Source: an optimization exercise on an open RTL-to-GDS flow (aim: small area). Production flows keep margins and buffers that such runs may drop.
RTL that was checked went through simulation tests only; none was proved equivalent to the original.
Not every run is shown, and edits may drop behaviour that the tests do not exercise.
No functional check of the RTL was part of run 8.
Power is estimated from default activity; no workload was simulated.

run_1/clock_wires.png
Scale bar: 100 µm.
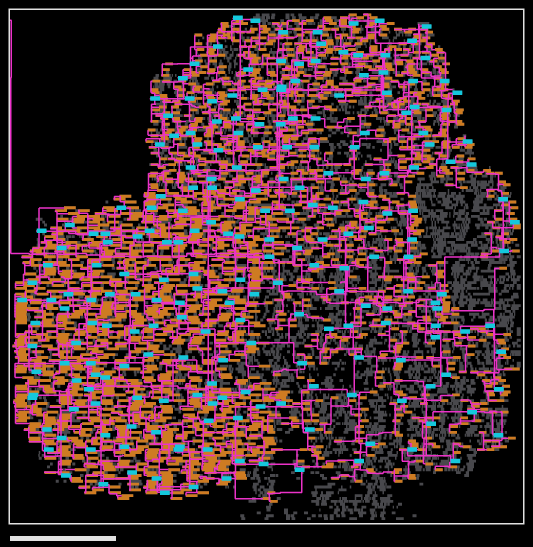
run_1/util_map.png
Scale bar: 100 µm. 24 x 24 tiles, from dark blue (low) to red (high), 0 to 100% covered.
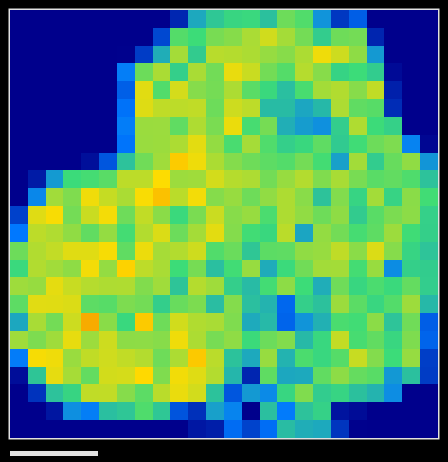
run_1/ff_map.png
Other sequential cells in the stronger grey, the rest of the logic in the fainter grey.
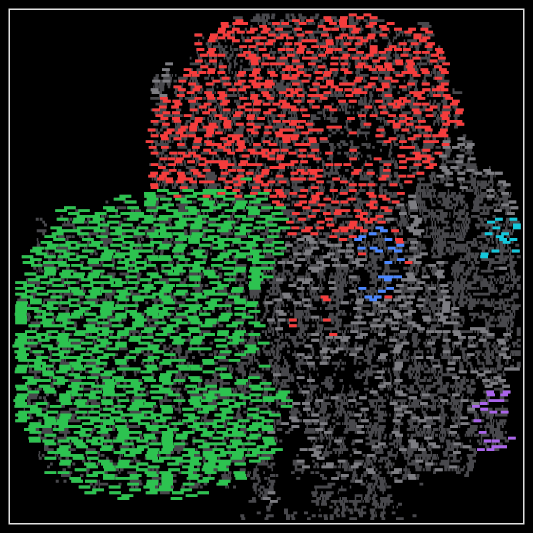
==> flow/config.mk <==
export PLATFORM = sky130hd
export DESIGN_NAME = atari_core
export DESIGN_NICKNAME = atari_core
export VERILOG_FILES = /design/flow/design.v
export SDC_FILE = /design/flow/constraint.sdc
export NUM_CORES = 4
export LEC_CHECK = 0
export CAP_MARGIN = 20
export CORE_MARGIN = 2
export CORE_UTILIZATION = 40
export SLEW_MARGIN = 20
==> flow/constraint.sdc <==
create_clock -name core_clock -period 12.0 [get_ports {clk}]
set_input_delay 2.4000 -clock core_clock [delete_from_list [all_inputs] [get_ports {clk}]]
set_output_delay 2.4000 -clock core_clock [all_outputs]
set_load 0.01 [all_outputs]
==> flow/design.v <==
module MUX #(
    parameter N=1
) (
    output wire o,
    input  wire i,
    input  wire [N-1:0] s,
    input  wire [N-1:0] d);
    assign o = (|s) ? &(d|(~s)) : i;
endmodule
module LOGIC (
    input  [1725-1:0] i,
    output [1725-1:0] o);
assign o[674] = i[192]|i[256];
assign o[928] = i[1077]|i[829];
assign o[522] = i[197]|i[403];
assign o[1117] = i[1134]|i[717];
assign o[876] = i[276]|i[697];
assign o[1448] = ~i[636]|i[660];
assign o[996] = ~i[310]|~i[119];
assign o[1018] = i[893]|i[68];
assign o[1688] = i[787]|i[673];
assign o[1309] = i[1077]|i[1669];
assign o[1228] = i[303]|i[1504];
assign o[125] = i[1410]|i[809]|i[540];
assign o[1081] = i[1055]|i[1337]|i[1355];
assign o[925] = ~i[1675]|i[541]|~i[1609];
assign o[544] = i[1609]|i[1675]|~i[541]|i[119];
assign o[630] = i[0]|i[1210]|i[461]|i[677];
assign o[664] = i[1620]|~i[310]|i[1050]|~i[1300];
assign o[837] = i[310]|i[1675]|i[1536]|~i[541]|~i[1609];
assign o[636] = ~i[1620]|~i[1575]|~i[1300]|i[927]|i[996];
assign o[218] = i[309]|i[528]|i[932]|i[1589]|i[446]|i[1430];
assign o[847] = i[1382]|i[712]|~i[1107]|i[1259]|i[857]|i[342];
assign o[980] = i[1620]|i[1675]|~i[927]|~i[541]|i[1300]|~i[678]|i[996];
assign o[1065] = i[1620]|i[1675]|i[1536]|~i[1300]|~i[541]|i[927]|i[996];
assign o[889] = i[1620]|~i[1675]|i[1536]|~i[1300]|~i[541]|i[927]|i[996];
assign o[1379] = i[1609]|~i[1675]|i[1536]|~i[927]|~i[541]|i[1300]|i[996];
assign o[774] = i[1620]|i[1675]|i[1536]|~i[1300]|i[541]|i[927]|i[996];
assign o[340] = i[1620]|i[1609]|~i[1675]|~i[1300]|i[541]|i[927]|i[996];
assign o[1268] = i[1503]|i[493]|i[1473]|i[1108]|i[991]|i[1302]|i[892]|i[833];
assign o[1586] = i[1620]|i[1609]|~i[1675]|i[1536]|~i[1300]|i[541]|i[119]|i[927];
assign o[1219] = ~i[1620]|i[1609]|~i[378]|~i[1675]|~i[927]|~i[1300]|~i[541]|i[996];
assign o[979] = ~i[24]&i[546];
assign o[19] = ~(~i[660]|~i[559]);
assign o[36] = ~(~i[1341]|i[393]);
assign o[46] = ~(i[197]|~i[595]);
assign o[53] = ~(i[1675]|i[119]);
assign o[65] = ~(~i[1425]|i[308]);
assign o[80] = ~(i[1130]|i[267]);
assign o[160] = ~(i[781]|~i[366]);
assign o[169] = ~(i[1624]|i[366]);
assign o[174] = ~(~i[427]|i[1459]);
assign o[176] = ~(i[10]|i[660]);
assign o[180] = ~(i[197]|i[1716]);
assign o[188] = ~(i[1606]|~i[223]);
assign o[193] = ~(~i[1122]|i[701]);
assign o[200] = ~(~i[292]|i[919]);
assign o[204] = ~(~i[1620]|~i[1575]);
assign o[251] = ~(i[1035]|~i[1579]);
assign o[260] = ~(i[1205]|~i[1001]);
assign o[261] = ~(i[447]|i[461]);
assign o[264] = ~(i[1312]|i[1149]);
assign o[269] = ~(i[1241]|~i[336]);
assign o[275] = ~(i[773]|~i[664]);
assign o[295] = ~(i[425]|~i[1285]);
assign o[327] = ~(i[1226]|i[1569]);
assign o[334] = ~(i[1382]|i[1553]);
assign o[335] = ~(i[347]|i[925]);
assign o[378] = ~(~i[223]|i[18]);
assign o[385] = ~(i[604]|~i[857]);
assign o[410] = ~(i[1184]|~i[900]);
assign o[412] = ~(i[164]|i[560]);
assign o[425] = ~(i[155]|~i[841]);
assign o[467] = ~(i[134]|i[17]);
assign o[479] = ~(i[739]|~i[1336]);
assign o[506] = ~(i[192]|i[660]);
assign o[516] = ~(i[1691]|~i[681]);
assign o[540] = ~(i[1077]|i[369]);
assign o[550] = ~(i[384]|i[1228]);
assign o[553] = ~(i[781]|~i[1124]);
assign o[555] = ~(i[1525]|~i[590]);
assign o[595] = ~(i[354]|i[1168]);
assign o[637] = ~(i[1318]|i[1314]);
assign o[640] = ~(i[649]|~i[350]);
assign o[678] = ~(~i[223]|i[644]);
assign o[717] = ~(i[1132]|i[1036]);
assign o[720] = ~(i[197]|i[56]);
assign o[735] = ~(~i[1150]|i[36]);
assign o[743] = ~(i[523]|~i[49]);
assign o[753] = ~(i[1257]|i[811]);
assign o[773] = ~(~i[17]|i[273]);
assign o[781] = ~(i[197]|i[199]);
assign o[790] = ~(i[53]|i[691]);
assign o[809] = ~(i[1077]|i[361]);
assign o[810] = ~(~i[584]|i[293]);
assign o[811] = ~(~i[412]|~i[581]);
assign o[812] = ~(~i[17]|~i[24]);
assign o[813] = ~(i[653]|~i[24]);
assign o[817] = ~(i[1220]|~i[142]);
assign o[819] = ~(i[449]|i[596]);
assign o[824] = ~(i[487]|i[579]);
assign o[827] = ~(~i[717]|i[1350]);
assign o[860] = ~(~i[1023]|i[640]);
assign o[877] = ~(i[506]|i[933]);
assign o[879] = ~(i[197]|~i[1011]);
assign o[882] = ~(i[597]|i[1252]);
assign o[917] = ~(i[197]|~i[712]);
assign o[930] = ~(i[134]|i[1276]);
assign o[944] = ~(i[89]|i[759]);
assign o[959] = ~(i[430]|i[294]);
assign o[964] = ~(i[554]|i[1533]);
assign o[1044] = ~(~i[32]|i[812]);
assign o[1055] = ~(~i[660]|i[756]);
assign o[1069] = ~(~i[94]|i[1274]);
assign o[1087] = ~(i[1382]|i[717]);
assign o[1090] = ~(~i[1225]|i[157]);
assign o[1097] = ~(i[345]|~i[1188]);
assign o[1109] = ~(i[1464]|i[902]);
assign o[1115] = ~(i[1609]|i[620]);
assign o[1134] = ~(i[1465]|~i[698]);
assign o[1154] = ~(i[197]|i[959]);
assign o[1159] = ~(i[613]|~i[1287]);
assign o[1170] = ~(i[781]|~i[443]);
assign o[1179] = ~(~i[1425]|~i[599]);
assign o[1180] = ~(i[197]|i[554]);
assign o[1213] = ~(~i[205]|i[609]);
assign o[1217] = ~(i[1241]|~i[1314]);
assign o[1220] = ~(i[1632]|~i[477]);
assign o[1225] = ~(i[285]|i[1524]);
assign o[1241] = ~(~i[1318]|i[1398]);
assign o[1253] = ~(~i[655]|i[1542]);
assign o[1257] = ~(i[412]|~i[1565]);
assign o[1286] = ~(i[17]|i[930]);
assign o[1312] = ~(i[1693]|i[1291]);
assign o[1316] = ~(i[344]|~i[377]);
assign o[1342] = ~(i[310]|i[1536]);
assign o[1343] = ~(i[197]|i[152]);
assign o[1345] = ~(i[379]|~i[1139]);
assign o[1350] = ~(i[1382]|i[760]);
assign o[1374] = ~(i[562]|i[882]);
assign o[1380] = ~(i[819]|i[1154]);
assign o[1382] = ~(i[197]|~i[1452]);
assign o[1391] = ~(i[352]|i[750]);
assign o[1410] = ~(i[1077]|i[1690]);
assign o[1457] = ~(i[781]|~i[974]);
assign o[1465] = ~(i[197]|~i[370]);
assign o[1517] = ~(~i[1176]|i[559]);
assign o[1575] = ~(~i[223]|i[1360]);
assign o[1587] = ~(i[1077]|i[894]);
assign o[1610] = ~(i[640]|~i[681]);
assign o[1619] = ~(i[1448]|i[182]);
assign o[1622] = ~(i[1077]|i[758]);
assign o[1629] = ~(~i[166]|i[753]);
assign o[1671] = ~(i[1077]|i[955]);
assign o[1705] = ~(i[467]|i[630]);
assign o[10] = ~(i[467]|i[1721]|i[1211]);
assign o[14] = ~(~i[1395]|i[323]|i[671]);
assign o[58] = ~(i[927]|i[1620]|~i[678]);
assign o[134] = ~(i[1557]|i[259]|i[1052]);
assign o[187] = ~(i[197]|~i[717]|i[1131]);
assign o[191] = ~(i[347]|i[197]|i[790]);
assign o[258] = ~(i[1300]|~i[1575]|i[927]);
assign o[267] = ~(i[544]|i[785]|~i[1447]);
assign o[273] = ~(~i[1575]|i[1620]|i[791]);
assign o[279] = ~(~i[1104]|~i[338]|~i[1049]);
assign o[281] = ~(i[927]|i[1620]|~i[188]);
assign o[285] = ~(~i[1575]|~i[1620]|i[1300]);
assign o[307] = ~(i[541]|~i[32]|~i[1675]);
assign o[354] = ~(i[927]|i[1620]|~i[188]);
assign o[447] = ~(i[927]|i[1620]|~i[678]);
assign o[501] = ~(i[819]|~i[1395]|i[180]);
assign o[510] = ~(i[347]|i[1052]|~i[790]);
assign o[513] = ~(i[1646]|~i[338]|~i[384]);
assign o[546] = ~(~i[1675]|~i[541]|i[119]);
assign o[616] = ~(i[1482]|i[286]|i[665]);
assign o[677] = ~(i[791]|i[1620]|~i[678]);
assign o[691] = ~(~i[1675]|~i[541]|i[119]);
assign o[844] = ~(i[786]|i[985]|i[1664]);
assign o[1019] = ~(i[1622]|~i[1587]|i[1671]);
assign o[1215] = ~(i[1382]|i[1185]|~i[1713]);
assign o[1243] = ~(~i[541]|i[310]|~i[1533]);
assign o[1246] = ~(~i[541]|i[1675]|i[119]);
assign o[1275] = ~(i[832]|i[197]|i[1019]);
assign o[1293] = ~(i[541]|i[1675]|~i[627]);
assign o[1358] = ~(i[917]|i[1109]|i[245]);
assign o[1368] = ~(i[1374]|~i[1431]|~i[1032]);
assign o[1371] = ~(~i[69]|~i[541]|~i[1675]);
assign o[1433] = ~(~i[541]|i[1675]|~i[1625]);
assign o[1562] = ~(~i[1675]|i[541]|i[119]);
assign o[1614] = ~(i[1177]|i[1111]|i[1436]);
assign o[1712] = ~(i[1134]|i[264]|~i[717]);
assign o[145] = ~(~i[1675]|i[541]|i[310]|~i[1609]);
assign o[152] = ~(~i[272]|i[630]|~i[1219]|i[1575]);
assign o[219] = ~(~i[1575]|~i[927]|~i[1620]|i[1300]);
assign o[302] = ~(~i[1622]|~i[1587]|i[1671]|i[540]);
assign o[324] = ~(i[1675]|i[541]|i[1609]|i[119]);
assign o[384] = ~(i[946]|i[1228]|i[653]|~i[1455]);
assign o[388] = ~(i[425]|i[623]|i[516]|~i[841]);
assign o[570] = ~(~i[477]|i[1220]|i[142]|~i[1459]);
assign o[575] = ~(i[310]|i[1675]|i[1609]|i[1536]);
assign o[607] = ~(~i[927]|i[1300]|i[1620]|~i[678]);
assign o[620] = ~(i[307]|i[1433]|i[1371]|i[1293]);
assign o[822] = ~(i[310]|i[1675]|i[1609]|~i[1533]);
assign o[904] = ~(i[1300]|i[927]|~i[1620]|~i[678]);
assign o[1031] = ~(~i[927]|~i[541]|~i[678]|i[996]);
assign o[1057] = ~(~i[1575]|~i[927]|i[1620]|i[1300]);
assign o[1155] = ~(i[310]|i[1675]|i[1609]|~i[1533]);
assign o[1178] = ~(i[960]|i[614]|i[848]|i[1652]);
assign o[1185] = ~(i[729]|i[916]|i[197]|i[1137]);
assign o[1196] = ~(i[522]|i[1228]|~i[837]|~i[366]);
assign o[1385] = ~(~i[1620]|i[310]|~i[378]|~i[1300]);
assign o[1466] = ~(~i[1675]|~i[541]|i[1609]|i[119]);
assign o[1524] = ~(~i[1575]|i[310]|~i[1620]|~i[1300]);
assign o[1540] = ~(~i[1675]|i[541]|i[119]|~i[1609]);
assign o[1716] = ~(i[510]|i[653]|i[218]|i[660]);
assign o[60] = ~(i[310]|~i[1620]|i[927]|~i[1300]|~i[678]);
assign o[84] = ~(i[310]|~i[1575]|~i[927]|~i[1620]|~i[1300]);
assign o[104] = ~(~i[636]|~i[24]|i[1589]|i[275]|i[847]);
assign o[157] = ~(~i[927]|~i[1575]|~i[541]|~i[1300]|i[996]);
assign o[301] = ~(~i[1533]|i[310]|i[541]|i[1675]|~i[1609]);
assign o[342] = ~(i[310]|~i[1620]|i[927]|~i[1300]|~i[678]);
assign o[347] = ~(i[281]|i[219]|i[1385]|i[607]|i[904]);
assign o[403] = ~(i[1536]|~i[1675]|~i[541]|i[310]|~i[1609]);
assign o[461] = ~(i[310]|~i[1620]|i[927]|~i[1300]|~i[188]);
assign o[492] = ~(i[310]|~i[1620]|i[927]|~i[1300]|~i[188]);
assign o[660] = ~(i[927]|~i[1620]|~i[678]|~i[1300]|i[996]);
assign o[787] = ~(i[310]|i[1675]|i[1536]|i[1609]|i[541]);
assign o[791] = ~(~i[927]|i[1620]|~i[541]|~i[1300]|i[996]);
assign o[985] = ~(i[1536]|~i[1675]|i[541]|i[1609]|i[119]);
assign o[1050] = ~(~i[927]|i[1620]|~i[541]|~i[1300]|i[996]);
assign o[1130] = ~(~i[1219]|i[192]|i[1109]|i[653]|~i[666]);
assign o[1168] = ~(i[310]|~i[1620]|~i[378]|~i[1300]|i[927]);
assign o[1204] = ~(~i[1575]|~i[1620]|i[310]|~i[1300]|i[927]);
assign o[1210] = ~(i[310]|~i[1620]|~i[927]|~i[378]|~i[1300]);
assign o[1211] = ~(~i[636]|i[273]|~i[666]|~i[1219]|i[1286]);
assign o[1259] = ~(i[310]|~i[1620]|~i[927]|~i[1300]|~i[188]);
assign o[1294] = ~(i[1587]|i[1622]|i[1671]|~i[1410]|i[540]);
assign o[1334] = ~(~i[292]|~i[1670]|~i[1704]|~i[584]|~i[502]);
assign o[1337] = ~(i[1536]|~i[927]|i[541]|i[1675]|i[996]);
assign o[1355] = ~(i[1536]|i[310]|i[541]|i[1675]|~i[1609]);
assign o[1420] = ~(~i[1675]|i[310]|i[1536]|i[1609]|i[541]);
assign o[1428] = ~(i[310]|~i[1620]|~i[927]|~i[1300]|~i[678]);
assign o[1504] = ~(~i[1675]|i[310]|i[1536]|i[1609]|~i[541]);
assign o[1512] = ~(~i[1575]|i[1620]|i[310]|~i[1300]|i[927]);
assign o[1582] = ~(~i[927]|~i[1575]|~i[541]|~i[1300]|i[996]);
assign o[1601] = ~(~i[1675]|i[1300]|i[541]|~i[1609]|i[996]);
assign o[272] = ~(~i[17]|i[273]|~i[636]|i[660]|i[0]|~i[666]);
assign o[286] = ~(~i[1675]|i[1536]|~i[927]|i[541]|i[1609]|i[996]);
assign o[665] = ~(~i[1675]|i[1536]|i[1300]|i[541]|i[1609]|i[996]);
assign o[764] = ~(~i[927]|~i[541]|i[1675]|i[1300]|i[1620]|i[996]);
assign o[857] = ~(i[1675]|~i[927]|~i[1620]|~i[541]|~i[1300]|i[996]);
assign o[1052] = ~(~i[927]|~i[541]|i[1675]|i[1300]|i[1620]|i[996]);
assign o[1233] = ~(i[1536]|~i[927]|i[1675]|i[541]|~i[1609]|i[996]);
assign o[1324] = ~(~i[927]|~i[541]|i[1620]|~i[1533]|~i[1300]|i[119]);
assign o[1347] = ~(~i[636]|i[1396]|i[979]|i[550]|~i[666]|i[782]);
assign o[1352] = ~(i[653]|~i[24]|i[335]|i[352]|i[1642]|i[932]);
assign o[1396] = ~(i[1536]|~i[927]|i[1620]|~i[541]|~i[1300]|i[119]);
assign o[1464] = ~(i[370]|i[784]|i[271]|i[552]|i[1612]|i[1487]);
assign o[1520] = ~(i[1620]|~i[927]|i[1609]|~i[541]|~i[1300]|i[996]);
assign o[1557] = ~(~i[927]|~i[541]|~i[1620]|~i[1609]|~i[1300]|i[996]);
assign o[1658] = ~(i[1536]|~i[927]|i[1675]|i[541]|i[1609]|i[996]);
assign o[1710] = ~(~i[927]|~i[1533]|i[1675]|i[541]|~i[1620]|i[996]);
assign o[1721] = ~(i[1536]|i[927]|~i[1620]|~i[47]|~i[1300]|i[996]);
assign o[256] = ~(i[784]|i[0]|i[1478]|i[594]|i[188]|i[1210]|i[678]);
assign o[259] = ~(~i[1675]|~i[1620]|~i[927]|i[1609]|~i[541]|~i[1300]|i[996]);
assign o[303] = ~(i[1536]|~i[1675]|~i[927]|~i[541]|i[1300]|i[1609]|i[996]);
assign o[382] = ~(i[1536]|~i[927]|i[541]|i[1620]|~i[1609]|~i[1300]|i[996]);
assign o[446] = ~(i[1675]|~i[1620]|~i[927]|~i[378]|~i[541]|~i[1300]|i[996]);
assign o[552] = ~(i[1536]|~i[927]|~i[541]|i[1620]|~i[1609]|~i[1300]|i[996]);
assign o[594] = ~(i[1536]|~i[927]|~i[541]|i[1675]|i[1300]|i[1620]|i[996]);
assign o[804] = ~(~i[1675]|~i[927]|~i[541]|~i[1620]|~i[188]|~i[1300]|i[996]);
assign o[932] = ~(~i[927]|~i[1575]|~i[541]|i[1620]|~i[1609]|~i[1300]|i[996]);
assign o[950] = ~(~i[927]|~i[1533]|i[1300]|i[1675]|i[541]|i[1620]|i[996]);
assign o[1074] = ~(i[1536]|i[1675]|~i[927]|i[1620]|~i[541]|~i[1300]|i[119]);
assign o[1430] = ~(~i[927]|i[1620]|~i[541]|i[1609]|~i[678]|~i[1300]|i[996]);
assign o[1455] = ~(i[1420]|i[179]|i[131]|i[1324]|i[1243]|i[257]|i[822]);
assign o[1478] = ~(i[1536]|~i[927]|~i[541]|~i[1620]|~i[1609]|~i[1300]|i[996]);
assign o[1482] = ~(~i[927]|~i[1533]|i[541]|i[1620]|~i[1609]|~i[1300]|i[996]);
assign o[1487] = ~(~i[927]|i[1620]|~i[541]|i[1609]|~i[678]|~i[1300]|i[996]);
assign o[1589] = ~(~i[927]|~i[541]|i[1300]|i[1675]|~i[188]|i[1620]|i[996]);
assign o[1646] = ~(~i[1675]|~i[927]|~i[541]|~i[1533]|i[1300]|i[1609]|i[996]);
assign o[1665] = ~(~i[1675]|~i[927]|~i[541]|i[1620]|~i[1533]|~i[1300]|i[119]);
assign o[0] = ~(~i[1620]|i[1675]|~i[378]|~i[927]|i[1609]|~i[541]|~i[1300]|i[996]);
assign o[4] = ~(~i[1675]|i[1536]|i[1620]|~i[927]|i[1609]|i[541]|~i[1300]|i[996]);
assign o[76] = ~(i[1536]|~i[927]|i[1675]|i[541]|i[1620]|i[119]|~i[1300]|~i[1609]);
assign o[131] = ~(i[1675]|i[1536]|i[1620]|~i[927]|i[1609]|~i[541]|~i[1300]|i[996]);
assign o[167] = ~(~i[1675]|i[1536]|i[1620]|~i[927]|i[1609]|i[541]|~i[1300]|i[119]);
assign o[179] = ~(~i[1675]|i[1536]|~i[927]|i[541]|i[1620]|i[119]|~i[1300]|~i[1609]);
assign o[245] = ~(~i[1675]|i[1536]|i[541]|i[119]|i[1620]|i[927]|~i[1300]|~i[1609]);
assign o[257] = ~(~i[1675]|i[1536]|i[541]|i[927]|i[1620]|~i[1609]|~i[1300]|i[996]);
assign o[271] = ~(~i[1675]|i[1536]|~i[1620]|~i[927]|i[1609]|~i[541]|~i[1300]|i[996]);
assign o[309] = ~(~i[1575]|~i[927]|i[1675]|~i[541]|i[1620]|i[1300]|~i[1609]|i[996]);
assign o[352] = ~(~i[1675]|~i[927]|~i[1620]|~i[541]|~i[1609]|~i[188]|~i[1300]|i[996]);
assign o[370] = ~(~i[1675]|~i[927]|~i[1620]|~i[541]|~i[378]|~i[1609]|~i[1300]|i[996]);
assign o[487] = ~(~i[1675]|~i[927]|~i[1575]|~i[541]|~i[1620]|~i[1609]|~i[1300]|i[996]);
assign o[528] = ~(~i[1620]|~i[1675]|~i[378]|~i[927]|i[1609]|~i[541]|~i[1300]|i[996]);
assign o[579] = ~(~i[1675]|~i[927]|~i[1620]|~i[541]|i[1609]|~i[678]|~i[1300]|i[996]);
assign o[712] = ~(~i[1575]|~i[1675]|~i[1620]|~i[927]|i[1609]|~i[541]|~i[1300]|i[996]);
assign o[750] = ~(~i[1675]|~i[927]|~i[1575]|~i[541]|i[1620]|~i[1609]|~i[1300]|i[996]);
assign o[784] = ~(i[1675]|~i[927]|~i[1620]|~i[541]|~i[378]|~i[1609]|~i[1300]|i[996]);
assign o[786] = ~(~i[927]|~i[1533]|i[1675]|i[541]|i[1620]|i[119]|~i[1300]|~i[1609]);
assign o[1086] = ~(~i[1575]|~i[927]|i[1675]|~i[541]|i[1620]|~i[1609]|~i[1300]|i[996]);
assign o[1173] = ~(~i[1675]|i[1536]|i[541]|i[927]|i[1620]|~i[1609]|~i[1300]|i[996]);
assign o[1226] = ~(~i[1675]|i[1536]|i[1620]|~i[927]|i[1609]|~i[541]|~i[1300]|i[996]);
assign o[1311] = ~(~i[927]|i[1675]|~i[1620]|~i[541]|~i[1609]|~i[188]|~i[1300]|i[996]);
assign o[1543] = ~(~i[1675]|i[1536]|~i[927]|i[541]|i[1620]|i[119]|~i[1300]|~i[1609]);
assign o[1569] = ~(i[1675]|~i[927]|~i[1620]|~i[541]|~i[1609]|~i[188]|~i[1300]|i[996]);
assign o[1612] = ~(i[1675]|~i[927]|~i[1620]|~i[541]|i[1609]|~i[188]|~i[1300]|i[996]);
assign o[1664] = ~(i[1675]|~i[927]|i[1620]|~i[1533]|i[1609]|i[541]|~i[1300]|i[996]);
assign o[1649] = ~(i[764]|i[197]|i[1109]|i[1382]|i[1057]|~i[1107]|i[1259]|i[712]|i[857]);
assign o[1704] = ~(~i[655]|i[379]|~i[1611]|~i[1359]|~i[377]|~i[622]|~i[1139]|~i[1022]|~i[900]);
assign o[919] = ~(i[1704]&i[1670]);
assign o[1137] = ~(i[790]&i[925]);
assign o[1386] = ~(i[1316]&i[1611]);
assign o[1101] = ~(i[813]&i[46]);
assign o[1077] = ~(i[879]&i[827]);
assign o[757] = ~(i[142]&~i[477]);
assign o[1594] = ~(i[779]&i[604]);
assign o[523] = ~(i[948]&i[1334]);
assign o[473] = ~(i[980]&i[1408]);
assign o[1642] = ~(i[824]&~i[1338]);
assign o[29] = ~(i[787]&i[348]);
assign o[293] = ~(i[200]&i[502]);
assign o[986] = ~(i[276]&i[697]);
assign o[782] = ~(i[1303]&~i[712]);
assign o[673] = ~(i[575]&i[348]);
assign o[504] = ~(~i[24]&~i[197]);
assign o[319] = ~(i[623]&~i[841]);
assign o[701] = ~(~i[1691]&i[681]);
assign o[1525] = ~(~i[143]&i[1628]);
assign o[308] = ~(i[1063]&~i[404]);
assign o[946] = ~(i[844]&i[616]);
assign o[1184] = ~(i[1253]&i[1359]);
assign o[933] = ~(~i[1679]&~i[1176]);
assign o[233] = ~(i[893]&i[68]);
assign o[192] = ~(~i[1721]&i[595]);
assign o[609] = ~(i[743]&i[1551]);
assign o[1459] = ~(i[336]&~i[1084]);
assign o[695] = ~(~i[1425]&i[1450]);
assign o[1542] = ~(i[1345]&i[1022]);
assign o[344] = ~(i[410]&i[622]);
assign o[1111] = ~(i[215]&i[199]);
assign o[651] = ~(~i[1425]&i[308]|i[65]);
assign o[274] = ~(~i[1023]&i[640]|i[860]);
assign o[515] = ~(i[1542]&~i[655]|i[1253]);
assign o[1209] = ~(i[609]&~i[205]|i[1213]);
assign o[1500] = ~(i[379]&~i[1139]|i[1345]);
assign o[263] = ~(i[753]&~i[166]|i[1629]);
assign o[371] = ~(~i[590]&i[1525]|i[555]);
assign o[486] = ~(~i[142]&i[1220]|i[817]);
assign o[1314] = ~(i[427]&i[336]|i[1084]);
assign o[366] = ~(~i[24]&i[1246]|i[1074]);
assign o[1285] = ~(i[1628]&i[590]|i[143]);
assign o[754] = ~(i[443]&i[199]|i[1673]);
assign o[207] = ~(i[293]&~i[584]|i[810]);
assign o[916] = ~(i[412]&i[559]|i[1517]);
assign o[22] = ~(~i[1122]&i[701]|i[193]);
assign o[427] = ~(i[142]&~i[1632]|~i[477]);
assign o[1486] = ~(i[919]&~i[292]|i[200]);
assign o[586] = ~(i[1544]&~i[636]|i[1619]);
assign o[142] = ~(i[1425]&i[1063]|i[404]);
assign o[532] = ~(~i[1314]&i[1241]|i[1217]);
assign o[1475] = ~(i[345]&~i[1188]|i[1097]);
assign o[1308] = ~(i[1314]&i[1398]|i[637]);
assign o[965] = ~(~i[1285]&i[425]|i[295]);
assign o[1039] = ~(i[197]&i[151]|i[456]);
assign o[1327] = ~(i[1314]&~i[1398]|~i[1318]);
assign o[1023] = ~(i[681]&i[1122]|i[1691]);
assign o[732] = ~(i[792]&i[1528]|i[1161]);
assign o[1009] = ~(i[36]&~i[1150]|i[735]);
assign o[1494] = ~(i[1205]&~i[1001]|i[260]);
assign o[450] = ~(i[613]&~i[1287]|i[1159]);
assign o[623] = ~(i[1628]&i[590]|i[143]);
assign o[20] = ~(i[344]&~i[377]|i[1316]);
assign o[1544] = ~(i[1609]&i[620]|i[1115]);
assign o[1290] = ~(i[197]&~i[698]|i[1126]);
assign o[875] = ~(i[523]&~i[49]|i[743]);
assign o[1197] = ~(~i[427]&i[1459]|i[174]);
assign o[632] = ~(~i[902]&i[271]|i[1582]);
assign o[1122] = ~(i[1285]&~i[155]|~i[841]);
assign o[679] = ~(i[739]&~i[1336]|i[479]);
assign o[1037] = ~(i[145]&i[335]|i[1086]);
assign o[474] = ~(i[1184]&~i[900]|i[410]);
assign o[1425] = ~(i[1023]&~i[649]|i[1372]|~i[350]);
assign o[851] = ~(i[1019]&i[125]|i[1294]|i[302]);
assign o[182] = ~(i[660]&~i[1679]|i[0]|~i[17]|~i[1211]);
assign o[11] = ~(~i[1420]&i[1342]|i[4]|i[167]|i[1396]|i[1228]);
assign o[1107] = ~(i[324]&~i[24]|i[1520]|i[1428]|i[1204]|i[492]|i[58]);
assign o[252] = ~(i[691]&i[653]|i[1710]|i[1665]|i[1155]|i[950]|i[301]);
assign o[604] = ~(i[1536]&i[204]|i[197]|i[1582]|i[804]|i[1311]|i[1031]|i[1428]);
assign o[472] = ~(~i[197]&i[706]|i[197]&i[1373]);
assign o[428] = ~(~i[197]&i[40]|i[197]&i[706]);
assign o[613] = ~(~i[697]&i[393]|~i[1341]&i[697]);
assign o[262] = ~(~i[1008]&i[685]|~i[1321]&i[1008]);
assign o[468] = ~(~i[197]&i[1373]|i[197]&i[940]);
assign o[1091] = ~(~i[197]&i[537]|i[197]&i[40]);
assign o[626] = ~(~i[493]&i[1269]|~i[1269]&i[1530]);
assign o[345] = ~(i[986]&~i[1341]|i[393]&i[876]);
assign o[1181] = ~(i[754]&~i[493]|~i[754]&i[1442]);
assign o[739] = ~(~i[893]&i[811]|i[893]&i[1257]);
assign o[1205] = ~(i[811]&i[1018]|i[233]&i[1257]);
assign o[1106] = ~(i[258]&~i[1562]|i[335]&i[1540]|i[76]|i[1543]|i[1658]|i[245]|i[84]);
assign o[1717] = ~(i[258]&i[1562]|i[335]&i[1601]|i[1173]|i[1233]|i[60]|i[382]|i[1512]);
assign o[1495] = ~(~i[1302]&i[781]|i[1457]&i[99]|i[1609]&~i[974]);
assign o[566] = ~(i[1170]&i[1607]|~i[991]&i[781]|~i[443]&i[1268]);
assign o[845] = ~(~i[1473]&i[781]|~i[1124]&i[1609]|i[553]&i[1078]);
assign o[299] = ~(i[408]&i[1436]|i[1614]&i[44]|~i[833]&i[1111]|~i[1283]);
assign o[1082] = ~(~i[1049]&~i[1108]|i[412]&~i[338]|i[1051]&i[279]|i[1609]&~i[1104]);
wire sb_local_1287 = i[801]|i[1263]|~i[621]|~i[512]|i[1698];
wire idb_local_1473 = i[1331]|~i[398]|~i[878]|i[710]&~i[1221]|~i[1577];
wire adh_local_1651 = ~i[1683]|~i[598]|i[710]&~i[1020];
wire db2sb_1287 = idb_local_1473 & ~i[1527];
wire sb2db_1473 = sb_local_1287 & ~i[1527];
wire adh2sb_1287 = adh_local_1651 & ~i[1602];
wire sb2adh_1651 = sb_local_1287 & ~i[1602];
MUX #(8) mux_sb_1287 (.o(o[1287]), .i(i[1287]), .s({i[943],i[801],i[1263],~i[621],~i[512],i[1698],db2sb_1287,adh2sb_1287}), .d({i[657],i[573],i[1],~i[752],~i[276],i[978],i[1473],i[1651]}));
MUX #(7) mux_idb_1473 (.o(o[1473]), .i(i[1473]), .s({i[943],i[1331],~i[398],~i[878],i[710]&~i[1221],sb2db_1473,~i[1577]}), .d({i[657],i[978],~i[114],i[1411],~i[1485],i[1287],~i[334]}));
MUX #(6) mux_adl_1242 (.o(o[1242]), .i(i[1242]), .s({i[943],~i[339],~i[745],~i[897],i[710]&~i[1121],i[45]}), .d({i[657],~i[752],~i[276],i[1411],~i[1485],i[558]}));
MUX #(5) mux_adh_1651 (.o(o[1651]), .i(i[1651]), .s({i[943],~i[1683],~i[598],i[710]&~i[1020], sb2adh_1651}), .d({i[657],i[558],~i[114],~i[1485],i[1287]}));
MUX #(2) mux_pcl_655 (.o(o[655]), .i(i[655]), .s({i[898],i[414]}), .d({i[1411],i[1242]}));
MUX #(2) mux_pch_502 (.o(o[502]), .i(i[502]), .s({i[48],i[741]}), .d({i[1651],~i[114]}));
wire sb_local_54 = i[801]|i[1263]|~i[621]|~i[512]|i[1698];
wire idb_local_1108 = i[1331]|~i[398]|~i[878]|i[710]&~i[1221]|~i[1577];
wire adh_local_407 = ~i[683]|~i[598]|i[710]&~i[1020];
wire db2sb_54 = idb_local_1108 & ~i[1527];
wire sb2db_1108 = sb_local_54 & ~i[1527];
wire adh2sb_54 = adh_local_407 & ~i[1602];
wire sb2adh_407 = sb_local_54 & ~i[1602];
MUX #(8) mux_sb_54 (.o(o[54]), .i(i[54]), .s({i[943],i[801],i[1263],~i[621],~i[512],i[1698],db2sb_54,adh2sb_54}), .d({i[657],i[64],i[1216],~i[418],~i[394],i[737],i[1108],i[407]}));
MUX #(7) mux_idb_1108 (.o(o[1108]), .i(i[1108]), .s({i[943],i[1331],~i[398],~i[878],i[710]&~i[1221],sb2db_1108,~i[1577]}), .d({i[657],i[737],~i[780],i[526],~i[116],i[54],i[32]}));
MUX #(6) mux_adl_413 (.o(o[413]), .i(i[413]), .s({i[943],~i[339],~i[745],~i[897],i[710]&~i[1121],~i[357]}), .d({i[657],~i[418],~i[394],i[526],~i[116],i[558]}));
MUX #(5) mux_adh_407 (.o(o[407]), .i(i[407]), .s({i[943],~i[683],~i[598],i[710]&~i[1020], sb2adh_407}), .d({i[657],i[558],~i[780],~i[116],i[54]}));
MUX #(2) mux_pcl_1139 (.o(o[1139]), .i(i[1139]), .s({i[898],i[414]}), .d({i[526],i[413]}));
MUX #(2) mux_pch_1670 (.o(o[1670]), .i(i[1670]), .s({i[48],i[741]}), .d({i[407],~i[780]}));
wire sb_local_1150 = i[801]|i[1263]|~i[621]|~i[512]|i[1698];
wire idb_local_991 = i[1331]|~i[398]|~i[878]|i[710]&~i[1221]|~i[1577];
wire adh_local_52 = ~i[1683]|~i[598]|i[710]&~i[1020];
wire db2sb_1150 = idb_local_991 & ~i[1527];
wire sb2db_991 = sb_local_1150 & ~i[1527];
wire adh2sb_1150 = adh_local_52 & ~i[1602];
wire sb2adh_52 = sb_local_1150 & ~i[1602];
MUX #(8) mux_sb_1150 (.o(o[1150]), .i(i[1150]), .s({i[943],i[801],i[1263],~i[621],~i[512],i[1698],db2sb_1150,adh2sb_1150}), .d({i[657],i[1148],i[98],~i[1064],~i[697],i[1234],i[991],i[52]}));
MUX #(7) mux_idb_991 (.o(o[991]), .i(i[991]), .s({i[943],i[1331],~i[398],~i[878],i[710]&~i[1221],sb2db_991,~i[1577]}), .d({i[657],i[1234],i[126],~i[1102],~i[576],i[1150],i[627]}));
MUX #(6) mux_adl_1282 (.o(o[1282]), .i(i[1282]), .s({i[943],~i[339],~i[745],~i[897],i[710]&~i[1121],~i[170]}), .d({i[657],~i[1064],~i[697],~i[1102],~i[576],i[558]}));
MUX #(5) mux_adh_52 (.o(o[52]), .i(i[52]), .s({i[943],~i[1683],~i[598],i[710]&~i[1020], sb2adh_52}), .d({i[657],i[558],i[126],~i[576],i[1150]}));
MUX #(2) mux_pcl_1022 (.o(o[1022]), .i(i[1022]), .s({i[898],i[414]}), .d({~i[1102],i[1282]}));
MUX #(2) mux_pch_292 (.o(o[292]), .i(i[292]), .s({i[48],i[741]}), .d({i[52],i[126]}));
wire sb_local_1188 = i[801]|i[1263]|~i[621]|~i[512]|i[1698];
wire idb_local_1302 = i[1331]|~i[398]|~i[878]|i[710]&~i[1221]|~i[1577];
wire adh_local_315 = ~i[1683]|~i[598]|i[710]&~i[1020];
wire db2sb_1188 = idb_local_1302 & ~i[1527];
wire sb2db_1302 = sb_local_1188 & ~i[1527];
wire adh2sb_1188 = adh_local_315 & ~i[1602];
wire sb2adh_315 = sb_local_1188 & ~i[1602];
MUX #(8) mux_sb_1188 (.o(o[1188]), .i(i[1188]), .s({i[943],i[801],i[1263],~i[621],~i[512],i[1698],db2sb_1188,adh2sb_1188}), .d({i[657],i[305],i[1648],~i[828],~i[495],i[162],i[1302],i[315]}));
MUX #(7) mux_idb_1302 (.o(o[1302]), .i(i[1302]), .s({i[943],i[1331],~i[398],~i[878],i[710]&~i[1221],sb2db_1302,~i[1577]}), .d({i[657],i[162],i[1061],~i[868],~i[1284],i[1188],i[348]}));
MUX #(6) mux_adl_684 (.o(o[684]), .i(i[684]), .s({i[943],~i[339],~i[745],~i[897],i[710]&~i[1121],i[558]}), .d({i[657],~i[828],~i[495],~i[868],~i[1284],i[558]}));
MUX #(5) mux_adh_315 (.o(o[315]), .i(i[315]), .s({i[943],~i[1683],~i[598],i[710]&~i[1020], sb2adh_315}), .d({i[657],i[558],i[1061],~i[1284],i[1188]}));
MUX #(2) mux_pcl_1359 (.o(o[1359]), .i(i[1359]), .s({i[898],i[414]}), .d({~i[868],i[684]}));
MUX #(2) mux_pch_584 (.o(o[584]), .i(i[584]), .s({i[48],i[741]}), .d({i[315],i[1061]}));
wire sb_local_1405 = i[801]|i[1263]|~i[621]|~i[512]|i[1698];
wire idb_local_892 = i[1331]|~i[398]|~i[878]|i[710]&~i[1221]|~i[1577];
wire adh_local_1160 = ~i[1683]|~i[598]|i[710]&~i[1020];
wire db2sb_1405 = idb_local_892 & ~i[1527];
wire sb2db_892 = sb_local_1405 & ~i[1527];
wire adh2sb_1405 = adh_local_1160 & ~i[1602];
wire sb2adh_1160 = sb_local_1405 & ~i[1602];
MUX #(8) mux_sb_1405 (.o(o[1405]), .i(i[1405]), .s({i[943],i[801],i[1263],~i[621],~i[512],i[1698],db2sb_1405,adh2sb_1405}), .d({i[657],i[989],i[85],~i[1603],~i[1490],i[727],i[892],i[1160]}));
MUX #(7) mux_idb_892 (.o(o[892]), .i(i[892]), .s({i[943],i[1331],~i[398],~i[878],i[710]&~i[1221],sb2db_892,~i[1577]}), .d({i[657],i[727],~i[820],i[15],~i[1516],i[1405],i[827]}));
MUX #(6) mux_adl_1437 (.o(o[1437]), .i(i[1437]), .s({i[943],~i[339],~i[745],~i[897],i[710]&~i[1121],i[558]}), .d({i[657],~i[1603],~i[1490],i[15],~i[1516],i[558]}));
MUX #(5) mux_adh_1160 (.o(o[1160]), .i(i[1160]), .s({i[943],~i[1683],~i[598],i[710]&~i[1020], sb2adh_1160}), .d({i[657],i[558],~i[820],~i[1516],i[1405]}));
MUX #(2) mux_pcl_900 (.o(o[900]), .i(i[900]), .s({i[898],i[414]}), .d({i[15],i[1437]}));
MUX #(2) mux_pch_948 (.o(o[948]), .i(i[948]), .s({i[48],i[741]}), .d({i[1160],~i[820]}));
wire sb_local_166 = i[801]|i[1263]|~i[621]|~i[512]|i[1698];
wire idb_local_1503 = i[1331]|~i[398]|~i[878]|i[710]&~i[1221]|i[558];
wire adh_local_483 = ~i[1683]|~i[598]|i[710]&~i[1020];
wire db2sb_166 = idb_local_1503 & ~i[1527];
wire sb2db_1503 = sb_local_166 & ~i[1527];
wire adh2sb_166 = adh_local_483 & ~i[1602];
wire sb2adh_483 = sb_local_166 & ~i[1602];
MUX #(8) mux_sb_166 (.o(o[166]), .i(i[166]), .s({i[943],i[801],i[1263],~i[621],~i[512],i[1698],db2sb_166,adh2sb_166}), .d({i[657],i[615],i[589],~i[601],~i[893],i[858],i[1503],i[483]}));
MUX #(7) mux_idb_1503 (.o(o[1503]), .i(i[1503]), .s({i[943],i[1331],~i[398],~i[878],i[710]&~i[1221],sb2db_1503,i[558]}), .d({i[657],i[858],i[469],~i[1326],~i[498],i[166],i[558]}));
MUX #(6) mux_adl_1630 (.o(o[1630]), .i(i[1630]), .s({i[943],~i[339],~i[745],~i[897],i[710]&~i[1121],i[558]}), .d({i[657],~i[601],~i[893],~i[1326],~i[498],i[558]}));
MUX #(5) mux_adh_483 (.o(o[483]), .i(i[483]), .s({i[943],~i[1683],~i[598],i[710]&~i[1020], sb2adh_483}), .d({i[657],i[558],i[469],~i[498],i[166]}));
MUX #(2) mux_pcl_622 (.o(o[622]), .i(i[622]), .s({i[898],i[414]}), .d({~i[1326],i[1630]}));
MUX #(2) mux_pch_49 (.o(o[49]), .i(i[49]), .s({i[48],i[741]}), .d({i[483],i[469]}));
wire sb_local_1336 = i[801]|i[1263]|~i[621]|~i[512]|i[1698];
wire idb_local_833 = i[1331]|~i[398]|~i[878]|i[710]&~i[1221]|~i[1577];
wire adh_local_13 = ~i[1683]|~i[598]|i[710]&~i[1020];
wire db2sb_1336 = idb_local_833 & ~i[1527];
wire sb2db_833 = sb_local_1336 & ~i[1527];
wire adh2sb_1336 = adh_local_13 & ~i[1602];
wire sb2adh_13 = sb_local_1336 & ~i[1602];
MUX #(8) mux_sb_1336 (.o(o[1336]), .i(i[1336]), .s({i[943],i[801],i[1263],~i[621],~i[512],i[1698],db2sb_1336,adh2sb_1336}), .d({i[657],i[115],i[448],~i[1029],~i[68],i[1136],i[833],i[13]}));
MUX #(7) mux_idb_833 (.o(o[833]), .i(i[833]), .s({i[943],i[1331],~i[398],~i[878],i[710]&~i[1221],sb2db_833,~i[1577]}), .d({i[657],i[1136],~i[751],i[993],~i[1537],i[1336],i[1625]}));
MUX #(6) mux_adl_121 (.o(o[121]), .i(i[121]), .s({i[943],~i[339],~i[745],~i[897],i[710]&~i[1121],i[558]}), .d({i[657],~i[1029],~i[68],i[993],~i[1537],i[558]}));
MUX #(5) mux_adh_13 (.o(o[13]), .i(i[13]), .s({i[943],~i[1683],~i[598],i[710]&~i[1020], sb2adh_13}), .d({i[657],i[558],~i[751],~i[1537],i[1336]}));
MUX #(2) mux_pcl_377 (.o(o[377]), .i(i[377]), .s({i[898],i[414]}), .d({i[993],i[121]}));
MUX #(2) mux_pch_1551 (.o(o[1551]), .i(i[1551]), .s({i[48],i[741]}), .d({i[13],~i[751]}));
wire sb_local_1001 = i[801]|i[1263]|~i[621]|i[1333]|i[1698];
wire idb_local_493 = i[1331]|~i[398]|~i[878]|i[710]&~i[1221]|~i[1577];
wire adh_local_1539 = ~i[1683]|~i[598]|i[710]&~i[1020];
wire db2sb_1001 = idb_local_493 & ~i[1527];
wire sb2db_493 = sb_local_1001 & ~i[1527];
wire adh2sb_1001 = adh_local_1539 & ~i[1602];
wire sb2adh_1539 = sb_local_1001 & ~i[1602];
MUX #(8) mux_sb_1001 (.o(o[1001]), .i(i[1001]), .s({i[943],i[801],i[1263],~i[621],i[1333],i[1698],db2sb_1001,adh2sb_1001}), .d({i[657],i[843],i[777],~i[181],~i[1123],i[1653],i[493],i[1539]}));
MUX #(7) mux_idb_493 (.o(o[493]), .i(i[493]), .s({i[943],i[1331],~i[398],~i[878],i[710]&~i[1221],sb2db_493,~i[1577]}), .d({i[657],i[1653],i[663],~i[536],~i[529],i[1001],i[69]}));
MUX #(6) mux_adl_1299 (.o(o[1299]), .i(i[1299]), .s({i[943],~i[339],~i[745],~i[897],i[710]&~i[1121],i[558]}), .d({i[657],~i[181],~i[1123],~i[536],~i[529],i[558]}));
MUX #(5) mux_adh_1539 (.o(o[1539]), .i(i[1539]), .s({i[943],~i[1683],~i[598],i[710]&~i[1020], sb2adh_1539}), .d({i[657],i[558],i[663],~i[529],i[1001]}));
MUX #(2) mux_pcl_1611 (.o(o[1611]), .i(i[1611]), .s({i[898],i[414]}), .d({~i[536],i[1299]}));
MUX #(2) mux_pch_205 (.o(o[205]), .i(i[205]), .s({i[48],i[741]}), .d({i[1539],i[663]}));
assign o[430] = (i[756]^i[412]) & i[899];
assign o[1536] = ~(i[964]|i[732]);
assign o[17] = ~(i[964]|i[732]);
assign o[779] = ~((i[787]|i[1081]|~i[1219])&~i[197]);
assign o[1035] = ~(i[943]|i[943]);
assign o[1085] = ~(~i[197]&(~i[17]|~i[636]&i[1544])|~i[666]&i[197]);
assign o[379] = ~((i[1581]|i[1570])&i[1472]);
assign o[480] = ~((~i[334]|~i[675])&i[264]);
assign o[1229] = ~((i[1670]|i[1704])&i[919]);
assign o[484] = ~((i[1611]|i[1316])&i[1386]);
assign o[1408] = ~((i[575]|i[1466])&i[1044]);
assign o[1657] = ~((i[1334]|i[948])&i[523]);
assign o[1402] = ~((i[502]|i[200])&i[293]);
assign o[1631] = ~((i[1359]|i[1253])&i[1184]);
assign o[1192] = ~((i[1551]|i[743])&i[609]);
assign o[1073] = ~((i[410]|i[622])&i[344]);
assign o[1099] = ~((i[1345]|i[1022])&i[1542]);
assign o[629] = ~((~i[636]|~i[17])&i[480]|i[50]);
assign o[696] = ~((i[1343]|i[877])&~i[660]|~i[357]);
assign o[1372] = ~((i[1691]|i[319])&(i[1610]|i[388])|~i[1450]);
assign o[333] = ~((i[757]|i[1459])&(i[570]|i[269])|~i[1450]);
assign o[1303] = ~((i[1601]|i[1540])&i[335]);
assign o[1393] = ~i[873];
assign o[945] = ~i[1288];
assign o[1591] = ~i[1418];
assign o[650] = ~i[823];
assign o[175] = ~i[1266];
assign o[82] = ~i[527];
assign o[1005] = ~i[222];
assign o[1349] = ~i[158];
assign o[1331] = ~i[266]&i[710]&~i[943];
assign o[1698] = ~i[55]&i[710]&~i[943];
assign o[1263] = ~i[1404]&i[710]&~i[943];
assign o[801] = ~i[1113]&i[710]&~i[943];
assign o[414] = ~i[265]&i[710]&~i[943];
assign o[654] = ~i[796]&i[710]&~i[943];
assign o[859] = ~i[688]&i[710]&~i[943];
assign o[325] = ~i[460]&i[710]&~i[943];
assign o[984] = ~i[1027]&i[710]&~i[943];
assign o[549] = ~i[360]&i[710]&~i[943];
assign o[1068] = ~i[805]&i[710]&~i[943];
assign o[437] = ~i[1477]&i[710]&~i[943];
assign o[1186] = ~i[459]&i[710]&~i[943];
assign o[48] = ~i[1162]&i[710]&~i[943];
assign o[741] = ~i[1509]&i[710]&~i[943];
assign o[534] = ~i[1505]&i[710]&~i[943];
assign o[898] = ~i[509]&i[710]&~i[943];
assign o[874] = ~i[521]&i[710]&~i[943];
assign o[710] = ~i[1171];
assign o[943] =  i[1171];
assign o[297] = ~(i[1032]|~i[1297]&i[943]);
assign o[1032] = ~(i[297]|i[1297]&i[943]);
assign o[854] = ~(i[975]|~i[159]&i[943]);
assign o[330] = ~(i[807]|i[103]&i[943]);
assign o[807] = ~(i[330]|~i[103]&i[943]);
assign o[975] = ~(i[854]|i[159]&i[943]);
assign o[539] = ~i[666];
assign o[1156] = ~i[402];
assign o[736] = i[710]&~i[190]? i[1630] : i[736];
assign o[148] = i[710]&~i[610]? i[52] : i[148];
assign o[451] = i[710]&~i[190]? i[1282] : i[451];
assign o[1340] = i[710]&~i[190]? i[1242] : i[1340];
assign o[211] = i[710]&~i[190]? i[684] : i[211];
assign o[1493] = i[710]&~i[190]? i[1299] : i[1493];
assign o[1443] = i[710]&~i[610]? i[1651] : i[1443];
assign o[195] = i[710]&~i[610]? i[1539] : i[195];
assign o[887] = i[710]&~i[190]? i[121] : i[887];
assign o[230] = i[710]&~i[610]? i[407] : i[230];
assign o[399] = i[710]&~i[610]? i[315] : i[399];
assign o[349] = i[710]&~i[610]? i[483] : i[349];
assign o[672] = i[710]&~i[610]? i[13] : i[672];
assign o[268] = i[710]&~i[190]? i[413] : i[268];
assign o[435] = i[710]&~i[190]? i[1437] : i[435];
assign o[1237] = i[710]&~i[610]? i[1160] : i[1237];
assign o[1532] = i[874]? i[1188] : i[654]? ~i[828] : i[1532];
assign o[828] = i[943]? ~i[1532] : i[828];
assign o[1098] = i[874]? i[166] : i[654]? ~i[601] : i[1098];
assign o[601] = i[943]? ~i[1098] : i[601];
assign o[1435] = i[874]? i[1001] : i[654]? ~i[181] : i[1435];
assign o[181] = i[943]? ~i[1435] : i[181];
assign o[1702] = i[874]? i[1405] : i[654]? ~i[1603] : i[1702];
assign o[1603] = i[943]? ~i[1702] : i[1603];
assign o[1403] = i[874]? i[54] : i[654]? ~i[418] : i[1403];
assign o[418] = i[943]? ~i[1403] : i[418];
assign o[1212] = i[874]? i[1336] : i[654]? ~i[1029] : i[1212];
assign o[1029] = i[943]? ~i[1212] : i[1029];
assign o[81] = i[874]? i[1287] : i[654]? ~i[752] : i[81];
assign o[752] = i[943]? ~i[81] : i[752];
assign o[183] = i[874]? i[1150] : i[654]? ~i[1064] : i[183];
assign o[1064] = i[943]? ~i[183] : i[1064];
assign o[737] = i[534]? i[54] : i[737];
assign o[1653] = i[534]? i[1494] : i[1653];
assign o[305] = i[325]? i[1188] : i[305];
assign o[978] = i[534]? i[450] : i[978];
assign o[85] = i[1186]? i[1405] : i[85];
assign o[727] = i[534]? i[1405] : i[727];
assign o[989] = i[325]? i[1405] : i[989];
assign o[448] = i[1186]? i[1336] : i[448];
assign o[1] = i[1186]? i[1287] : i[1];
assign o[162] = i[534]? i[1475] : i[162];
assign o[615] = i[325]? i[166] : i[615];
assign o[1216] = i[1186]? i[54] : i[1216];
assign o[589] = i[1186]? i[166] : i[589];
assign o[64] = i[325]? i[54] : i[64];
assign o[1148] = i[325]? i[1150] : i[1148];
assign o[1136] = i[534]? i[679] : i[1136];
assign o[98] = i[1186]? i[1150] : i[98];
assign o[115] = i[325]? i[1336] : i[115];
assign o[573] = i[325]? i[1287] : i[573];
assign o[1648] = i[1186]? i[1188] : i[1648];
assign o[1234] = i[534]? i[1009] : i[1234];
assign o[777] = i[1186]? i[1001] : i[777];
assign o[843] = i[325]? i[1001] : i[843];
assign o[858] = i[534]? i[263] : i[858];
assign o[1609] = i[710]&i[879]? i[928] : i[1609];
assign o[1675] = i[710]&i[879]? i[1309] : i[1675];
assign o[1620] = i[710]&i[879]? ~i[1587] : i[1620];
assign o[541] = i[710]&i[879]? ~i[1410] : i[541];
assign o[1300] = i[710]&i[879]? ~i[1671] : i[1300];
assign o[119] = i[710]&i[879]? ~i[809] : i[119];
assign o[310] = i[710]&i[879]? ~i[1622] : i[310];
assign o[927] = i[710]&i[879]? ~i[540] : i[927];
MUX #(5) mux_alu_out_68 (.o(o[68]), .i(i[68]), .s({~i[226]&i[943],~i[1674]&i[943],~i[95]&i[943],~i[101]&i[943],~i[1529]&i[943]}), .d({i[1318],i[1197],i[1084],i[1459],i[336]}));
MUX #(5) mux_alu_out_276 (.o(o[276]), .i(i[276]), .s({~i[1674]&i[943],~i[95]&i[943],~i[101]&i[943],~i[1529]&i[943],~i[226]&i[943]}), .d({i[22],i[1691],i[701],i[681],i[350]}));
MUX #(5) mux_alu_out_495 (.o(o[495]), .i(i[495]), .s({~i[1674]&i[943],~i[95]&i[943],~i[101]&i[943],~i[226]&i[943],~i[1529]&i[943]}), .d({i[274],i[649],~i[640],i[1063],i[350]}));
MUX #(5) mux_alu_out_893 (.o(o[893]), .i(i[893]), .s({~i[1674]&i[943],~i[226]&i[943],~i[95]&i[943],~i[101]&i[943],~i[1529]&i[943]}), .d({i[486],i[336],i[1632],~i[1220],i[477]}));
MUX #(5) mux_alu_out_394 (.o(o[394]), .i(i[394]), .s({~i[1674]&i[943],~i[1529]&i[943],~i[95]&i[943],~i[101]&i[943],~i[226]&i[943]}), .d({i[371],i[1628],i[143],i[1525],i[841]}));
MUX #(5) mux_alu_out_697 (.o(o[697]), .i(i[697]), .s({~i[95]&i[943],~i[101]&i[943],~i[1674]&i[943],~i[226]&i[943],~i[1529]&i[943]}), .d({i[155],~i[425],i[965],i[681],i[841]}));
MUX #(5) mux_alu_out_1490 (.o(o[1490]), .i(i[1490]), .s({~i[226]&i[943],~i[1674]&i[943],~i[101]&i[943],~i[1529]&i[943],~i[95]&i[943]}), .d({i[477],i[651],i[308],i[1063],i[404]}));
MUX #(5) mux_alu_out_1123 (.o(o[1123]), .i(i[1123]), .s({~i[1529]&i[943],~i[101]&i[943],~i[95]&i[943],~i[1674]&i[943],~i[226]&i[943]}), .d({i[1318],~i[1241],i[1398],i[532],i[657]}));
MUX #(2) mux_alua_1627 (.o(o[1627]), .i(i[1627]), .s({i[549],i[984]}), .d({i[1336],i[558]}));
MUX #(3) mux_alub_235 (.o(o[235]), .i(i[235]), .s({ i[1068],i[859],i[437]}), .d({~i[833],i[833],i[121]}));
assign o[1084] = ~(i[235]|i[1627]);
assign o[336] = ~(i[235]&i[1627]);
MUX #(2) mux_alua_1522 (.o(o[1522]), .i(i[1522]), .s({i[549],i[984]}), .d({i[1001],i[558]}));
MUX #(3) mux_alub_1535 (.o(o[1535]), .i(i[1535]), .s({ i[1068],i[859],i[437]}), .d({~i[493],i[493],i[1299]}));
assign o[1398] = ~(i[1535]|i[1522]);
assign o[1318] = ~(i[1535]&i[1522]);
MUX #(2) mux_alua_1332 (.o(o[1332]), .i(i[1332]), .s({i[549],i[984]}), .d({i[1287],i[558]}));
MUX #(3) mux_alub_704 (.o(o[704]), .i(i[704]), .s({ i[1068],i[859],i[437]}), .d({~i[1473],i[1473],i[1242]}));
assign o[1691] = ~(i[704]|i[1332]);
assign o[681] = ~(i[704]&i[1332]);
MUX #(2) mux_alua_1142 (.o(o[1142]), .i(i[1142]), .s({i[549],i[984]}), .d({i[1405],i[558]}));
MUX #(3) mux_alub_1645 (.o(o[1645]), .i(i[1645]), .s({ i[1068],i[859],i[437]}), .d({~i[892],i[892],i[1437]}));
assign o[404] = ~(i[1645]|i[1142]);
assign o[1063] = ~(i[1645]&i[1142]);
MUX #(2) mux_alua_1248 (.o(o[1248]), .i(i[1248]), .s({i[549],i[984]}), .d({i[1150],i[558]}));
MUX #(3) mux_alub_1432 (.o(o[1432]), .i(i[1432]), .s({ i[1068],i[859],i[437]}), .d({~i[991],i[991],i[1282]}));
assign o[155] = ~(i[1432]|i[1248]);
assign o[841] = ~(i[1432]&i[1248]);
MUX #(2) mux_alua_1167 (.o(o[1167]), .i(i[1167]), .s({i[549],i[984]}), .d({i[54],i[558]}));
MUX #(3) mux_alub_977 (.o(o[977]), .i(i[977]), .s({ i[1068],i[859],i[437]}), .d({~i[1108],i[1108],i[413]}));
assign o[143] = ~(i[977]|i[1167]);
assign o[1628] = ~(i[977]&i[1167]);
MUX #(2) mux_alua_530 (.o(o[530]), .i(i[530]), .s({i[549],i[984]}), .d({i[166],i[558]}));
MUX #(3) mux_alub_1678 (.o(o[1678]), .i(i[1678]), .s({ i[1068],i[859],i[437]}), .d({~i[1503],i[1503],i[1630]}));
assign o[1632] = ~(i[1678]|i[530]);
assign o[477] = ~(i[1678]&i[530]);
MUX #(2) mux_alua_1680 (.o(o[1680]), .i(i[1680]), .s({i[549],i[984]}), .d({i[1188],i[558]}));
MUX #(3) mux_alub_96 (.o(o[96]), .i(i[96]), .s({ i[1068],i[859],i[437]}), .d({~i[1302],i[1302],i[684]}));
assign o[649] = ~(i[96]|i[1680]);
assign o[350] = ~(i[96]&i[1680]);
assign o[758] = i[943] ? ~i[1005] : i[758];
assign o[361] = i[943] ? ~i[82] : i[361];
assign o[688] = i[943] ? i[1594] : i[688];
assign o[1565] = i[943] ? i[1450] : i[1565];
assign o[1027] = i[943] ? i[1649] : i[1027];
assign o[760] = i[943] ? i[629] : i[760];
assign o[610] = i[943] ? i[696] : i[610];
assign o[1436] = i[943] ? i[1155] : i[1436];
assign o[1078] = i[943] ? i[334] : i[1078];
assign o[1341] = i[943] ? i[695] : i[1341];
assign o[56] = i[943] ? i[824] : i[56];
assign o[1485] = i[943] ? ~i[945] : i[1485];
assign o[1338] = i[710] ? i[720] : i[1338];
assign o[449] = i[943] ? ~i[1395] : i[449];
assign o[45] = i[943] ? i[1712] : i[45];
assign o[1252] = i[943] ? i[1374] : i[1252];
assign o[899] = i[943] ? i[19] : i[899];
assign o[1126] = i[943] ? i[1465] : i[1126];
assign o[680] = i[943] ? i[1688] : i[680];
assign o[415] = i[943] ? i[1196] : i[415];
assign o[968] = i[943] ? ~i[366] : i[968];
assign o[974] = i[943] ? i[774] : i[974];
assign o[1404] = i[943] ? i[1106] : i[1404];
assign o[1577] = i[943] ? i[1391] : i[1577];
assign o[339] = i[943] ? i[632] : i[339];
assign o[685] = i[943] ? ~i[1447] : i[685];
assign o[596] = i[943] ? i[1085] : i[596];
assign o[1291] = i[710] ? i[1382] : i[1291];
assign o[527] = i[710] ? ~i[991] : i[527];
assign o[666] = i[710] ? i[1380] : i[666];
assign o[47] = i[710] ? ~i[865] : i[47];
assign o[1221] = i[943] ? i[104] : i[1221];
assign o[215] = i[943] ? i[1379] : i[215];
assign o[759] = i[710] ? i[187] : i[759];
assign o[1693] = i[943] ? i[264] : i[1693];
assign o[799] = i[943] ? i[264] : i[799];
assign o[40] = i[943] ? i[1575] : i[40];
assign o[1602] = i[943] ? i[506] : i[1602];
assign o[94] = i[710] ? ~i[1672] : i[94];
assign o[456] = i[943] ? i[191] : i[456];
assign o[1121] = i[943] ? i[1225] : i[1121];
assign o[1530] = i[943] ? ~i[756] : i[1530];
assign o[780] = i[943] ? i[1229] : i[780];
assign o[554] = i[943] ? i[17] : i[554];
assign o[581] = i[943] ? i[599] : i[581];
assign o[627] = i[710] ? i[566] : i[627];
assign o[1579] = i[710] ? i[187] : i[1579];
assign o[338] = i[943] ? i[252] : i[338];
assign o[199] = i[943] ? i[327] : i[199];
assign o[1269] = i[943] ? ~i[636] : i[1269];
assign o[158] = i[710] ? ~i[493] : i[158];
assign o[537] = i[943] ? ~i[666] : i[537];
assign o[576] = i[943] ? ~i[82] : i[576];
assign o[18] = i[710] ? i[468] : i[18];
assign o[1699] = i[943] ? ~i[94] : i[1699];
assign o[706] = i[943] ? i[678] : i[706];
assign o[536] = i[943] ? i[484] : i[536];
assign o[940] = i[943] ? i[378] : i[940];
assign o[126] = i[943] ? i[1486] : i[126];
assign o[1411] = i[943] ? i[515] : i[1411];
assign o[751] = i[943] ? i[1192] : i[751];
assign o[590] = i[710] ? i[1178] : i[590];
assign o[868] = i[943] ? i[1631] : i[868];
assign o[360] = i[943] ? ~i[1649] : i[360];
assign o[1505] = i[943] ? i[1455] : i[1505];
assign o[460] = i[943] ? i[616] : i[460];
assign o[151] = i[943] ? ~i[24] : i[151];
assign o[526] = i[943] ? i[1500] : i[526];
assign o[1533] = i[710] ? i[1180] : i[1533];
assign o[529] = i[943] ? ~i[1349] : i[529];
assign o[1509] = i[943] ? ~i[272] : i[1509];
assign o[1266] = i[710] ? ~i[1503] : i[1266];
assign o[1176] = i[943] ? ~i[1409] : i[1176];
assign o[671] = i[710] ? ~i[197] : i[671];
assign o[99] = i[943] ? ~i[348] : i[99];
assign o[1652] = i[943] ? i[385] : i[1652];
assign o[357] = i[943] ? ~i[1465] : i[357];
assign o[1442] = i[943] ? ~i[69] : i[1442];
assign o[1177] = i[943] ? i[1069] : i[1177];
assign o[993] = i[943] ? i[20] : i[993];
assign o[190] = i[943] ? i[1101] : i[190];
assign o[24] = i[710] ? i[1039] : i[24];
assign o[1333] = i[943] ? i[80] : i[1333];
assign o[1409] = i[710] ? i[916] : i[1409];
assign o[1020] = i[943] ? i[1705] : i[1020];
assign o[1274] = i[710] ? ~i[1699] : i[1274];
assign o[55] = i[943] ? i[11] : i[55];
assign o[644] = i[710] ? i[428] : i[644];
assign o[521] = i[943] ? i[1358] : i[521];
assign o[1326] = i[943] ? i[1073] : i[1326];
assign o[69] = i[710] ? i[1181] : i[69];
assign o[663] = i[943] ? i[1209] : i[663];
assign o[398] = i[943] ? i[824] : i[398];
assign o[1124] = i[943] ? i[1065] : i[1124];
assign o[1272] = i[710] ? i[197] : i[1272];
assign o[1574] = i[943] ? i[1228] : i[1574];
assign o[1438] = i[943] ? i[504] : i[1438];
assign o[1360] = i[710] ? i[1091] : i[1360];
assign o[1713] = i[943] ? i[501] : i[1713];
assign o[1276] = i[710] ? i[197] : i[1276];
assign o[1049] = i[943] ? i[160] : i[1049];
assign o[73] = i[943] ? ~i[366] : i[73];
assign o[1102] = i[943] ? i[1099] : i[1102];
assign o[512] = i[943] ? i[1130] : i[512];
assign o[745] = i[943] ? i[674] : i[745];
assign o[114] = i[943] ? i[1402] : i[114];
assign o[897] = i[943] ? i[1211] : i[897];
assign o[265] = i[943] ? i[182] : i[265];
assign o[1161] = i[710] ? ~i[1380] : i[1161];
assign o[1528] = i[710] ? i[1215] : i[1528];
assign o[50] = i[710] ? i[1350] : i[50];
assign o[1581] = i[710] ? i[1275] : i[1581];
assign o[1472] = i[710] ? i[827] : i[1472];
assign o[226] = i[710] ? ~i[968] : i[226];
assign o[621] = i[943] ? i[1586] : i[621];
assign o[266] = i[943] ? i[1037] : i[266];
assign o[1149] = i[710] ? i[1368] : i[1149];
assign o[1051] = i[943] ? ~i[32] : i[1051];
assign o[1321] = i[943] ? i[32] : i[1321];
assign o[1284] = i[943] ? ~i[650] : i[1284];
assign o[560] = i[943] ? ~i[1327] : i[560];
assign o[1452] = i[943] ? ~i[698] : i[1452];
assign o[469] = i[943] ? i[875] : i[469];
assign o[559] = i[943] ? ~i[1272] : i[559];
assign o[44] = i[943] ? ~i[1625] : i[44];
assign o[1606] = i[710] ? i[472] : i[1606];
assign o[1624] = i[710] ? i[197] : i[1624];
assign o[88] = i[943] ? i[522] : i[88];
assign o[982] = i[943] ? ~i[837] : i[982];
assign o[865] = i[943] ? ~i[89] : i[865];
assign o[1431] = i[943] ? i[1134] : i[1431];
assign o[832] = i[943] ? i[586] : i[832];
assign o[294] = i[943] ? i[14] : i[294];
assign o[675] = i[710] ? i[330] : i[675];
assign o[599] = i[710] ? ~i[561] : i[599];
assign o[1669] = i[943] ? ~i[1591] : i[1669];
assign o[1690] = i[943] ? ~i[1349] : i[1690];
assign o[955] = i[943] ? ~i[945] : i[955];
assign o[698] = i[710] ? i[1290] : i[698];
assign o[796] = i[943] ? ~i[1358] : i[796];
assign o[1104] = i[943] ? i[889] : i[1104];
assign o[1283] = i[943] ? i[340] : i[1283];
assign o[1008] = i[943] ? i[169] : i[1008];
assign o[1625] = i[710] ? i[299] : i[1625];
assign o[222] = i[710] ? ~i[1108] : i[222];
assign o[1011] = i[943] ? ~i[666] : i[1011];
assign o[1036] = i[943] ? ~i[1395] : i[1036];
assign o[598] = i[943] ? i[176] : i[598];
assign o[820] = i[943] ? i[1657] : i[820];
assign o[1529] = i[710] ? ~i[1574] : i[1529];
assign o[95] = i[710] ? ~i[88] : i[95];
assign o[1131] = i[943] ? i[1352] : i[1131];
assign o[1418] = i[710] ? ~i[833] : i[1418];
assign o[197] = i[943] ? i[944] : i[197];
assign o[562] = i[710] ? ~i[1032] : i[562];
assign o[509] = i[943] ? ~i[182] : i[509];
assign o[597] = i[710] ? ~i[799] : i[597];
assign o[1288] = i[710] ? ~i[1473] : i[1288];
assign o[792] = i[710] ? i[851] : i[792];
assign o[1447] = i[710] ? i[262] : i[1447];
assign o[1537] = i[943] ? ~i[1591] : i[1537];
assign o[369] = i[943] ? ~i[1393] : i[369];
assign o[894] = i[943] ? ~i[650] : i[894];
assign o[829] = i[943] ? ~i[175] : i[829];
assign o[902] = i[710] ? i[197] : i[902];
assign o[823] = i[710] ? ~i[1302] : i[823];
assign o[756] = i[710] ? i[626] : i[756];
assign o[683] = i[943] ? i[1225] : i[683];
assign o[1373] = i[943] ? i[188] : i[1373];
assign o[1132] = i[710] ? i[1087] : i[1132];
assign o[1607] = i[943] ? ~i[627] : i[1607];
assign o[1395] = i[710] ? i[854] : i[1395];
assign o[960] = i[943] ? i[1081] : i[960];
assign o[614] = i[943] ? ~i[1107] : i[614];
assign o[848] = i[943] ? i[473] : i[848];
assign o[223] = i[710] ? i[1215] : i[223];
assign o[1679] = i[710] ? i[197] : i[1679];
assign o[116] = i[943] ? ~i[1005] : i[116];
assign o[459] = i[943] ? i[844] : i[459];
assign o[164] = i[943] ? i[333] : i[164];
assign o[1061] = i[943] ? i[207] : i[1061];
assign o[498] = i[943] ? ~i[175] : i[498];
assign o[1113] = i[943] ? i[1717] : i[1113];
assign o[402] = i[710] ? i[187] : i[402];
assign o[15] = i[943] ? i[474] : i[15];
assign o[1683] = i[943] ? i[1090] : i[1683];
assign o[878] = i[943] ? ~i[1338] : i[878];
assign o[1553] = i[710] ? i[845] : i[1553];
assign o[323] = i[710] ? i[959] : i[323];
assign o[729] = i[943] ? i[261] : i[729];
assign o[1477] = i[943] ? i[604] : i[1477];
assign o[1450] = i[710] ? ~i[680] : i[1450];
assign o[1674] = i[710] ? ~i[415] : i[1674];
assign o[873] = i[710] ? ~i[892] : i[873];
assign o[170] = i[943] ? i[1117] : i[170];
assign o[561] = i[943] ? i[29] : i[561];
assign o[408] = i[943] ? i[1308] : i[408];
assign o[101] = i[710] ? ~i[982] : i[101];
assign o[805] = i[943] ? i[779] : i[805];
assign o[393] = i[943] ? i[1179] : i[393];
assign o[1570] = i[710] ? i[430] : i[1570];
assign o[653] = i[710] ? ~i[1438] : i[653];
assign o[1516] = i[943] ? ~i[1393] : i[1516];
assign o[1673] = i[943] ? i[1646] : i[1673];
assign o[443] = i[943] ? i[513] : i[443];
assign o[785] = i[710] ? ~i[73] : i[785];
assign o[1527] = i[943] ? i[1347] : i[1527];
assign o[348] = i[710] ? i[1495] : i[348];
assign o[1162] = i[943] ? i[272] : i[1162];
assign o[32] = i[710] ? i[1082] : i[32];
endmodule
module chip_6502 (
    input           clk,     
    input           clr,     
    input           phi,     
    input           res,
    input           so,
    input           rdy,
    input           nmi,
    input           irq,
    input     [7:0] dbi,
    output    [7:0] dbo,
    output          rw,
    output          sync,
    output   [15:0] ab,
    output   [15:0] pc);
    wire [1725-1:0] no;
    reg  [1725-1:0] ni;
    reg  [1725-1:0] q;
    LOGIC logic_00 (.i(ni), .o(no));
    always @ (posedge clk)
        if (clr) q <= 0;
        else q <= no;
    always @* begin
        ni = q;
        ni[657 ]  = 1'b1;
        ni[558 ]  = 1'b0;
        ni[159 ]  = res;
        ni[1171]  = phi;
        ni[1672  ]  = so;
        ni[89 ]  = rdy;
        ni[1297 ]  = nmi;
        ni[103 ]  = irq;
       {ni[1349],ni[1591],ni[175],ni[1393],
        ni[650],ni[945],ni[82],ni[1005]} = dbi[7:0];
    end
    assign dbo[7:0] = {
        no[1349],no[1591],no[175],no[1393],
        no[650],no[945],no[82],no[1005]
    };
    assign ab[15:0] = {
        no[195], no[672], no[349], no[1237],
        no[399], no[1443], no[148],  no[230],
        no[1493],  no[887],  no[736],  no[435],
        no[211],  no[1340],  no[451],  no[268]
    };
    assign pc[15:0] = {
        no[205], no[1551], no[49], no[948],
        no[584], no[502], no[292], no[1670],
        no[1611], no[377], no[622], no[900],
        no[1359], no[655], no[1022], no[1139]
    };
    assign rw   = no[1156];
    assign sync = no[539];
endmodule
`default_nettype none
module tia #(
  parameter DATA_WIDTH = 8,
  parameter ADDR_WIDTH = 6
) (
  input                           clk_i,
  input                           rst_i,
  input                           enable_i,
  input                           cpu_enable_i,
  input                           cpu_tick_i,
  input                           stb_i,
  input                           we_i,
  input [ADDR_WIDTH-1:0]          adr_i,
  input [DATA_WIDTH-1:0]          dat_i,
  output reg [DATA_WIDTH-1:0]     dat_o,
  input [6:0]                     buttons,
  input [7:0]                     pot,
  input                           pal,
  output [3:0]                    audio_left,
  output [3:0]                    audio_right,
  output reg                      stall_cpu,
  output reg [6:0]                vid_out,
  output [15:0]                   vid_addr,
  output reg                      vid_wr
);
  localparam FIRE = 1;
  reg [6:0]        colubk, colup0, colup1, colupf;
  reg              vsync, enam0, enam1, enabl, vdelp0, vdelp1;
  reg              refp0, refp1, refpf, scorepf, pf_priority;
  reg [7:0]        grp0, grp1, old_grp0, old_grp1;
  reg [7:0]        x_p0, x_p1, x_m0, x_m1, x_bl;
  reg [19:0]       pf;
  reg [3:0]        hmp0, hmp1, hmm0, hmm1, hmbl;    
  reg [14:0]       cx;
  reg              cx_clr;
  reg [3:0]        audc0, audc1, audv0, audv1;
  reg [4:0]        audf0, audf1;
  reg [3:0]        ball_w, m0_w, m1_w;               
  reg [1:0]        p0_sz, p1_sz;                     
  reg [7:0]        xpos;
  reg [8:0]        ypos;
  wire [8:0] depth_m1    = pal ? 9'd311 : 9'd261;
  wire [8:0] start       = pal ? 9'd36 : 9'd22;
  wire [8:0] hblank_area = pal ? 9'd48 : 9'd38;
  wire [10:0] va_hi = {ypos, 2'b00} + {2'b00, ypos} + {8'd0, xpos[7:5]} - (pal ? 11'd180 : 11'd110);
  assign vid_addr = {va_hi, xpos[4:0]};
  wire valid_write_cmd = stb_i && we_i;
  wire valid_read_cmd  = stb_i && !we_i;
  wire [5:0] xq = xpos[7:2];
  wire [4:0] pf_j = xq - 6'd20;
  reg        pf_bit;
  always @* begin
    if (xq < 20) pf_bit = pf[xq[4:0]];
    else if (xq < 40) pf_bit = refpf ? pf[5'd19 - pf_j] : pf[pf_j];
    else pf_bit = 1'b0;
  end
  function player_bit;
    input [7:0] xp;
    input [7:0] x;
    input [1:0] sz;
    input       refl;
    input [7:0] g;
    reg   [8:0] d;
    reg         in;
    reg   [2:0] idx;
    begin
      d = {1'b0, xp} - {1'b0, x};
      case (sz)
        2'd1: begin in = d[7:3] == 0 && x[7:3] != 5'h1f; idx = d[2:0]; end
        2'd2: begin in = d[7:4] == 0 && x[7:4] != 4'hf;  idx = d[3:1]; end
        2'd3: begin in = d[7:5] == 0 && x[7:5] != 3'h7;  idx = d[4:2]; end
        default: begin in = 1'b0; idx = d[2:0]; end
      endcase
      if (!refl) idx = ~idx;
      player_bit = !d[8] && in && g[idx];
    end
  endfunction
  function object_bit;
    input [7:0] xp;
    input [7:0] x;
    input [3:0] w;
    reg   [8:0] d;
    begin
      d = {1'b0, xp} - {1'b0, x};
      object_bit = !d[8] &&
        ((w[0] && d[7:0] == 0 && x[7:0] != 8'hff) ||
         (w[1] && d[7:1] == 0 && x[7:1] != 7'h7f) ||
         (w[2] && d[7:2] == 0 && x[7:2] != 6'h3f) ||
         (w[3] && d[7:3] == 0 && x[7:3] != 5'h1f));
    end
  endfunction
  wire p0_bit = player_bit(xpos, x_p0, p0_sz, refp0, vdelp0 ? old_grp0 : grp0);
  wire p1_bit = player_bit(xpos, x_p1, p1_sz, refp1, vdelp1 ? old_grp1 : grp1);
  wire bl_bit = enabl && object_bit(xpos, x_bl, ball_w);
  wire m0_bit = enam0 && object_bit(xpos, x_m0, m0_w);
  wire m1_bit = enam1 && object_bit(xpos, x_m1, m1_w);
  wire [6:0] pf_color = scorepf ? colup0 : colupf;
  function [15:0] audio_div;
    input [3:0] c;
    input [4:0] f;
    reg  [11:0] m;
    begin
      case (c)
        4'd2:                 m = 12'd570;    
        4'd4, 4'd5:           m = 12'd76;     
        4'd6, 4'd10:          m = 12'd1178;   
        4'd12, 4'd13, 4'd15:  m = 12'd228;    
        4'd14:                m = 12'd3534;   
        default:              m = 12'd38;
      endcase
      audio_div = m * ({1'b0, f} + 6'd1);
    end
  endfunction
  wire [15:0] audio_div0 = audio_div(audc0, audf0);
  wire [15:0] audio_div1 = audio_div(audc1, audf1);
  reg [15:0] audio_left_counter, audio_right_counter;
  always @(posedge clk_i) begin
      if (rst_i) dat_o <= 0;
      else if (cpu_tick_i && valid_read_cmd) begin
        dat_o <= 0;
        case (adr_i[3:0])
          'h0: dat_o[7:6] <= cx[14:13];            
          'h1: dat_o[7:6] <= cx[12:11];            
          'h2: dat_o[7:6] <= cx[10:9];             
          'h3: dat_o[7:6] <= cx[8:7];              
          'h4: dat_o[7:6] <= cx[6:5];              
          'h5: dat_o[7:6] <= cx[4:3];              
          'h6: dat_o[7] <= cx[2];                  
          'h7: dat_o[7:6] <= cx[1:0];              
          'h8: dat_o[7] <= ypos > pot;             
          'hc: dat_o[7] <= buttons[FIRE];          
          'hd: dat_o[7] <= buttons[FIRE];          
          default: ;
        endcase
      end
  end
  always @(posedge clk_i) begin
    if (rst_i) begin
      colubk <= 0;
      colupf <= 0;
      colup0 <= 0;
      colup1 <= 0;
      vsync <= 0;
      enam0 <= 0;
      enam1 <= 0;
      enabl <= 0;
      vdelp0 <= 0;
      vdelp1 <= 0;
      refp0 <= 0;
      refp1 <= 0;
      refpf <= 0;
      scorepf <= 0;
      pf_priority <= 0;
      grp0 <= 0;
      grp1 <= 0;
      x_p0 <= 0;
      x_p1 <= 0;
      x_m0 <= 0;
      x_m1 <= 0;
      x_bl <= 0;
      pf <= 0;
      hmp0 <= 0;
      hmp1 <= 0;
      hmm0 <= 0;
      hmm1 <= 0;
      hmbl <= 0;
      cx <= 0;
      cx_clr <= 0;
      ball_w <= 0;
      m0_w <= 0;
      m1_w <= 0;
      p0_sz <= 0;
      p1_sz <= 0;
      audv0 <= 0;
      audv1 <= 0;
      audc0 <= 0;
      audc1 <= 0;
      audf0 <= 0;
      audf1 <= 0;
      xpos <= 0;
      ypos <= 0;
      old_grp0 <= 0;
      old_grp1 <= 0;
      vid_out <= 0;
      stall_cpu <= 0;
      vid_wr <= 0;
    end else if (cpu_enable_i) begin
      cx_clr <= 0;
      if (valid_write_cmd) begin
        case (adr_i)
          'h00: begin                      
                  vsync <= dat_i[1];
                  if (vsync == 0 && dat_i[1] == 1) begin
                    xpos <= 0;
                    ypos <= 0;
                  end
                end
          'h02: stall_cpu <= 1;            
          'h04: begin                      
                  m0_w <= 4'b0001 << dat_i[5:4];
                  p0_sz <= dat_i[2:0] == 5 ? 2'd2 : dat_i[2:0] == 7 ? 2'd3 : 2'd1;
                end
          'h05: begin                      
                  m1_w <= 4'b0001 << dat_i[5:4];
                  p1_sz <= dat_i[2:0] == 5 ? 2'd2 : dat_i[2:0] == 7 ? 2'd3 : 2'd1;
                end
          'h06: colup0 <= dat_i[7:1];      
          'h07: colup1 <= dat_i[7:1];      
          'h08: colupf <= dat_i[7:1];      
          'h09: colubk <= dat_i[7:1];      
          'h0a: begin                      
                  ball_w <= 4'b0001 << dat_i[5:4];
                  refpf <= dat_i[0];
                  scorepf <= dat_i[1];
                  pf_priority <= dat_i[2];
                end
          'h0b: refp0 <= dat_i[3];         
          'h0c: refp1 <= dat_i[3];         
          'h0d: pf[3:0] <= dat_i[7:4];     
          'h0e: pf[11:4] <= {dat_i[0], dat_i[1], dat_i[2], dat_i[3],
                             dat_i[4], dat_i[5], dat_i[6], dat_i[7]};  
          'h0f: pf[19:12] <= dat_i;        
          'h10: x_p0 <= xpos >= 160 ? 8'd0 : xpos + 8'd5;         
          'h11: x_p1 <= xpos >= 160 ? 8'd0 : xpos + 8'd5;         
          'h12: x_m0 <= xpos >= 160 ? 8'd0 : xpos + 8'd5;         
          'h13: x_m1 <= xpos >= 160 ? 8'd0 : xpos + 8'd5;         
          'h14: x_bl <= xpos >= 160 ? 8'd0 : xpos + 8'd5;         
          'h15: audc0 <= dat_i[3:0];       
          'h16: audc1 <= dat_i[3:0];       
          'h17: audf0 <= dat_i[4:0];       
          'h18: audf1 <= dat_i[4:0];       
          'h19: audv0 <= dat_i[3:0];       
          'h1a: audv1 <= dat_i[3:0];       
          'h1b: begin grp0 <= dat_i; old_grp1 <= grp1; end             
          'h1c: begin grp1 <= dat_i; old_grp0 <= grp0; end             
          'h1d: enam0 <= dat_i[1];         
          'h1e: enam1 <= dat_i[1];         
          'h1f: enabl <= dat_i[1];         
          'h20: hmp0 <= dat_i[7:4];        
          'h21: hmp1 <= dat_i[7:4];        
          'h22: hmm0 <= dat_i[7:4];        
          'h23: hmm1 <= dat_i[7:4];        
          'h24: hmbl <= dat_i[7:4];        
          'h25: vdelp0 <= dat_i[0];        
          'h26: vdelp1 <= dat_i[0];        
          'h28: x_m0 <= x_p0 + {2'b00, p0_sz == 3, p0_sz == 2, p0_sz == 1, 2'b00};  
          'h29: x_m1 <= x_p1 + {2'b00, p1_sz == 3, p1_sz == 2, p1_sz == 1, 2'b00};  
          'h2a: begin                      
                  x_p0 <= x_p0 - {{4{hmp0[3]}}, hmp0};
                  x_p1 <= x_p1 - {{4{hmp1[3]}}, hmp1};
                  x_m0 <= x_m0 - {{4{hmm0[3]}}, hmm0};
                  x_m1 <= x_m1 - {{4{hmm1[3]}}, hmm1};
                  x_bl <= x_bl - {{4{hmbl[3]}}, hmbl};
                end
          'h2b: begin
                  hmp0 <= 0;               
                  hmp1 <= 0;
                  hmm0 <= 0;
                  hmm1 <= 0;
                  hmbl <= 0;
                end
          'h2c: cx_clr <= 1;               
          default: ;
        endcase
      end
    end
    if (xpos == 160) stall_cpu <= 0;
    if (!rst_i && enable_i) begin
      if (cx_clr) cx <= 0;
      vid_wr <= 0;
      if (ypos < depth_m1) begin  
        if (xpos < 227)  begin  
           xpos <= xpos + 1;
        end else begin
           xpos <= 0;
           ypos <= ypos + 1;
        end
        if (m0_bit) begin
          if (p1_bit) cx[14] <= 1;
          if (p0_bit) cx[13] <= 1;
        end
        if (m1_bit) begin
          if (p0_bit) cx[12] <= 1;  
          if (p1_bit) cx[11] <= 1;
        end
        if (p0_bit) begin
          if (pf_bit) cx[10] <= 1;
          if (bl_bit) cx[9] <= 1;
        end
        if (p1_bit) begin
          if (pf_bit) cx[8] <= 1;
          if (bl_bit) cx[7] <= 1;
        end
        if (m0_bit) begin
          if (pf_bit) cx[6] <= 1;
          if (bl_bit) cx[5] <= 1;
        end
        if (m1_bit) begin
          if (pf_bit) cx[4] <= 1;
          if (bl_bit) cx[3] <= 1;
        end
        if (bl_bit && pf_bit) cx[2] <= 1;
        if (p0_bit && p1_bit) cx[1] <= 1;
        if (m0_bit && m1_bit) cx[0] <= 1;
        if (ypos >= start && xpos < 160) begin  
          if (ypos >= hblank_area)
            vid_out <=
               bl_bit ? colupf :
               m0_bit ? colup0 :
               m1_bit ? colup1 :
               pf_priority && pf_bit ? pf_color :
               p0_bit ? colup0 :
               p1_bit ? colup1 :
               pf_bit ? pf_color : colubk;
          else vid_out <= 7'b0;
          vid_wr <= 1;
        end
      end else begin
         ypos <= 0;
      end
    end
  end
  reg audio_l, audio_r;
  wire p4_l, p5_l, p9_l, p4_r, p5_r, p9_r;
  wire ena_l = audio_left_counter == audio_div0;
  wire ena_r = audio_right_counter == audio_div0;
  poly4 poly4_l (.clk(clk_i), .ena(ena_l), .reset(rst_i), .q(p4_l));
  poly5 poly5_l (.clk(clk_i), .ena(ena_l), .reset(rst_i), .q(p5_l));
  poly9 poly9_l (.clk(clk_i), .ena(ena_l), .reset(rst_i), .q(p9_l));
  poly4 poly4_r (.clk(clk_i), .ena(ena_r), .reset(rst_i), .q(p4_r));
  poly5 poly5_r (.clk(clk_i), .ena(ena_r), .reset(rst_i), .q(p5_r));
  poly9 poly9_r (.clk(clk_i), .ena(ena_r), .reset(rst_i), .q(p9_r));
  always @(posedge clk_i) begin
   if (rst_i) begin
    audio_left_counter <= 0;
    audio_right_counter <= 0;
    audio_l <= 0;
    audio_r <= 0;
   end else if (cpu_tick_i) begin
    audio_left_counter <= audio_left_counter + 1;
    audio_right_counter <= audio_right_counter + 1;
    if (audc0 != 4'h0 && audc0 != 4'hb) begin
      if (audio_left_counter >= audio_div0) begin
        if (audc0 == 1) audio_l <= p4_l;
        else if (audc0 == 8) audio_l <= p9_l;
        else if (audc0 == 9 || audc0 == 7) audio_l <= p5_l;
        else audio_l <= !audio_l;
        audio_left_counter <= 0;
      end
    end else audio_l <= 1;
    if (audc1 != 4'h0 && audc1 != 4'hb) begin
      if (audio_right_counter >= audio_div1) begin
        if (audc1 == 1) audio_r <= p4_r;
        else if (audc1 == 8) audio_r <= p9_r;
        else if (audc1 == 9 || audc1 == 7) audio_r <= p5_r;
        else audio_r <= !audio_r;
        audio_right_counter <= 0;
      end
    end else audio_r <= 1;
   end
  end
  assign audio_left = audio_l ? audv0 : 4'd0;
  assign audio_right = audio_r ? audv1 : 4'd0;
endmodule
module poly4 (
  input clk,
  input ena,
  input reset,
  output q
);
reg [3:0] x;
always @(posedge clk) begin
  if (reset) x <= 4'b1111;
  else if (ena) x <= {x[1] ^ x[0], x[3:1]};
end
assign q = x[0];
endmodule
module poly5 (
  input clk,
  input ena,
  input reset,
  output q
);
reg [4:0] x;
always @(posedge clk) begin
  if (reset) x <= 5'b11111;
  else if (ena) x <= {x[2] ^ x[0], x[4:1]};
end
assign q = x[0];
endmodule
module poly9 (
  input clk,
  input ena,
  input reset,
  output q
);
reg [8:0] x;
always @(posedge clk) begin
  if (reset) x <= 9'h01f;
  else if (ena) x <= {x[4] ^ x[0], x[8:1]};
end
assign q = x[0];
endmodule
`default_nettype none
module pia (
  input                           clk_i,
  input                           cpu_tick_i,
  input                           rst_i,
  input                           stb_i,
  input                           we_i,
  input [6:0]                     adr_i,
  input [7:0]                     dat_i,
  output reg [7:0]                dat_o,
  input [6:0]                     buttons,
  input [3:0]                     sw
);
  localparam UP = 3, RIGHT = 6, LEFT = 5, DOWN = 4, SELECT = 2, RESET = 0, FIRE = 1;
  wire valid_cmd = !rst_i && stb_i;
  wire valid_write_cmd = valid_cmd && we_i;
  wire valid_read_cmd = valid_cmd && !we_i;
  reg [7:0]  intim;
  reg [1:0]  instat;
  reg        underflow;
  reg [23:0] time_counter;
  reg [7:0]  reset_timer;
  reg [10:0] interval;
  reg [7:0]  swa_dir, swb_dir;
  always @(posedge clk_i) begin
    if (rst_i) begin
      interval <= sw[3];
      time_counter <= 0;
      intim <= 0;
      underflow <= 0;
      instat <= 0;
      reset_timer <= 0;
      dat_o <= 0;
      swa_dir <= 0;
      swb_dir <= 0;
    end else if (cpu_tick_i) begin
      reset_timer <= 0;
      if (valid_read_cmd) begin
        case (adr_i) 
          7'h00: begin dat_o <= {buttons[6:3], buttons[6:3]}; end 
          7'h01: dat_o <= swa_dir;  
          7'h02: dat_o <= {~sw[0], ~sw[1], 2'b11, sw[2], 1'b1, buttons[SELECT], buttons[RESET]};  
          7'h03: dat_o <= {2'b0, swb_dir[5:4], 1'b0, swb_dir[2], 2'b0};  
	  7'h04: begin; dat_o <= intim; underflow <= 0; end  
	  7'h05: begin dat_o <= {instat, 6'b0}; instat[0] <= 0; end 
        endcase
      end
      if (valid_write_cmd) begin
        case (adr_i)
          7'h01: swa_dir <= dat_i;
          7'h03: swb_dir <= dat_i; 
          7'h14: begin interval <= 1; reset_timer <= dat_i; underflow <= 0; end  
          7'h15: begin interval <= 8; reset_timer <= dat_i; underflow <= 0; end   
          7'h16: begin interval <= 64; reset_timer <= dat_i; underflow <= 0; end  
          7'h17: begin interval <= 1024; reset_timer <= dat_i; underflow <= 0; end  
        endcase
      end
      if (reset_timer > 0) begin
        time_counter <= 0;
        intim <= reset_timer;
	instat <= 2'b0;
      end else begin
        time_counter <= time_counter + 1;
      end
      if (time_counter == (underflow ? 11'b1 : interval) - 1) begin
        if (intim == 0) begin
	  underflow <= 1;
	  instat <= 2'b11;
        end
        intim <= intim - 1;
        time_counter <= 0;
      end
    end
  end
endmodule
module ram #(
  parameter DATA_WIDTH = 8,
  parameter DEPTH = 128,
  parameter ADDRESS_WIDTH = $clog2(DEPTH)
) (
  input                       clk,
  input                       rst,
  input                       we,
  input [ADDRESS_WIDTH-1:0]   addr,
  input [DATA_WIDTH-1:0]      din,
  output reg [DATA_WIDTH-1:0] dout
);
  wire [DATA_WIDTH-1:0] wdata = rst ? {DATA_WIDTH{1'b0}} : din;
  reg [DATA_WIDTH-1:0] mem [0:DEPTH-1];
  genvar k;
  generate
    for (k = 0; k < DEPTH; k = k + 1) begin : word
      wire wen = rst | (we && addr == k);
      always @(posedge clk)
        if (wen) mem[k] <= wdata;
    end
  endgenerate
  always @(posedge clk)
    if (rst) dout <= 0;
    else dout <= mem[addr];
endmodule
`default_nettype none
module atari_core (
  input         clk,
  input         rst,           
  input  [6:0]  btn,
  input  [3:0]  sw,
  input  [7:0]  pot,
  input         pal,
  input  [2:0]  rom_size,
  input         e0_detect,
  input         fe_detect,
  output [14:0] rom_addr,
  input  [7:0]  rom_data,
  output [15:0] cpu_addr,
  output [7:0]  cpu_dout,
  output        cpu_rw,
  output [6:0]  vid_out,
  output [15:0] vid_addr,
  output        vid_wr,
  output [3:0]  audio_l,
  output [3:0]  audio_r
);
  localparam c_speed = 3;
  reg [6:0] r_btn;
  always @(posedge clk)
    if (rst) r_btn <= 0;
    else r_btn <= btn;
  reg [c_speed:0] clk_counter;
  wire            cpu_enable = clk_counter == 0;
  wire            tia_enable = clk_counter >= 5 && clk_counter <= 7;
  wire            clk_cpu = clk_counter[c_speed];
  wire            cpu_tick = clk_counter == 8;
  always @(posedge clk) begin
    if (rst) clk_counter <= 0;
    else clk_counter <= clk_counter + 1;
  end
  reg [7:0] res_counter;
  wire      reset = rst;
  wire      cpu_res_n = res_counter[7];
  always @(posedge clk) begin
    if (rst) res_counter <= 0;
    else if (!res_counter[7]) res_counter <= res_counter + 1;
  end
  wire [7:0]  ram_out;
  wire [7:0]  pia_dat_o;
  wire [7:0]  tia_dat_o;
  wire [7:0]  cpu_din;
  wire [15:0] cpu_address;
  wire [15:0] pc;
  wire        rnw;
  wire        stall_cpu;
  assign cpu_addr = cpu_address;
  assign cpu_rw = rnw;
  wire ram_cs = cpu_address[12] == 0 && cpu_address[9] == 0 && cpu_address[7] == 1;
  wire tia_cs = cpu_address[12] == 0 && cpu_address[7] == 0;
  wire pia_cs = cpu_address[12] == 0 && cpu_address[9] == 1 && cpu_address[7] == 1;
  wire rom_cs = cpu_address[12] == 1;
  chip_6502 aholme_cpu (
    .clk(clk),
    .clr(rst),
    .phi(clk_cpu),
    .res(cpu_res_n),
    .so(1'b1),
    .rdy(!stall_cpu),
    .nmi(1'b1),
    .irq(1'b1),
    .rw(rnw),
    .dbi(cpu_din),
    .dbo(cpu_dout),
    .ab(cpu_address),
    .sync(),
    .pc(pc)
  );
  reg [2:0] bank;
  reg [2:0] bank0;
  reg [2:0] bank1;
  reg [2:0] bank2;
  wire f8 = rom_size == 3'b001;
  wire e0 = rom_size == 3'b001 && e0_detect;
  wire fe = rom_size == 3'b001 && fe_detect;
  wire f6 = rom_size == 3'b011;
  wire f4 = rom_size == 3'b111;
  always @(posedge clk) begin
    if (reset) begin
      bank <= 0;
      bank0 <= 0;
      bank1 <= 0;
      bank2 <= 0;
    end begin
      if (clk_counter == 15) begin
        if (e0) begin  
          if (cpu_address[12:0] == 13'h1fe0) bank0 <= 0;
          if (cpu_address[12:0] == 13'h1fe1) bank0 <= 1;
          if (cpu_address[12:0] == 13'h1fe2) bank0 <= 2;
          if (cpu_address[12:0] == 13'h1fe3) bank0 <= 3;
          if (cpu_address[12:0] == 13'h1fe4) bank0 <= 4;
          if (cpu_address[12:0] == 13'h1fe5) bank0 <= 5;
          if (cpu_address[12:0] == 13'h1fe6) bank0 <= 6;
          if (cpu_address[12:0] == 13'h1fe7) bank0 <= 7;
          if (cpu_address[12:0] == 13'h1fe8) bank1 <= 0;
          if (cpu_address[12:0] == 13'h1fe9) bank1 <= 1;
          if (cpu_address[12:0] == 13'h1fea) bank1 <= 2;
          if (cpu_address[12:0] == 13'h1feb) bank1 <= 3;
          if (cpu_address[12:0] == 13'h1fec) bank1 <= 4;
          if (cpu_address[12:0] == 13'h1fed) bank1 <= 5;
          if (cpu_address[12:0] == 13'h1fee) bank1 <= 6;
          if (cpu_address[12:0] == 13'h1fef) bank1 <= 7;
          if (cpu_address[12:0] == 13'h1ff0) bank2 <= 0;
          if (cpu_address[12:0] == 13'h1ff1) bank2 <= 1;
          if (cpu_address[12:0] == 13'h1ff2) bank2 <= 2;
          if (cpu_address[12:0] == 13'h1ff3) bank2 <= 3;
          if (cpu_address[12:0] == 13'h1ff4) bank2 <= 4;
          if (cpu_address[12:0] == 13'h1ff5) bank2 <= 5;
          if (cpu_address[12:0] == 13'h1ff6) bank2 <= 6;
          if (cpu_address[12:0] == 13'h1ff7) bank2 <= 7;
        end else if (fe) begin  
          if (cpu_address[12:0] == 13'h01fe) bank <= 0;
          if (cpu_address[12:0] == 13'h11fe) bank <= 1;
        end else if (f8) begin  
          if (cpu_address[12:0] == 13'h1ff8) bank <= 0;
          if (cpu_address[12:0] == 13'h1ff9)  bank <= 1;
        end else if (f6) begin  
          if (cpu_address[12:0] == 13'h1ff6) bank <= 0;
          if (cpu_address[12:0] == 13'h1ff7) bank <= 1;
          if (cpu_address[12:0] == 13'h1ff8) bank <= 2;
          if (cpu_address[12:0] == 13'h1ff9) bank <= 3;
        end else if (f4) begin  
          if (cpu_address[12:0] == 13'h1ff4) bank <= 0;
          if (cpu_address[12:0] == 13'h1ff5) bank <= 1;
          if (cpu_address[12:0] == 13'h1ff6) bank <= 2;
          if (cpu_address[12:0] == 13'h1ff7) bank <= 3;
          if (cpu_address[12:0] == 13'h1ff8) bank <= 4;
          if (cpu_address[12:0] == 13'h1ff9) bank <= 5;
          if (cpu_address[12:0] == 13'h1ffa) bank <= 6;
          if (cpu_address[12:0] == 13'h1ffb) bank <= 7;
        end
      end
    end
  end
  assign cpu_din = tia_cs ? tia_dat_o :
                   pia_cs ? pia_dat_o :
                   ram_cs ? ram_out :
                   rom_cs ? rom_data : 8'h00;
  tia tia_ram (
    .clk_i(clk),
    .rst_i(reset),
    .stb_i(tia_cs),
    .we_i(!rnw),
    .adr_i(cpu_address[5:0]),
    .dat_i(cpu_dout),
    .dat_o(tia_dat_o),
    .buttons({~r_btn[6:1], r_btn[0]}),
    .pot(pot),
    .audio_left(audio_l),
    .audio_right(audio_r),
    .stall_cpu(stall_cpu),
    .enable_i(tia_enable),
    .cpu_enable_i(cpu_enable),
    .cpu_tick_i(cpu_tick),
    .vid_out(vid_out),
    .vid_addr(vid_addr),
    .vid_wr(vid_wr),
    .pal(pal)
  );
  pia pia (
    .clk_i(clk),
    .cpu_tick_i(cpu_tick),
    .rst_i(reset),
    .stb_i(pia_cs),
    .we_i(!rnw),
    .adr_i(cpu_address[6:0]),
    .dat_i(cpu_dout),
    .dat_o(pia_dat_o),
    .buttons({~r_btn[6:1], r_btn[0]}),
    .sw(sw)
  );
  reg [14:0] rom_address;
  always @* begin
    if (e0) begin
      case(cpu_address[11:10])
        0: rom_address = {bank0, cpu_address[9:0]};
        1: rom_address = {bank1, cpu_address[9:0]};
        2: rom_address = {bank2, cpu_address[9:0]};
        3: rom_address = {3'b111, cpu_address[9:0]};
      endcase
    end else rom_address = {bank, cpu_address[11:0]};
  end
  assign rom_addr = rom_address;
  ram #(
    .DATA_WIDTH(8),
    .DEPTH(128)
  ) ram (
    .clk(clk),
    .rst(reset),
    .addr(cpu_address[6:0]),
    .dout(ram_out),
    .din(cpu_dout),
    .we(!rnw && ram_cs)
  );
endmodule
==> flow/run.sh <==
#!/bin/bash
# synth_recipe.tcl (not shown) runs the flow's synth.tcl, then flattens the netlist and writes it again
# the make line also repeats each setting of config.mk as NAME=value (left out here)
make -C /OpenROAD-flow-scripts/flow DESIGN_CONFIG=/design/flow/config.mk WORK_HOME=/design/flow/orfs CLKGATE_MAP_FILE= SYNTH_SCRIPT=/design/flow/synth_recipe.tcl finish
==> qor.log, run 1 <==
qor: outcome.status complete, no violations
qor: final_layout.signal_buffer_area_fraction 2.59%
qor: global_routing.grtUsageMet3 6.95%
qor: routing.drt-wirelength-per-cell 29.1 µm
qor: critical_path.cpPeakStageDelay 0.68 ns
qor: final_layout.mostFrequentLayoutCell dfxtp_1
qor: critical_path.endpoint vid_addr[15]
qor: routing.met1Wirelength 132000 µm
qor: critical_path.startpoint pal
qor: synth.syn_area 92400 µm²
qor: min_path.worst_min_delay_path_startpoint aholme_cpu.q[487]
qor: final_layout.final_design_area_no_fill 105000 µm²
qor: clock_tree.tritoncts_clock_tree yes
qor: synth.synth_edf_count 1026
qor: routing.dr.max_layer_used met5
qor: timing.timing.hold.ws 0.370 ns
qor: critical_path.timing.critical_path.depth 15
qor: synth.synthDominantAreaCellType edfxtp_1
qor: power.vdd_drop_max 0.000142 V
qor: clock_tree.hold_buffers 0
qor: floorplanning.fp-row-count 176
qor: timing.setup_repair_after_global_routing_missed_its_margin false
qor: synth.postSynthAreaPerCell 11.1 µm²
qor: synth.synth.area.mux_share 3.57%
qor: global_routing.antenna_found_initial 11
qor: timing.slew_headroom 12.2%
qor: final_layout.filler_cell_count 21100
qor: timing.setup-violations-final 0
qor: routing.detail-route-antenna-nets 0
qor: critical_path.timing.reg2reg.setup_slack 4.81 ns
qor: final_layout.largest_register_ffs 1024
qor: floorplanning.die_h 485 µm
qor: timing.achievable-frequency 0.112 GHz
qor: critical_path.crit_start_category primary input
qor: final_layout.finish.net_count 8775
qor: synth.yosys.area.top_type_share 33.3%
qor: global_routing.grt-ovfl-total 0
qor: power.power.combinational.fraction 4.0%
qor: critical_path.cp.buffers_inverters 2
qor: routing.drc_errors 0
qor: floorplanning.initial_cell_density_of_the_core 40.2%
qor: final_layout.clock_cell_area_share 7.35%
qor: clock_tree.ctsHtreeMaxLevel 4
qor: synth.synthXorXnorAreaFrac 1.72%
qor: critical_path.timing.critical_path.mode_cell a21oi_1
qor: synth.most_frequent_cell_after_synthesis dfxtp_1
qor: timing.drv_slew 0
qor: placed_design.io_buffer_count 106
qor: final_layout.multi_input_comb_area 34700 µm²
qor: critical_path.timing.critical_path.fanout_max 8
qor: critical_path.cell_class_contributing_the_biggest_share_of_worst_path_delay adder cells
qor: power.p_seq_share 51.4%
qor: power.combinationalPower 662 µW
qor: routing.vias 70000
qor: final_layout.multi_input_logic_portion_of_the_cell_area 33.0%
qor: critical_path.timing.critical_path.required 9.60 ns
qor: routing.drt-vias-per-instance 6.00
qor: critical_path.critical_path.endpoint_type output port
qor: synth.postSynthNetCount 8663
qor: clock_tree.clock-sinks 2218
qor: global_routing.largest_net_degree_at_the_start_of_global_routing 137
qor: synth.synthesis.yosys.warnings 918
qor: synth.synth_common_cells dfxtp_1, nor2_1, edfxtp_1, nand2_1, inv_1
qor: clock_tree.cts_made_buffers 225
qor: final_layout.nNonClkBuffers 315
qor: placed_design.placedInstanceArea 97300 µm²
qor: floorplanning.io-pin-count 107
qor: critical_path.crit_arrival 6.52 ns
qor: critical_path.worst_r2r_path_depth 25
qor: power.cellLeakagePower 37.8 nW
qor: synth.synth-seq-area-share 59.1%
qor: run.cap_viol_max_count 0
qor: placed_design.dpl.cell_count 11200
qor: clock_tree.cts-resized-gates 0
qor: critical_path.crit-reg2reg-capture tia_ram.audio_left_counter[3]
qor: synth.async_reset_ff_share 0%
qor: final_layout.largestRegisters ram.mem (1024), aholme_cpu.q (762), pia.time_counter (24)
qor: final_layout.area.growth.synth_to_final 13.8%
qor: synth.synth_compound_area_share 13.6%
qor: global_routing.track_usage 28.0%
qor: final_layout.num-nonclk-inverters 393
qor: critical_path.cpMaxStageDelayCell clkdlybuf4s50_1
qor: final_layout.regArea 54700 µm²
qor: final_layout.multiInputCombCellCount 5286
qor: min_path.hold_end aholme_cpu.q[824]
qor: global_routing.groute.layer.met2.usage 42.5%
qor: final_layout.clock_buffer_count 298
qor: power.power_leader registers
qor: placed_design.dp_hpwl 232000 µm
qor: clock_tree.cts-root-to-sink-buffers 3
qor: final_layout.share_of_layout_cells_above_drive_strength_1 8.53%
qor: critical_path.criticalPathCategory in -> out
qor: global_routing.grt_first_pass_wirelength 479000 µm
qor: synth.synth-seq-cells 2218
qor: clock_tree.clk_pin_slew_worst_paths 0.06 ns
qor: final_layout.dominant-cell-class registers
qor: timing.final_critical_path_setup_slack 3.08 ns
qor: synth.simple_gate_area_share_of_the_yosys_netlist 13.5%
qor: power.net-switching-power 3.79 mW
qor: final_layout.utilization 45.7%
qor: placed_design.gp_routability_congestion 1.00
qor: final_layout.finish.cell_count_without_fillers 11700
qor: power.power_total 16.4 mW
qor: critical_path.r2r_start tia_ram.audf0[0]
qor: timing.tns 0 ns
qor: power.p_int 12.6 mW
qor: clock_tree.cts_setup_buffers 0
## Picture notes: clock_wires.png
clock wires: shown in magenta, length 26.5 mm. clock-net drivers: shown in cyan, count 225. flip-flops: shown in orange, count 2218.
There are 226 routed clock nets. Position of the flops: widely spread.
clock network power share: 44.5%
Final Skew: 0.124 ns

## Picture notes: util_map.png
The densest ninth of the die: centre. The mean over all tiles is 43%. The fullest tile reaches 81%.

## Picture notes: ff_map.png
aholme_cpu.q: shown in red, placed flops 762. ram.mem: shown in green, placed flops 1024. pia.time_counter: shown in blue, placed flops 24, where east. tia_ram.audio_right_counter: shown in cyan, placed flops 16, where east. tia_ram.pf: shown in purple, placed flops 20, where south-east.
fraction of area in registers: 52.0%
power drawn by the sequential cells: 8.44 mW

==> run 2: changes to the inputs <==
--- a/flow/config.mk
+++ b/flow/config.mk
@@ -5,7 +5,9 @@
 export SDC_FILE = /design/flow/constraint.sdc
 export NUM_CORES = 4
 export LEC_CHECK = 0
-export CAP_MARGIN = 20
+export CAP_MARGIN = 0
 export CORE_MARGIN = 2
 export CORE_UTILIZATION = 40
-export SLEW_MARGIN = 20
+export CTS_BUF_LIST = sky130_fd_sc_hd__clkbuf_4 sky130_fd_sc_hd__clkbuf_8
+export CTS_CLUSTER_SIZE = 30
+export SLEW_MARGIN = 0
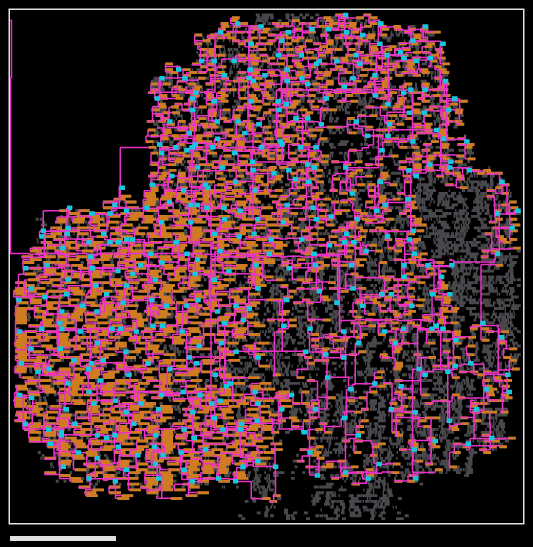
run_2/clock_wires.png
Scale bar: 100 µm.
clock wires: shown in magenta, length 29.2 mm. clock-net drivers: shown in cyan, count 380. flip-flops: shown in orange, count 2218.
There are 381 routed clock nets. Position of the flops: widely spread.

==> qor.log, run 2 <==
qor: final_layout.clock_cell_area_share 7.28%
qor: placed_design.io_buffer_count 106
qor: floorplanning.num_tap_cells 3026
qor: global_routing.grt_pass1_vias 67000
qor: critical_path.startpoint pal
qor: placed_design.dp_hpwl 232000 µm
qor: critical_path.crit_start_category primary input
qor: final_layout.multi_input_logic_portion_of_the_cell_area 33.0%
qor: critical_path.timing.critical_path.fanout_max 8
qor: global_routing.groute.layer.met2.usage 42.8%
qor: routing.drtPass1Iterations 9
qor: final_layout.share_of_layout_cells_above_drive_strength_1 11.1%
qor: clock_tree.clock-sinks 2218
qor: timing.clock_skew 0.118 ns
qor: power.power_total 16.1 mW
qor: clock_tree.tritoncts_clock_tree yes
qor: timing.slew_headroom 4.57%
qor: min_path.hold_end aholme_cpu.q[678]
qor: synth.synthesis.yosys.warnings 918
qor: critical_path.crit-reg2reg-capture tia_ram.audio_left_counter[14]
qor: final_layout.signal_buffer_area_fraction 2.53%
qor: critical_path.criticalPathCategory in -> out
qor: outcome.status complete, no violations
qor: clock_tree.cts_made_buffers 380
qor: power.power.combinational.fraction 4.1%
qor: power.power_leader registers
qor: final_layout.utilization 45.7%
qor: critical_path.worst_r2r_path_depth 25
qor: final_layout.seq_area_share 52.1%
qor: critical_path.critical_path.endpoint_type output port
qor: power.power_density 153 nW/µm²
qor: final_layout.area.growth.synth_to_final 13.5%
qor: power.power.share.clock 43.5%
qor: power.vdd_drop_max 0.000113 V
qor: power.combinationalPower 660 µW
qor: routing.dr_wl_met2 149000 µm
qor: timing.drv_slew 0
qor: critical_path.cell_class_contributing_the_biggest_share_of_worst_path_delay adder cells
qor: floorplanning.initial_cell_density_of_the_core 40.2%
qor: synth.post_synth_main_area_contributors edfxtp_1, dfxtp_1, nor2_1
qor: synth.synth_compound_area_share 13.6%
qor: run.cap_viol_max_count 0
qor: floorplanning.die_h 485 µm
qor: final_layout.mostFrequentLayoutCell dfxtp_1
qor: critical_path.cpMaxStageDelayCell clkdlybuf4s50_1
qor: clock_tree.ctsHtreeMaxLevel 5
qor: floorplanning.die_outline_area 235000 µm²
qor: final_layout.nNonClkBuffers 311
qor: placed_design.placedInstanceArea 97300 µm²
qor: clock_tree.ctsRootBufferMaster clkbuf_8
qor: timing.tns 0 ns
qor: global_routing.largest_net_degree_at_the_start_of_global_routing 137
qor: synth.syn_area 92400 µm²
qor: final_layout.largest_register_ffs 1024
qor: critical_path.cp.buffers_inverters 2
qor: routing.drc_errors 0
qor: synth.simple_gate_area_share_of_the_yosys_netlist 13.5%
qor: synth.postSynthNetCount 8663
qor: routing.dr.max_layer_used met5
qor: floorplanning.core_area 230000 µm²
qor: synth.most_frequent_cell_after_synthesis dfxtp_1
qor: power.switching_share 23.5%
qor: global_routing.grt_first_pass_wirelength 484000 µm
qor: placed_design.dpl.cell_count 11200
qor: final_layout.largest_register ram.mem
qor: critical_path.r2r_start tia_ram.audf0[0]
qor: synth.synth_edf_count 1026
qor: placed_design.detailedPlace.worstSlack 2.98 ns
qor: min_path.min_path_type reg -> reg
qor: power.power_sequential 8.44 mW
qor: synth.synthXorXnorAreaFrac 1.72%
qor: final_layout.multi_input_comb_area 34700 µm²
qor: power.net-switching-power 3.79 mW
qor: synth.synth-seq-cells 2218
qor: timing.setup-violations-final 0
qor: routing.detail-route-antenna-nets 0
qor: timing.timing.hold.ws 0.380 ns
qor: synth.synth_common_cells dfxtp_1, nor2_1, edfxtp_1, nand2_1, inv_1
qor: global_routing.antenna_found_initial 13
qor: clock_tree.clk_pin_slew_worst_paths 0.06 ns
qor: final_layout.regArea 54700 µm²
qor: power.cellLeakagePower 38.1 nW
qor: global_routing.grt-ovfl-total 0
qor: clock_tree.cts-resized-gates 0
qor: final_layout.seq_cells 2218
qor: synth.synth-seq-area-share 59.1%
qor: final_layout.final_design_area_no_fill 105000 µm²
qor: final_layout.multiInputCombCellCount 5286
qor: critical_path.worstPathCellList clkdlybuf4s50_1, fa_1, fa_1, ha_1, a21o_1, a21oi_1, o21bai_1, a21oi_1, nor2b_1, o21a_1, o21ai_0, nand2b_1, a21oi_1, xnor2_1, clkdlybuf4s50_1
qor: synth.synth.area.mux_share 3.57%
qor: critical_path.cpPeakStageDelay 0.69 ns
qor: routing.met1Wirelength 132000 µm
qor: critical_path.timing.reg2reg.setup_slack 4.75 ns
qor: final_layout.largestRegisters ram.mem (1024), aholme_cpu.q (762), pia.time_counter (24)
qor: routing.vias 70700
qor: clock_tree.cts_setup_buffers 0
qor: final_layout.n_antenna_cell 8
qor: power.p_seq_share 52.4%
qor: synth.synth_cell_type_count 105
qor: floorplanning.io-pin-count 107
qor: final_layout.filler_cell_count 21300
qor: global_routing.grtUsageMet3 7.09%
qor: timing.achievable-frequency 0.111 GHz
qor: power.p_int 12.3 mW
qor: final_layout.finish.cell_count_without_fillers 11900
qor: critical_path.timing.critical_path.mode_cell a21oi_1
qor: final_layout.num-nonclk-inverters 393
qor: critical_path.crit_arrival 6.58 ns
qor: synth.postSynthAreaPerCell 11.1 µm²
qor: clock_tree.worstSkewPairLatency 1.08 ns
qor: routing.drt-vias-per-instance 5.94
qor: final_layout.dominant-cell-class registers
qor: global_routing.track_usage 28.2%
qor: placed_design.gp_routability_congestion 1.00
qor: critical_path.timing.critical_path.depth 15
qor: final_layout.clock_buffer_count 564
qor: synth.synthDominantAreaCellType edfxtp_1
qor: synth.yosys.area.top_type_share 33.3%
qor: critical_path.endpoint vid_addr[15]
qor: min_path.worst_min_delay_path_startpoint aholme_cpu.q[644]
qor: timing.final_critical_path_setup_slack 3.02 ns
qor: timing.setup_repair_after_global_routing_missed_its_margin false
qor: routing.drt-wirelength-per-cell 28.7 µm
qor: timing.max_slew.worst_pin.slew 1.43 ns
qor: floorplanning.fp-row-count 176
qor: clock_tree.hold_buffers 0
qor: final_layout.finish.net_count 8926
qor: timing.period_needed 8.98 ns
qor: critical_path.timing.critical_path.required 9.60 ns
qor: clock_tree.cts-root-to-sink-buffers 4
qor: synth.async_reset_ff_share 0%
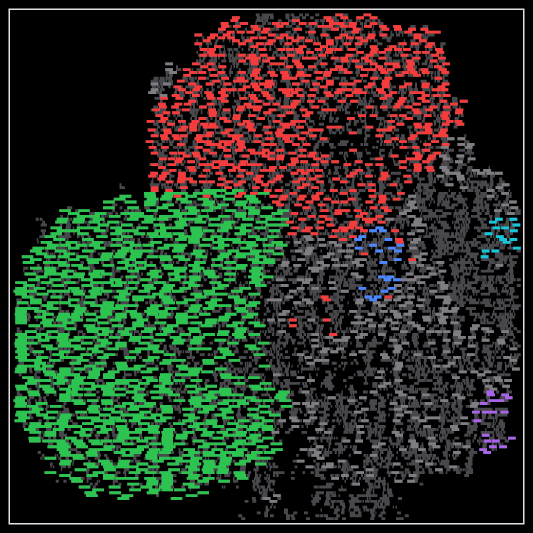
run_2/ff_map.png
Other sequential cells in the stronger grey, the rest of the logic in the fainter grey.
tia_ram.audio_right_counter: shown in cyan, placed flops 16, where east. tia_ram.pf: shown in purple, placed flops 20, where south-east. pia.time_counter: shown in blue, placed flops 24, where east. aholme_cpu.q: shown in red, placed flops 762. ram.mem: shown in green, placed flops 1024.

==> run 3: changes to the inputs <==
--- a/flow/design.v
+++ b/flow/design.v
@@ -947,6 +947,7 @@
   input                           enable_i,
   input                           cpu_enable_i,
   input                           cpu_tick_i,
+  input [3:0]                     cc_i,           
   input                           stb_i,
   input                           we_i,
   input [ADDR_WIDTH-1:0]          adr_i,
@@ -1050,8 +1051,10 @@
       audio_div = m * ({1'b0, f} + 6'd1);
     end
   endfunction
-  wire [15:0] audio_div0 = audio_div(audc0, audf0);
-  wire [15:0] audio_div1 = audio_div(audc1, audf1);
+  wire        div_right = cc_i == 4'd8;
+  wire [15:0] audio_div_x = audio_div(div_right ? audc1 : audc0, div_right ? audf1 : audf0);
+  wire        cmp_phase = cc_i == 4'd1 || cc_i == 4'd9;
+  reg         ena_l_q, ena_r_q, ge_l_q;
   reg [15:0] audio_left_counter, audio_right_counter;
   always @(posedge clk_i) begin
       if (rst_i) dat_o <= 0;
@@ -1261,8 +1264,21 @@
   end
   reg audio_l, audio_r;
   wire p4_l, p5_l, p9_l, p4_r, p5_r, p9_r;
-  wire ena_l = audio_left_counter == audio_div0;
-  wire ena_r = audio_right_counter == audio_div0;
+  wire ena_l = cmp_phase ? audio_left_counter == audio_div_x : ena_l_q;
+  wire ena_r = cmp_phase ? audio_right_counter == audio_div_x : ena_r_q;
+  wire ge_l  = cc_i == 4'd1 ? audio_left_counter >= audio_div_x : ge_l_q;
+  wire ge_r  = audio_right_counter >= audio_div_x;
+  always @(posedge clk_i) begin
+    if (rst_i) begin
+      ena_l_q <= 0;
+      ena_r_q <= 0;
+      ge_l_q <= 0;
+    end else begin
+      ena_l_q <= ena_l;
+      ena_r_q <= ena_r;
+      ge_l_q <= ge_l;
+    end
+  end
   poly4 poly4_l (.clk(clk_i), .ena(ena_l), .reset(rst_i), .q(p4_l));
   poly5 poly5_l (.clk(clk_i), .ena(ena_l), .reset(rst_i), .q(p5_l));
   poly9 poly9_l (.clk(clk_i), .ena(ena_l), .reset(rst_i), .q(p9_l));
@@ -1279,7 +1295,7 @@
     audio_left_counter <= audio_left_counter + 1;
     audio_right_counter <= audio_right_counter + 1;
     if (audc0 != 4'h0 && audc0 != 4'hb) begin
-      if (audio_left_counter >= audio_div0) begin
+      if (ge_l) begin
         if (audc0 == 1) audio_l <= p4_l;
         else if (audc0 == 8) audio_l <= p9_l;
         else if (audc0 == 9 || audc0 == 7) audio_l <= p5_l;
@@ -1288,7 +1304,7 @@
       end
     end else audio_l <= 1;
     if (audc1 != 4'h0 && audc1 != 4'hb) begin
-      if (audio_right_counter >= audio_div1) begin
+      if (ge_r) begin
         if (audc1 == 1) audio_r <= p4_r;
         else if (audc1 == 8) audio_r <= p9_r;
         else if (audc1 == 9 || audc1 == 7) audio_r <= p5_r;
@@ -1600,6 +1616,7 @@
     .enable_i(tia_enable),
     .cpu_enable_i(cpu_enable),
     .cpu_tick_i(cpu_tick),
+    .cc_i(clk_counter),
     .vid_out(vid_out),
     .vid_addr(vid_addr),
     .vid_wr(vid_wr),
==> flow/config.mk (replaced) <==
export PLATFORM = sky130hd
export DESIGN_NAME = atari_core
export DESIGN_NICKNAME = atari_core
export VERILOG_FILES = /design/flow/design.v
export SDC_FILE = /design/flow/constraint.sdc
export NUM_CORES = 4
export LEC_CHECK = 0
export CAP_MARGIN = 20
export CORE_MARGIN = 2
export CORE_UTILIZATION = 50
export CTS_BUF_LIST = sky130_fd_sc_hd__clkbuf_16
export CTS_CLUSTER_DIAMETER = 100
export CTS_CLUSTER_SIZE = 25
export SLEW_MARGIN = 20
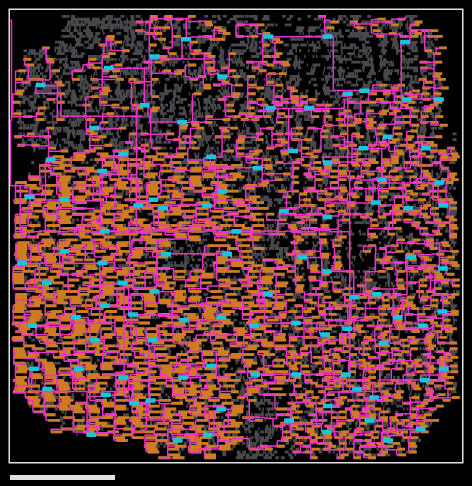
run_3/clock_wires.png
Scale bar: 100 µm.
flip-flops: shown in orange, count 2201. clock-net drivers: shown in cyan, count 100. clock wires: shown in magenta, length 23.2 mm.
There are 101 routed clock nets. Position of the flops: widely spread.
clock network power share: 31.0%
P_clk: 4.06 mW
Final Skew: 0.0835 ns
clock latency of the later-clocked register in the worst-skew pair: 0.85 ns

==> qor.log, run 3 <==
qor: outcome.status complete, no violations
qor: synth.postSynthNetCount 8433
qor: routing.drt-wirelength-per-cell 31.7 µm
qor: critical_path.timing.critical_path.fanout_max 8
qor: power.power_density 134 nW/µm²
qor: critical_path.criticalPathCategory in -> out
qor: timing.max_slew.worst_pin.slew 1.28 ns
qor: global_routing.largest_net_degree_at_the_start_of_global_routing 157
qor: timing.timing.hold.ws 0.384 ns
qor: clock_tree.ctsHtreeMaxLevel 3
qor: critical_path.cp.buffers_inverters 2
qor: clock_tree.clock-sinks 2201
qor: final_layout.finish.net_count 8435
qor: final_layout.mostFrequentLayoutCell dfxtp_1
qor: timing.period_needed 8.99 ns
qor: routing.wirelength 335000 µm
qor: final_layout.filler_cell_count 15500
qor: power.p_int 9.99 mW
qor: final_layout.nNonClkBuffers 328
qor: routing.drc_marker_count_from_the_first_detailed_route_iteration 9783
qor: final_layout.area.growth.synth_to_final 8.00%
qor: clock_tree.cts_made_buffers 100
qor: final_layout.multiInputCombCellCount 5188
qor: critical_path.crit_arrival 6.59 ns
qor: placed_design.gp_routability_congestion 1.00
qor: synth.synth_common_cells dfxtp_1, nor2_1, edfxtp_1, nand2_1, inv_1
qor: final_layout.largest_register_ffs 1024
qor: min_path.worst_min_delay_path_startpoint aholme_cpu.q[882]
qor: power.power.combinational.fraction 5.1%
qor: global_routing.grt_pass1_vias 63200
qor: global_routing.grt_first_pass_wirelength 469000 µm
qor: timing.tns 0 ns
qor: final_layout.share_of_layout_cells_above_drive_strength_1 6.30%
qor: floorplanning.io-pin-count 107
qor: timing.setup_repair_after_global_routing_missed_its_margin false
qor: power.cellLeakagePower 34.9 nW
qor: floorplanning.num_tap_cells 2355
qor: final_layout.signal_buffer_area_fraction 2.87%
qor: power.switching_share 23.8%
qor: critical_path.cell_class_contributing_the_biggest_share_of_worst_path_delay adder cells
qor: routing.met1Wirelength 128000 µm
qor: synth.synthXorXnorAreaFrac 1.54%
qor: power.power_sequential 8.37 mW
qor: timing.final_critical_path_setup_slack 3.01 ns
qor: synth.synth_compound_area_share 13.8%
qor: final_layout.multi_input_comb_area 33200 µm²
qor: synth.synth-adder-area-share 3.81%
qor: final_layout.num-nonclk-inverters 340
qor: power.vdd_drop_max 0.000141 V
qor: floorplanning.floorplan.die.width 429 µm
qor: synth.synth.area.mux_share 3.66%
qor: power.combinationalPower 670 µW
qor: final_layout.finish.cell_count_without_fillers 10600
qor: global_routing.grt_util_met1 46.8%
qor: min_path.min_path_cells 1
qor: final_layout.n_antenna_cell 4
qor: synth.synthDominantAreaCellType edfxtp_1
qor: critical_path.worstPathCellList clkdlybuf4s50_1, fa_1, fa_1, ha_1, a21o_1, a21oi_1, o21bai_1, a21oi_1, nor2b_1, o21a_1, o21ai_0, nand2b_1, a21oi_1, xnor2_1, clkdlybuf4s50_1
qor: routing.drtPass1Iterations 6
qor: placed_design.detailedPlace.worstSlack 3.00 ns
qor: critical_path.cpPeakStageDelay 0.68 ns
qor: synth.postSynthAreaPerCell 11.1 µm²
qor: critical_path.timing.reg2reg.setup_slack 4.58 ns
qor: synth.synth_edf_count 1026
qor: critical_path.worst_r2r_path_depth 28
qor: placed_design.placedInstanceArea 94500 µm²
qor: critical_path.crit_start_category primary input
qor: synth.synth_cell_type_count 95
qor: synth.post_synth_main_area_contributors edfxtp_1, dfxtp_1, nor2_1
qor: clock_tree.cts-resized-gates 0
qor: timing.setup-violations-final 0
qor: global_routing.grt-ovfl-total 0
qor: synth.most_frequent_cell_after_synthesis dfxtp_1
qor: critical_path.r2r_start clk_counter[0]
qor: clock_tree.clk_pin_slew_worst_paths 0.09 ns
qor: timing.drv_slew 0
qor: final_layout.largestRegisters ram.mem (1024), aholme_cpu.q (762), pia.time_counter (24)
qor: routing.wl_met3 39700 µm
qor: clock_tree.cts-root-to-sink-buffers 3
qor: clock_tree.hold_buffers 0
qor: run.cap_viol_max_count 0
qor: synth.async_reset_ff_share 0%
qor: synth.netlist_instances 8157
qor: synth.syn_area 90300 µm²
qor: routing.detail-route-antenna-nets 0
qor: timing.slew_headroom 14.4%
qor: floorplanning.die_outline_area 184000 µm²
qor: clock_tree.ctsRootBufferMaster clkbuf_16
qor: critical_path.startpoint pal
qor: power.net-switching-power 3.12 mW
qor: final_layout.layout.cells.most_common_list dfxtp_1, nor2_1, edfxtp_1
qor: power.p_seq_share 63.9%
qor: synth.synth-seq-area-share 60.2%
qor: synth.combinational_family_with_the_most_area_after_synthesis compound AO/OA/AOI/OAI gates
qor: routing.dr_wl_met2 144000 µm
qor: global_routing.global_route.peak_usage_layer met2
qor: placed_design.dpl.cell_count 10400
qor: final_layout.multi_input_logic_portion_of_the_cell_area 34.0%
qor: critical_path.endpoint vid_addr[15]
qor: floorplanning.initial_cell_density_of_the_core 50.4%
qor: synth.synth-seq-cells 2201
qor: power.power_total 13.1 mW
qor: final_layout.largest_register ram.mem
qor: critical_path.timing.critical_path.mode_cell a21oi_1
qor: final_layout.dominant-cell-class registers
qor: critical_path.cpMaxStageDelayCell clkdlybuf4s50_1
qor: synth.simple_gate_area_share_of_the_yosys_netlist 13.6%
qor: final_layout.clock_cell_area_share 3.02%
qor: timing.achievable-frequency 0.111 GHz
qor: final_layout.regArea 54300 µm²
qor: clock_tree.cts_setup_buffers 0
qor: critical_path.timing.critical_path.required 9.60 ns
qor: routing.dr.max_layer_used met5
qor: synth.postSynth.topFlopCell dfxtp_1
qor: timing.timing.final.crit_share 74.9%
qor: global_routing.grtUsageMet3 8.80%
qor: power.power_leader registers
qor: global_routing.track_usage 35.4%
qor: global_routing.antenna_found_initial 11
qor: floorplanning.die_h 429 µm
qor: routing.drt-vias-per-instance 6.46
qor: clock_tree.tritoncts_clock_tree yes
qor: critical_path.crit-reg2reg-capture tia_ram.audio_left_counter[13]
qor: final_layout.seq_cells 2201
qor: global_routing.groute.layer.met2.usage 53.2%
qor: min_path.min_path_type reg -> reg
qor: routing.drc_errors 0
qor: timing.finalHoldViolations 0
qor: routing.vias 68300
qor: placed_design.io_buffer_count 106
qor: synth.synthesis.yosys.warnings 918
qor: final_layout.clock_buffer_count 103
qor: min_path.hold_end aholme_cpu.q[1374]
qor: critical_path.timing.critical_path.depth 15
qor: synth.yosys.area.top_type_share 34.1%
qor: placed_design.dp_hpwl 231000 µm
qor: critical_path.critical_path.endpoint_type output port
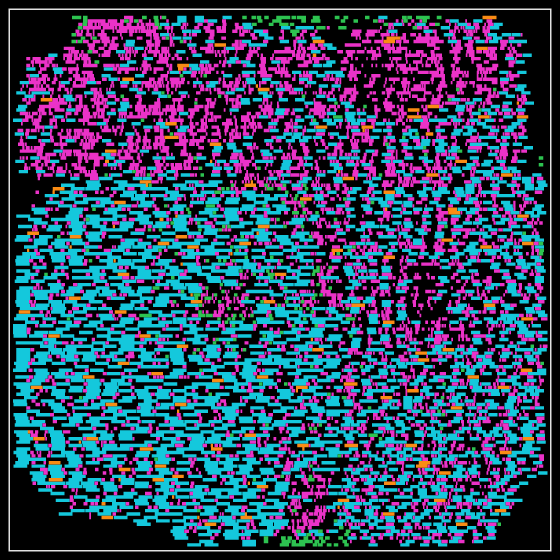
run_3/class_map.png
remaining logic cells: shown in magenta, cells 5528, share of their area 36%. registers: shown in cyan, cells 2201, share of their area 57%. remaining buffers and delay cells: shown in green, cells 328, share of their area 3.0%. clock drivers and dummy loads: shown in orange, cells 151, share of their area 3.1%.
core region area: 179000 µm²
fraction of area in registers: 55.7%
share of the core filled with cells: 54.5%
total non-filler cell area in the finished layout: 97500 µm²
number of rows in the core area: 155

==> run 4: changes to the inputs <==
==> flow/flow/run.sh (new file) <==
#!/bin/bash
# Layout flow: the standard flow (standard.sh) with two changes.
# 1. Synthesis maps the combinational logic with an area-oriented ABC script
#    (flow/abc_speed.script, delay relaxed, no buffering or upsizing) in place
#    of ORFS's delay-oriented one; the clock period leaves ample slack. The
#    rest of synthesis, and so every register it infers, is the standard one.
# 2. Clock tree synthesis clusters up to 25 sinks within 100 um per
#    clkbuf_16 leaf buffer and inserts no dummy loads.
# Each tool's output goes to ORFS's logs under orfs/logs; make's to
# standard_flow.log here.
set -euo pipefail
here=$(pwd)
rm -rf "$here/orfs_scripts"
cp -r "$FLOW_HOME/scripts" "$here/orfs_scripts"
cp "$here/flow/abc_speed.script" "$here/orfs_scripts/abc_speed.script"
export SCRIPTS_DIR="$here/orfs_scripts"
export CTS_ARGS="-sink_clustering_enable -repair_clock_nets -dont_use_dummy_load -sink_clustering_size 25 -sink_clustering_max_diameter 100 -buf_list sky130_fd_sc_hd__clkbuf_16"
bash standard.sh > "$here/standard_flow.log" 2>&1
==> flow/flow/abc_speed.script (new file) <==
&get -n
&st
&synch2
&dch -f
&nf -R 1000 -p -E 100 -F 8 -A 4
&put
topo
dnsize -c
==> flow/standard.sh (new file) <==
#!/bin/bash
# synth_recipe.tcl (not shown) runs the flow's synth.tcl, then flattens the netlist and writes it again
# the make line also repeats each setting of config.mk as NAME=value (left out here)
make -C /OpenROAD-flow-scripts/flow DESIGN_CONFIG=/design/flow/config.mk WORK_HOME=/design/flow/orfs CLKGATE_MAP_FILE= SYNTH_SCRIPT=/design/flow/synth_recipe.tcl "${@:-finish}"
--- a/flow/config.mk
+++ b/flow/config.mk
@@ -8,7 +8,4 @@
 export CAP_MARGIN = 20
 export CORE_MARGIN = 2
 export CORE_UTILIZATION = 50
-export CTS_BUF_LIST = sky130_fd_sc_hd__clkbuf_16
-export CTS_CLUSTER_DIAMETER = 100
-export CTS_CLUSTER_SIZE = 25
 export SLEW_MARGIN = 20
removed: flow/run.sh
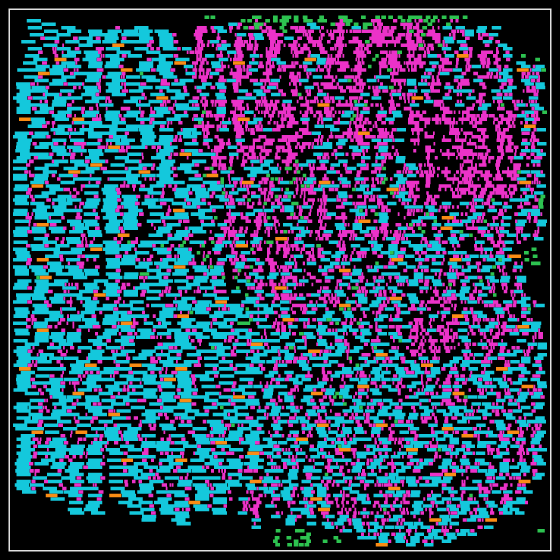
run_4/class_map.png
remaining buffers and delay cells: shown in green, cells 225, share of their area 2.2%. registers: shown in cyan, cells 2201, share of their area 60%. clock-net drivers: shown in orange, cells 99, share of their area 2.8%. remaining logic cells: shown in magenta, cells 5117, share of their area 35%.
core region area: 170000 µm²
share of the core filled with cells: 54.6%

==> qor.log, run 4 <==
qor: critical_path.criticalPathCategory reg -> reg
qor: placed_design.detailedPlace.worstSlack 2.80 ns
qor: critical_path.cp.buffers_inverters 3
qor: outcome.status complete, no violations
qor: min_path.min_path_type reg -> reg
qor: routing.drt-vias-per-instance 6.20
qor: routing.drc_marker_count_from_the_first_detailed_route_iteration 7209
qor: routing.drtPass1Iterations 9
qor: power.power_total 12.7 mW
qor: power.power_density 137 nW/µm²
qor: floorplanning.initial_cell_density_of_the_core 50.4%
qor: power.power.combinational.fraction 4.9%
qor: synth.async_reset_ff_share 0%
qor: run.cap_viol_max_count 0
qor: timing.max_slew.worst_pin.slew 1.17 ns
qor: global_routing.largest_net_degree_at_the_start_of_global_routing 107
qor: final_layout.largest_register ram.mem
qor: power.switching_share 22.6%
qor: timing.timing.hold.ws 0.352 ns
qor: critical_path.crit_arrival 9.85 ns
qor: final_layout.area.growth.synth_to_final 8.37%
qor: global_routing.antenna_found_initial 4
qor: critical_path.cpMaxStageDelayCell a21oi_1
qor: final_layout.regArea 54300 µm²
qor: power.clockNetworkPower 3.73 mW
qor: critical_path.timing.critical_path.required 12.63 ns
qor: final_layout.multi_input_logic_portion_of_the_cell_area 32.2%
qor: global_routing.groute.layer.met2.usage 46.9%
qor: placed_design.dpl.cell_count 9760
qor: power.cellLeakagePower 32.8 nW
qor: power.p_int 9.86 mW
qor: final_layout.finish.cell_count_without_fillers 9861
qor: final_layout.share_of_layout_cells_above_drive_strength_1 3.42%
qor: critical_path.startpoint clk_counter[0]
qor: global_routing.grt-ovfl-total 0
qor: clock_tree.clk_pin_slew_worst_paths 0.10 ns
qor: clock_tree.ctsRootBufferMaster clkbuf_16
qor: synth.most_frequent_cell_after_synthesis dfxtp_1
qor: power.power_leader registers
qor: timing.slew_headroom 22.1%
qor: power.power.share.clock 29.3%
qor: critical_path.critical_path.endpoint_type flop
qor: synth.combinational_family_with_the_most_area_after_synthesis compound AO/OA/AOI/OAI gates
qor: critical_path.crit_start_category flop
qor: clock_tree.cts_setup_buffers 0
qor: floorplanning.die_outline_area 174000 µm²
qor: critical_path.crit-reg2reg-capture tia_ram.audio_right_counter[7]
qor: timing.drv_slew 0
qor: clock_tree.tritoncts_clock_tree yes
qor: final_layout.filler_cell_count 14700
qor: synth.postSynthNetCount 7633
qor: placed_design.gp_routability_congestion 0.912
qor: final_layout.finish.net_count 7920
qor: critical_path.timing.critical_path.mode_cell a21oi_1
qor: final_layout.signal_buffer_area_fraction 2.15%
qor: power.vdd_drop_max 0.000156 V
qor: synth.yosys.area.top_type_share 36.0%
qor: timing.period_needed 9.22 ns
qor: timing.clock_skew 0.0844 ns
qor: synth.simple_gate_area_share_of_the_yosys_netlist 12.2%
qor: routing.detail-route-antenna-nets 0
qor: routing.vias 61200
qor: timing.setup_repair_after_global_routing_missed_its_margin false
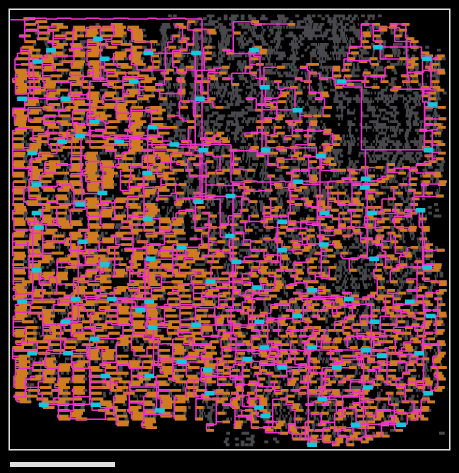
run_4/clock_wires.png
Scale bar: 100 µm.
clock wires: shown in magenta, length 22.3 mm. clock-net drivers: shown in cyan, count 99. flip-flops: shown in orange, count 2201.
There are 100 routed clock nets. Position of the flops: widely spread.

==> run 5: changes to the inputs <==
==> flow/flow/abc_speed.script (replaced) <==
&get -n
&st
&syn3
&synch2
&dch -f
&nf -R 1000 -p -E 100 -F 8 -A 4 -C 32
&put
topo
dnsize -c
--- a/flow/config.mk
+++ b/flow/config.mk
@@ -8,4 +8,5 @@
 export CAP_MARGIN = 20
 export CORE_MARGIN = 2
 export CORE_UTILIZATION = 50
+export PLACE_DENSITY = 0.75
 export SLEW_MARGIN = 20
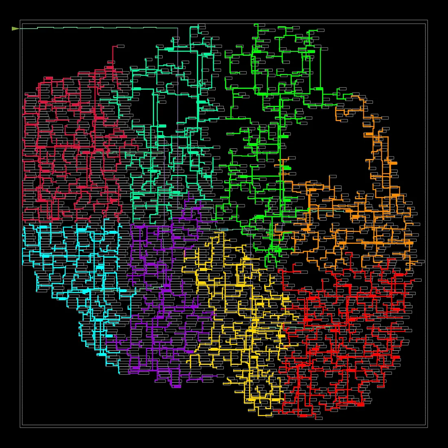
run_5/cts.png
Num CTS Buffers: 99
# clock sinks: 2201
number of sequential cells in the layout: 2201
cell chosen for the clock root: clkbuf_16

==> qor.log, run 5 <==
qor: outcome.status complete, no violations
qor: global_routing.grtUsageMet3 4.40%
qor: critical_path.cp.buffers_inverters 4
qor: synth.async_reset_ff_share 0%
qor: global_routing.track_usage 26.8%
qor: placed_design.io_buffer_count 106
qor: floorplanning.core_area 169000 µm²
qor: final_layout.seq_area_share 58.7%
qor: power.power_leader registers
qor: final_layout.multiInputCombCellCount 4780
qor: routing.drtPass1Iterations 9
qor: min_path.min_path_cells 1
qor: routing.wl_met3 22300 µm
qor: routing.dr_wl_met2 111000 µm
qor: synth.synth-adder-area-share 4.03%
qor: clock_tree.tritoncts_clock_tree yes
qor: final_layout.utilization 54.6%
qor: placed_design.placedInstanceArea 89900 µm²
qor: floorplanning.floorplan.die.width 417 µm
qor: global_routing.grt_util_met1 35.5%
qor: timing.achievable-frequency 0.107 GHz
qor: synth.postSynthAreaPerCell 11.6 µm²
qor: synth.synth_cell_type_count 68
qor: routing.drt-vias-per-instance 6.36
qor: final_layout.area.growth.synth_to_final 8.33%
qor: timing.final_critical_path_setup_slack 2.68 ns
qor: final_layout.regArea 54300 µm²
qor: routing.drt-wirelength-per-cell 24.5 µm
qor: routing.drc_errors 0
qor: final_layout.mostFrequentLayoutCell dfxtp_1
qor: placed_design.detailedPlace.worstSlack 2.85 ns
qor: critical_path.crit_arrival 9.87 ns
qor: global_routing.grt-ovfl-total 0
qor: final_layout.clock_cell_area_share 2.68%
qor: critical_path.timing.critical_path.required 12.55 ns
qor: power.power.combinational.fraction 4.5%
qor: power.p_seq_share 66.3%
qor: synth.synth_common_cells dfxtp_1, edfxtp_1, nand2_1, nor2_1, a21oi_1
qor: floorplanning.initial_cell_density_of_the_core 50.4%
qor: min_path.hold_end aholme_cpu.q[679]
qor: final_layout.dominant-cell-class registers
qor: final_layout.layout.cells.most_common_list dfxtp_1, edfxtp_1, nand2_1
qor: timing.setup-violations-final 0
qor: clock_tree.hold_buffers 0
qor: power.switching_share 22.1%
qor: final_layout.largest_register ram.mem
qor: final_layout.nNonClkBuffers 223
qor: critical_path.endpoint tia_ram.audio_left_counter[7]
qor: final_layout.clock_buffer_count 99
qor: synth.simple_gate_area_share_of_the_yosys_netlist 12.5%
qor: critical_path.timing.critical_path.depth 34
qor: power.power_total 12.6 mW
qor: run.cap_viol_max_count 0
qor: timing.timing.hold.ws 0.324 ns
qor: timing.period_needed 9.32 ns
qor: synth.synth.area.mux_share 1.10%
qor: critical_path.cell_class_contributing_the_biggest_share_of_worst_path_delay adder cells
qor: critical_path.critical_path.endpoint_type flop
qor: critical_path.timing.critical_path.mode_cell ha_1
qor: timing.clock_skew 0.108 ns
qor: critical_path.cpMaxStageDelayCell xor2_1
qor: synth.combinational_family_with_the_most_area_after_synthesis compound AO/OA/AOI/OAI gates
qor: synth.synth_edf_count 1026
qor: power.net-switching-power 2.79 mW
qor: final_layout.largestRegisters ram.mem (1024), aholme_cpu.q (762), pia.time_counter (24)
qor: final_layout.multi_input_logic_portion_of_the_cell_area 32.1%
qor: final_layout.filler_cell_count 14100
qor: global_routing.global_route.peak_usage_layer met2
qor: critical_path.criticalPathCategory reg -> reg
qor: clock_tree.cts-root-to-sink-buffers 3
qor: synth.synth-seq-area-share 63.6%
qor: critical_path.crit-reg2reg-capture tia_ram.audio_left_counter[7]
qor: clock_tree.cts-resized-gates 0
qor: synth.synth_compound_area_share 15.6%
qor: synth.postSynth.topFlopCell dfxtp_1
qor: power.combinationalPower 568 µW
qor: critical_path.crit_start_category flop
qor: power.p_int 9.84 mW
qor: global_routing.groute.layer.met2.usage 42.5%
qor: synth.netlist_instances 7340
qor: timing.tns 0 ns
qor: timing.slew_headroom 19.6%
qor: final_layout.finish.cell_count_without_fillers 9847
qor: timing.timing.final.crit_share 77.6%
qor: routing.drc_marker_count_from_the_first_detailed_route_iteration 9479
qor: critical_path.r2r_start clk_counter[0]
qor: placed_design.gp_routability_congestion 0.953
qor: power.cellLeakagePower 32.7 nW
qor: power.power_density 137 nW/µm²
qor: timing.finalHoldViolations 0
qor: timing.setup_repair_after_global_routing_missed_its_margin false
qor: timing.drv_slew 0
qor: power.clockNetworkPower 3.69 mW
qor: final_layout.final_design_area_no_fill 92500 µm²
qor: min_path.worst_min_delay_path_startpoint aholme_cpu.q[479]
qor: power.power.share.clock 29.2%
qor: power.power_sequential 8.38 mW
qor: global_routing.grt_first_pass_wirelength 361000 µm
qor: min_path.min_path_type reg -> reg
qor: synth.post_synth_main_area_contributors edfxtp_1, dfxtp_1, nand2_1
qor: clock_tree.cts_setup_buffers 0
qor: synth.synthXorXnorAreaFrac 1.41%
qor: final_layout.largest_register_ffs 1024
qor: final_layout.signal_buffer_area_fraction 2.16%
qor: routing.dr.max_layer_used met5
qor: clock_tree.clk_pin_slew_worst_paths 0.10 ns
qor: routing.vias 62600
qor: synth.yosys.area.top_type_share 36.1%
qor: global_routing.largest_net_degree_at_the_start_of_global_routing 136
qor: global_routing.antenna_found_initial 12
qor: synth.synthDominantAreaCellType edfxtp_1
qor: routing.detail-route-antenna-nets 0
qor: final_layout.num-nonclk-inverters 320
qor: routing.met1Wirelength 93500 µm
qor: floorplanning.io-pin-count 107
qor: routing.wirelength 241000 µm
qor: timing.max_slew.worst_pin.slew 1.19 ns
qor: floorplanning.num_tap_cells 2218
qor: synth.most_frequent_cell_after_synthesis dfxtp_1
qor: placed_design.dpl.cell_count 9738
qor: placed_design.dp_hpwl 161000 µm
qor: synth.syn_area 85400 µm²
qor: synth.postSynthNetCount 7616
qor: power.vdd_drop_max 0.000131 V
qor: final_layout.finish.net_count 7901
qor: synth.synthesis.yosys.warnings 918
qor: floorplanning.fp-row-count 151
qor: clock_tree.ctsHtreeMaxLevel 3
qor: critical_path.worst_r2r_path_depth 34
qor: critical_path.startpoint clk_counter[0]
qor: global_routing.grt_pass1_vias 59000
qor: synth.synth-seq-cells 2201
qor: floorplanning.die_h 417 µm
qor: clock_tree.worstSkewPairLatency 0.78 ns
qor: critical_path.cpPeakStageDelay 0.69 ns
qor: critical_path.timing.critical_path.fanout_max 36
qor: floorplanning.die_outline_area 174000 µm²
qor: final_layout.share_of_layout_cells_above_drive_strength_1 3.42%
qor: final_layout.multi_input_comb_area 29700 µm²
qor: critical_path.timing.reg2reg.setup_slack 2.68 ns
qor: final_layout.n_antenna_cell 6
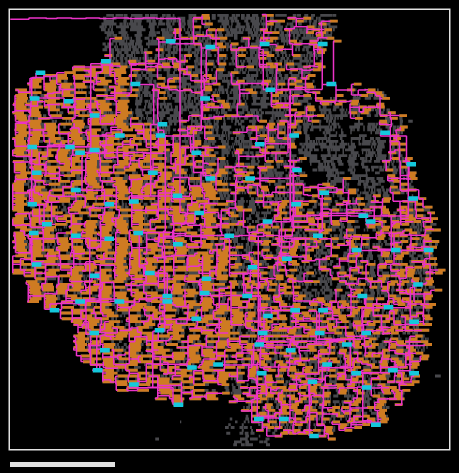
run_5/clock_wires.png
Scale bar: 100 µm.
clock wires: shown in magenta, length 20.8 mm. clock-net drivers: shown in cyan, count 99. flip-flops: shown in orange, count 2201.
Position of the flops: widely spread. There are 100 routed clock nets.

==> run 6: changes to the inputs <==
--- a/flow/design.v
+++ b/flow/design.v
@@ -1035,27 +1035,46 @@
   wire m0_bit = enam0 && object_bit(xpos, x_m0, m0_w);
   wire m1_bit = enam1 && object_bit(xpos, x_m1, m1_w);
   wire [6:0] pf_color = scorepf ? colup0 : colupf;
-  function [15:0] audio_div;
+  function [11:0] audio_div;
     input [3:0] c;
     input [4:0] f;
-    reg  [11:0] m;
+    reg   [6:0] k;
+    reg  [11:0] x;
     begin
       case (c)
-        4'd2:                 m = 12'd570;    
-        4'd4, 4'd5:           m = 12'd76;     
-        4'd6, 4'd10:          m = 12'd1178;   
-        4'd12, 4'd13, 4'd15:  m = 12'd228;    
-        4'd14:                m = 12'd3534;   
-        default:              m = 12'd38;
+        4'd2:                 k = 7'd15;
+        4'd4, 4'd5:           k = 7'd2;
+        4'd6, 4'd10:          k = 7'd31;
+        4'd12, 4'd13, 4'd15:  k = 7'd6;
+        4'd14:                k = 7'd93;
+        default:              k = 7'd1;
       endcase
-      audio_div = m * ({1'b0, f} + 6'd1);
+      x = k * ({1'b0, f} + 6'd1);
+      if (x >= 12'd1725) audio_div = {1'b1, x[10:0] - 11'd1725};
+      else audio_div = {1'b0, x[10:0]};
+    end
+  endfunction
+  function [16:0] audio_inc;
+    input [10:0] a;
+    input [5:0]  b;
+    begin
+      if (a == 11'd1724 && b == 6'd23) audio_inc = 17'd0;
+      else if (b == 6'd37) audio_inc = {a + 11'd1, 6'd0};
+      else audio_inc = {a, b + 6'd1};
     end
   endfunction
   wire        div_right = cc_i == 4'd8;
-  wire [15:0] audio_div_x = audio_div(div_right ? audc1 : audc0, div_right ? audf1 : audf0);
+  wire [11:0] audio_div_x = audio_div(div_right ? audc1 : audc0, div_right ? audf1 : audf0);
   wire        cmp_phase = cc_i == 4'd1 || cc_i == 4'd9;
   reg         ena_l_q, ena_r_q, ge_l_q;
-  reg [15:0] audio_left_counter, audio_right_counter;
+  reg [10:0] al_a, ar_a;
+  reg [5:0]  al_b, ar_b;
+  wire al_aeq = al_a == audio_div_x[10:0];
+  wire ar_aeq = ar_a == audio_div_x[10:0];
+  wire al_eq  = al_aeq && al_b == (audio_div_x[11] ? 6'd14 : 6'd0);
+  wire ar_eq  = ar_aeq && ar_b == (audio_div_x[11] ? 6'd14 : 6'd0);
+  wire al_ge  = al_a > audio_div_x[10:0] || (al_aeq && (!audio_div_x[11] || al_b >= 6'd14));
+  wire ar_ge  = ar_a > audio_div_x[10:0] || (ar_aeq && (!audio_div_x[11] || ar_b >= 6'd14));
   always @(posedge clk_i) begin
       if (rst_i) dat_o <= 0;
       else if (cpu_tick_i && valid_read_cmd) begin
@@ -1264,10 +1283,10 @@
   end
   reg audio_l, audio_r;
   wire p4_l, p5_l, p9_l, p4_r, p5_r, p9_r;
-  wire ena_l = cmp_phase ? audio_left_counter == audio_div_x : ena_l_q;
-  wire ena_r = cmp_phase ? audio_right_counter == audio_div_x : ena_r_q;
-  wire ge_l  = cc_i == 4'd1 ? audio_left_counter >= audio_div_x : ge_l_q;
-  wire ge_r  = audio_right_counter >= audio_div_x;
+  wire ena_l = cmp_phase ? al_eq : ena_l_q;
+  wire ena_r = cmp_phase ? ar_eq : ena_r_q;
+  wire ge_l  = cc_i == 4'd1 ? al_ge : ge_l_q;
+  wire ge_r  = ar_ge;
   always @(posedge clk_i) begin
     if (rst_i) begin
       ena_l_q <= 0;
@@ -1287,20 +1306,20 @@
   poly9 poly9_r (.clk(clk_i), .ena(ena_r), .reset(rst_i), .q(p9_r));
   always @(posedge clk_i) begin
    if (rst_i) begin
-    audio_left_counter <= 0;
-    audio_right_counter <= 0;
+    {al_a, al_b} <= 0;
+    {ar_a, ar_b} <= 0;
     audio_l <= 0;
     audio_r <= 0;
    end else if (cpu_tick_i) begin
-    audio_left_counter <= audio_left_counter + 1;
-    audio_right_counter <= audio_right_counter + 1;
+    {al_a, al_b} <= audio_inc(al_a, al_b);
+    {ar_a, ar_b} <= audio_inc(ar_a, ar_b);
     if (audc0 != 4'h0 && audc0 != 4'hb) begin
       if (ge_l) begin
         if (audc0 == 1) audio_l <= p4_l;
         else if (audc0 == 8) audio_l <= p9_l;
         else if (audc0 == 9 || audc0 == 7) audio_l <= p5_l;
         else audio_l <= !audio_l;
-        audio_left_counter <= 0;
+        {al_a, al_b} <= 0;
       end
     end else audio_l <= 1;
     if (audc1 != 4'h0 && audc1 != 4'hb) begin
@@ -1309,7 +1328,7 @@
         else if (audc1 == 8) audio_r <= p9_r;
         else if (audc1 == 9 || audc1 == 7) audio_r <= p5_r;
         else audio_r <= !audio_r;
-        audio_right_counter <= 0;
+        {ar_a, ar_b} <= 0;
       end
     end else audio_r <= 1;
    end
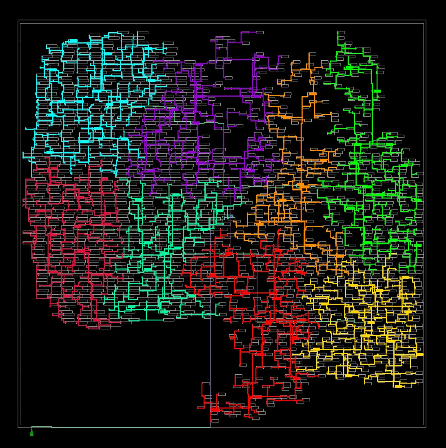
run_6/cts.png
# clock sinks: 2203
number of sequential cells in the layout: 2203
number of levels the H-tree was split into: 3

==> qor.log, run 6 <==
qor: outcome.status complete, no violations
qor: floorplanning.floorplan.die.width 417 µm
qor: min_path.hold_end aholme_cpu.q[1032]
qor: clock_tree.worstSkewPairLatency 0.77 ns
qor: timing.tns 0 ns
qor: floorplanning.die_outline_area 174000 µm²
qor: final_layout.clock_buffer_count 99
qor: power.net-switching-power 2.85 mW
qor: routing.drtPass1Iterations 13
qor: min_path.worst_min_delay_path_startpoint aholme_cpu.q[297]
qor: routing.detail-route-antenna-nets 0
qor: placed_design.placedInstanceArea 89800 µm²
qor: final_layout.multi_input_comb_area 29600 µm²
qor: final_layout.multiInputCombCellCount 4801
qor: global_routing.track_usage 27.1%
qor: routing.wl_met3 21200 µm
qor: final_layout.n_antenna_cell 2
qor: routing.drc_marker_count_from_the_first_detailed_route_iteration 9153
qor: synth.netlist_instances 7343
qor: global_routing.grtUsageMet3 4.37%
qor: floorplanning.fp-row-count 151
qor: final_layout.final_design_area_no_fill 92300 µm²
qor: timing.timing.hold.ws 0.384 ns
qor: critical_path.crit_arrival 10.07 ns
qor: power.power_leader registers
qor: global_routing.grt_first_pass_wirelength 365000 µm
qor: synth.post_synth_main_area_contributors edfxtp_1, dfxtp_1, nand2_1
qor: clock_tree.cts_made_buffers 99
qor: final_layout.clock_cell_area_share 2.68%
qor: synth.syn_area 85200 µm²
qor: final_layout.largest_register_ffs 1024
qor: routing.wirelength 241000 µm
qor: critical_path.timing.critical_path.required 12.60 ns
qor: placed_design.io_buffer_count 106
qor: final_layout.multi_input_logic_portion_of_the_cell_area 32.1%
qor: final_layout.share_of_layout_cells_above_drive_strength_1 3.46%
qor: final_layout.seq_area_share 58.9%
qor: final_layout.layout.cells.most_common_list dfxtp_1, edfxtp_1, nand2_1
qor: synth.most_frequent_cell_after_synthesis dfxtp_1
qor: final_layout.largestRegisters ram.mem (1024), aholme_cpu.q (762), pia.time_counter (24)
qor: clock_tree.ctsRootBufferMaster clkbuf_16
qor: critical_path.crit-reg2reg-capture tia_ram.al_a[4]
qor: synth.simple_gate_area_share_of_the_yosys_netlist 12.7%
qor: critical_path.worst_r2r_path_depth 37
qor: power.clockNetworkPower 3.70 mW
qor: global_routing.grt_util_met1 36.1%
qor: power.p_int 9.89 mW
qor: floorplanning.die_h 417 µm
qor: synth.synth-seq-cells 2203
qor: clock_tree.hold_buffers 0
qor: floorplanning.num_tap_cells 2218
qor: synth.postSynthNetCount 7603
qor: routing.met1Wirelength 94300 µm
qor: final_layout.largest_register ram.mem
qor: clock_tree.clk_pin_slew_worst_paths 0.09 ns
qor: power.vdd_drop_max 0.000120 V
qor: critical_path.cpMaxStageDelayCell fa_1
qor: power.power_density 138 nW/µm²
qor: critical_path.startpoint clk_counter[0]
qor: final_layout.dominant-cell-class registers
qor: routing.drt-wirelength-per-cell 24.5 µm
qor: power.combinationalPower 648 µW
qor: critical_path.critical_path.endpoint_type flop
qor: synth.async_reset_ff_share 0%
qor: clock_tree.cts-root-to-sink-buffers 3
qor: critical_path.r2r_start clk_counter[0]
qor: synth.synth.area.mux_share 1.12%
qor: timing.period_needed 9.47 ns
qor: synth.synth-seq-area-share 63.8%
qor: placed_design.dpl.cell_count 9740
qor: placed_design.detailedPlace.worstSlack 2.64 ns
qor: power.power_total 12.7 mW
qor: run.cap_viol_max_count 0
qor: min_path.min_path_type reg -> reg
qor: final_layout.regArea 54400 µm²
qor: timing.max_slew.worst_pin.slew 1.21 ns
qor: routing.dr.max_layer_used met4
qor: final_layout.finish.net_count 7884
qor: timing.finalHoldViolations 0
qor: global_routing.groute.layer.met2.usage 43.4%
qor: placed_design.gp_routability_congestion 0.952
qor: critical_path.timing.critical_path.depth 37
qor: synth.synth_edf_count 1026
qor: power.p_seq_share 65.9%
qor: timing.drv_slew 0
qor: synth.combinational_family_with_the_most_area_after_synthesis compound AO/OA/AOI/OAI gates
qor: synth.yosys.area.top_type_share 36.2%
qor: routing.vias 62500
qor: timing.clock_skew 0.0650 ns
qor: routing.drt-vias-per-instance 6.35
qor: clock_tree.cts-resized-gates 0
qor: global_routing.antenna_found_initial 4
qor: floorplanning.io-pin-count 107
qor: final_layout.filler_cell_count 14200
qor: synth.synth-adder-area-share 3.61%
qor: timing.setup_repair_after_global_routing_missed_its_margin false
qor: synth.synth_cell_type_count 72
qor: timing.achievable-frequency 0.106 GHz
qor: timing.final_critical_path_setup_slack 2.53 ns
qor: clock_tree.cts_setup_buffers 0
qor: power.power.combinational.fraction 5.1%
qor: placed_design.dp_hpwl 163000 µm
qor: clock_tree.tritoncts_clock_tree yes
qor: power.power_sequential 8.40 mW
qor: global_routing.grt_pass1_vias 59500
qor: routing.dr_wl_met2 112000 µm
qor: power.cellLeakagePower 32.2 nW
qor: critical_path.cp.buffers_inverters 3
qor: critical_path.cpPeakStageDelay 0.55 ns
qor: global_routing.global_route.peak_usage_layer met2
qor: synth.synth_compound_area_share 15.6%
qor: critical_path.crit_start_category flop
qor: routing.drc_errors 0
qor: synth.postSynthAreaPerCell 11.6 µm²
qor: min_path.min_path_cells 1
qor: timing.slew_headroom 16.9%
qor: synth.synth_common_cells dfxtp_1, edfxtp_1, nand2_1, nor2_1, a21oi_1
qor: critical_path.criticalPathCategory reg -> reg
qor: timing.timing.final.crit_share 78.9%
qor: final_layout.nNonClkBuffers 219
qor: synth.synthesis.yosys.warnings 918
qor: critical_path.timing.reg2reg.setup_slack 2.53 ns
qor: synth.synthXorXnorAreaFrac 1.41%
qor: power.power.share.clock 29.0%
qor: final_layout.mostFrequentLayoutCell dfxtp_1
qor: power.switching_share 22.4%
qor: critical_path.timing.critical_path.fanout_max 36
qor: timing.setup-violations-final 0
qor: critical_path.endpoint tia_ram.al_a[4]
qor: final_layout.signal_buffer_area_fraction 2.09%
qor: synth.synthDominantAreaCellType edfxtp_1
qor: critical_path.cell_class_contributing_the_biggest_share_of_worst_path_delay simple AND/OR/NAND/NOR gates
qor: global_routing.grt-ovfl-total 0
qor: global_routing.largest_net_degree_at_the_start_of_global_routing 108
qor: final_layout.area.growth.synth_to_final 8.29%
qor: final_layout.finish.cell_count_without_fillers 9842
qor: synth.postSynth.topFlopCell dfxtp_1
qor: final_layout.num-nonclk-inverters 300
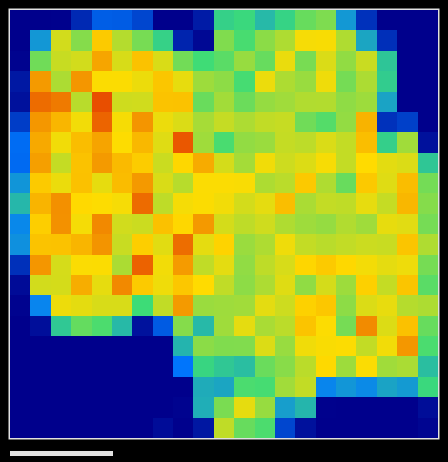
run_6/util_map.png
Scale bar: 100 µm. 21 x 21 tiles, from dark blue (low) to red (high), 0 to 100% covered.
The emptiest ninth of the die: south-west. The fullest tile reaches 91%. 17% of the tiles are nearly empty. The mean over all tiles is 52%. 18% of the tiles are over 75% full.
initial cell density of the core: 50.3%
core region area: 169000 µm²
share of the core filled with cells: 54.5%

==> run 7: changes to the inputs <==
==> flow/flow/run.sh (replaced) <==
#!/bin/bash
# Layout flow: the standard flow (standard.sh) with two changes.
# 1. Synthesis maps the combinational logic with an area-oriented ABC script
#    (flow/abc_speed.script, delay relaxed, no buffering or upsizing) in place
#    of ORFS's delay-oriented one; the clock period leaves ample slack. The
#    rest of synthesis, and so every register it infers, is the standard one.
# 2. Clock tree synthesis clusters up to 28 sinks within 100 um per
#    clkbuf_16 leaf buffer and inserts no dummy loads.
# Each tool's output goes to ORFS's logs under orfs/logs; make's to
# standard_flow.log here.
set -euo pipefail
here=$(pwd)
rm -rf "$here/orfs_scripts"
cp -r "$FLOW_HOME/scripts" "$here/orfs_scripts"
cp "$here/flow/abc_speed.script" "$here/orfs_scripts/abc_speed.script"
export SCRIPTS_DIR="$here/orfs_scripts"
export CTS_ARGS="-sink_clustering_enable -repair_clock_nets -dont_use_dummy_load -sink_clustering_size 28 -sink_clustering_max_diameter 100 -buf_list sky130_fd_sc_hd__clkbuf_16"
bash standard.sh > "$here/standard_flow.log" 2>&1
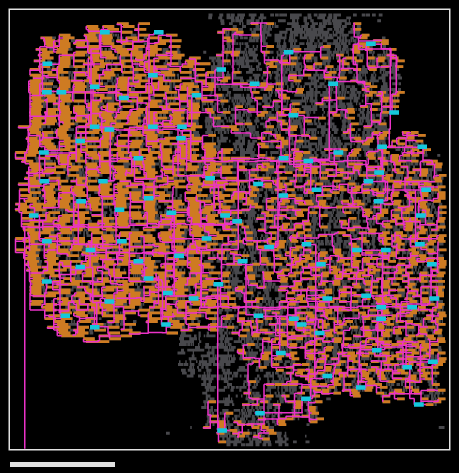
run_7/clock_wires.png
Scale bar: 100 µm.
clock-net drivers: shown in cyan, count 91. clock wires: shown in magenta, length 20.7 mm. flip-flops: shown in orange, count 2203.
There are 92 routed clock nets.

==> qor.log, run 7 <==
qor: power.power.combinational.fraction 5.1%
qor: final_layout.num-nonclk-inverters 300
qor: final_layout.finish.net_count 7876
qor: synth.syn_area 85200 µm²
qor: global_routing.antenna_found_initial 4
qor: final_layout.largest_register_ffs 1024
qor: power.power_density 137 nW/µm²
qor: placed_design.gp_routability_congestion 0.952
qor: routing.dr.max_layer_used met4
qor: synth.simple_gate_area_share_of_the_yosys_netlist 12.7%
qor: synth.synth_common_cells dfxtp_1, edfxtp_1, nand2_1, nor2_1, a21oi_1
qor: synth.synth-seq-cells 2203
qor: global_routing.grtUsageMet3 4.32%
qor: outcome.status complete, no violations
qor: clock_tree.clk_pin_slew_worst_paths 0.10 ns
qor: routing.drt-vias-per-instance 6.34
qor: power.combinationalPower 648 µW
qor: synth.most_frequent_cell_after_synthesis dfxtp_1
qor: timing.drv_slew 0
qor: final_layout.multi_input_comb_area 29600 µm²
qor: floorplanning.io-pin-count 107
qor: global_routing.largest_net_degree_at_the_start_of_global_routing 108
qor: power.power.share.clock 28.3%
qor: critical_path.critical_path.endpoint_type flop
qor: timing.setup-violations-final 0
qor: final_layout.largestRegisters ram.mem (1024), aholme_cpu.q (762), pia.time_counter (24)
qor: synth.post_synth_main_area_contributors edfxtp_1, dfxtp_1, nand2_1
qor: timing.slew_headroom 15.1%
qor: synth.yosys.area.top_type_share 36.2%
qor: power.vdd_drop_max 0.000130 V
qor: critical_path.cp.buffers_inverters 3
qor: final_layout.mostFrequentLayoutCell dfxtp_1
qor: global_routing.global_route.peak_usage_layer met2
qor: run.cap_viol_max_count 0
qor: final_layout.area.growth.synth_to_final 8.05%
qor: power.net-switching-power 2.83 mW
qor: floorplanning.num_tap_cells 2218
qor: timing.timing.final.crit_share 79.3%
qor: critical_path.cell_class_contributing_the_biggest_share_of_worst_path_delay simple AND/OR/NAND/NOR gates
qor: routing.drc_errors 0
qor: synth.synth_edf_count 1026
qor: critical_path.worst_r2r_path_depth 37
qor: power.p_int 9.77 mW
qor: clock_tree.cts_setup_buffers 0
qor: clock_tree.tritoncts_clock_tree yes
qor: routing.detail-route-antenna-nets 0
qor: clock_tree.clock-sinks 2203
qor: min_path.worst_min_delay_path_startpoint aholme_cpu.q[18]
qor: global_routing.grt-ovfl-total 0
qor: floorplanning.floorplan.die.width 417 µm
qor: clock_tree.ctsHtreeMaxLevel 3
qor: routing.dr_wl_met2 111000 µm
qor: placed_design.placedInstanceArea 89800 µm²
qor: timing.timing.hold.ws 0.382 ns
qor: synth.netlist_instances 7343
qor: final_layout.multi_input_logic_portion_of_the_cell_area 32.1%
qor: synth.postSynthNetCount 7603
qor: final_layout.seq_cells 2203
qor: min_path.min_path_type reg -> reg
qor: final_layout.finish.cell_count_without_fillers 9833
qor: critical_path.startpoint clk_counter[0]
qor: routing.drc_marker_count_from_the_first_detailed_route_iteration 9247
qor: timing.clock_skew 0.0868 ns
qor: timing.tns 0 ns
qor: final_layout.n_antenna_cell 1
qor: critical_path.timing.reg2reg.setup_slack 2.48 ns
qor: timing.achievable-frequency 0.105 GHz
qor: routing.drtPass1Iterations 10
qor: critical_path.r2r_start clk_counter[0]
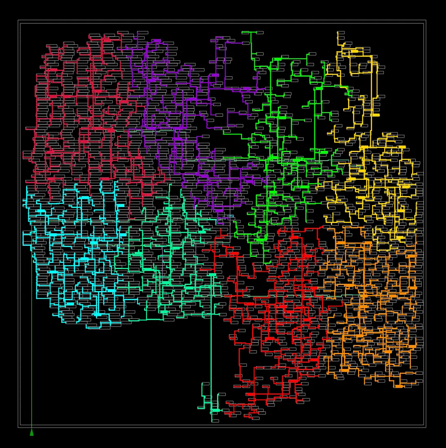
run_7/cts.png
Num CTS Buffers: 91

==> run 8: changes to the inputs <==
--- a/flow/design.v
+++ b/flow/design.v
@@ -947,7 +947,6 @@
   input                           enable_i,
   input                           cpu_enable_i,
   input                           cpu_tick_i,
-  input [3:0]                     cc_i,           
   input                           stb_i,
   input                           we_i,
   input [ADDR_WIDTH-1:0]          adr_i,
@@ -963,135 +962,87 @@
   output [15:0]                   vid_addr,
   output reg                      vid_wr
 );
-  localparam FIRE = 1;
+    localparam UP = 3, RIGHT = 6, LEFT = 5, DOWN = 4, SELECT = 2, RESET = 0, FIRE = 1;
   reg [6:0]        colubk, colup0, colup1, colupf;
-  reg              vsync, enam0, enam1, enabl, vdelp0, vdelp1;
+  reg              vsync, vblank, enam0, enam1, enabl, vdelbl, vdelp0, vdelp1;
   reg              refp0, refp1, refpf, scorepf, pf_priority;
   reg [7:0]        grp0, grp1, old_grp0, old_grp1;
   reg [7:0]        x_p0, x_p1, x_m0, x_m1, x_bl;
   reg [19:0]       pf;
-  reg [3:0]        hmp0, hmp1, hmm0, hmm1, hmbl;    
+  reg signed [7:0] hmp0, hmp1, hmm0, hmm1, hmbl;
   reg [14:0]       cx;
   reg              cx_clr;
   reg [3:0]        audc0, audc1, audv0, audv1;
   reg [4:0]        audf0, audf1;
-  reg [3:0]        ball_w, m0_w, m1_w;               
-  reg [1:0]        p0_sz, p1_sz;                     
+  reg              m0_locked, m1_locked;
+  reg [3:0]        ball_w, m0_w, m1_w;
+  reg [5:0]        p0_w, p1_w;
+  reg [1:0]        p0_scale, p1_scale;
+  reg [1:0]        p0_copies, p1_copies;
+  reg [6:0]        p0_spacing, p1_spacing;
+  reg              latch_ports, dump_ports;
   reg [7:0]        xpos;
   reg [8:0]        ypos;
-  wire [8:0] depth_m1    = pal ? 9'd311 : 9'd261;
-  wire [8:0] start       = pal ? 9'd36 : 9'd22;
-  wire [8:0] hblank_area = pal ? 9'd48 : 9'd38;
-  wire [10:0] va_hi = {ypos, 2'b00} + {2'b00, ypos} + {8'd0, xpos[7:5]} - (pal ? 11'd180 : 11'd110);
-  assign vid_addr = {va_hi, xpos[4:0]};
-  wire valid_write_cmd = stb_i && we_i;
-  wire valid_read_cmd  = stb_i && !we_i;
-  wire [5:0] xq = xpos[7:2];
-  wire [4:0] pf_j = xq - 6'd20;
-  reg        pf_bit;
-  always @* begin
-    if (xq < 20) pf_bit = pf[xq[4:0]];
-    else if (xq < 40) pf_bit = refpf ? pf[5'd19 - pf_j] : pf[pf_j];
-    else pf_bit = 1'b0;
-  end
-  function player_bit;
-    input [7:0] xp;
-    input [7:0] x;
-    input [1:0] sz;
-    input       refl;
-    input [7:0] g;
-    reg   [8:0] d;
-    reg         in;
-    reg   [2:0] idx;
-    begin
-      d = {1'b0, xp} - {1'b0, x};
-      case (sz)
-        2'd1: begin in = d[7:3] == 0 && x[7:3] != 5'h1f; idx = d[2:0]; end
-        2'd2: begin in = d[7:4] == 0 && x[7:4] != 4'hf;  idx = d[3:1]; end
-        2'd3: begin in = d[7:5] == 0 && x[7:5] != 3'h7;  idx = d[4:2]; end
-        default: begin in = 1'b0; idx = d[2:0]; end
-      endcase
-      if (!refl) idx = ~idx;
-      player_bit = !d[8] && in && g[idx];
-    end
-  endfunction
-  function object_bit;
-    input [7:0] xp;
-    input [7:0] x;
-    input [3:0] w;
-    reg   [8:0] d;
-    begin
-      d = {1'b0, xp} - {1'b0, x};
-      object_bit = !d[8] &&
-        ((w[0] && d[7:0] == 0 && x[7:0] != 8'hff) ||
-         (w[1] && d[7:1] == 0 && x[7:1] != 7'h7f) ||
-         (w[2] && d[7:2] == 0 && x[7:2] != 6'h3f) ||
-         (w[3] && d[7:3] == 0 && x[7:3] != 5'h1f));
-    end
-  endfunction
-  wire p0_bit = player_bit(xpos, x_p0, p0_sz, refp0, vdelp0 ? old_grp0 : grp0);
-  wire p1_bit = player_bit(xpos, x_p1, p1_sz, refp1, vdelp1 ? old_grp1 : grp1);
-  wire bl_bit = enabl && object_bit(xpos, x_bl, ball_w);
-  wire m0_bit = enam0 && object_bit(xpos, x_m0, m0_w);
-  wire m1_bit = enam1 && object_bit(xpos, x_m1, m1_w);
-  wire [6:0] pf_color = scorepf ? colup0 : colupf;
-  function [11:0] audio_div;
-    input [3:0] c;
-    input [4:0] f;
-    reg   [6:0] k;
-    reg  [11:0] x;
-    begin
-      case (c)
-        4'd2:                 k = 7'd15;
-        4'd4, 4'd5:           k = 7'd2;
-        4'd6, 4'd10:          k = 7'd31;
-        4'd12, 4'd13, 4'd15:  k = 7'd6;
-        4'd14:                k = 7'd93;
-        default:              k = 7'd1;
-      endcase
-      x = k * ({1'b0, f} + 6'd1);
-      if (x >= 12'd1725) audio_div = {1'b1, x[10:0] - 11'd1725};
-      else audio_div = {1'b0, x[10:0]};
-    end
-  endfunction
-  function [16:0] audio_inc;
-    input [10:0] a;
-    input [5:0]  b;
-    begin
-      if (a == 11'd1724 && b == 6'd23) audio_inc = 17'd0;
-      else if (b == 6'd37) audio_inc = {a + 11'd1, 6'd0};
-      else audio_inc = {a, b + 6'd1};
-    end
-  endfunction
-  wire        div_right = cc_i == 4'd8;
-  wire [11:0] audio_div_x = audio_div(div_right ? audc1 : audc0, div_right ? audf1 : audf0);
-  wire        cmp_phase = cc_i == 4'd1 || cc_i == 4'd9;
-  reg         ena_l_q, ena_r_q, ge_l_q;
-  reg [10:0] al_a, ar_a;
-  reg [5:0]  al_b, ar_b;
-  wire al_aeq = al_a == audio_div_x[10:0];
-  wire ar_aeq = ar_a == audio_div_x[10:0];
-  wire al_eq  = al_aeq && al_b == (audio_div_x[11] ? 6'd14 : 6'd0);
-  wire ar_eq  = ar_aeq && ar_b == (audio_div_x[11] ? 6'd14 : 6'd0);
-  wire al_ge  = al_a > audio_div_x[10:0] || (al_aeq && (!audio_div_x[11] || al_b >= 6'd14));
-  wire ar_ge  = ar_a > audio_div_x[10:0] || (ar_aeq && (!audio_div_x[11] || ar_b >= 6'd14));
+  wire [8:0] depth = pal ? 312 : 262;
+  wire [8:0] start = pal ? 36 : 22;
+  wire [8:0] hblank_area = pal ? 48 : 38;
+  assign vid_addr = (ypos - start) * 160 + xpos;
+  wire       valid_cmd = stb_i;
+  wire       valid_write_cmd = valid_cmd && we_i;
+  wire       valid_read_cmd = valid_cmd && !we_i;
+  wire [31:0] pf_idx  = xpos < 80 ? (xpos >> 2) : ((!refpf ? xpos - 80 : 159 - xpos) >> 2);
+  wire [31:0] p0_idx  = refp0 ? (xpos - x_p0) >> p0_scale  : 7 - ((xpos - x_p0) >> p0_scale);
+  wire [31:0] p1_idx  = refp1 ? (xpos - x_p1) >> p1_scale  : 7 - ((xpos - x_p1) >> p1_scale);
+  wire       pf_bit   = pf_idx < 20 ? pf[pf_idx[4:0]] : 1'b0;
+  wire       p0_bit   = (xpos >= x_p0 && xpos < x_p0 + p0_w ||
+                        (p0_copies > 0 && ((xpos - p0_spacing) >= x_p0 &&
+                        (xpos - p0_spacing) < x_p0 + p0_w)) ||
+                        (p0_copies > 1 && ((xpos - (p0_spacing << 1)) >= x_p0 &&
+                        (xpos - (p0_spacing << 1)) < x_p0 + p0_w))) &&
+                         (p0_idx < 8) && (vdelp0 ? old_grp0[p0_idx[2:0]] : grp0[p0_idx[2:0]]);
+  wire       p1_bit   = (xpos >= x_p1 && xpos < x_p1 + p1_w ||
+                        (p1_copies > 0 && ((xpos - p1_spacing) >= x_p1 &&
+                        (xpos - p1_spacing) < x_p1 + p1_w)) ||
+                        (p1_copies > 1 && ((xpos - (p1_spacing << 1)) >= x_p1 &&
+                        (xpos - (p1_spacing << 1)) < x_p1 + p1_w))) &&
+                         (p1_idx < 8) && (vdelp1 ? old_grp1[p1_idx[2:0]] : grp1[p1_idx[2:0]]);
+  wire       bl_bit   = enabl && xpos >= x_bl && xpos < x_bl + ball_w;
+  wire       m0_bit   = enam0 && xpos >= x_m0 && xpos < x_m0 + m0_w;
+  wire       m1_bit   = enam1 && xpos >= x_m1 && xpos < x_m1 + m1_w;
+  wire [6:0] pf_color = (scorepf ? (xpos < 160 ? colup0 : colup1) :  colupf);
+  wire [15:0] audio_div0 = 38 * (audf0 + 1) *
+   (audc0 == 2 ? 15 :
+    audc0 == 4 || audc0 == 5 ? 2 :
+    audc0 == 6 || audc0 == 10 ? 31 :
+    audc0 == 12 || audc0 == 13 || audc0 == 15 ? 6 :
+    audc0 == 14 ? 93 : 1) ;
+  wire [15:0] audio_div1 = 38 * (audf1 + 1) *
+   (audc1 == 2 ? 15 :
+    audc1 == 4 || audc1 == 5 ? 2 :
+    audc1 == 6 || audc1 == 10 ? 31 :
+    audc1 == 12 || audc1 == 13 || audc1 == 15 ? 6 :
+    audc1 == 14 ? 93 : 1) ;
+  reg [15:0] audio_left_counter, audio_right_counter;
+  integer i;
   always @(posedge clk_i) begin
       if (rst_i) dat_o <= 0;
       else if (cpu_tick_i && valid_read_cmd) begin
         dat_o <= 0;
         case (adr_i[3:0])
-          'h0: dat_o[7:6] <= cx[14:13];            
-          'h1: dat_o[7:6] <= cx[12:11];            
-          'h2: dat_o[7:6] <= cx[10:9];             
-          'h3: dat_o[7:6] <= cx[8:7];              
-          'h4: dat_o[7:6] <= cx[6:5];              
-          'h5: dat_o[7:6] <= cx[4:3];              
-          'h6: dat_o[7] <= cx[2];                  
-          'h7: dat_o[7:6] <= cx[1:0];              
-          'h8: dat_o[7] <= ypos > pot;             
-          'hc: dat_o[7] <= buttons[FIRE];          
-          'hd: dat_o[7] <= buttons[FIRE];          
-          default: ;
+          'h0: dat_o <= cx[14:13] << 6;          
+          'h1: dat_o <= cx[12:11] << 6;          
+          'h2: dat_o <= cx[10:9] << 6;           
+          'h3: dat_o <= cx[8:7] << 6;            
+          'h4: dat_o <= cx[6:5] << 6;            
+          'h5: dat_o <= cx[4:3] << 6;            
+          'h6: dat_o <= cx[2] << 7;              
+          'h7: dat_o <= cx[1:0] << 6;            
+          'h8: dat_o <= ypos > pot ? 8'h80 : 8'h00;                      
+          'h9: dat_o <= 0;                       
+          'ha: dat_o <= 0;                       
+          'hb: dat_o <= 0;                       
+          'hc: dat_o <= {buttons[FIRE], 7'b0};   
+          'hd: dat_o <= {buttons[FIRE], 7'b0};   
         endcase
       end
   end
@@ -1102,9 +1053,11 @@
       colup0 <= 0;
       colup1 <= 0;
       vsync <= 0;
+      vblank <= 0;
       enam0 <= 0;
       enam1 <= 0;
       enabl <= 0;
+      vdelbl <= 0;
       vdelp0 <= 0;
       vdelp1 <= 0;
       refp0 <= 0;
@@ -1127,11 +1080,19 @@
       hmbl <= 0;
       cx <= 0;
       cx_clr <= 0;
+      m0_locked <= 0;
+      m1_locked <= 0;
       ball_w <= 0;
       m0_w <= 0;
       m1_w <= 0;
-      p0_sz <= 0;
-      p1_sz <= 0;
+      p0_w <= 0;
+      p1_w <= 0;
+      p0_scale <= 0;
+      p1_scale <= 0;
+      p0_copies <= 0;
+      p1_copies <= 0;
+      p0_spacing <= 0;
+      p1_spacing <= 0;
       audv0 <= 0;
       audv1 <= 0;
       audc0 <= 0;
@@ -1142,13 +1103,15 @@
       ypos <= 0;
       old_grp0 <= 0;
       old_grp1 <= 0;
+      latch_ports <= 0;
+      dump_ports <= 0;
       vid_out <= 0;
       stall_cpu <= 0;
       vid_wr <= 0;
     end else if (cpu_enable_i) begin
       cx_clr <= 0;
       if (valid_write_cmd) begin
-        case (adr_i)
+        case (adr_i) 
           'h00: begin                      
                   vsync <= dat_i[1];
                   if (vsync == 0 && dat_i[1] == 1) begin
@@ -1156,72 +1119,97 @@
                     ypos <= 0;
                   end
                 end
+          'h01: begin                      
+                  vblank <= dat_i[1];
+                  latch_ports <= dat_i[6];
+                  dump_ports <= dat_i[7];
+                end
           'h02: stall_cpu <= 1;            
+          'h03: ;                          
           'h04: begin                      
-                  m0_w <= 4'b0001 << dat_i[5:4];
-                  p0_sz <= dat_i[2:0] == 5 ? 2'd2 : dat_i[2:0] == 7 ? 2'd3 : 2'd1;
+                  m0_w <= (1 << dat_i[5:4]);
+                  p0_scale <= 0;
+                  case (dat_i[2:0])
+                    0: begin p0_w <= 8; p0_copies <= 0; end
+                    1: begin p0_w <= 8; p0_copies <= 1; p0_spacing <= 16; end
+                    2: begin p0_w <= 8; p0_copies <= 1; p0_spacing <= 32; end
+                    3: begin p0_w <= 8; p0_copies <= 2; p0_spacing <= 16; end
+                    4: begin p0_w <= 8; p0_copies <= 1; p0_spacing <= 64; end
+                    5: begin p0_w <= 16; p0_scale <= 1; p0_copies <= 0; end
+                    6: begin p0_w <= 8; p0_copies <= 2; p0_spacing <= 32; end
+                    7: begin p0_w <=32; p0_scale <= 2; p0_copies <= 0; end
+                  endcase
                 end
           'h05: begin                      
-                  m1_w <= 4'b0001 << dat_i[5:4];
-                  p1_sz <= dat_i[2:0] == 5 ? 2'd2 : dat_i[2:0] == 7 ? 2'd3 : 2'd1;
+                  m1_w <= (1 << dat_i[5:4]);
+                  p1_scale <= 0;
+                  case (dat_i[2:0])
+                    0: begin p1_w <= 8; p1_copies <= 0; end
+                    1: begin p1_w <= 8; p1_copies <= 1; p1_spacing <= 16; end
+                    2: begin p1_w <= 8; p1_copies <= 1; p1_spacing <= 32; end
+                    3: begin p1_w <= 8; p1_copies <= 2; p1_spacing <= 16; end
+                    4: begin p1_w <= 8; p1_copies <= 1; p1_spacing <= 64; end
+                    5: begin p1_w <= 16; p1_scale <= 1; p1_copies <= 0; end
+                    6: begin p1_w <= 8; p1_copies <= 2; p1_spacing <= 32; end
+                    7: begin p1_w <=32; p1_scale <= 2; p1_copies <= 0; end
+                  endcase
                 end
           'h06: colup0 <= dat_i[7:1];      
           'h07: colup1 <= dat_i[7:1];      
           'h08: colupf <= dat_i[7:1];      
           'h09: colubk <= dat_i[7:1];      
           'h0a: begin                      
-                  ball_w <= 4'b0001 << dat_i[5:4];
+                  ball_w <= (1 << dat_i[5:4]); 
                   refpf <= dat_i[0];
                   scorepf <= dat_i[1];
                   pf_priority <= dat_i[2];
                 end
           'h0b: refp0 <= dat_i[3];         
           'h0c: refp1 <= dat_i[3];         
-          'h0d: pf[3:0] <= dat_i[7:4];     
-          'h0e: pf[11:4] <= {dat_i[0], dat_i[1], dat_i[2], dat_i[3],
-                             dat_i[4], dat_i[5], dat_i[6], dat_i[7]};  
-          'h0f: pf[19:12] <= dat_i;        
-          'h10: x_p0 <= xpos >= 160 ? 8'd0 : xpos + 8'd5;         
-          'h11: x_p1 <= xpos >= 160 ? 8'd0 : xpos + 8'd5;         
-          'h12: x_m0 <= xpos >= 160 ? 8'd0 : xpos + 8'd5;         
-          'h13: x_m1 <= xpos >= 160 ? 8'd0 : xpos + 8'd5;         
-          'h14: x_bl <= xpos >= 160 ? 8'd0 : xpos + 8'd5;         
+          'h0d: for(i = 0; i<4; i = i + 1) pf[i] <= dat_i[4+i];    
+          'h0e: for(i = 0; i<8; i = i + 1) pf[4+i] <= dat_i[7-i];  
+          'h0f: for(i = 0; i<8; i = i + 1) pf[12+i] <= dat_i[i];   
+          'h10: x_p0 <= xpos >= 160 ? 0 : xpos + 5;         
+          'h11: x_p1 <= xpos >= 160 ? 0 : xpos + 5;         
+          'h12: x_m0 <= xpos >= 160 ? 0 : xpos + 5;         
+          'h13: x_m1 <= xpos >= 160 ? 0 : xpos + 5;         
+          'h14: x_bl <= xpos >= 160 ? 0 : xpos + 5;         
           'h15: audc0 <= dat_i[3:0];       
           'h16: audc1 <= dat_i[3:0];       
           'h17: audf0 <= dat_i[4:0];       
           'h18: audf1 <= dat_i[4:0];       
           'h19: audv0 <= dat_i[3:0];       
           'h1a: audv1 <= dat_i[3:0];       
-          'h1b: begin grp0 <= dat_i; old_grp1 <= grp1; end             
-          'h1c: begin grp1 <= dat_i; old_grp0 <= grp0; end             
+	  'h1b: begin grp0 <= dat_i; old_grp1 <= grp1; end             
+	  'h1c: begin grp1 <= dat_i; old_grp0 <= grp0; end             
           'h1d: enam0 <= dat_i[1];         
           'h1e: enam1 <= dat_i[1];         
           'h1f: enabl <= dat_i[1];         
-          'h20: hmp0 <= dat_i[7:4];        
-          'h21: hmp1 <= dat_i[7:4];        
-          'h22: hmm0 <= dat_i[7:4];        
-          'h23: hmm1 <= dat_i[7:4];        
-          'h24: hmbl <= dat_i[7:4];        
+          'h20: hmp0 <= $signed(dat_i[7:4]);        
+          'h21: hmp1 <= $signed(dat_i[7:4]);        
+          'h22: hmm0 <= $signed(dat_i[7:4]);        
+          'h23: hmm1 <= $signed(dat_i[7:4]);        
+          'h24: hmbl <= $signed(dat_i[7:4]);        
           'h25: vdelp0 <= dat_i[0];        
           'h26: vdelp1 <= dat_i[0];        
-          'h28: x_m0 <= x_p0 + {2'b00, p0_sz == 3, p0_sz == 2, p0_sz == 1, 2'b00};  
-          'h29: x_m1 <= x_p1 + {2'b00, p1_sz == 3, p1_sz == 2, p1_sz == 1, 2'b00};  
+          'h27: vdelbl <= dat_i[0];        
+          'h28: begin x_m0 <= x_p0 + (p0_w >> 1); m0_locked <= dat_i[1]; end  
+          'h29: begin x_m1 <= x_p1 + (p1_w >> 1); m1_locked <= dat_i[1]; end  
           'h2a: begin                      
-                  x_p0 <= x_p0 - {{4{hmp0[3]}}, hmp0};
-                  x_p1 <= x_p1 - {{4{hmp1[3]}}, hmp1};
-                  x_m0 <= x_m0 - {{4{hmm0[3]}}, hmm0};
-                  x_m1 <= x_m1 - {{4{hmm1[3]}}, hmm1};
-                  x_bl <= x_bl - {{4{hmbl[3]}}, hmbl};
+                  x_p0 <= x_p0 - hmp0;
+                  x_p1 <= x_p1 - hmp1;
+                  x_m0 <= x_m0 - hmm0;
+                  x_m1 <= x_m1 - hmm1;
+                  x_bl <= x_bl - hmbl;
                 end
           'h2b: begin
                   hmp0 <= 0;               
                   hmp1 <= 0;
-                  hmm0 <= 0;
-                  hmm1 <= 0;
-                  hmbl <= 0;
+                  hmm0 <= 0;  
+                  hmm1 <= 0;  
+                  hmbl <= 0; 
                 end
           'h2c: cx_clr <= 1;               
-          default: ;
         endcase
       end
     end
@@ -1229,7 +1217,7 @@
     if (!rst_i && enable_i) begin
       if (cx_clr) cx <= 0;
       vid_wr <= 0;
-      if (ypos < depth_m1) begin  
+      if (ypos < depth - 1) begin  
         if (xpos < 227)  begin  
            xpos <= xpos + 1;
         end else begin
@@ -1263,8 +1251,8 @@
         if (bl_bit && pf_bit) cx[2] <= 1;
         if (p0_bit && p1_bit) cx[1] <= 1;
         if (m0_bit && m1_bit) cx[0] <= 1;
-        if (ypos >= start && xpos < 160) begin  
-          if (ypos >= hblank_area)
+        if ( ypos >= start && xpos < 160) begin  
+	  if (ypos >= hblank_area)
             vid_out <=
                bl_bit ? colupf :
                m0_bit ? colup0 :
@@ -1273,7 +1261,7 @@
                p0_bit ? colup0 :
                p1_bit ? colup1 :
                pf_bit ? pf_color : colubk;
-          else vid_out <= 7'b0;
+          else vid_out <= 8'b0;
           vid_wr <= 1;
         end
       end else begin
@@ -1283,58 +1271,73 @@
   end
   reg audio_l, audio_r;
   wire p4_l, p5_l, p9_l, p4_r, p5_r, p9_r;
-  wire ena_l = cmp_phase ? al_eq : ena_l_q;
-  wire ena_r = cmp_phase ? ar_eq : ena_r_q;
-  wire ge_l  = cc_i == 4'd1 ? al_ge : ge_l_q;
-  wire ge_r  = ar_ge;
-  always @(posedge clk_i) begin
-    if (rst_i) begin
-      ena_l_q <= 0;
-      ena_r_q <= 0;
-      ge_l_q <= 0;
-    end else begin
-      ena_l_q <= ena_l;
-      ena_r_q <= ena_r;
-      ge_l_q <= ge_l;
-    end
-  end
-  poly4 poly4_l (.clk(clk_i), .ena(ena_l), .reset(rst_i), .q(p4_l));
-  poly5 poly5_l (.clk(clk_i), .ena(ena_l), .reset(rst_i), .q(p5_l));
-  poly9 poly9_l (.clk(clk_i), .ena(ena_l), .reset(rst_i), .q(p9_l));
-  poly4 poly4_r (.clk(clk_i), .ena(ena_r), .reset(rst_i), .q(p4_r));
-  poly5 poly5_r (.clk(clk_i), .ena(ena_r), .reset(rst_i), .q(p5_r));
-  poly9 poly9_r (.clk(clk_i), .ena(ena_r), .reset(rst_i), .q(p9_r));
+  poly4 poly4_l (
+    .clk(clk_i),
+    .ena(audio_left_counter == audio_div0),
+    .reset(rst_i),
+    .q(p4_l)
+  );
+  poly5 poly5_l (
+    .clk(clk_i),
+    .ena(audio_left_counter == audio_div0),
+    .reset(rst_i),
+    .q(p5_l)
+  );
+  poly9 poly9_l (
+    .clk(clk_i),
+    .ena(audio_left_counter == audio_div0),
+    .reset(rst_i),
+    .q(p9_l)
+  );
+  poly4 poly4_r (
+    .clk(clk_i),
+    .ena(audio_right_counter == audio_div0),
+    .reset(rst_i),
+    .q(p4_r)
+  );
+  poly5 poly5_r (
+    .clk(clk_i),
+    .ena(audio_right_counter == audio_div0),
+    .reset(rst_i),
+    .q(p5_r)
+  );
+  poly9 poly9_r (
+    .clk(clk_i),
+    .ena(audio_right_counter == audio_div0),
+    .reset(rst_i),
+    .q(p9_r)
+  );
   always @(posedge clk_i) begin
    if (rst_i) begin
-    {al_a, al_b} <= 0;
-    {ar_a, ar_b} <= 0;
+    audio_left_counter <= 0;
+    audio_right_counter <= 0;
     audio_l <= 0;
     audio_r <= 0;
    end else if (cpu_tick_i) begin
-    {al_a, al_b} <= audio_inc(al_a, al_b);
-    {ar_a, ar_b} <= audio_inc(ar_a, ar_b);
+    audio_left_counter <= audio_left_counter + 1;
+    audio_right_counter <= audio_right_counter + 1;
     if (audc0 != 4'h0 && audc0 != 4'hb) begin
-      if (ge_l) begin
+      if (audio_left_counter >= audio_div0) begin
         if (audc0 == 1) audio_l <= p4_l;
-        else if (audc0 == 8) audio_l <= p9_l;
-        else if (audc0 == 9 || audc0 == 7) audio_l <= p5_l;
-        else audio_l <= !audio_l;
-        {al_a, al_b} <= 0;
+	else if (audc0 == 8) audio_l <= p9_l;
+	else if (audc0 == 9 || audc0 == 7) audio_l <= p5_l;
+	else audio_l <= !audio_l;
+        audio_left_counter <= 0;
       end
     end else audio_l <= 1;
     if (audc1 != 4'h0 && audc1 != 4'hb) begin
-      if (ge_r) begin
+      if (audio_right_counter >= audio_div1) begin
         if (audc1 == 1) audio_r <= p4_r;
-        else if (audc1 == 8) audio_r <= p9_r;
-        else if (audc1 == 9 || audc1 == 7) audio_r <= p5_r;
-        else audio_r <= !audio_r;
-        {ar_a, ar_b} <= 0;
+	else if (audc1 == 8) audio_r <= p9_r;
+	else if (audc1 == 9 || audc1 == 7) audio_r <= p5_r;
+	else audio_r <= !audio_r;
+        audio_right_counter <= 0;
       end
     end else audio_r <= 1;
    end
   end
-  assign audio_left = audio_l ? audv0 : 4'd0;
-  assign audio_right = audio_r ? audv1 : 4'd0;
+  assign audio_left = audio_l * audv0;
+  assign audio_right = audio_r * audv1;
 endmodule
 module poly4 (
   input clk,
@@ -1370,7 +1373,7 @@
 );
 reg [8:0] x;
 always @(posedge clk) begin
-  if (reset) x <= 9'h01f;
+  if (reset) x <= 5'b11111;
   else if (ena) x <= {x[4] ^ x[0], x[8:1]};
 end
 assign q = x[0];
@@ -1462,19 +1465,17 @@
   input [DATA_WIDTH-1:0]      din,
   output reg [DATA_WIDTH-1:0] dout
 );
-  wire [DATA_WIDTH-1:0] wdata = rst ? {DATA_WIDTH{1'b0}} : din;
-  reg [DATA_WIDTH-1:0] mem [0:DEPTH-1];
-  genvar k;
-  generate
-    for (k = 0; k < DEPTH; k = k + 1) begin : word
-      wire wen = rst | (we && addr == k);
-      always @(posedge clk)
-        if (wen) mem[k] <= wdata;
+  reg [DATA_WIDTH*DEPTH-1:0] mem;
+  always @(posedge clk) begin
+    if (rst) begin
+      mem <= 0;
+      dout <= 0;
+    end else begin
+      if (we)
+        mem[addr*DATA_WIDTH +: DATA_WIDTH] <= din;
+      dout <= mem[addr*DATA_WIDTH +: DATA_WIDTH];
     end
-  endgenerate
-  always @(posedge clk)
-    if (rst) dout <= 0;
-    else dout <= mem[addr];
+  end
 endmodule
 `default_nettype none
 module atari_core (
@@ -1635,7 +1636,6 @@
     .enable_i(tia_enable),
     .cpu_enable_i(cpu_enable),
     .cpu_tick_i(cpu_tick),
-    .cc_i(clk_counter),
     .vid_out(vid_out),
     .vid_addr(vid_addr),
     .vid_wr(vid_wr),
==> flow/run.sh (new file) <==
#!/bin/bash
# synth_recipe.tcl (not shown) runs the flow's synth.tcl, then flattens the netlist and writes it again
# the make line also repeats each setting of config.mk as NAME=value (left out here)
make -C /OpenROAD-flow-scripts/flow DESIGN_CONFIG=/design/flow/config.mk WORK_HOME=/design/flow/orfs CLKGATE_MAP_FILE= SYNTH_SCRIPT=/design/flow/synth_recipe.tcl finish
--- a/flow/config.mk
+++ b/flow/config.mk
@@ -7,6 +7,5 @@
 export LEC_CHECK = 0
 export CAP_MARGIN = 20
 export CORE_MARGIN = 2
-export CORE_UTILIZATION = 50
-export PLACE_DENSITY = 0.75
+export CORE_UTILIZATION = 40
 export SLEW_MARGIN = 20
removed: flow/flow/run.sh
removed: flow/flow/abc_speed.script
removed: flow/standard.sh
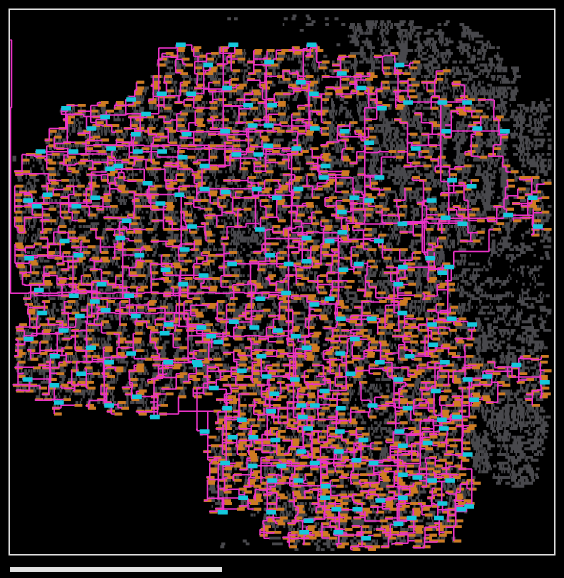
run_8/clock_wires.png
Scale bar: 200 µm.
clock wires: shown in magenta, length 27.1 mm. clock-net drivers: shown in cyan, count 226. flip-flops: shown in orange, count 2212.
There are 227 routed clock nets.

==> qor.log, run 8 <==
qor: critical_path.cpMaxStageDelayCell dfxtp_1
qor: synth.yosys.area.top_type_share 42.7%
qor: final_layout.regArea 44300 µm²
qor: final_layout.n_antenna_cell 3
qor: critical_path.crit_arrival 10.62 ns
qor: placed_design.placedInstanceArea 106000 µm²
qor: synth.postSynthAreaPerCell 8.18 µm²
qor: global_routing.grt_util_met1 32.3%
qor: routing.detail-route-antenna-nets 0
qor: outcome.status complete, no violations
qor: floorplanning.floorplan.die.width 513 µm
qor: timing.drv_slew 0
qor: power.power.share.clock 47.7%
qor: global_routing.grtUsageMet3 3.34%
qor: synth.synthesis.yosys.warnings 917
qor: synth.synth.area.mux_share 3.03%
qor: final_layout.seq_area_share 38.7%
qor: min_path.hold_end aholme_cpu.q[790]
qor: placed_design.dpl.cell_count 15300
qor: clock_tree.worstSkewPairLatency 0.91 ns
qor: critical_path.endpoint tia_ram.audio_left_counter[11]
qor: synth.postSynthNetCount 13200
qor: synth.synthDominantAreaCellType dfxtp_1
qor: power.p_seq_share 48.5%
qor: global_routing.groute.layer.met2.usage 39.1%
qor: final_layout.share_of_layout_cells_above_drive_strength_1 5.79%
qor: timing.final_critical_path_setup_slack 2.16 ns
qor: critical_path.startpoint tia_ram.audf0[0]
qor: timing.timing.final.crit_share 82.0%
qor: synth.synth-seq-cells 2212
qor: synth.combinational_family_with_the_most_area_after_synthesis simple AND/OR/NAND/NOR gates
qor: timing.period_needed 9.84 ns
qor: power.net-switching-power 3.66 mW
qor: power.clockNetworkPower 7.40 mW
qor: power.switching_share 23.6%
qor: floorplanning.die_h 513 µm
qor: timing.clock_skew 0.0675 ns
qor: min_path.min_path_cells 1
qor: timing.setup_repair_after_global_routing_missed_its_margin false
qor: routing.drc_marker_count_from_the_first_detailed_route_iteration 8266
qor: final_layout.finish.net_count 12700
qor: critical_path.cp.buffers_inverters 5
qor: routing.vias 89200
qor: critical_path.timing.critical_path.depth 36
qor: timing.tns 0 ns
qor: critical_path.criticalPathCategory reg -> reg
qor: final_layout.signal_buffer_area_fraction 2.11%
qor: floorplanning.num_tap_cells 3384
qor: critical_path.timing.critical_path.fanout_max 18
qor: clock_tree.ctsHtreeMaxLevel 4
qor: floorplanning.core_area 257000 µm²
qor: synth.netlist_instances 12700
qor: routing.wl_met3 19800 µm
qor: timing.setup-violations-final 0
qor: global_routing.largest_net_degree_at_the_start_of_global_routing 227
qor: final_layout.dominant-cell-class multi-input gates
qor: min_path.worst_min_delay_path_startpoint aholme_cpu.q[53]
qor: power.power_density 136 nW/µm²
qor: final_layout.area.growth.synth_to_final 10.6%
qor: routing.drtPass1Iterations 6
qor: clock_tree.cts_setup_buffers 0
qor: synth.synth_cell_type_count 107
qor: power.combinationalPower 595 µW
qor: timing.timing.hold.ws 0.369 ns
qor: final_layout.largest_register ram.mem
qor: critical_path.r2r_start tia_ram.audf0[0]
qor: synth.synth-adder-area-share 6.68%
qor: critical_path.timing.critical_path.required 12.78 ns
qor: critical_path.crit_start_category flop
qor: synth.postSynth.topFlopCell dfxtp_1
qor: min_path.min_path_type reg -> reg
qor: clock_tree.hold_buffers 0
qor: final_layout.finish.cell_count_without_fillers 15700
qor: floorplanning.io-pin-count 107
qor: clock_tree.clk_pin_slew_worst_paths 0.07 ns
qor: final_layout.layout.cells.most_common_list nor2_1, dfxtp_1, nand2_1
qor: placed_design.detailedPlace.worstSlack 2.17 ns
qor: synth.simple_gate_area_share_of_the_yosys_netlist 22.0%
qor: placed_design.dp_hpwl 216000 µm
qor: final_layout.largest_register_ffs 1024
qor: global_routing.antenna_found_initial 6
qor: critical_path.timing.reg2reg.setup_slack 2.16 ns
qor: placed_design.io_buffer_count 106
qor: synth.post_synth_main_area_contributors dfxtp_1, nor2_1, a211oi_1
qor: clock_tree.tritoncts_clock_tree yes
qor: power.power.combinational.fraction 3.8%
qor: final_layout.largestRegisters ram.mem (1024), aholme_cpu.q (762), pia.time_counter (24)
qor: synth.synthXorXnorAreaFrac 2.20%
qor: synth.synth_edf_count 2
qor: global_routing.grt-ovfl-total 0
qor: timing.max_slew.worst_pin.slew 1.17 ns
qor: critical_path.critical_path.endpoint_type flop
qor: final_layout.mostFrequentLayoutCell nor2_1
qor: timing.achievable-frequency 0.102 GHz
qor: global_routing.track_usage 24.0%
qor: final_layout.seq_cells 2212
qor: synth.synth_compound_area_share 17.9%
qor: final_layout.clock_cell_area_share 6.91%
qor: final_layout.final_design_area_no_fill 115000 µm²
qor: timing.slew_headroom 21.8%
qor: global_routing.grt_first_pass_wirelength 505000 µm
qor: final_layout.multiInputCombCellCount 9006
qor: routing.met1Wirelength 145000 µm
qor: routing.dr_wl_met2 150000 µm
qor: power.power_total 15.5 mW
qor: routing.drt-wirelength-per-cell 20.7 µm
qor: routing.drc_errors 0
qor: floorplanning.initial_cell_density_of_the_core 40.3%
qor: routing.drt-vias-per-instance 5.67
qor: synth.synth-seq-area-share 42.8%
qor: final_layout.filler_cell_count 25000
qor: power.power_sequential 7.53 mW
qor: final_layout.num-nonclk-inverters 446
qor: critical_path.timing.critical_path.mode_cell ha_1
qor: routing.dr.max_layer_used met4
qor: power.vdd_drop_max 0.000158 V
qor: run.cap_viol_max_count 0
qor: power.p_int 11.9 mW
qor: clock_tree.cts-root-to-sink-buffers 3
qor: critical_path.worst_r2r_path_depth 36
qor: final_layout.clock_buffer_count 321
qor: floorplanning.fp-row-count 186
qor: global_routing.grt_pass1_vias 84900
qor: clock_tree.ctsRootBufferMaster clkbuf_16
qor: final_layout.nNonClkBuffers 261
qor: clock_tree.cts-resized-gates 0
qor: routing.wirelength 326000 µm
qor: final_layout.multi_input_comb_area 53900 µm²
qor: global_routing.global_route.peak_usage_layer met2
qor: synth.async_reset_ff_share 0%
qor: final_layout.utilization 44.5%
qor: critical_path.cell_class_contributing_the_biggest_share_of_worst_path_delay adder cells
qor: synth.most_frequent_cell_after_synthesis nor2_1
qor: critical_path.cpPeakStageDelay 0.65 ns
qor: power.power_leader registers
qor: synth.synth_common_cells nor2_1, dfxtp_1, nand2_1, a211oi_1, clkbuf_1
qor: synth.syn_area 104000 µm²
qor: power.cellLeakagePower 40.6 nW
qor: timing.finalHoldViolations 0
qor: final_layout.multi_input_logic_portion_of_the_cell_area 47.1%
qor: placed_design.gp_routability_congestion 0.890
qor: critical_path.crit-reg2reg-capture tia_ram.audio_left_counter[11]
qor: floorplanning.die_outline_area 263000 µm²
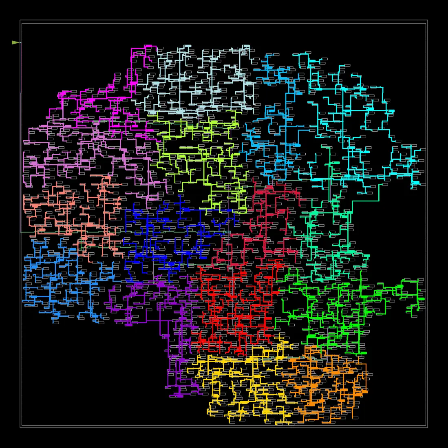
run_8/cts.png
# clock sinks: 2212
Num CTS Buffers: 226


==> gallery <==
Where the registers sit.
Other sequential cells in the stronger grey, the rest of the logic in the fainter grey.
(a)
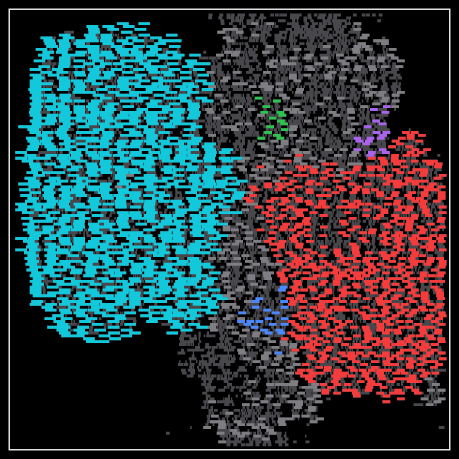
(b)
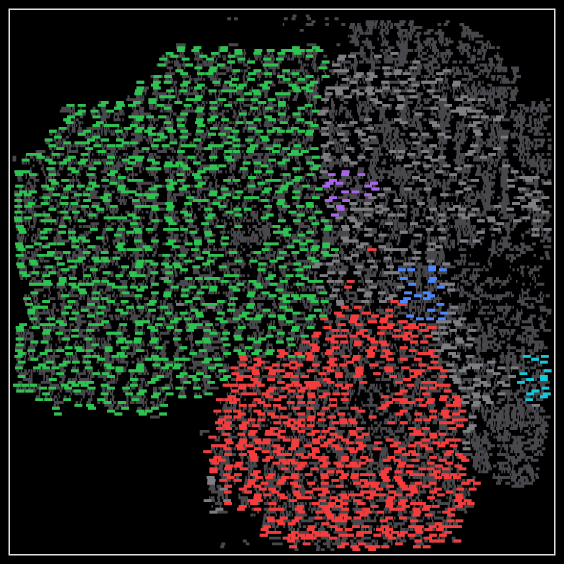
(c)
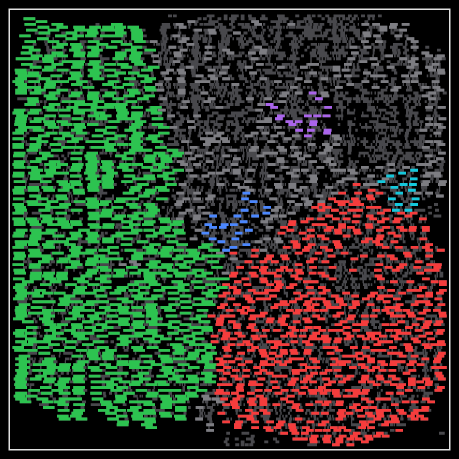
(d)
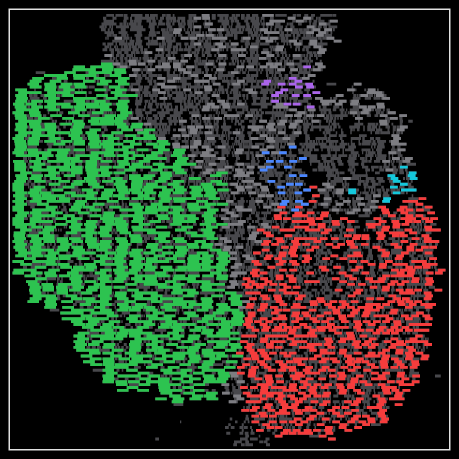
(e)
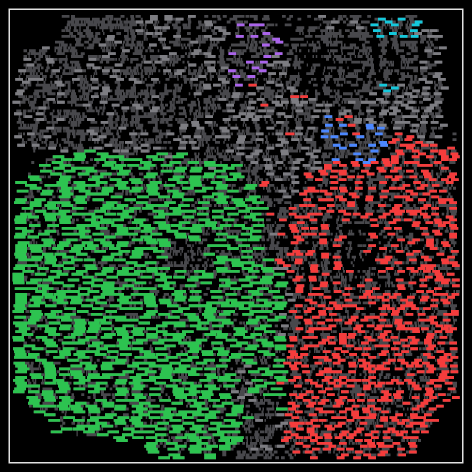
run 8: (b)
run 6: (a)
run 3: (e)
run 4: (c)
run 5: (d)
Of these, most cells: (b)


==> screenshots <==
Cell classes on the final placement.
picture 1
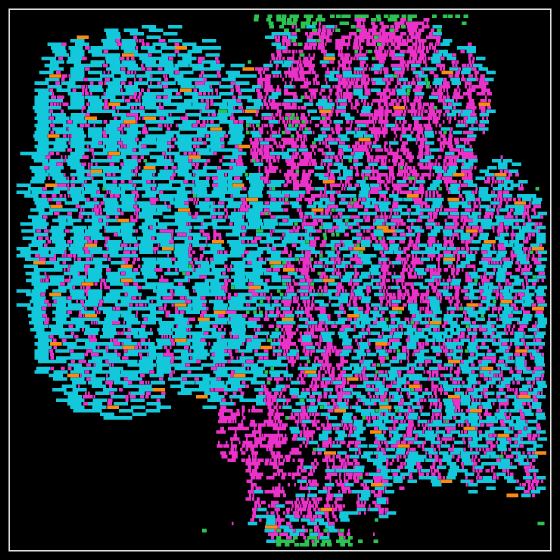
picture 2
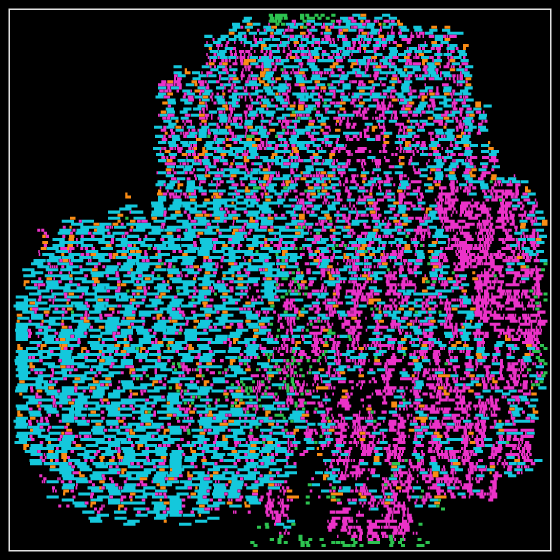
picture 3
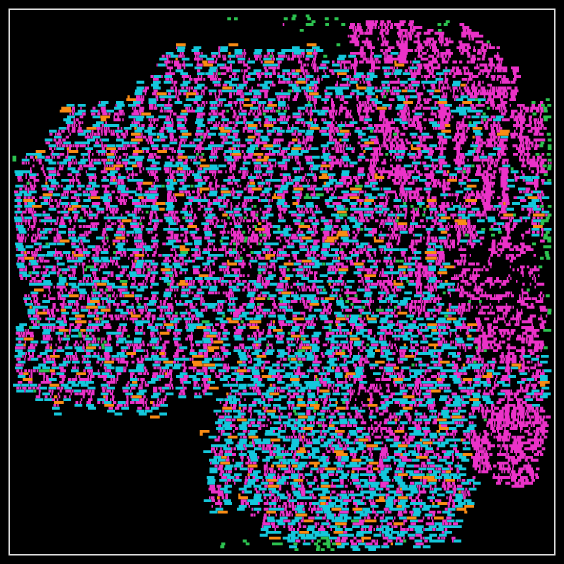
picture 4
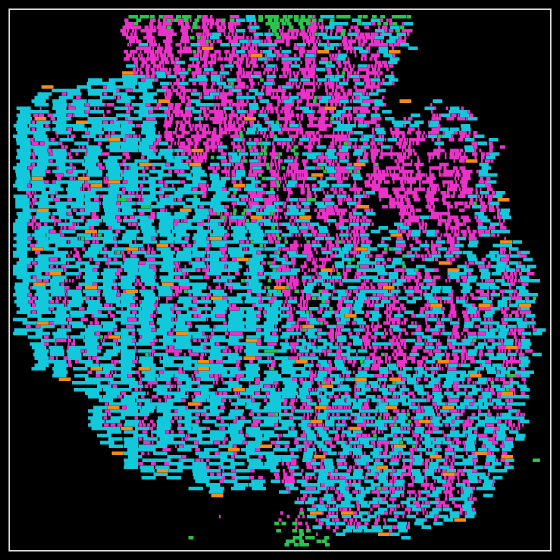
Run 5 is picture 4.
Run 6 is picture 1.
Run 2 is picture 2.
Run 8 is picture 3.
The one with the most cells is picture 3.

[static timing again, ports no longer ideal]
No port has a modelled driver above. Below, the same layouts with a new extraction and two added sets of constraints. Step 1 assumes that a clkbuf_16 drives the clock port and a buf_2 every other input. Step 2 moves the port delays by t, midway between the first and last clock arrival at a register: inputs arrive t later, outputs are due t later. That takes back most of the time a late clock gives input paths. Slacks: no drivers / after step 1 / after step 2; pairs: no drivers / after step 1.
run	shift t [ns]	setup slack, ns	slew at the worst register clock pin (ns)	cell pins on the clock port's net
run 1	0.960	3.077 / 3.056 / 3.056	0.07 / 0.07	1
run 2	1.132	3.019 / 2.998 / 2.998	0.07 / 0.07	1
run 3	0.892	3.008 / 2.984 / 2.984	0.12 / 0.12	1
run 4	0.816	2.779 / 2.779 / 2.779	0.11 / 0.11	1
run 5	0.820	2.685 / 2.685 / 2.685	0.11 / 0.11	1
run 6	0.824	2.529 / 2.529 / 2.529	0.11 / 0.11	1
run 7	0.837	2.479 / 2.479 / 2.479	0.12 / 0.12	1
run 8	0.968	2.162 / 2.162 / 2.162	0.07 / 0.07	1
After both steps every run listed still meets setup and hold. For run 3, which loses most, drivers alone change the setup slack by -0.024 ns; drivers and shift together by -0.024 ns.
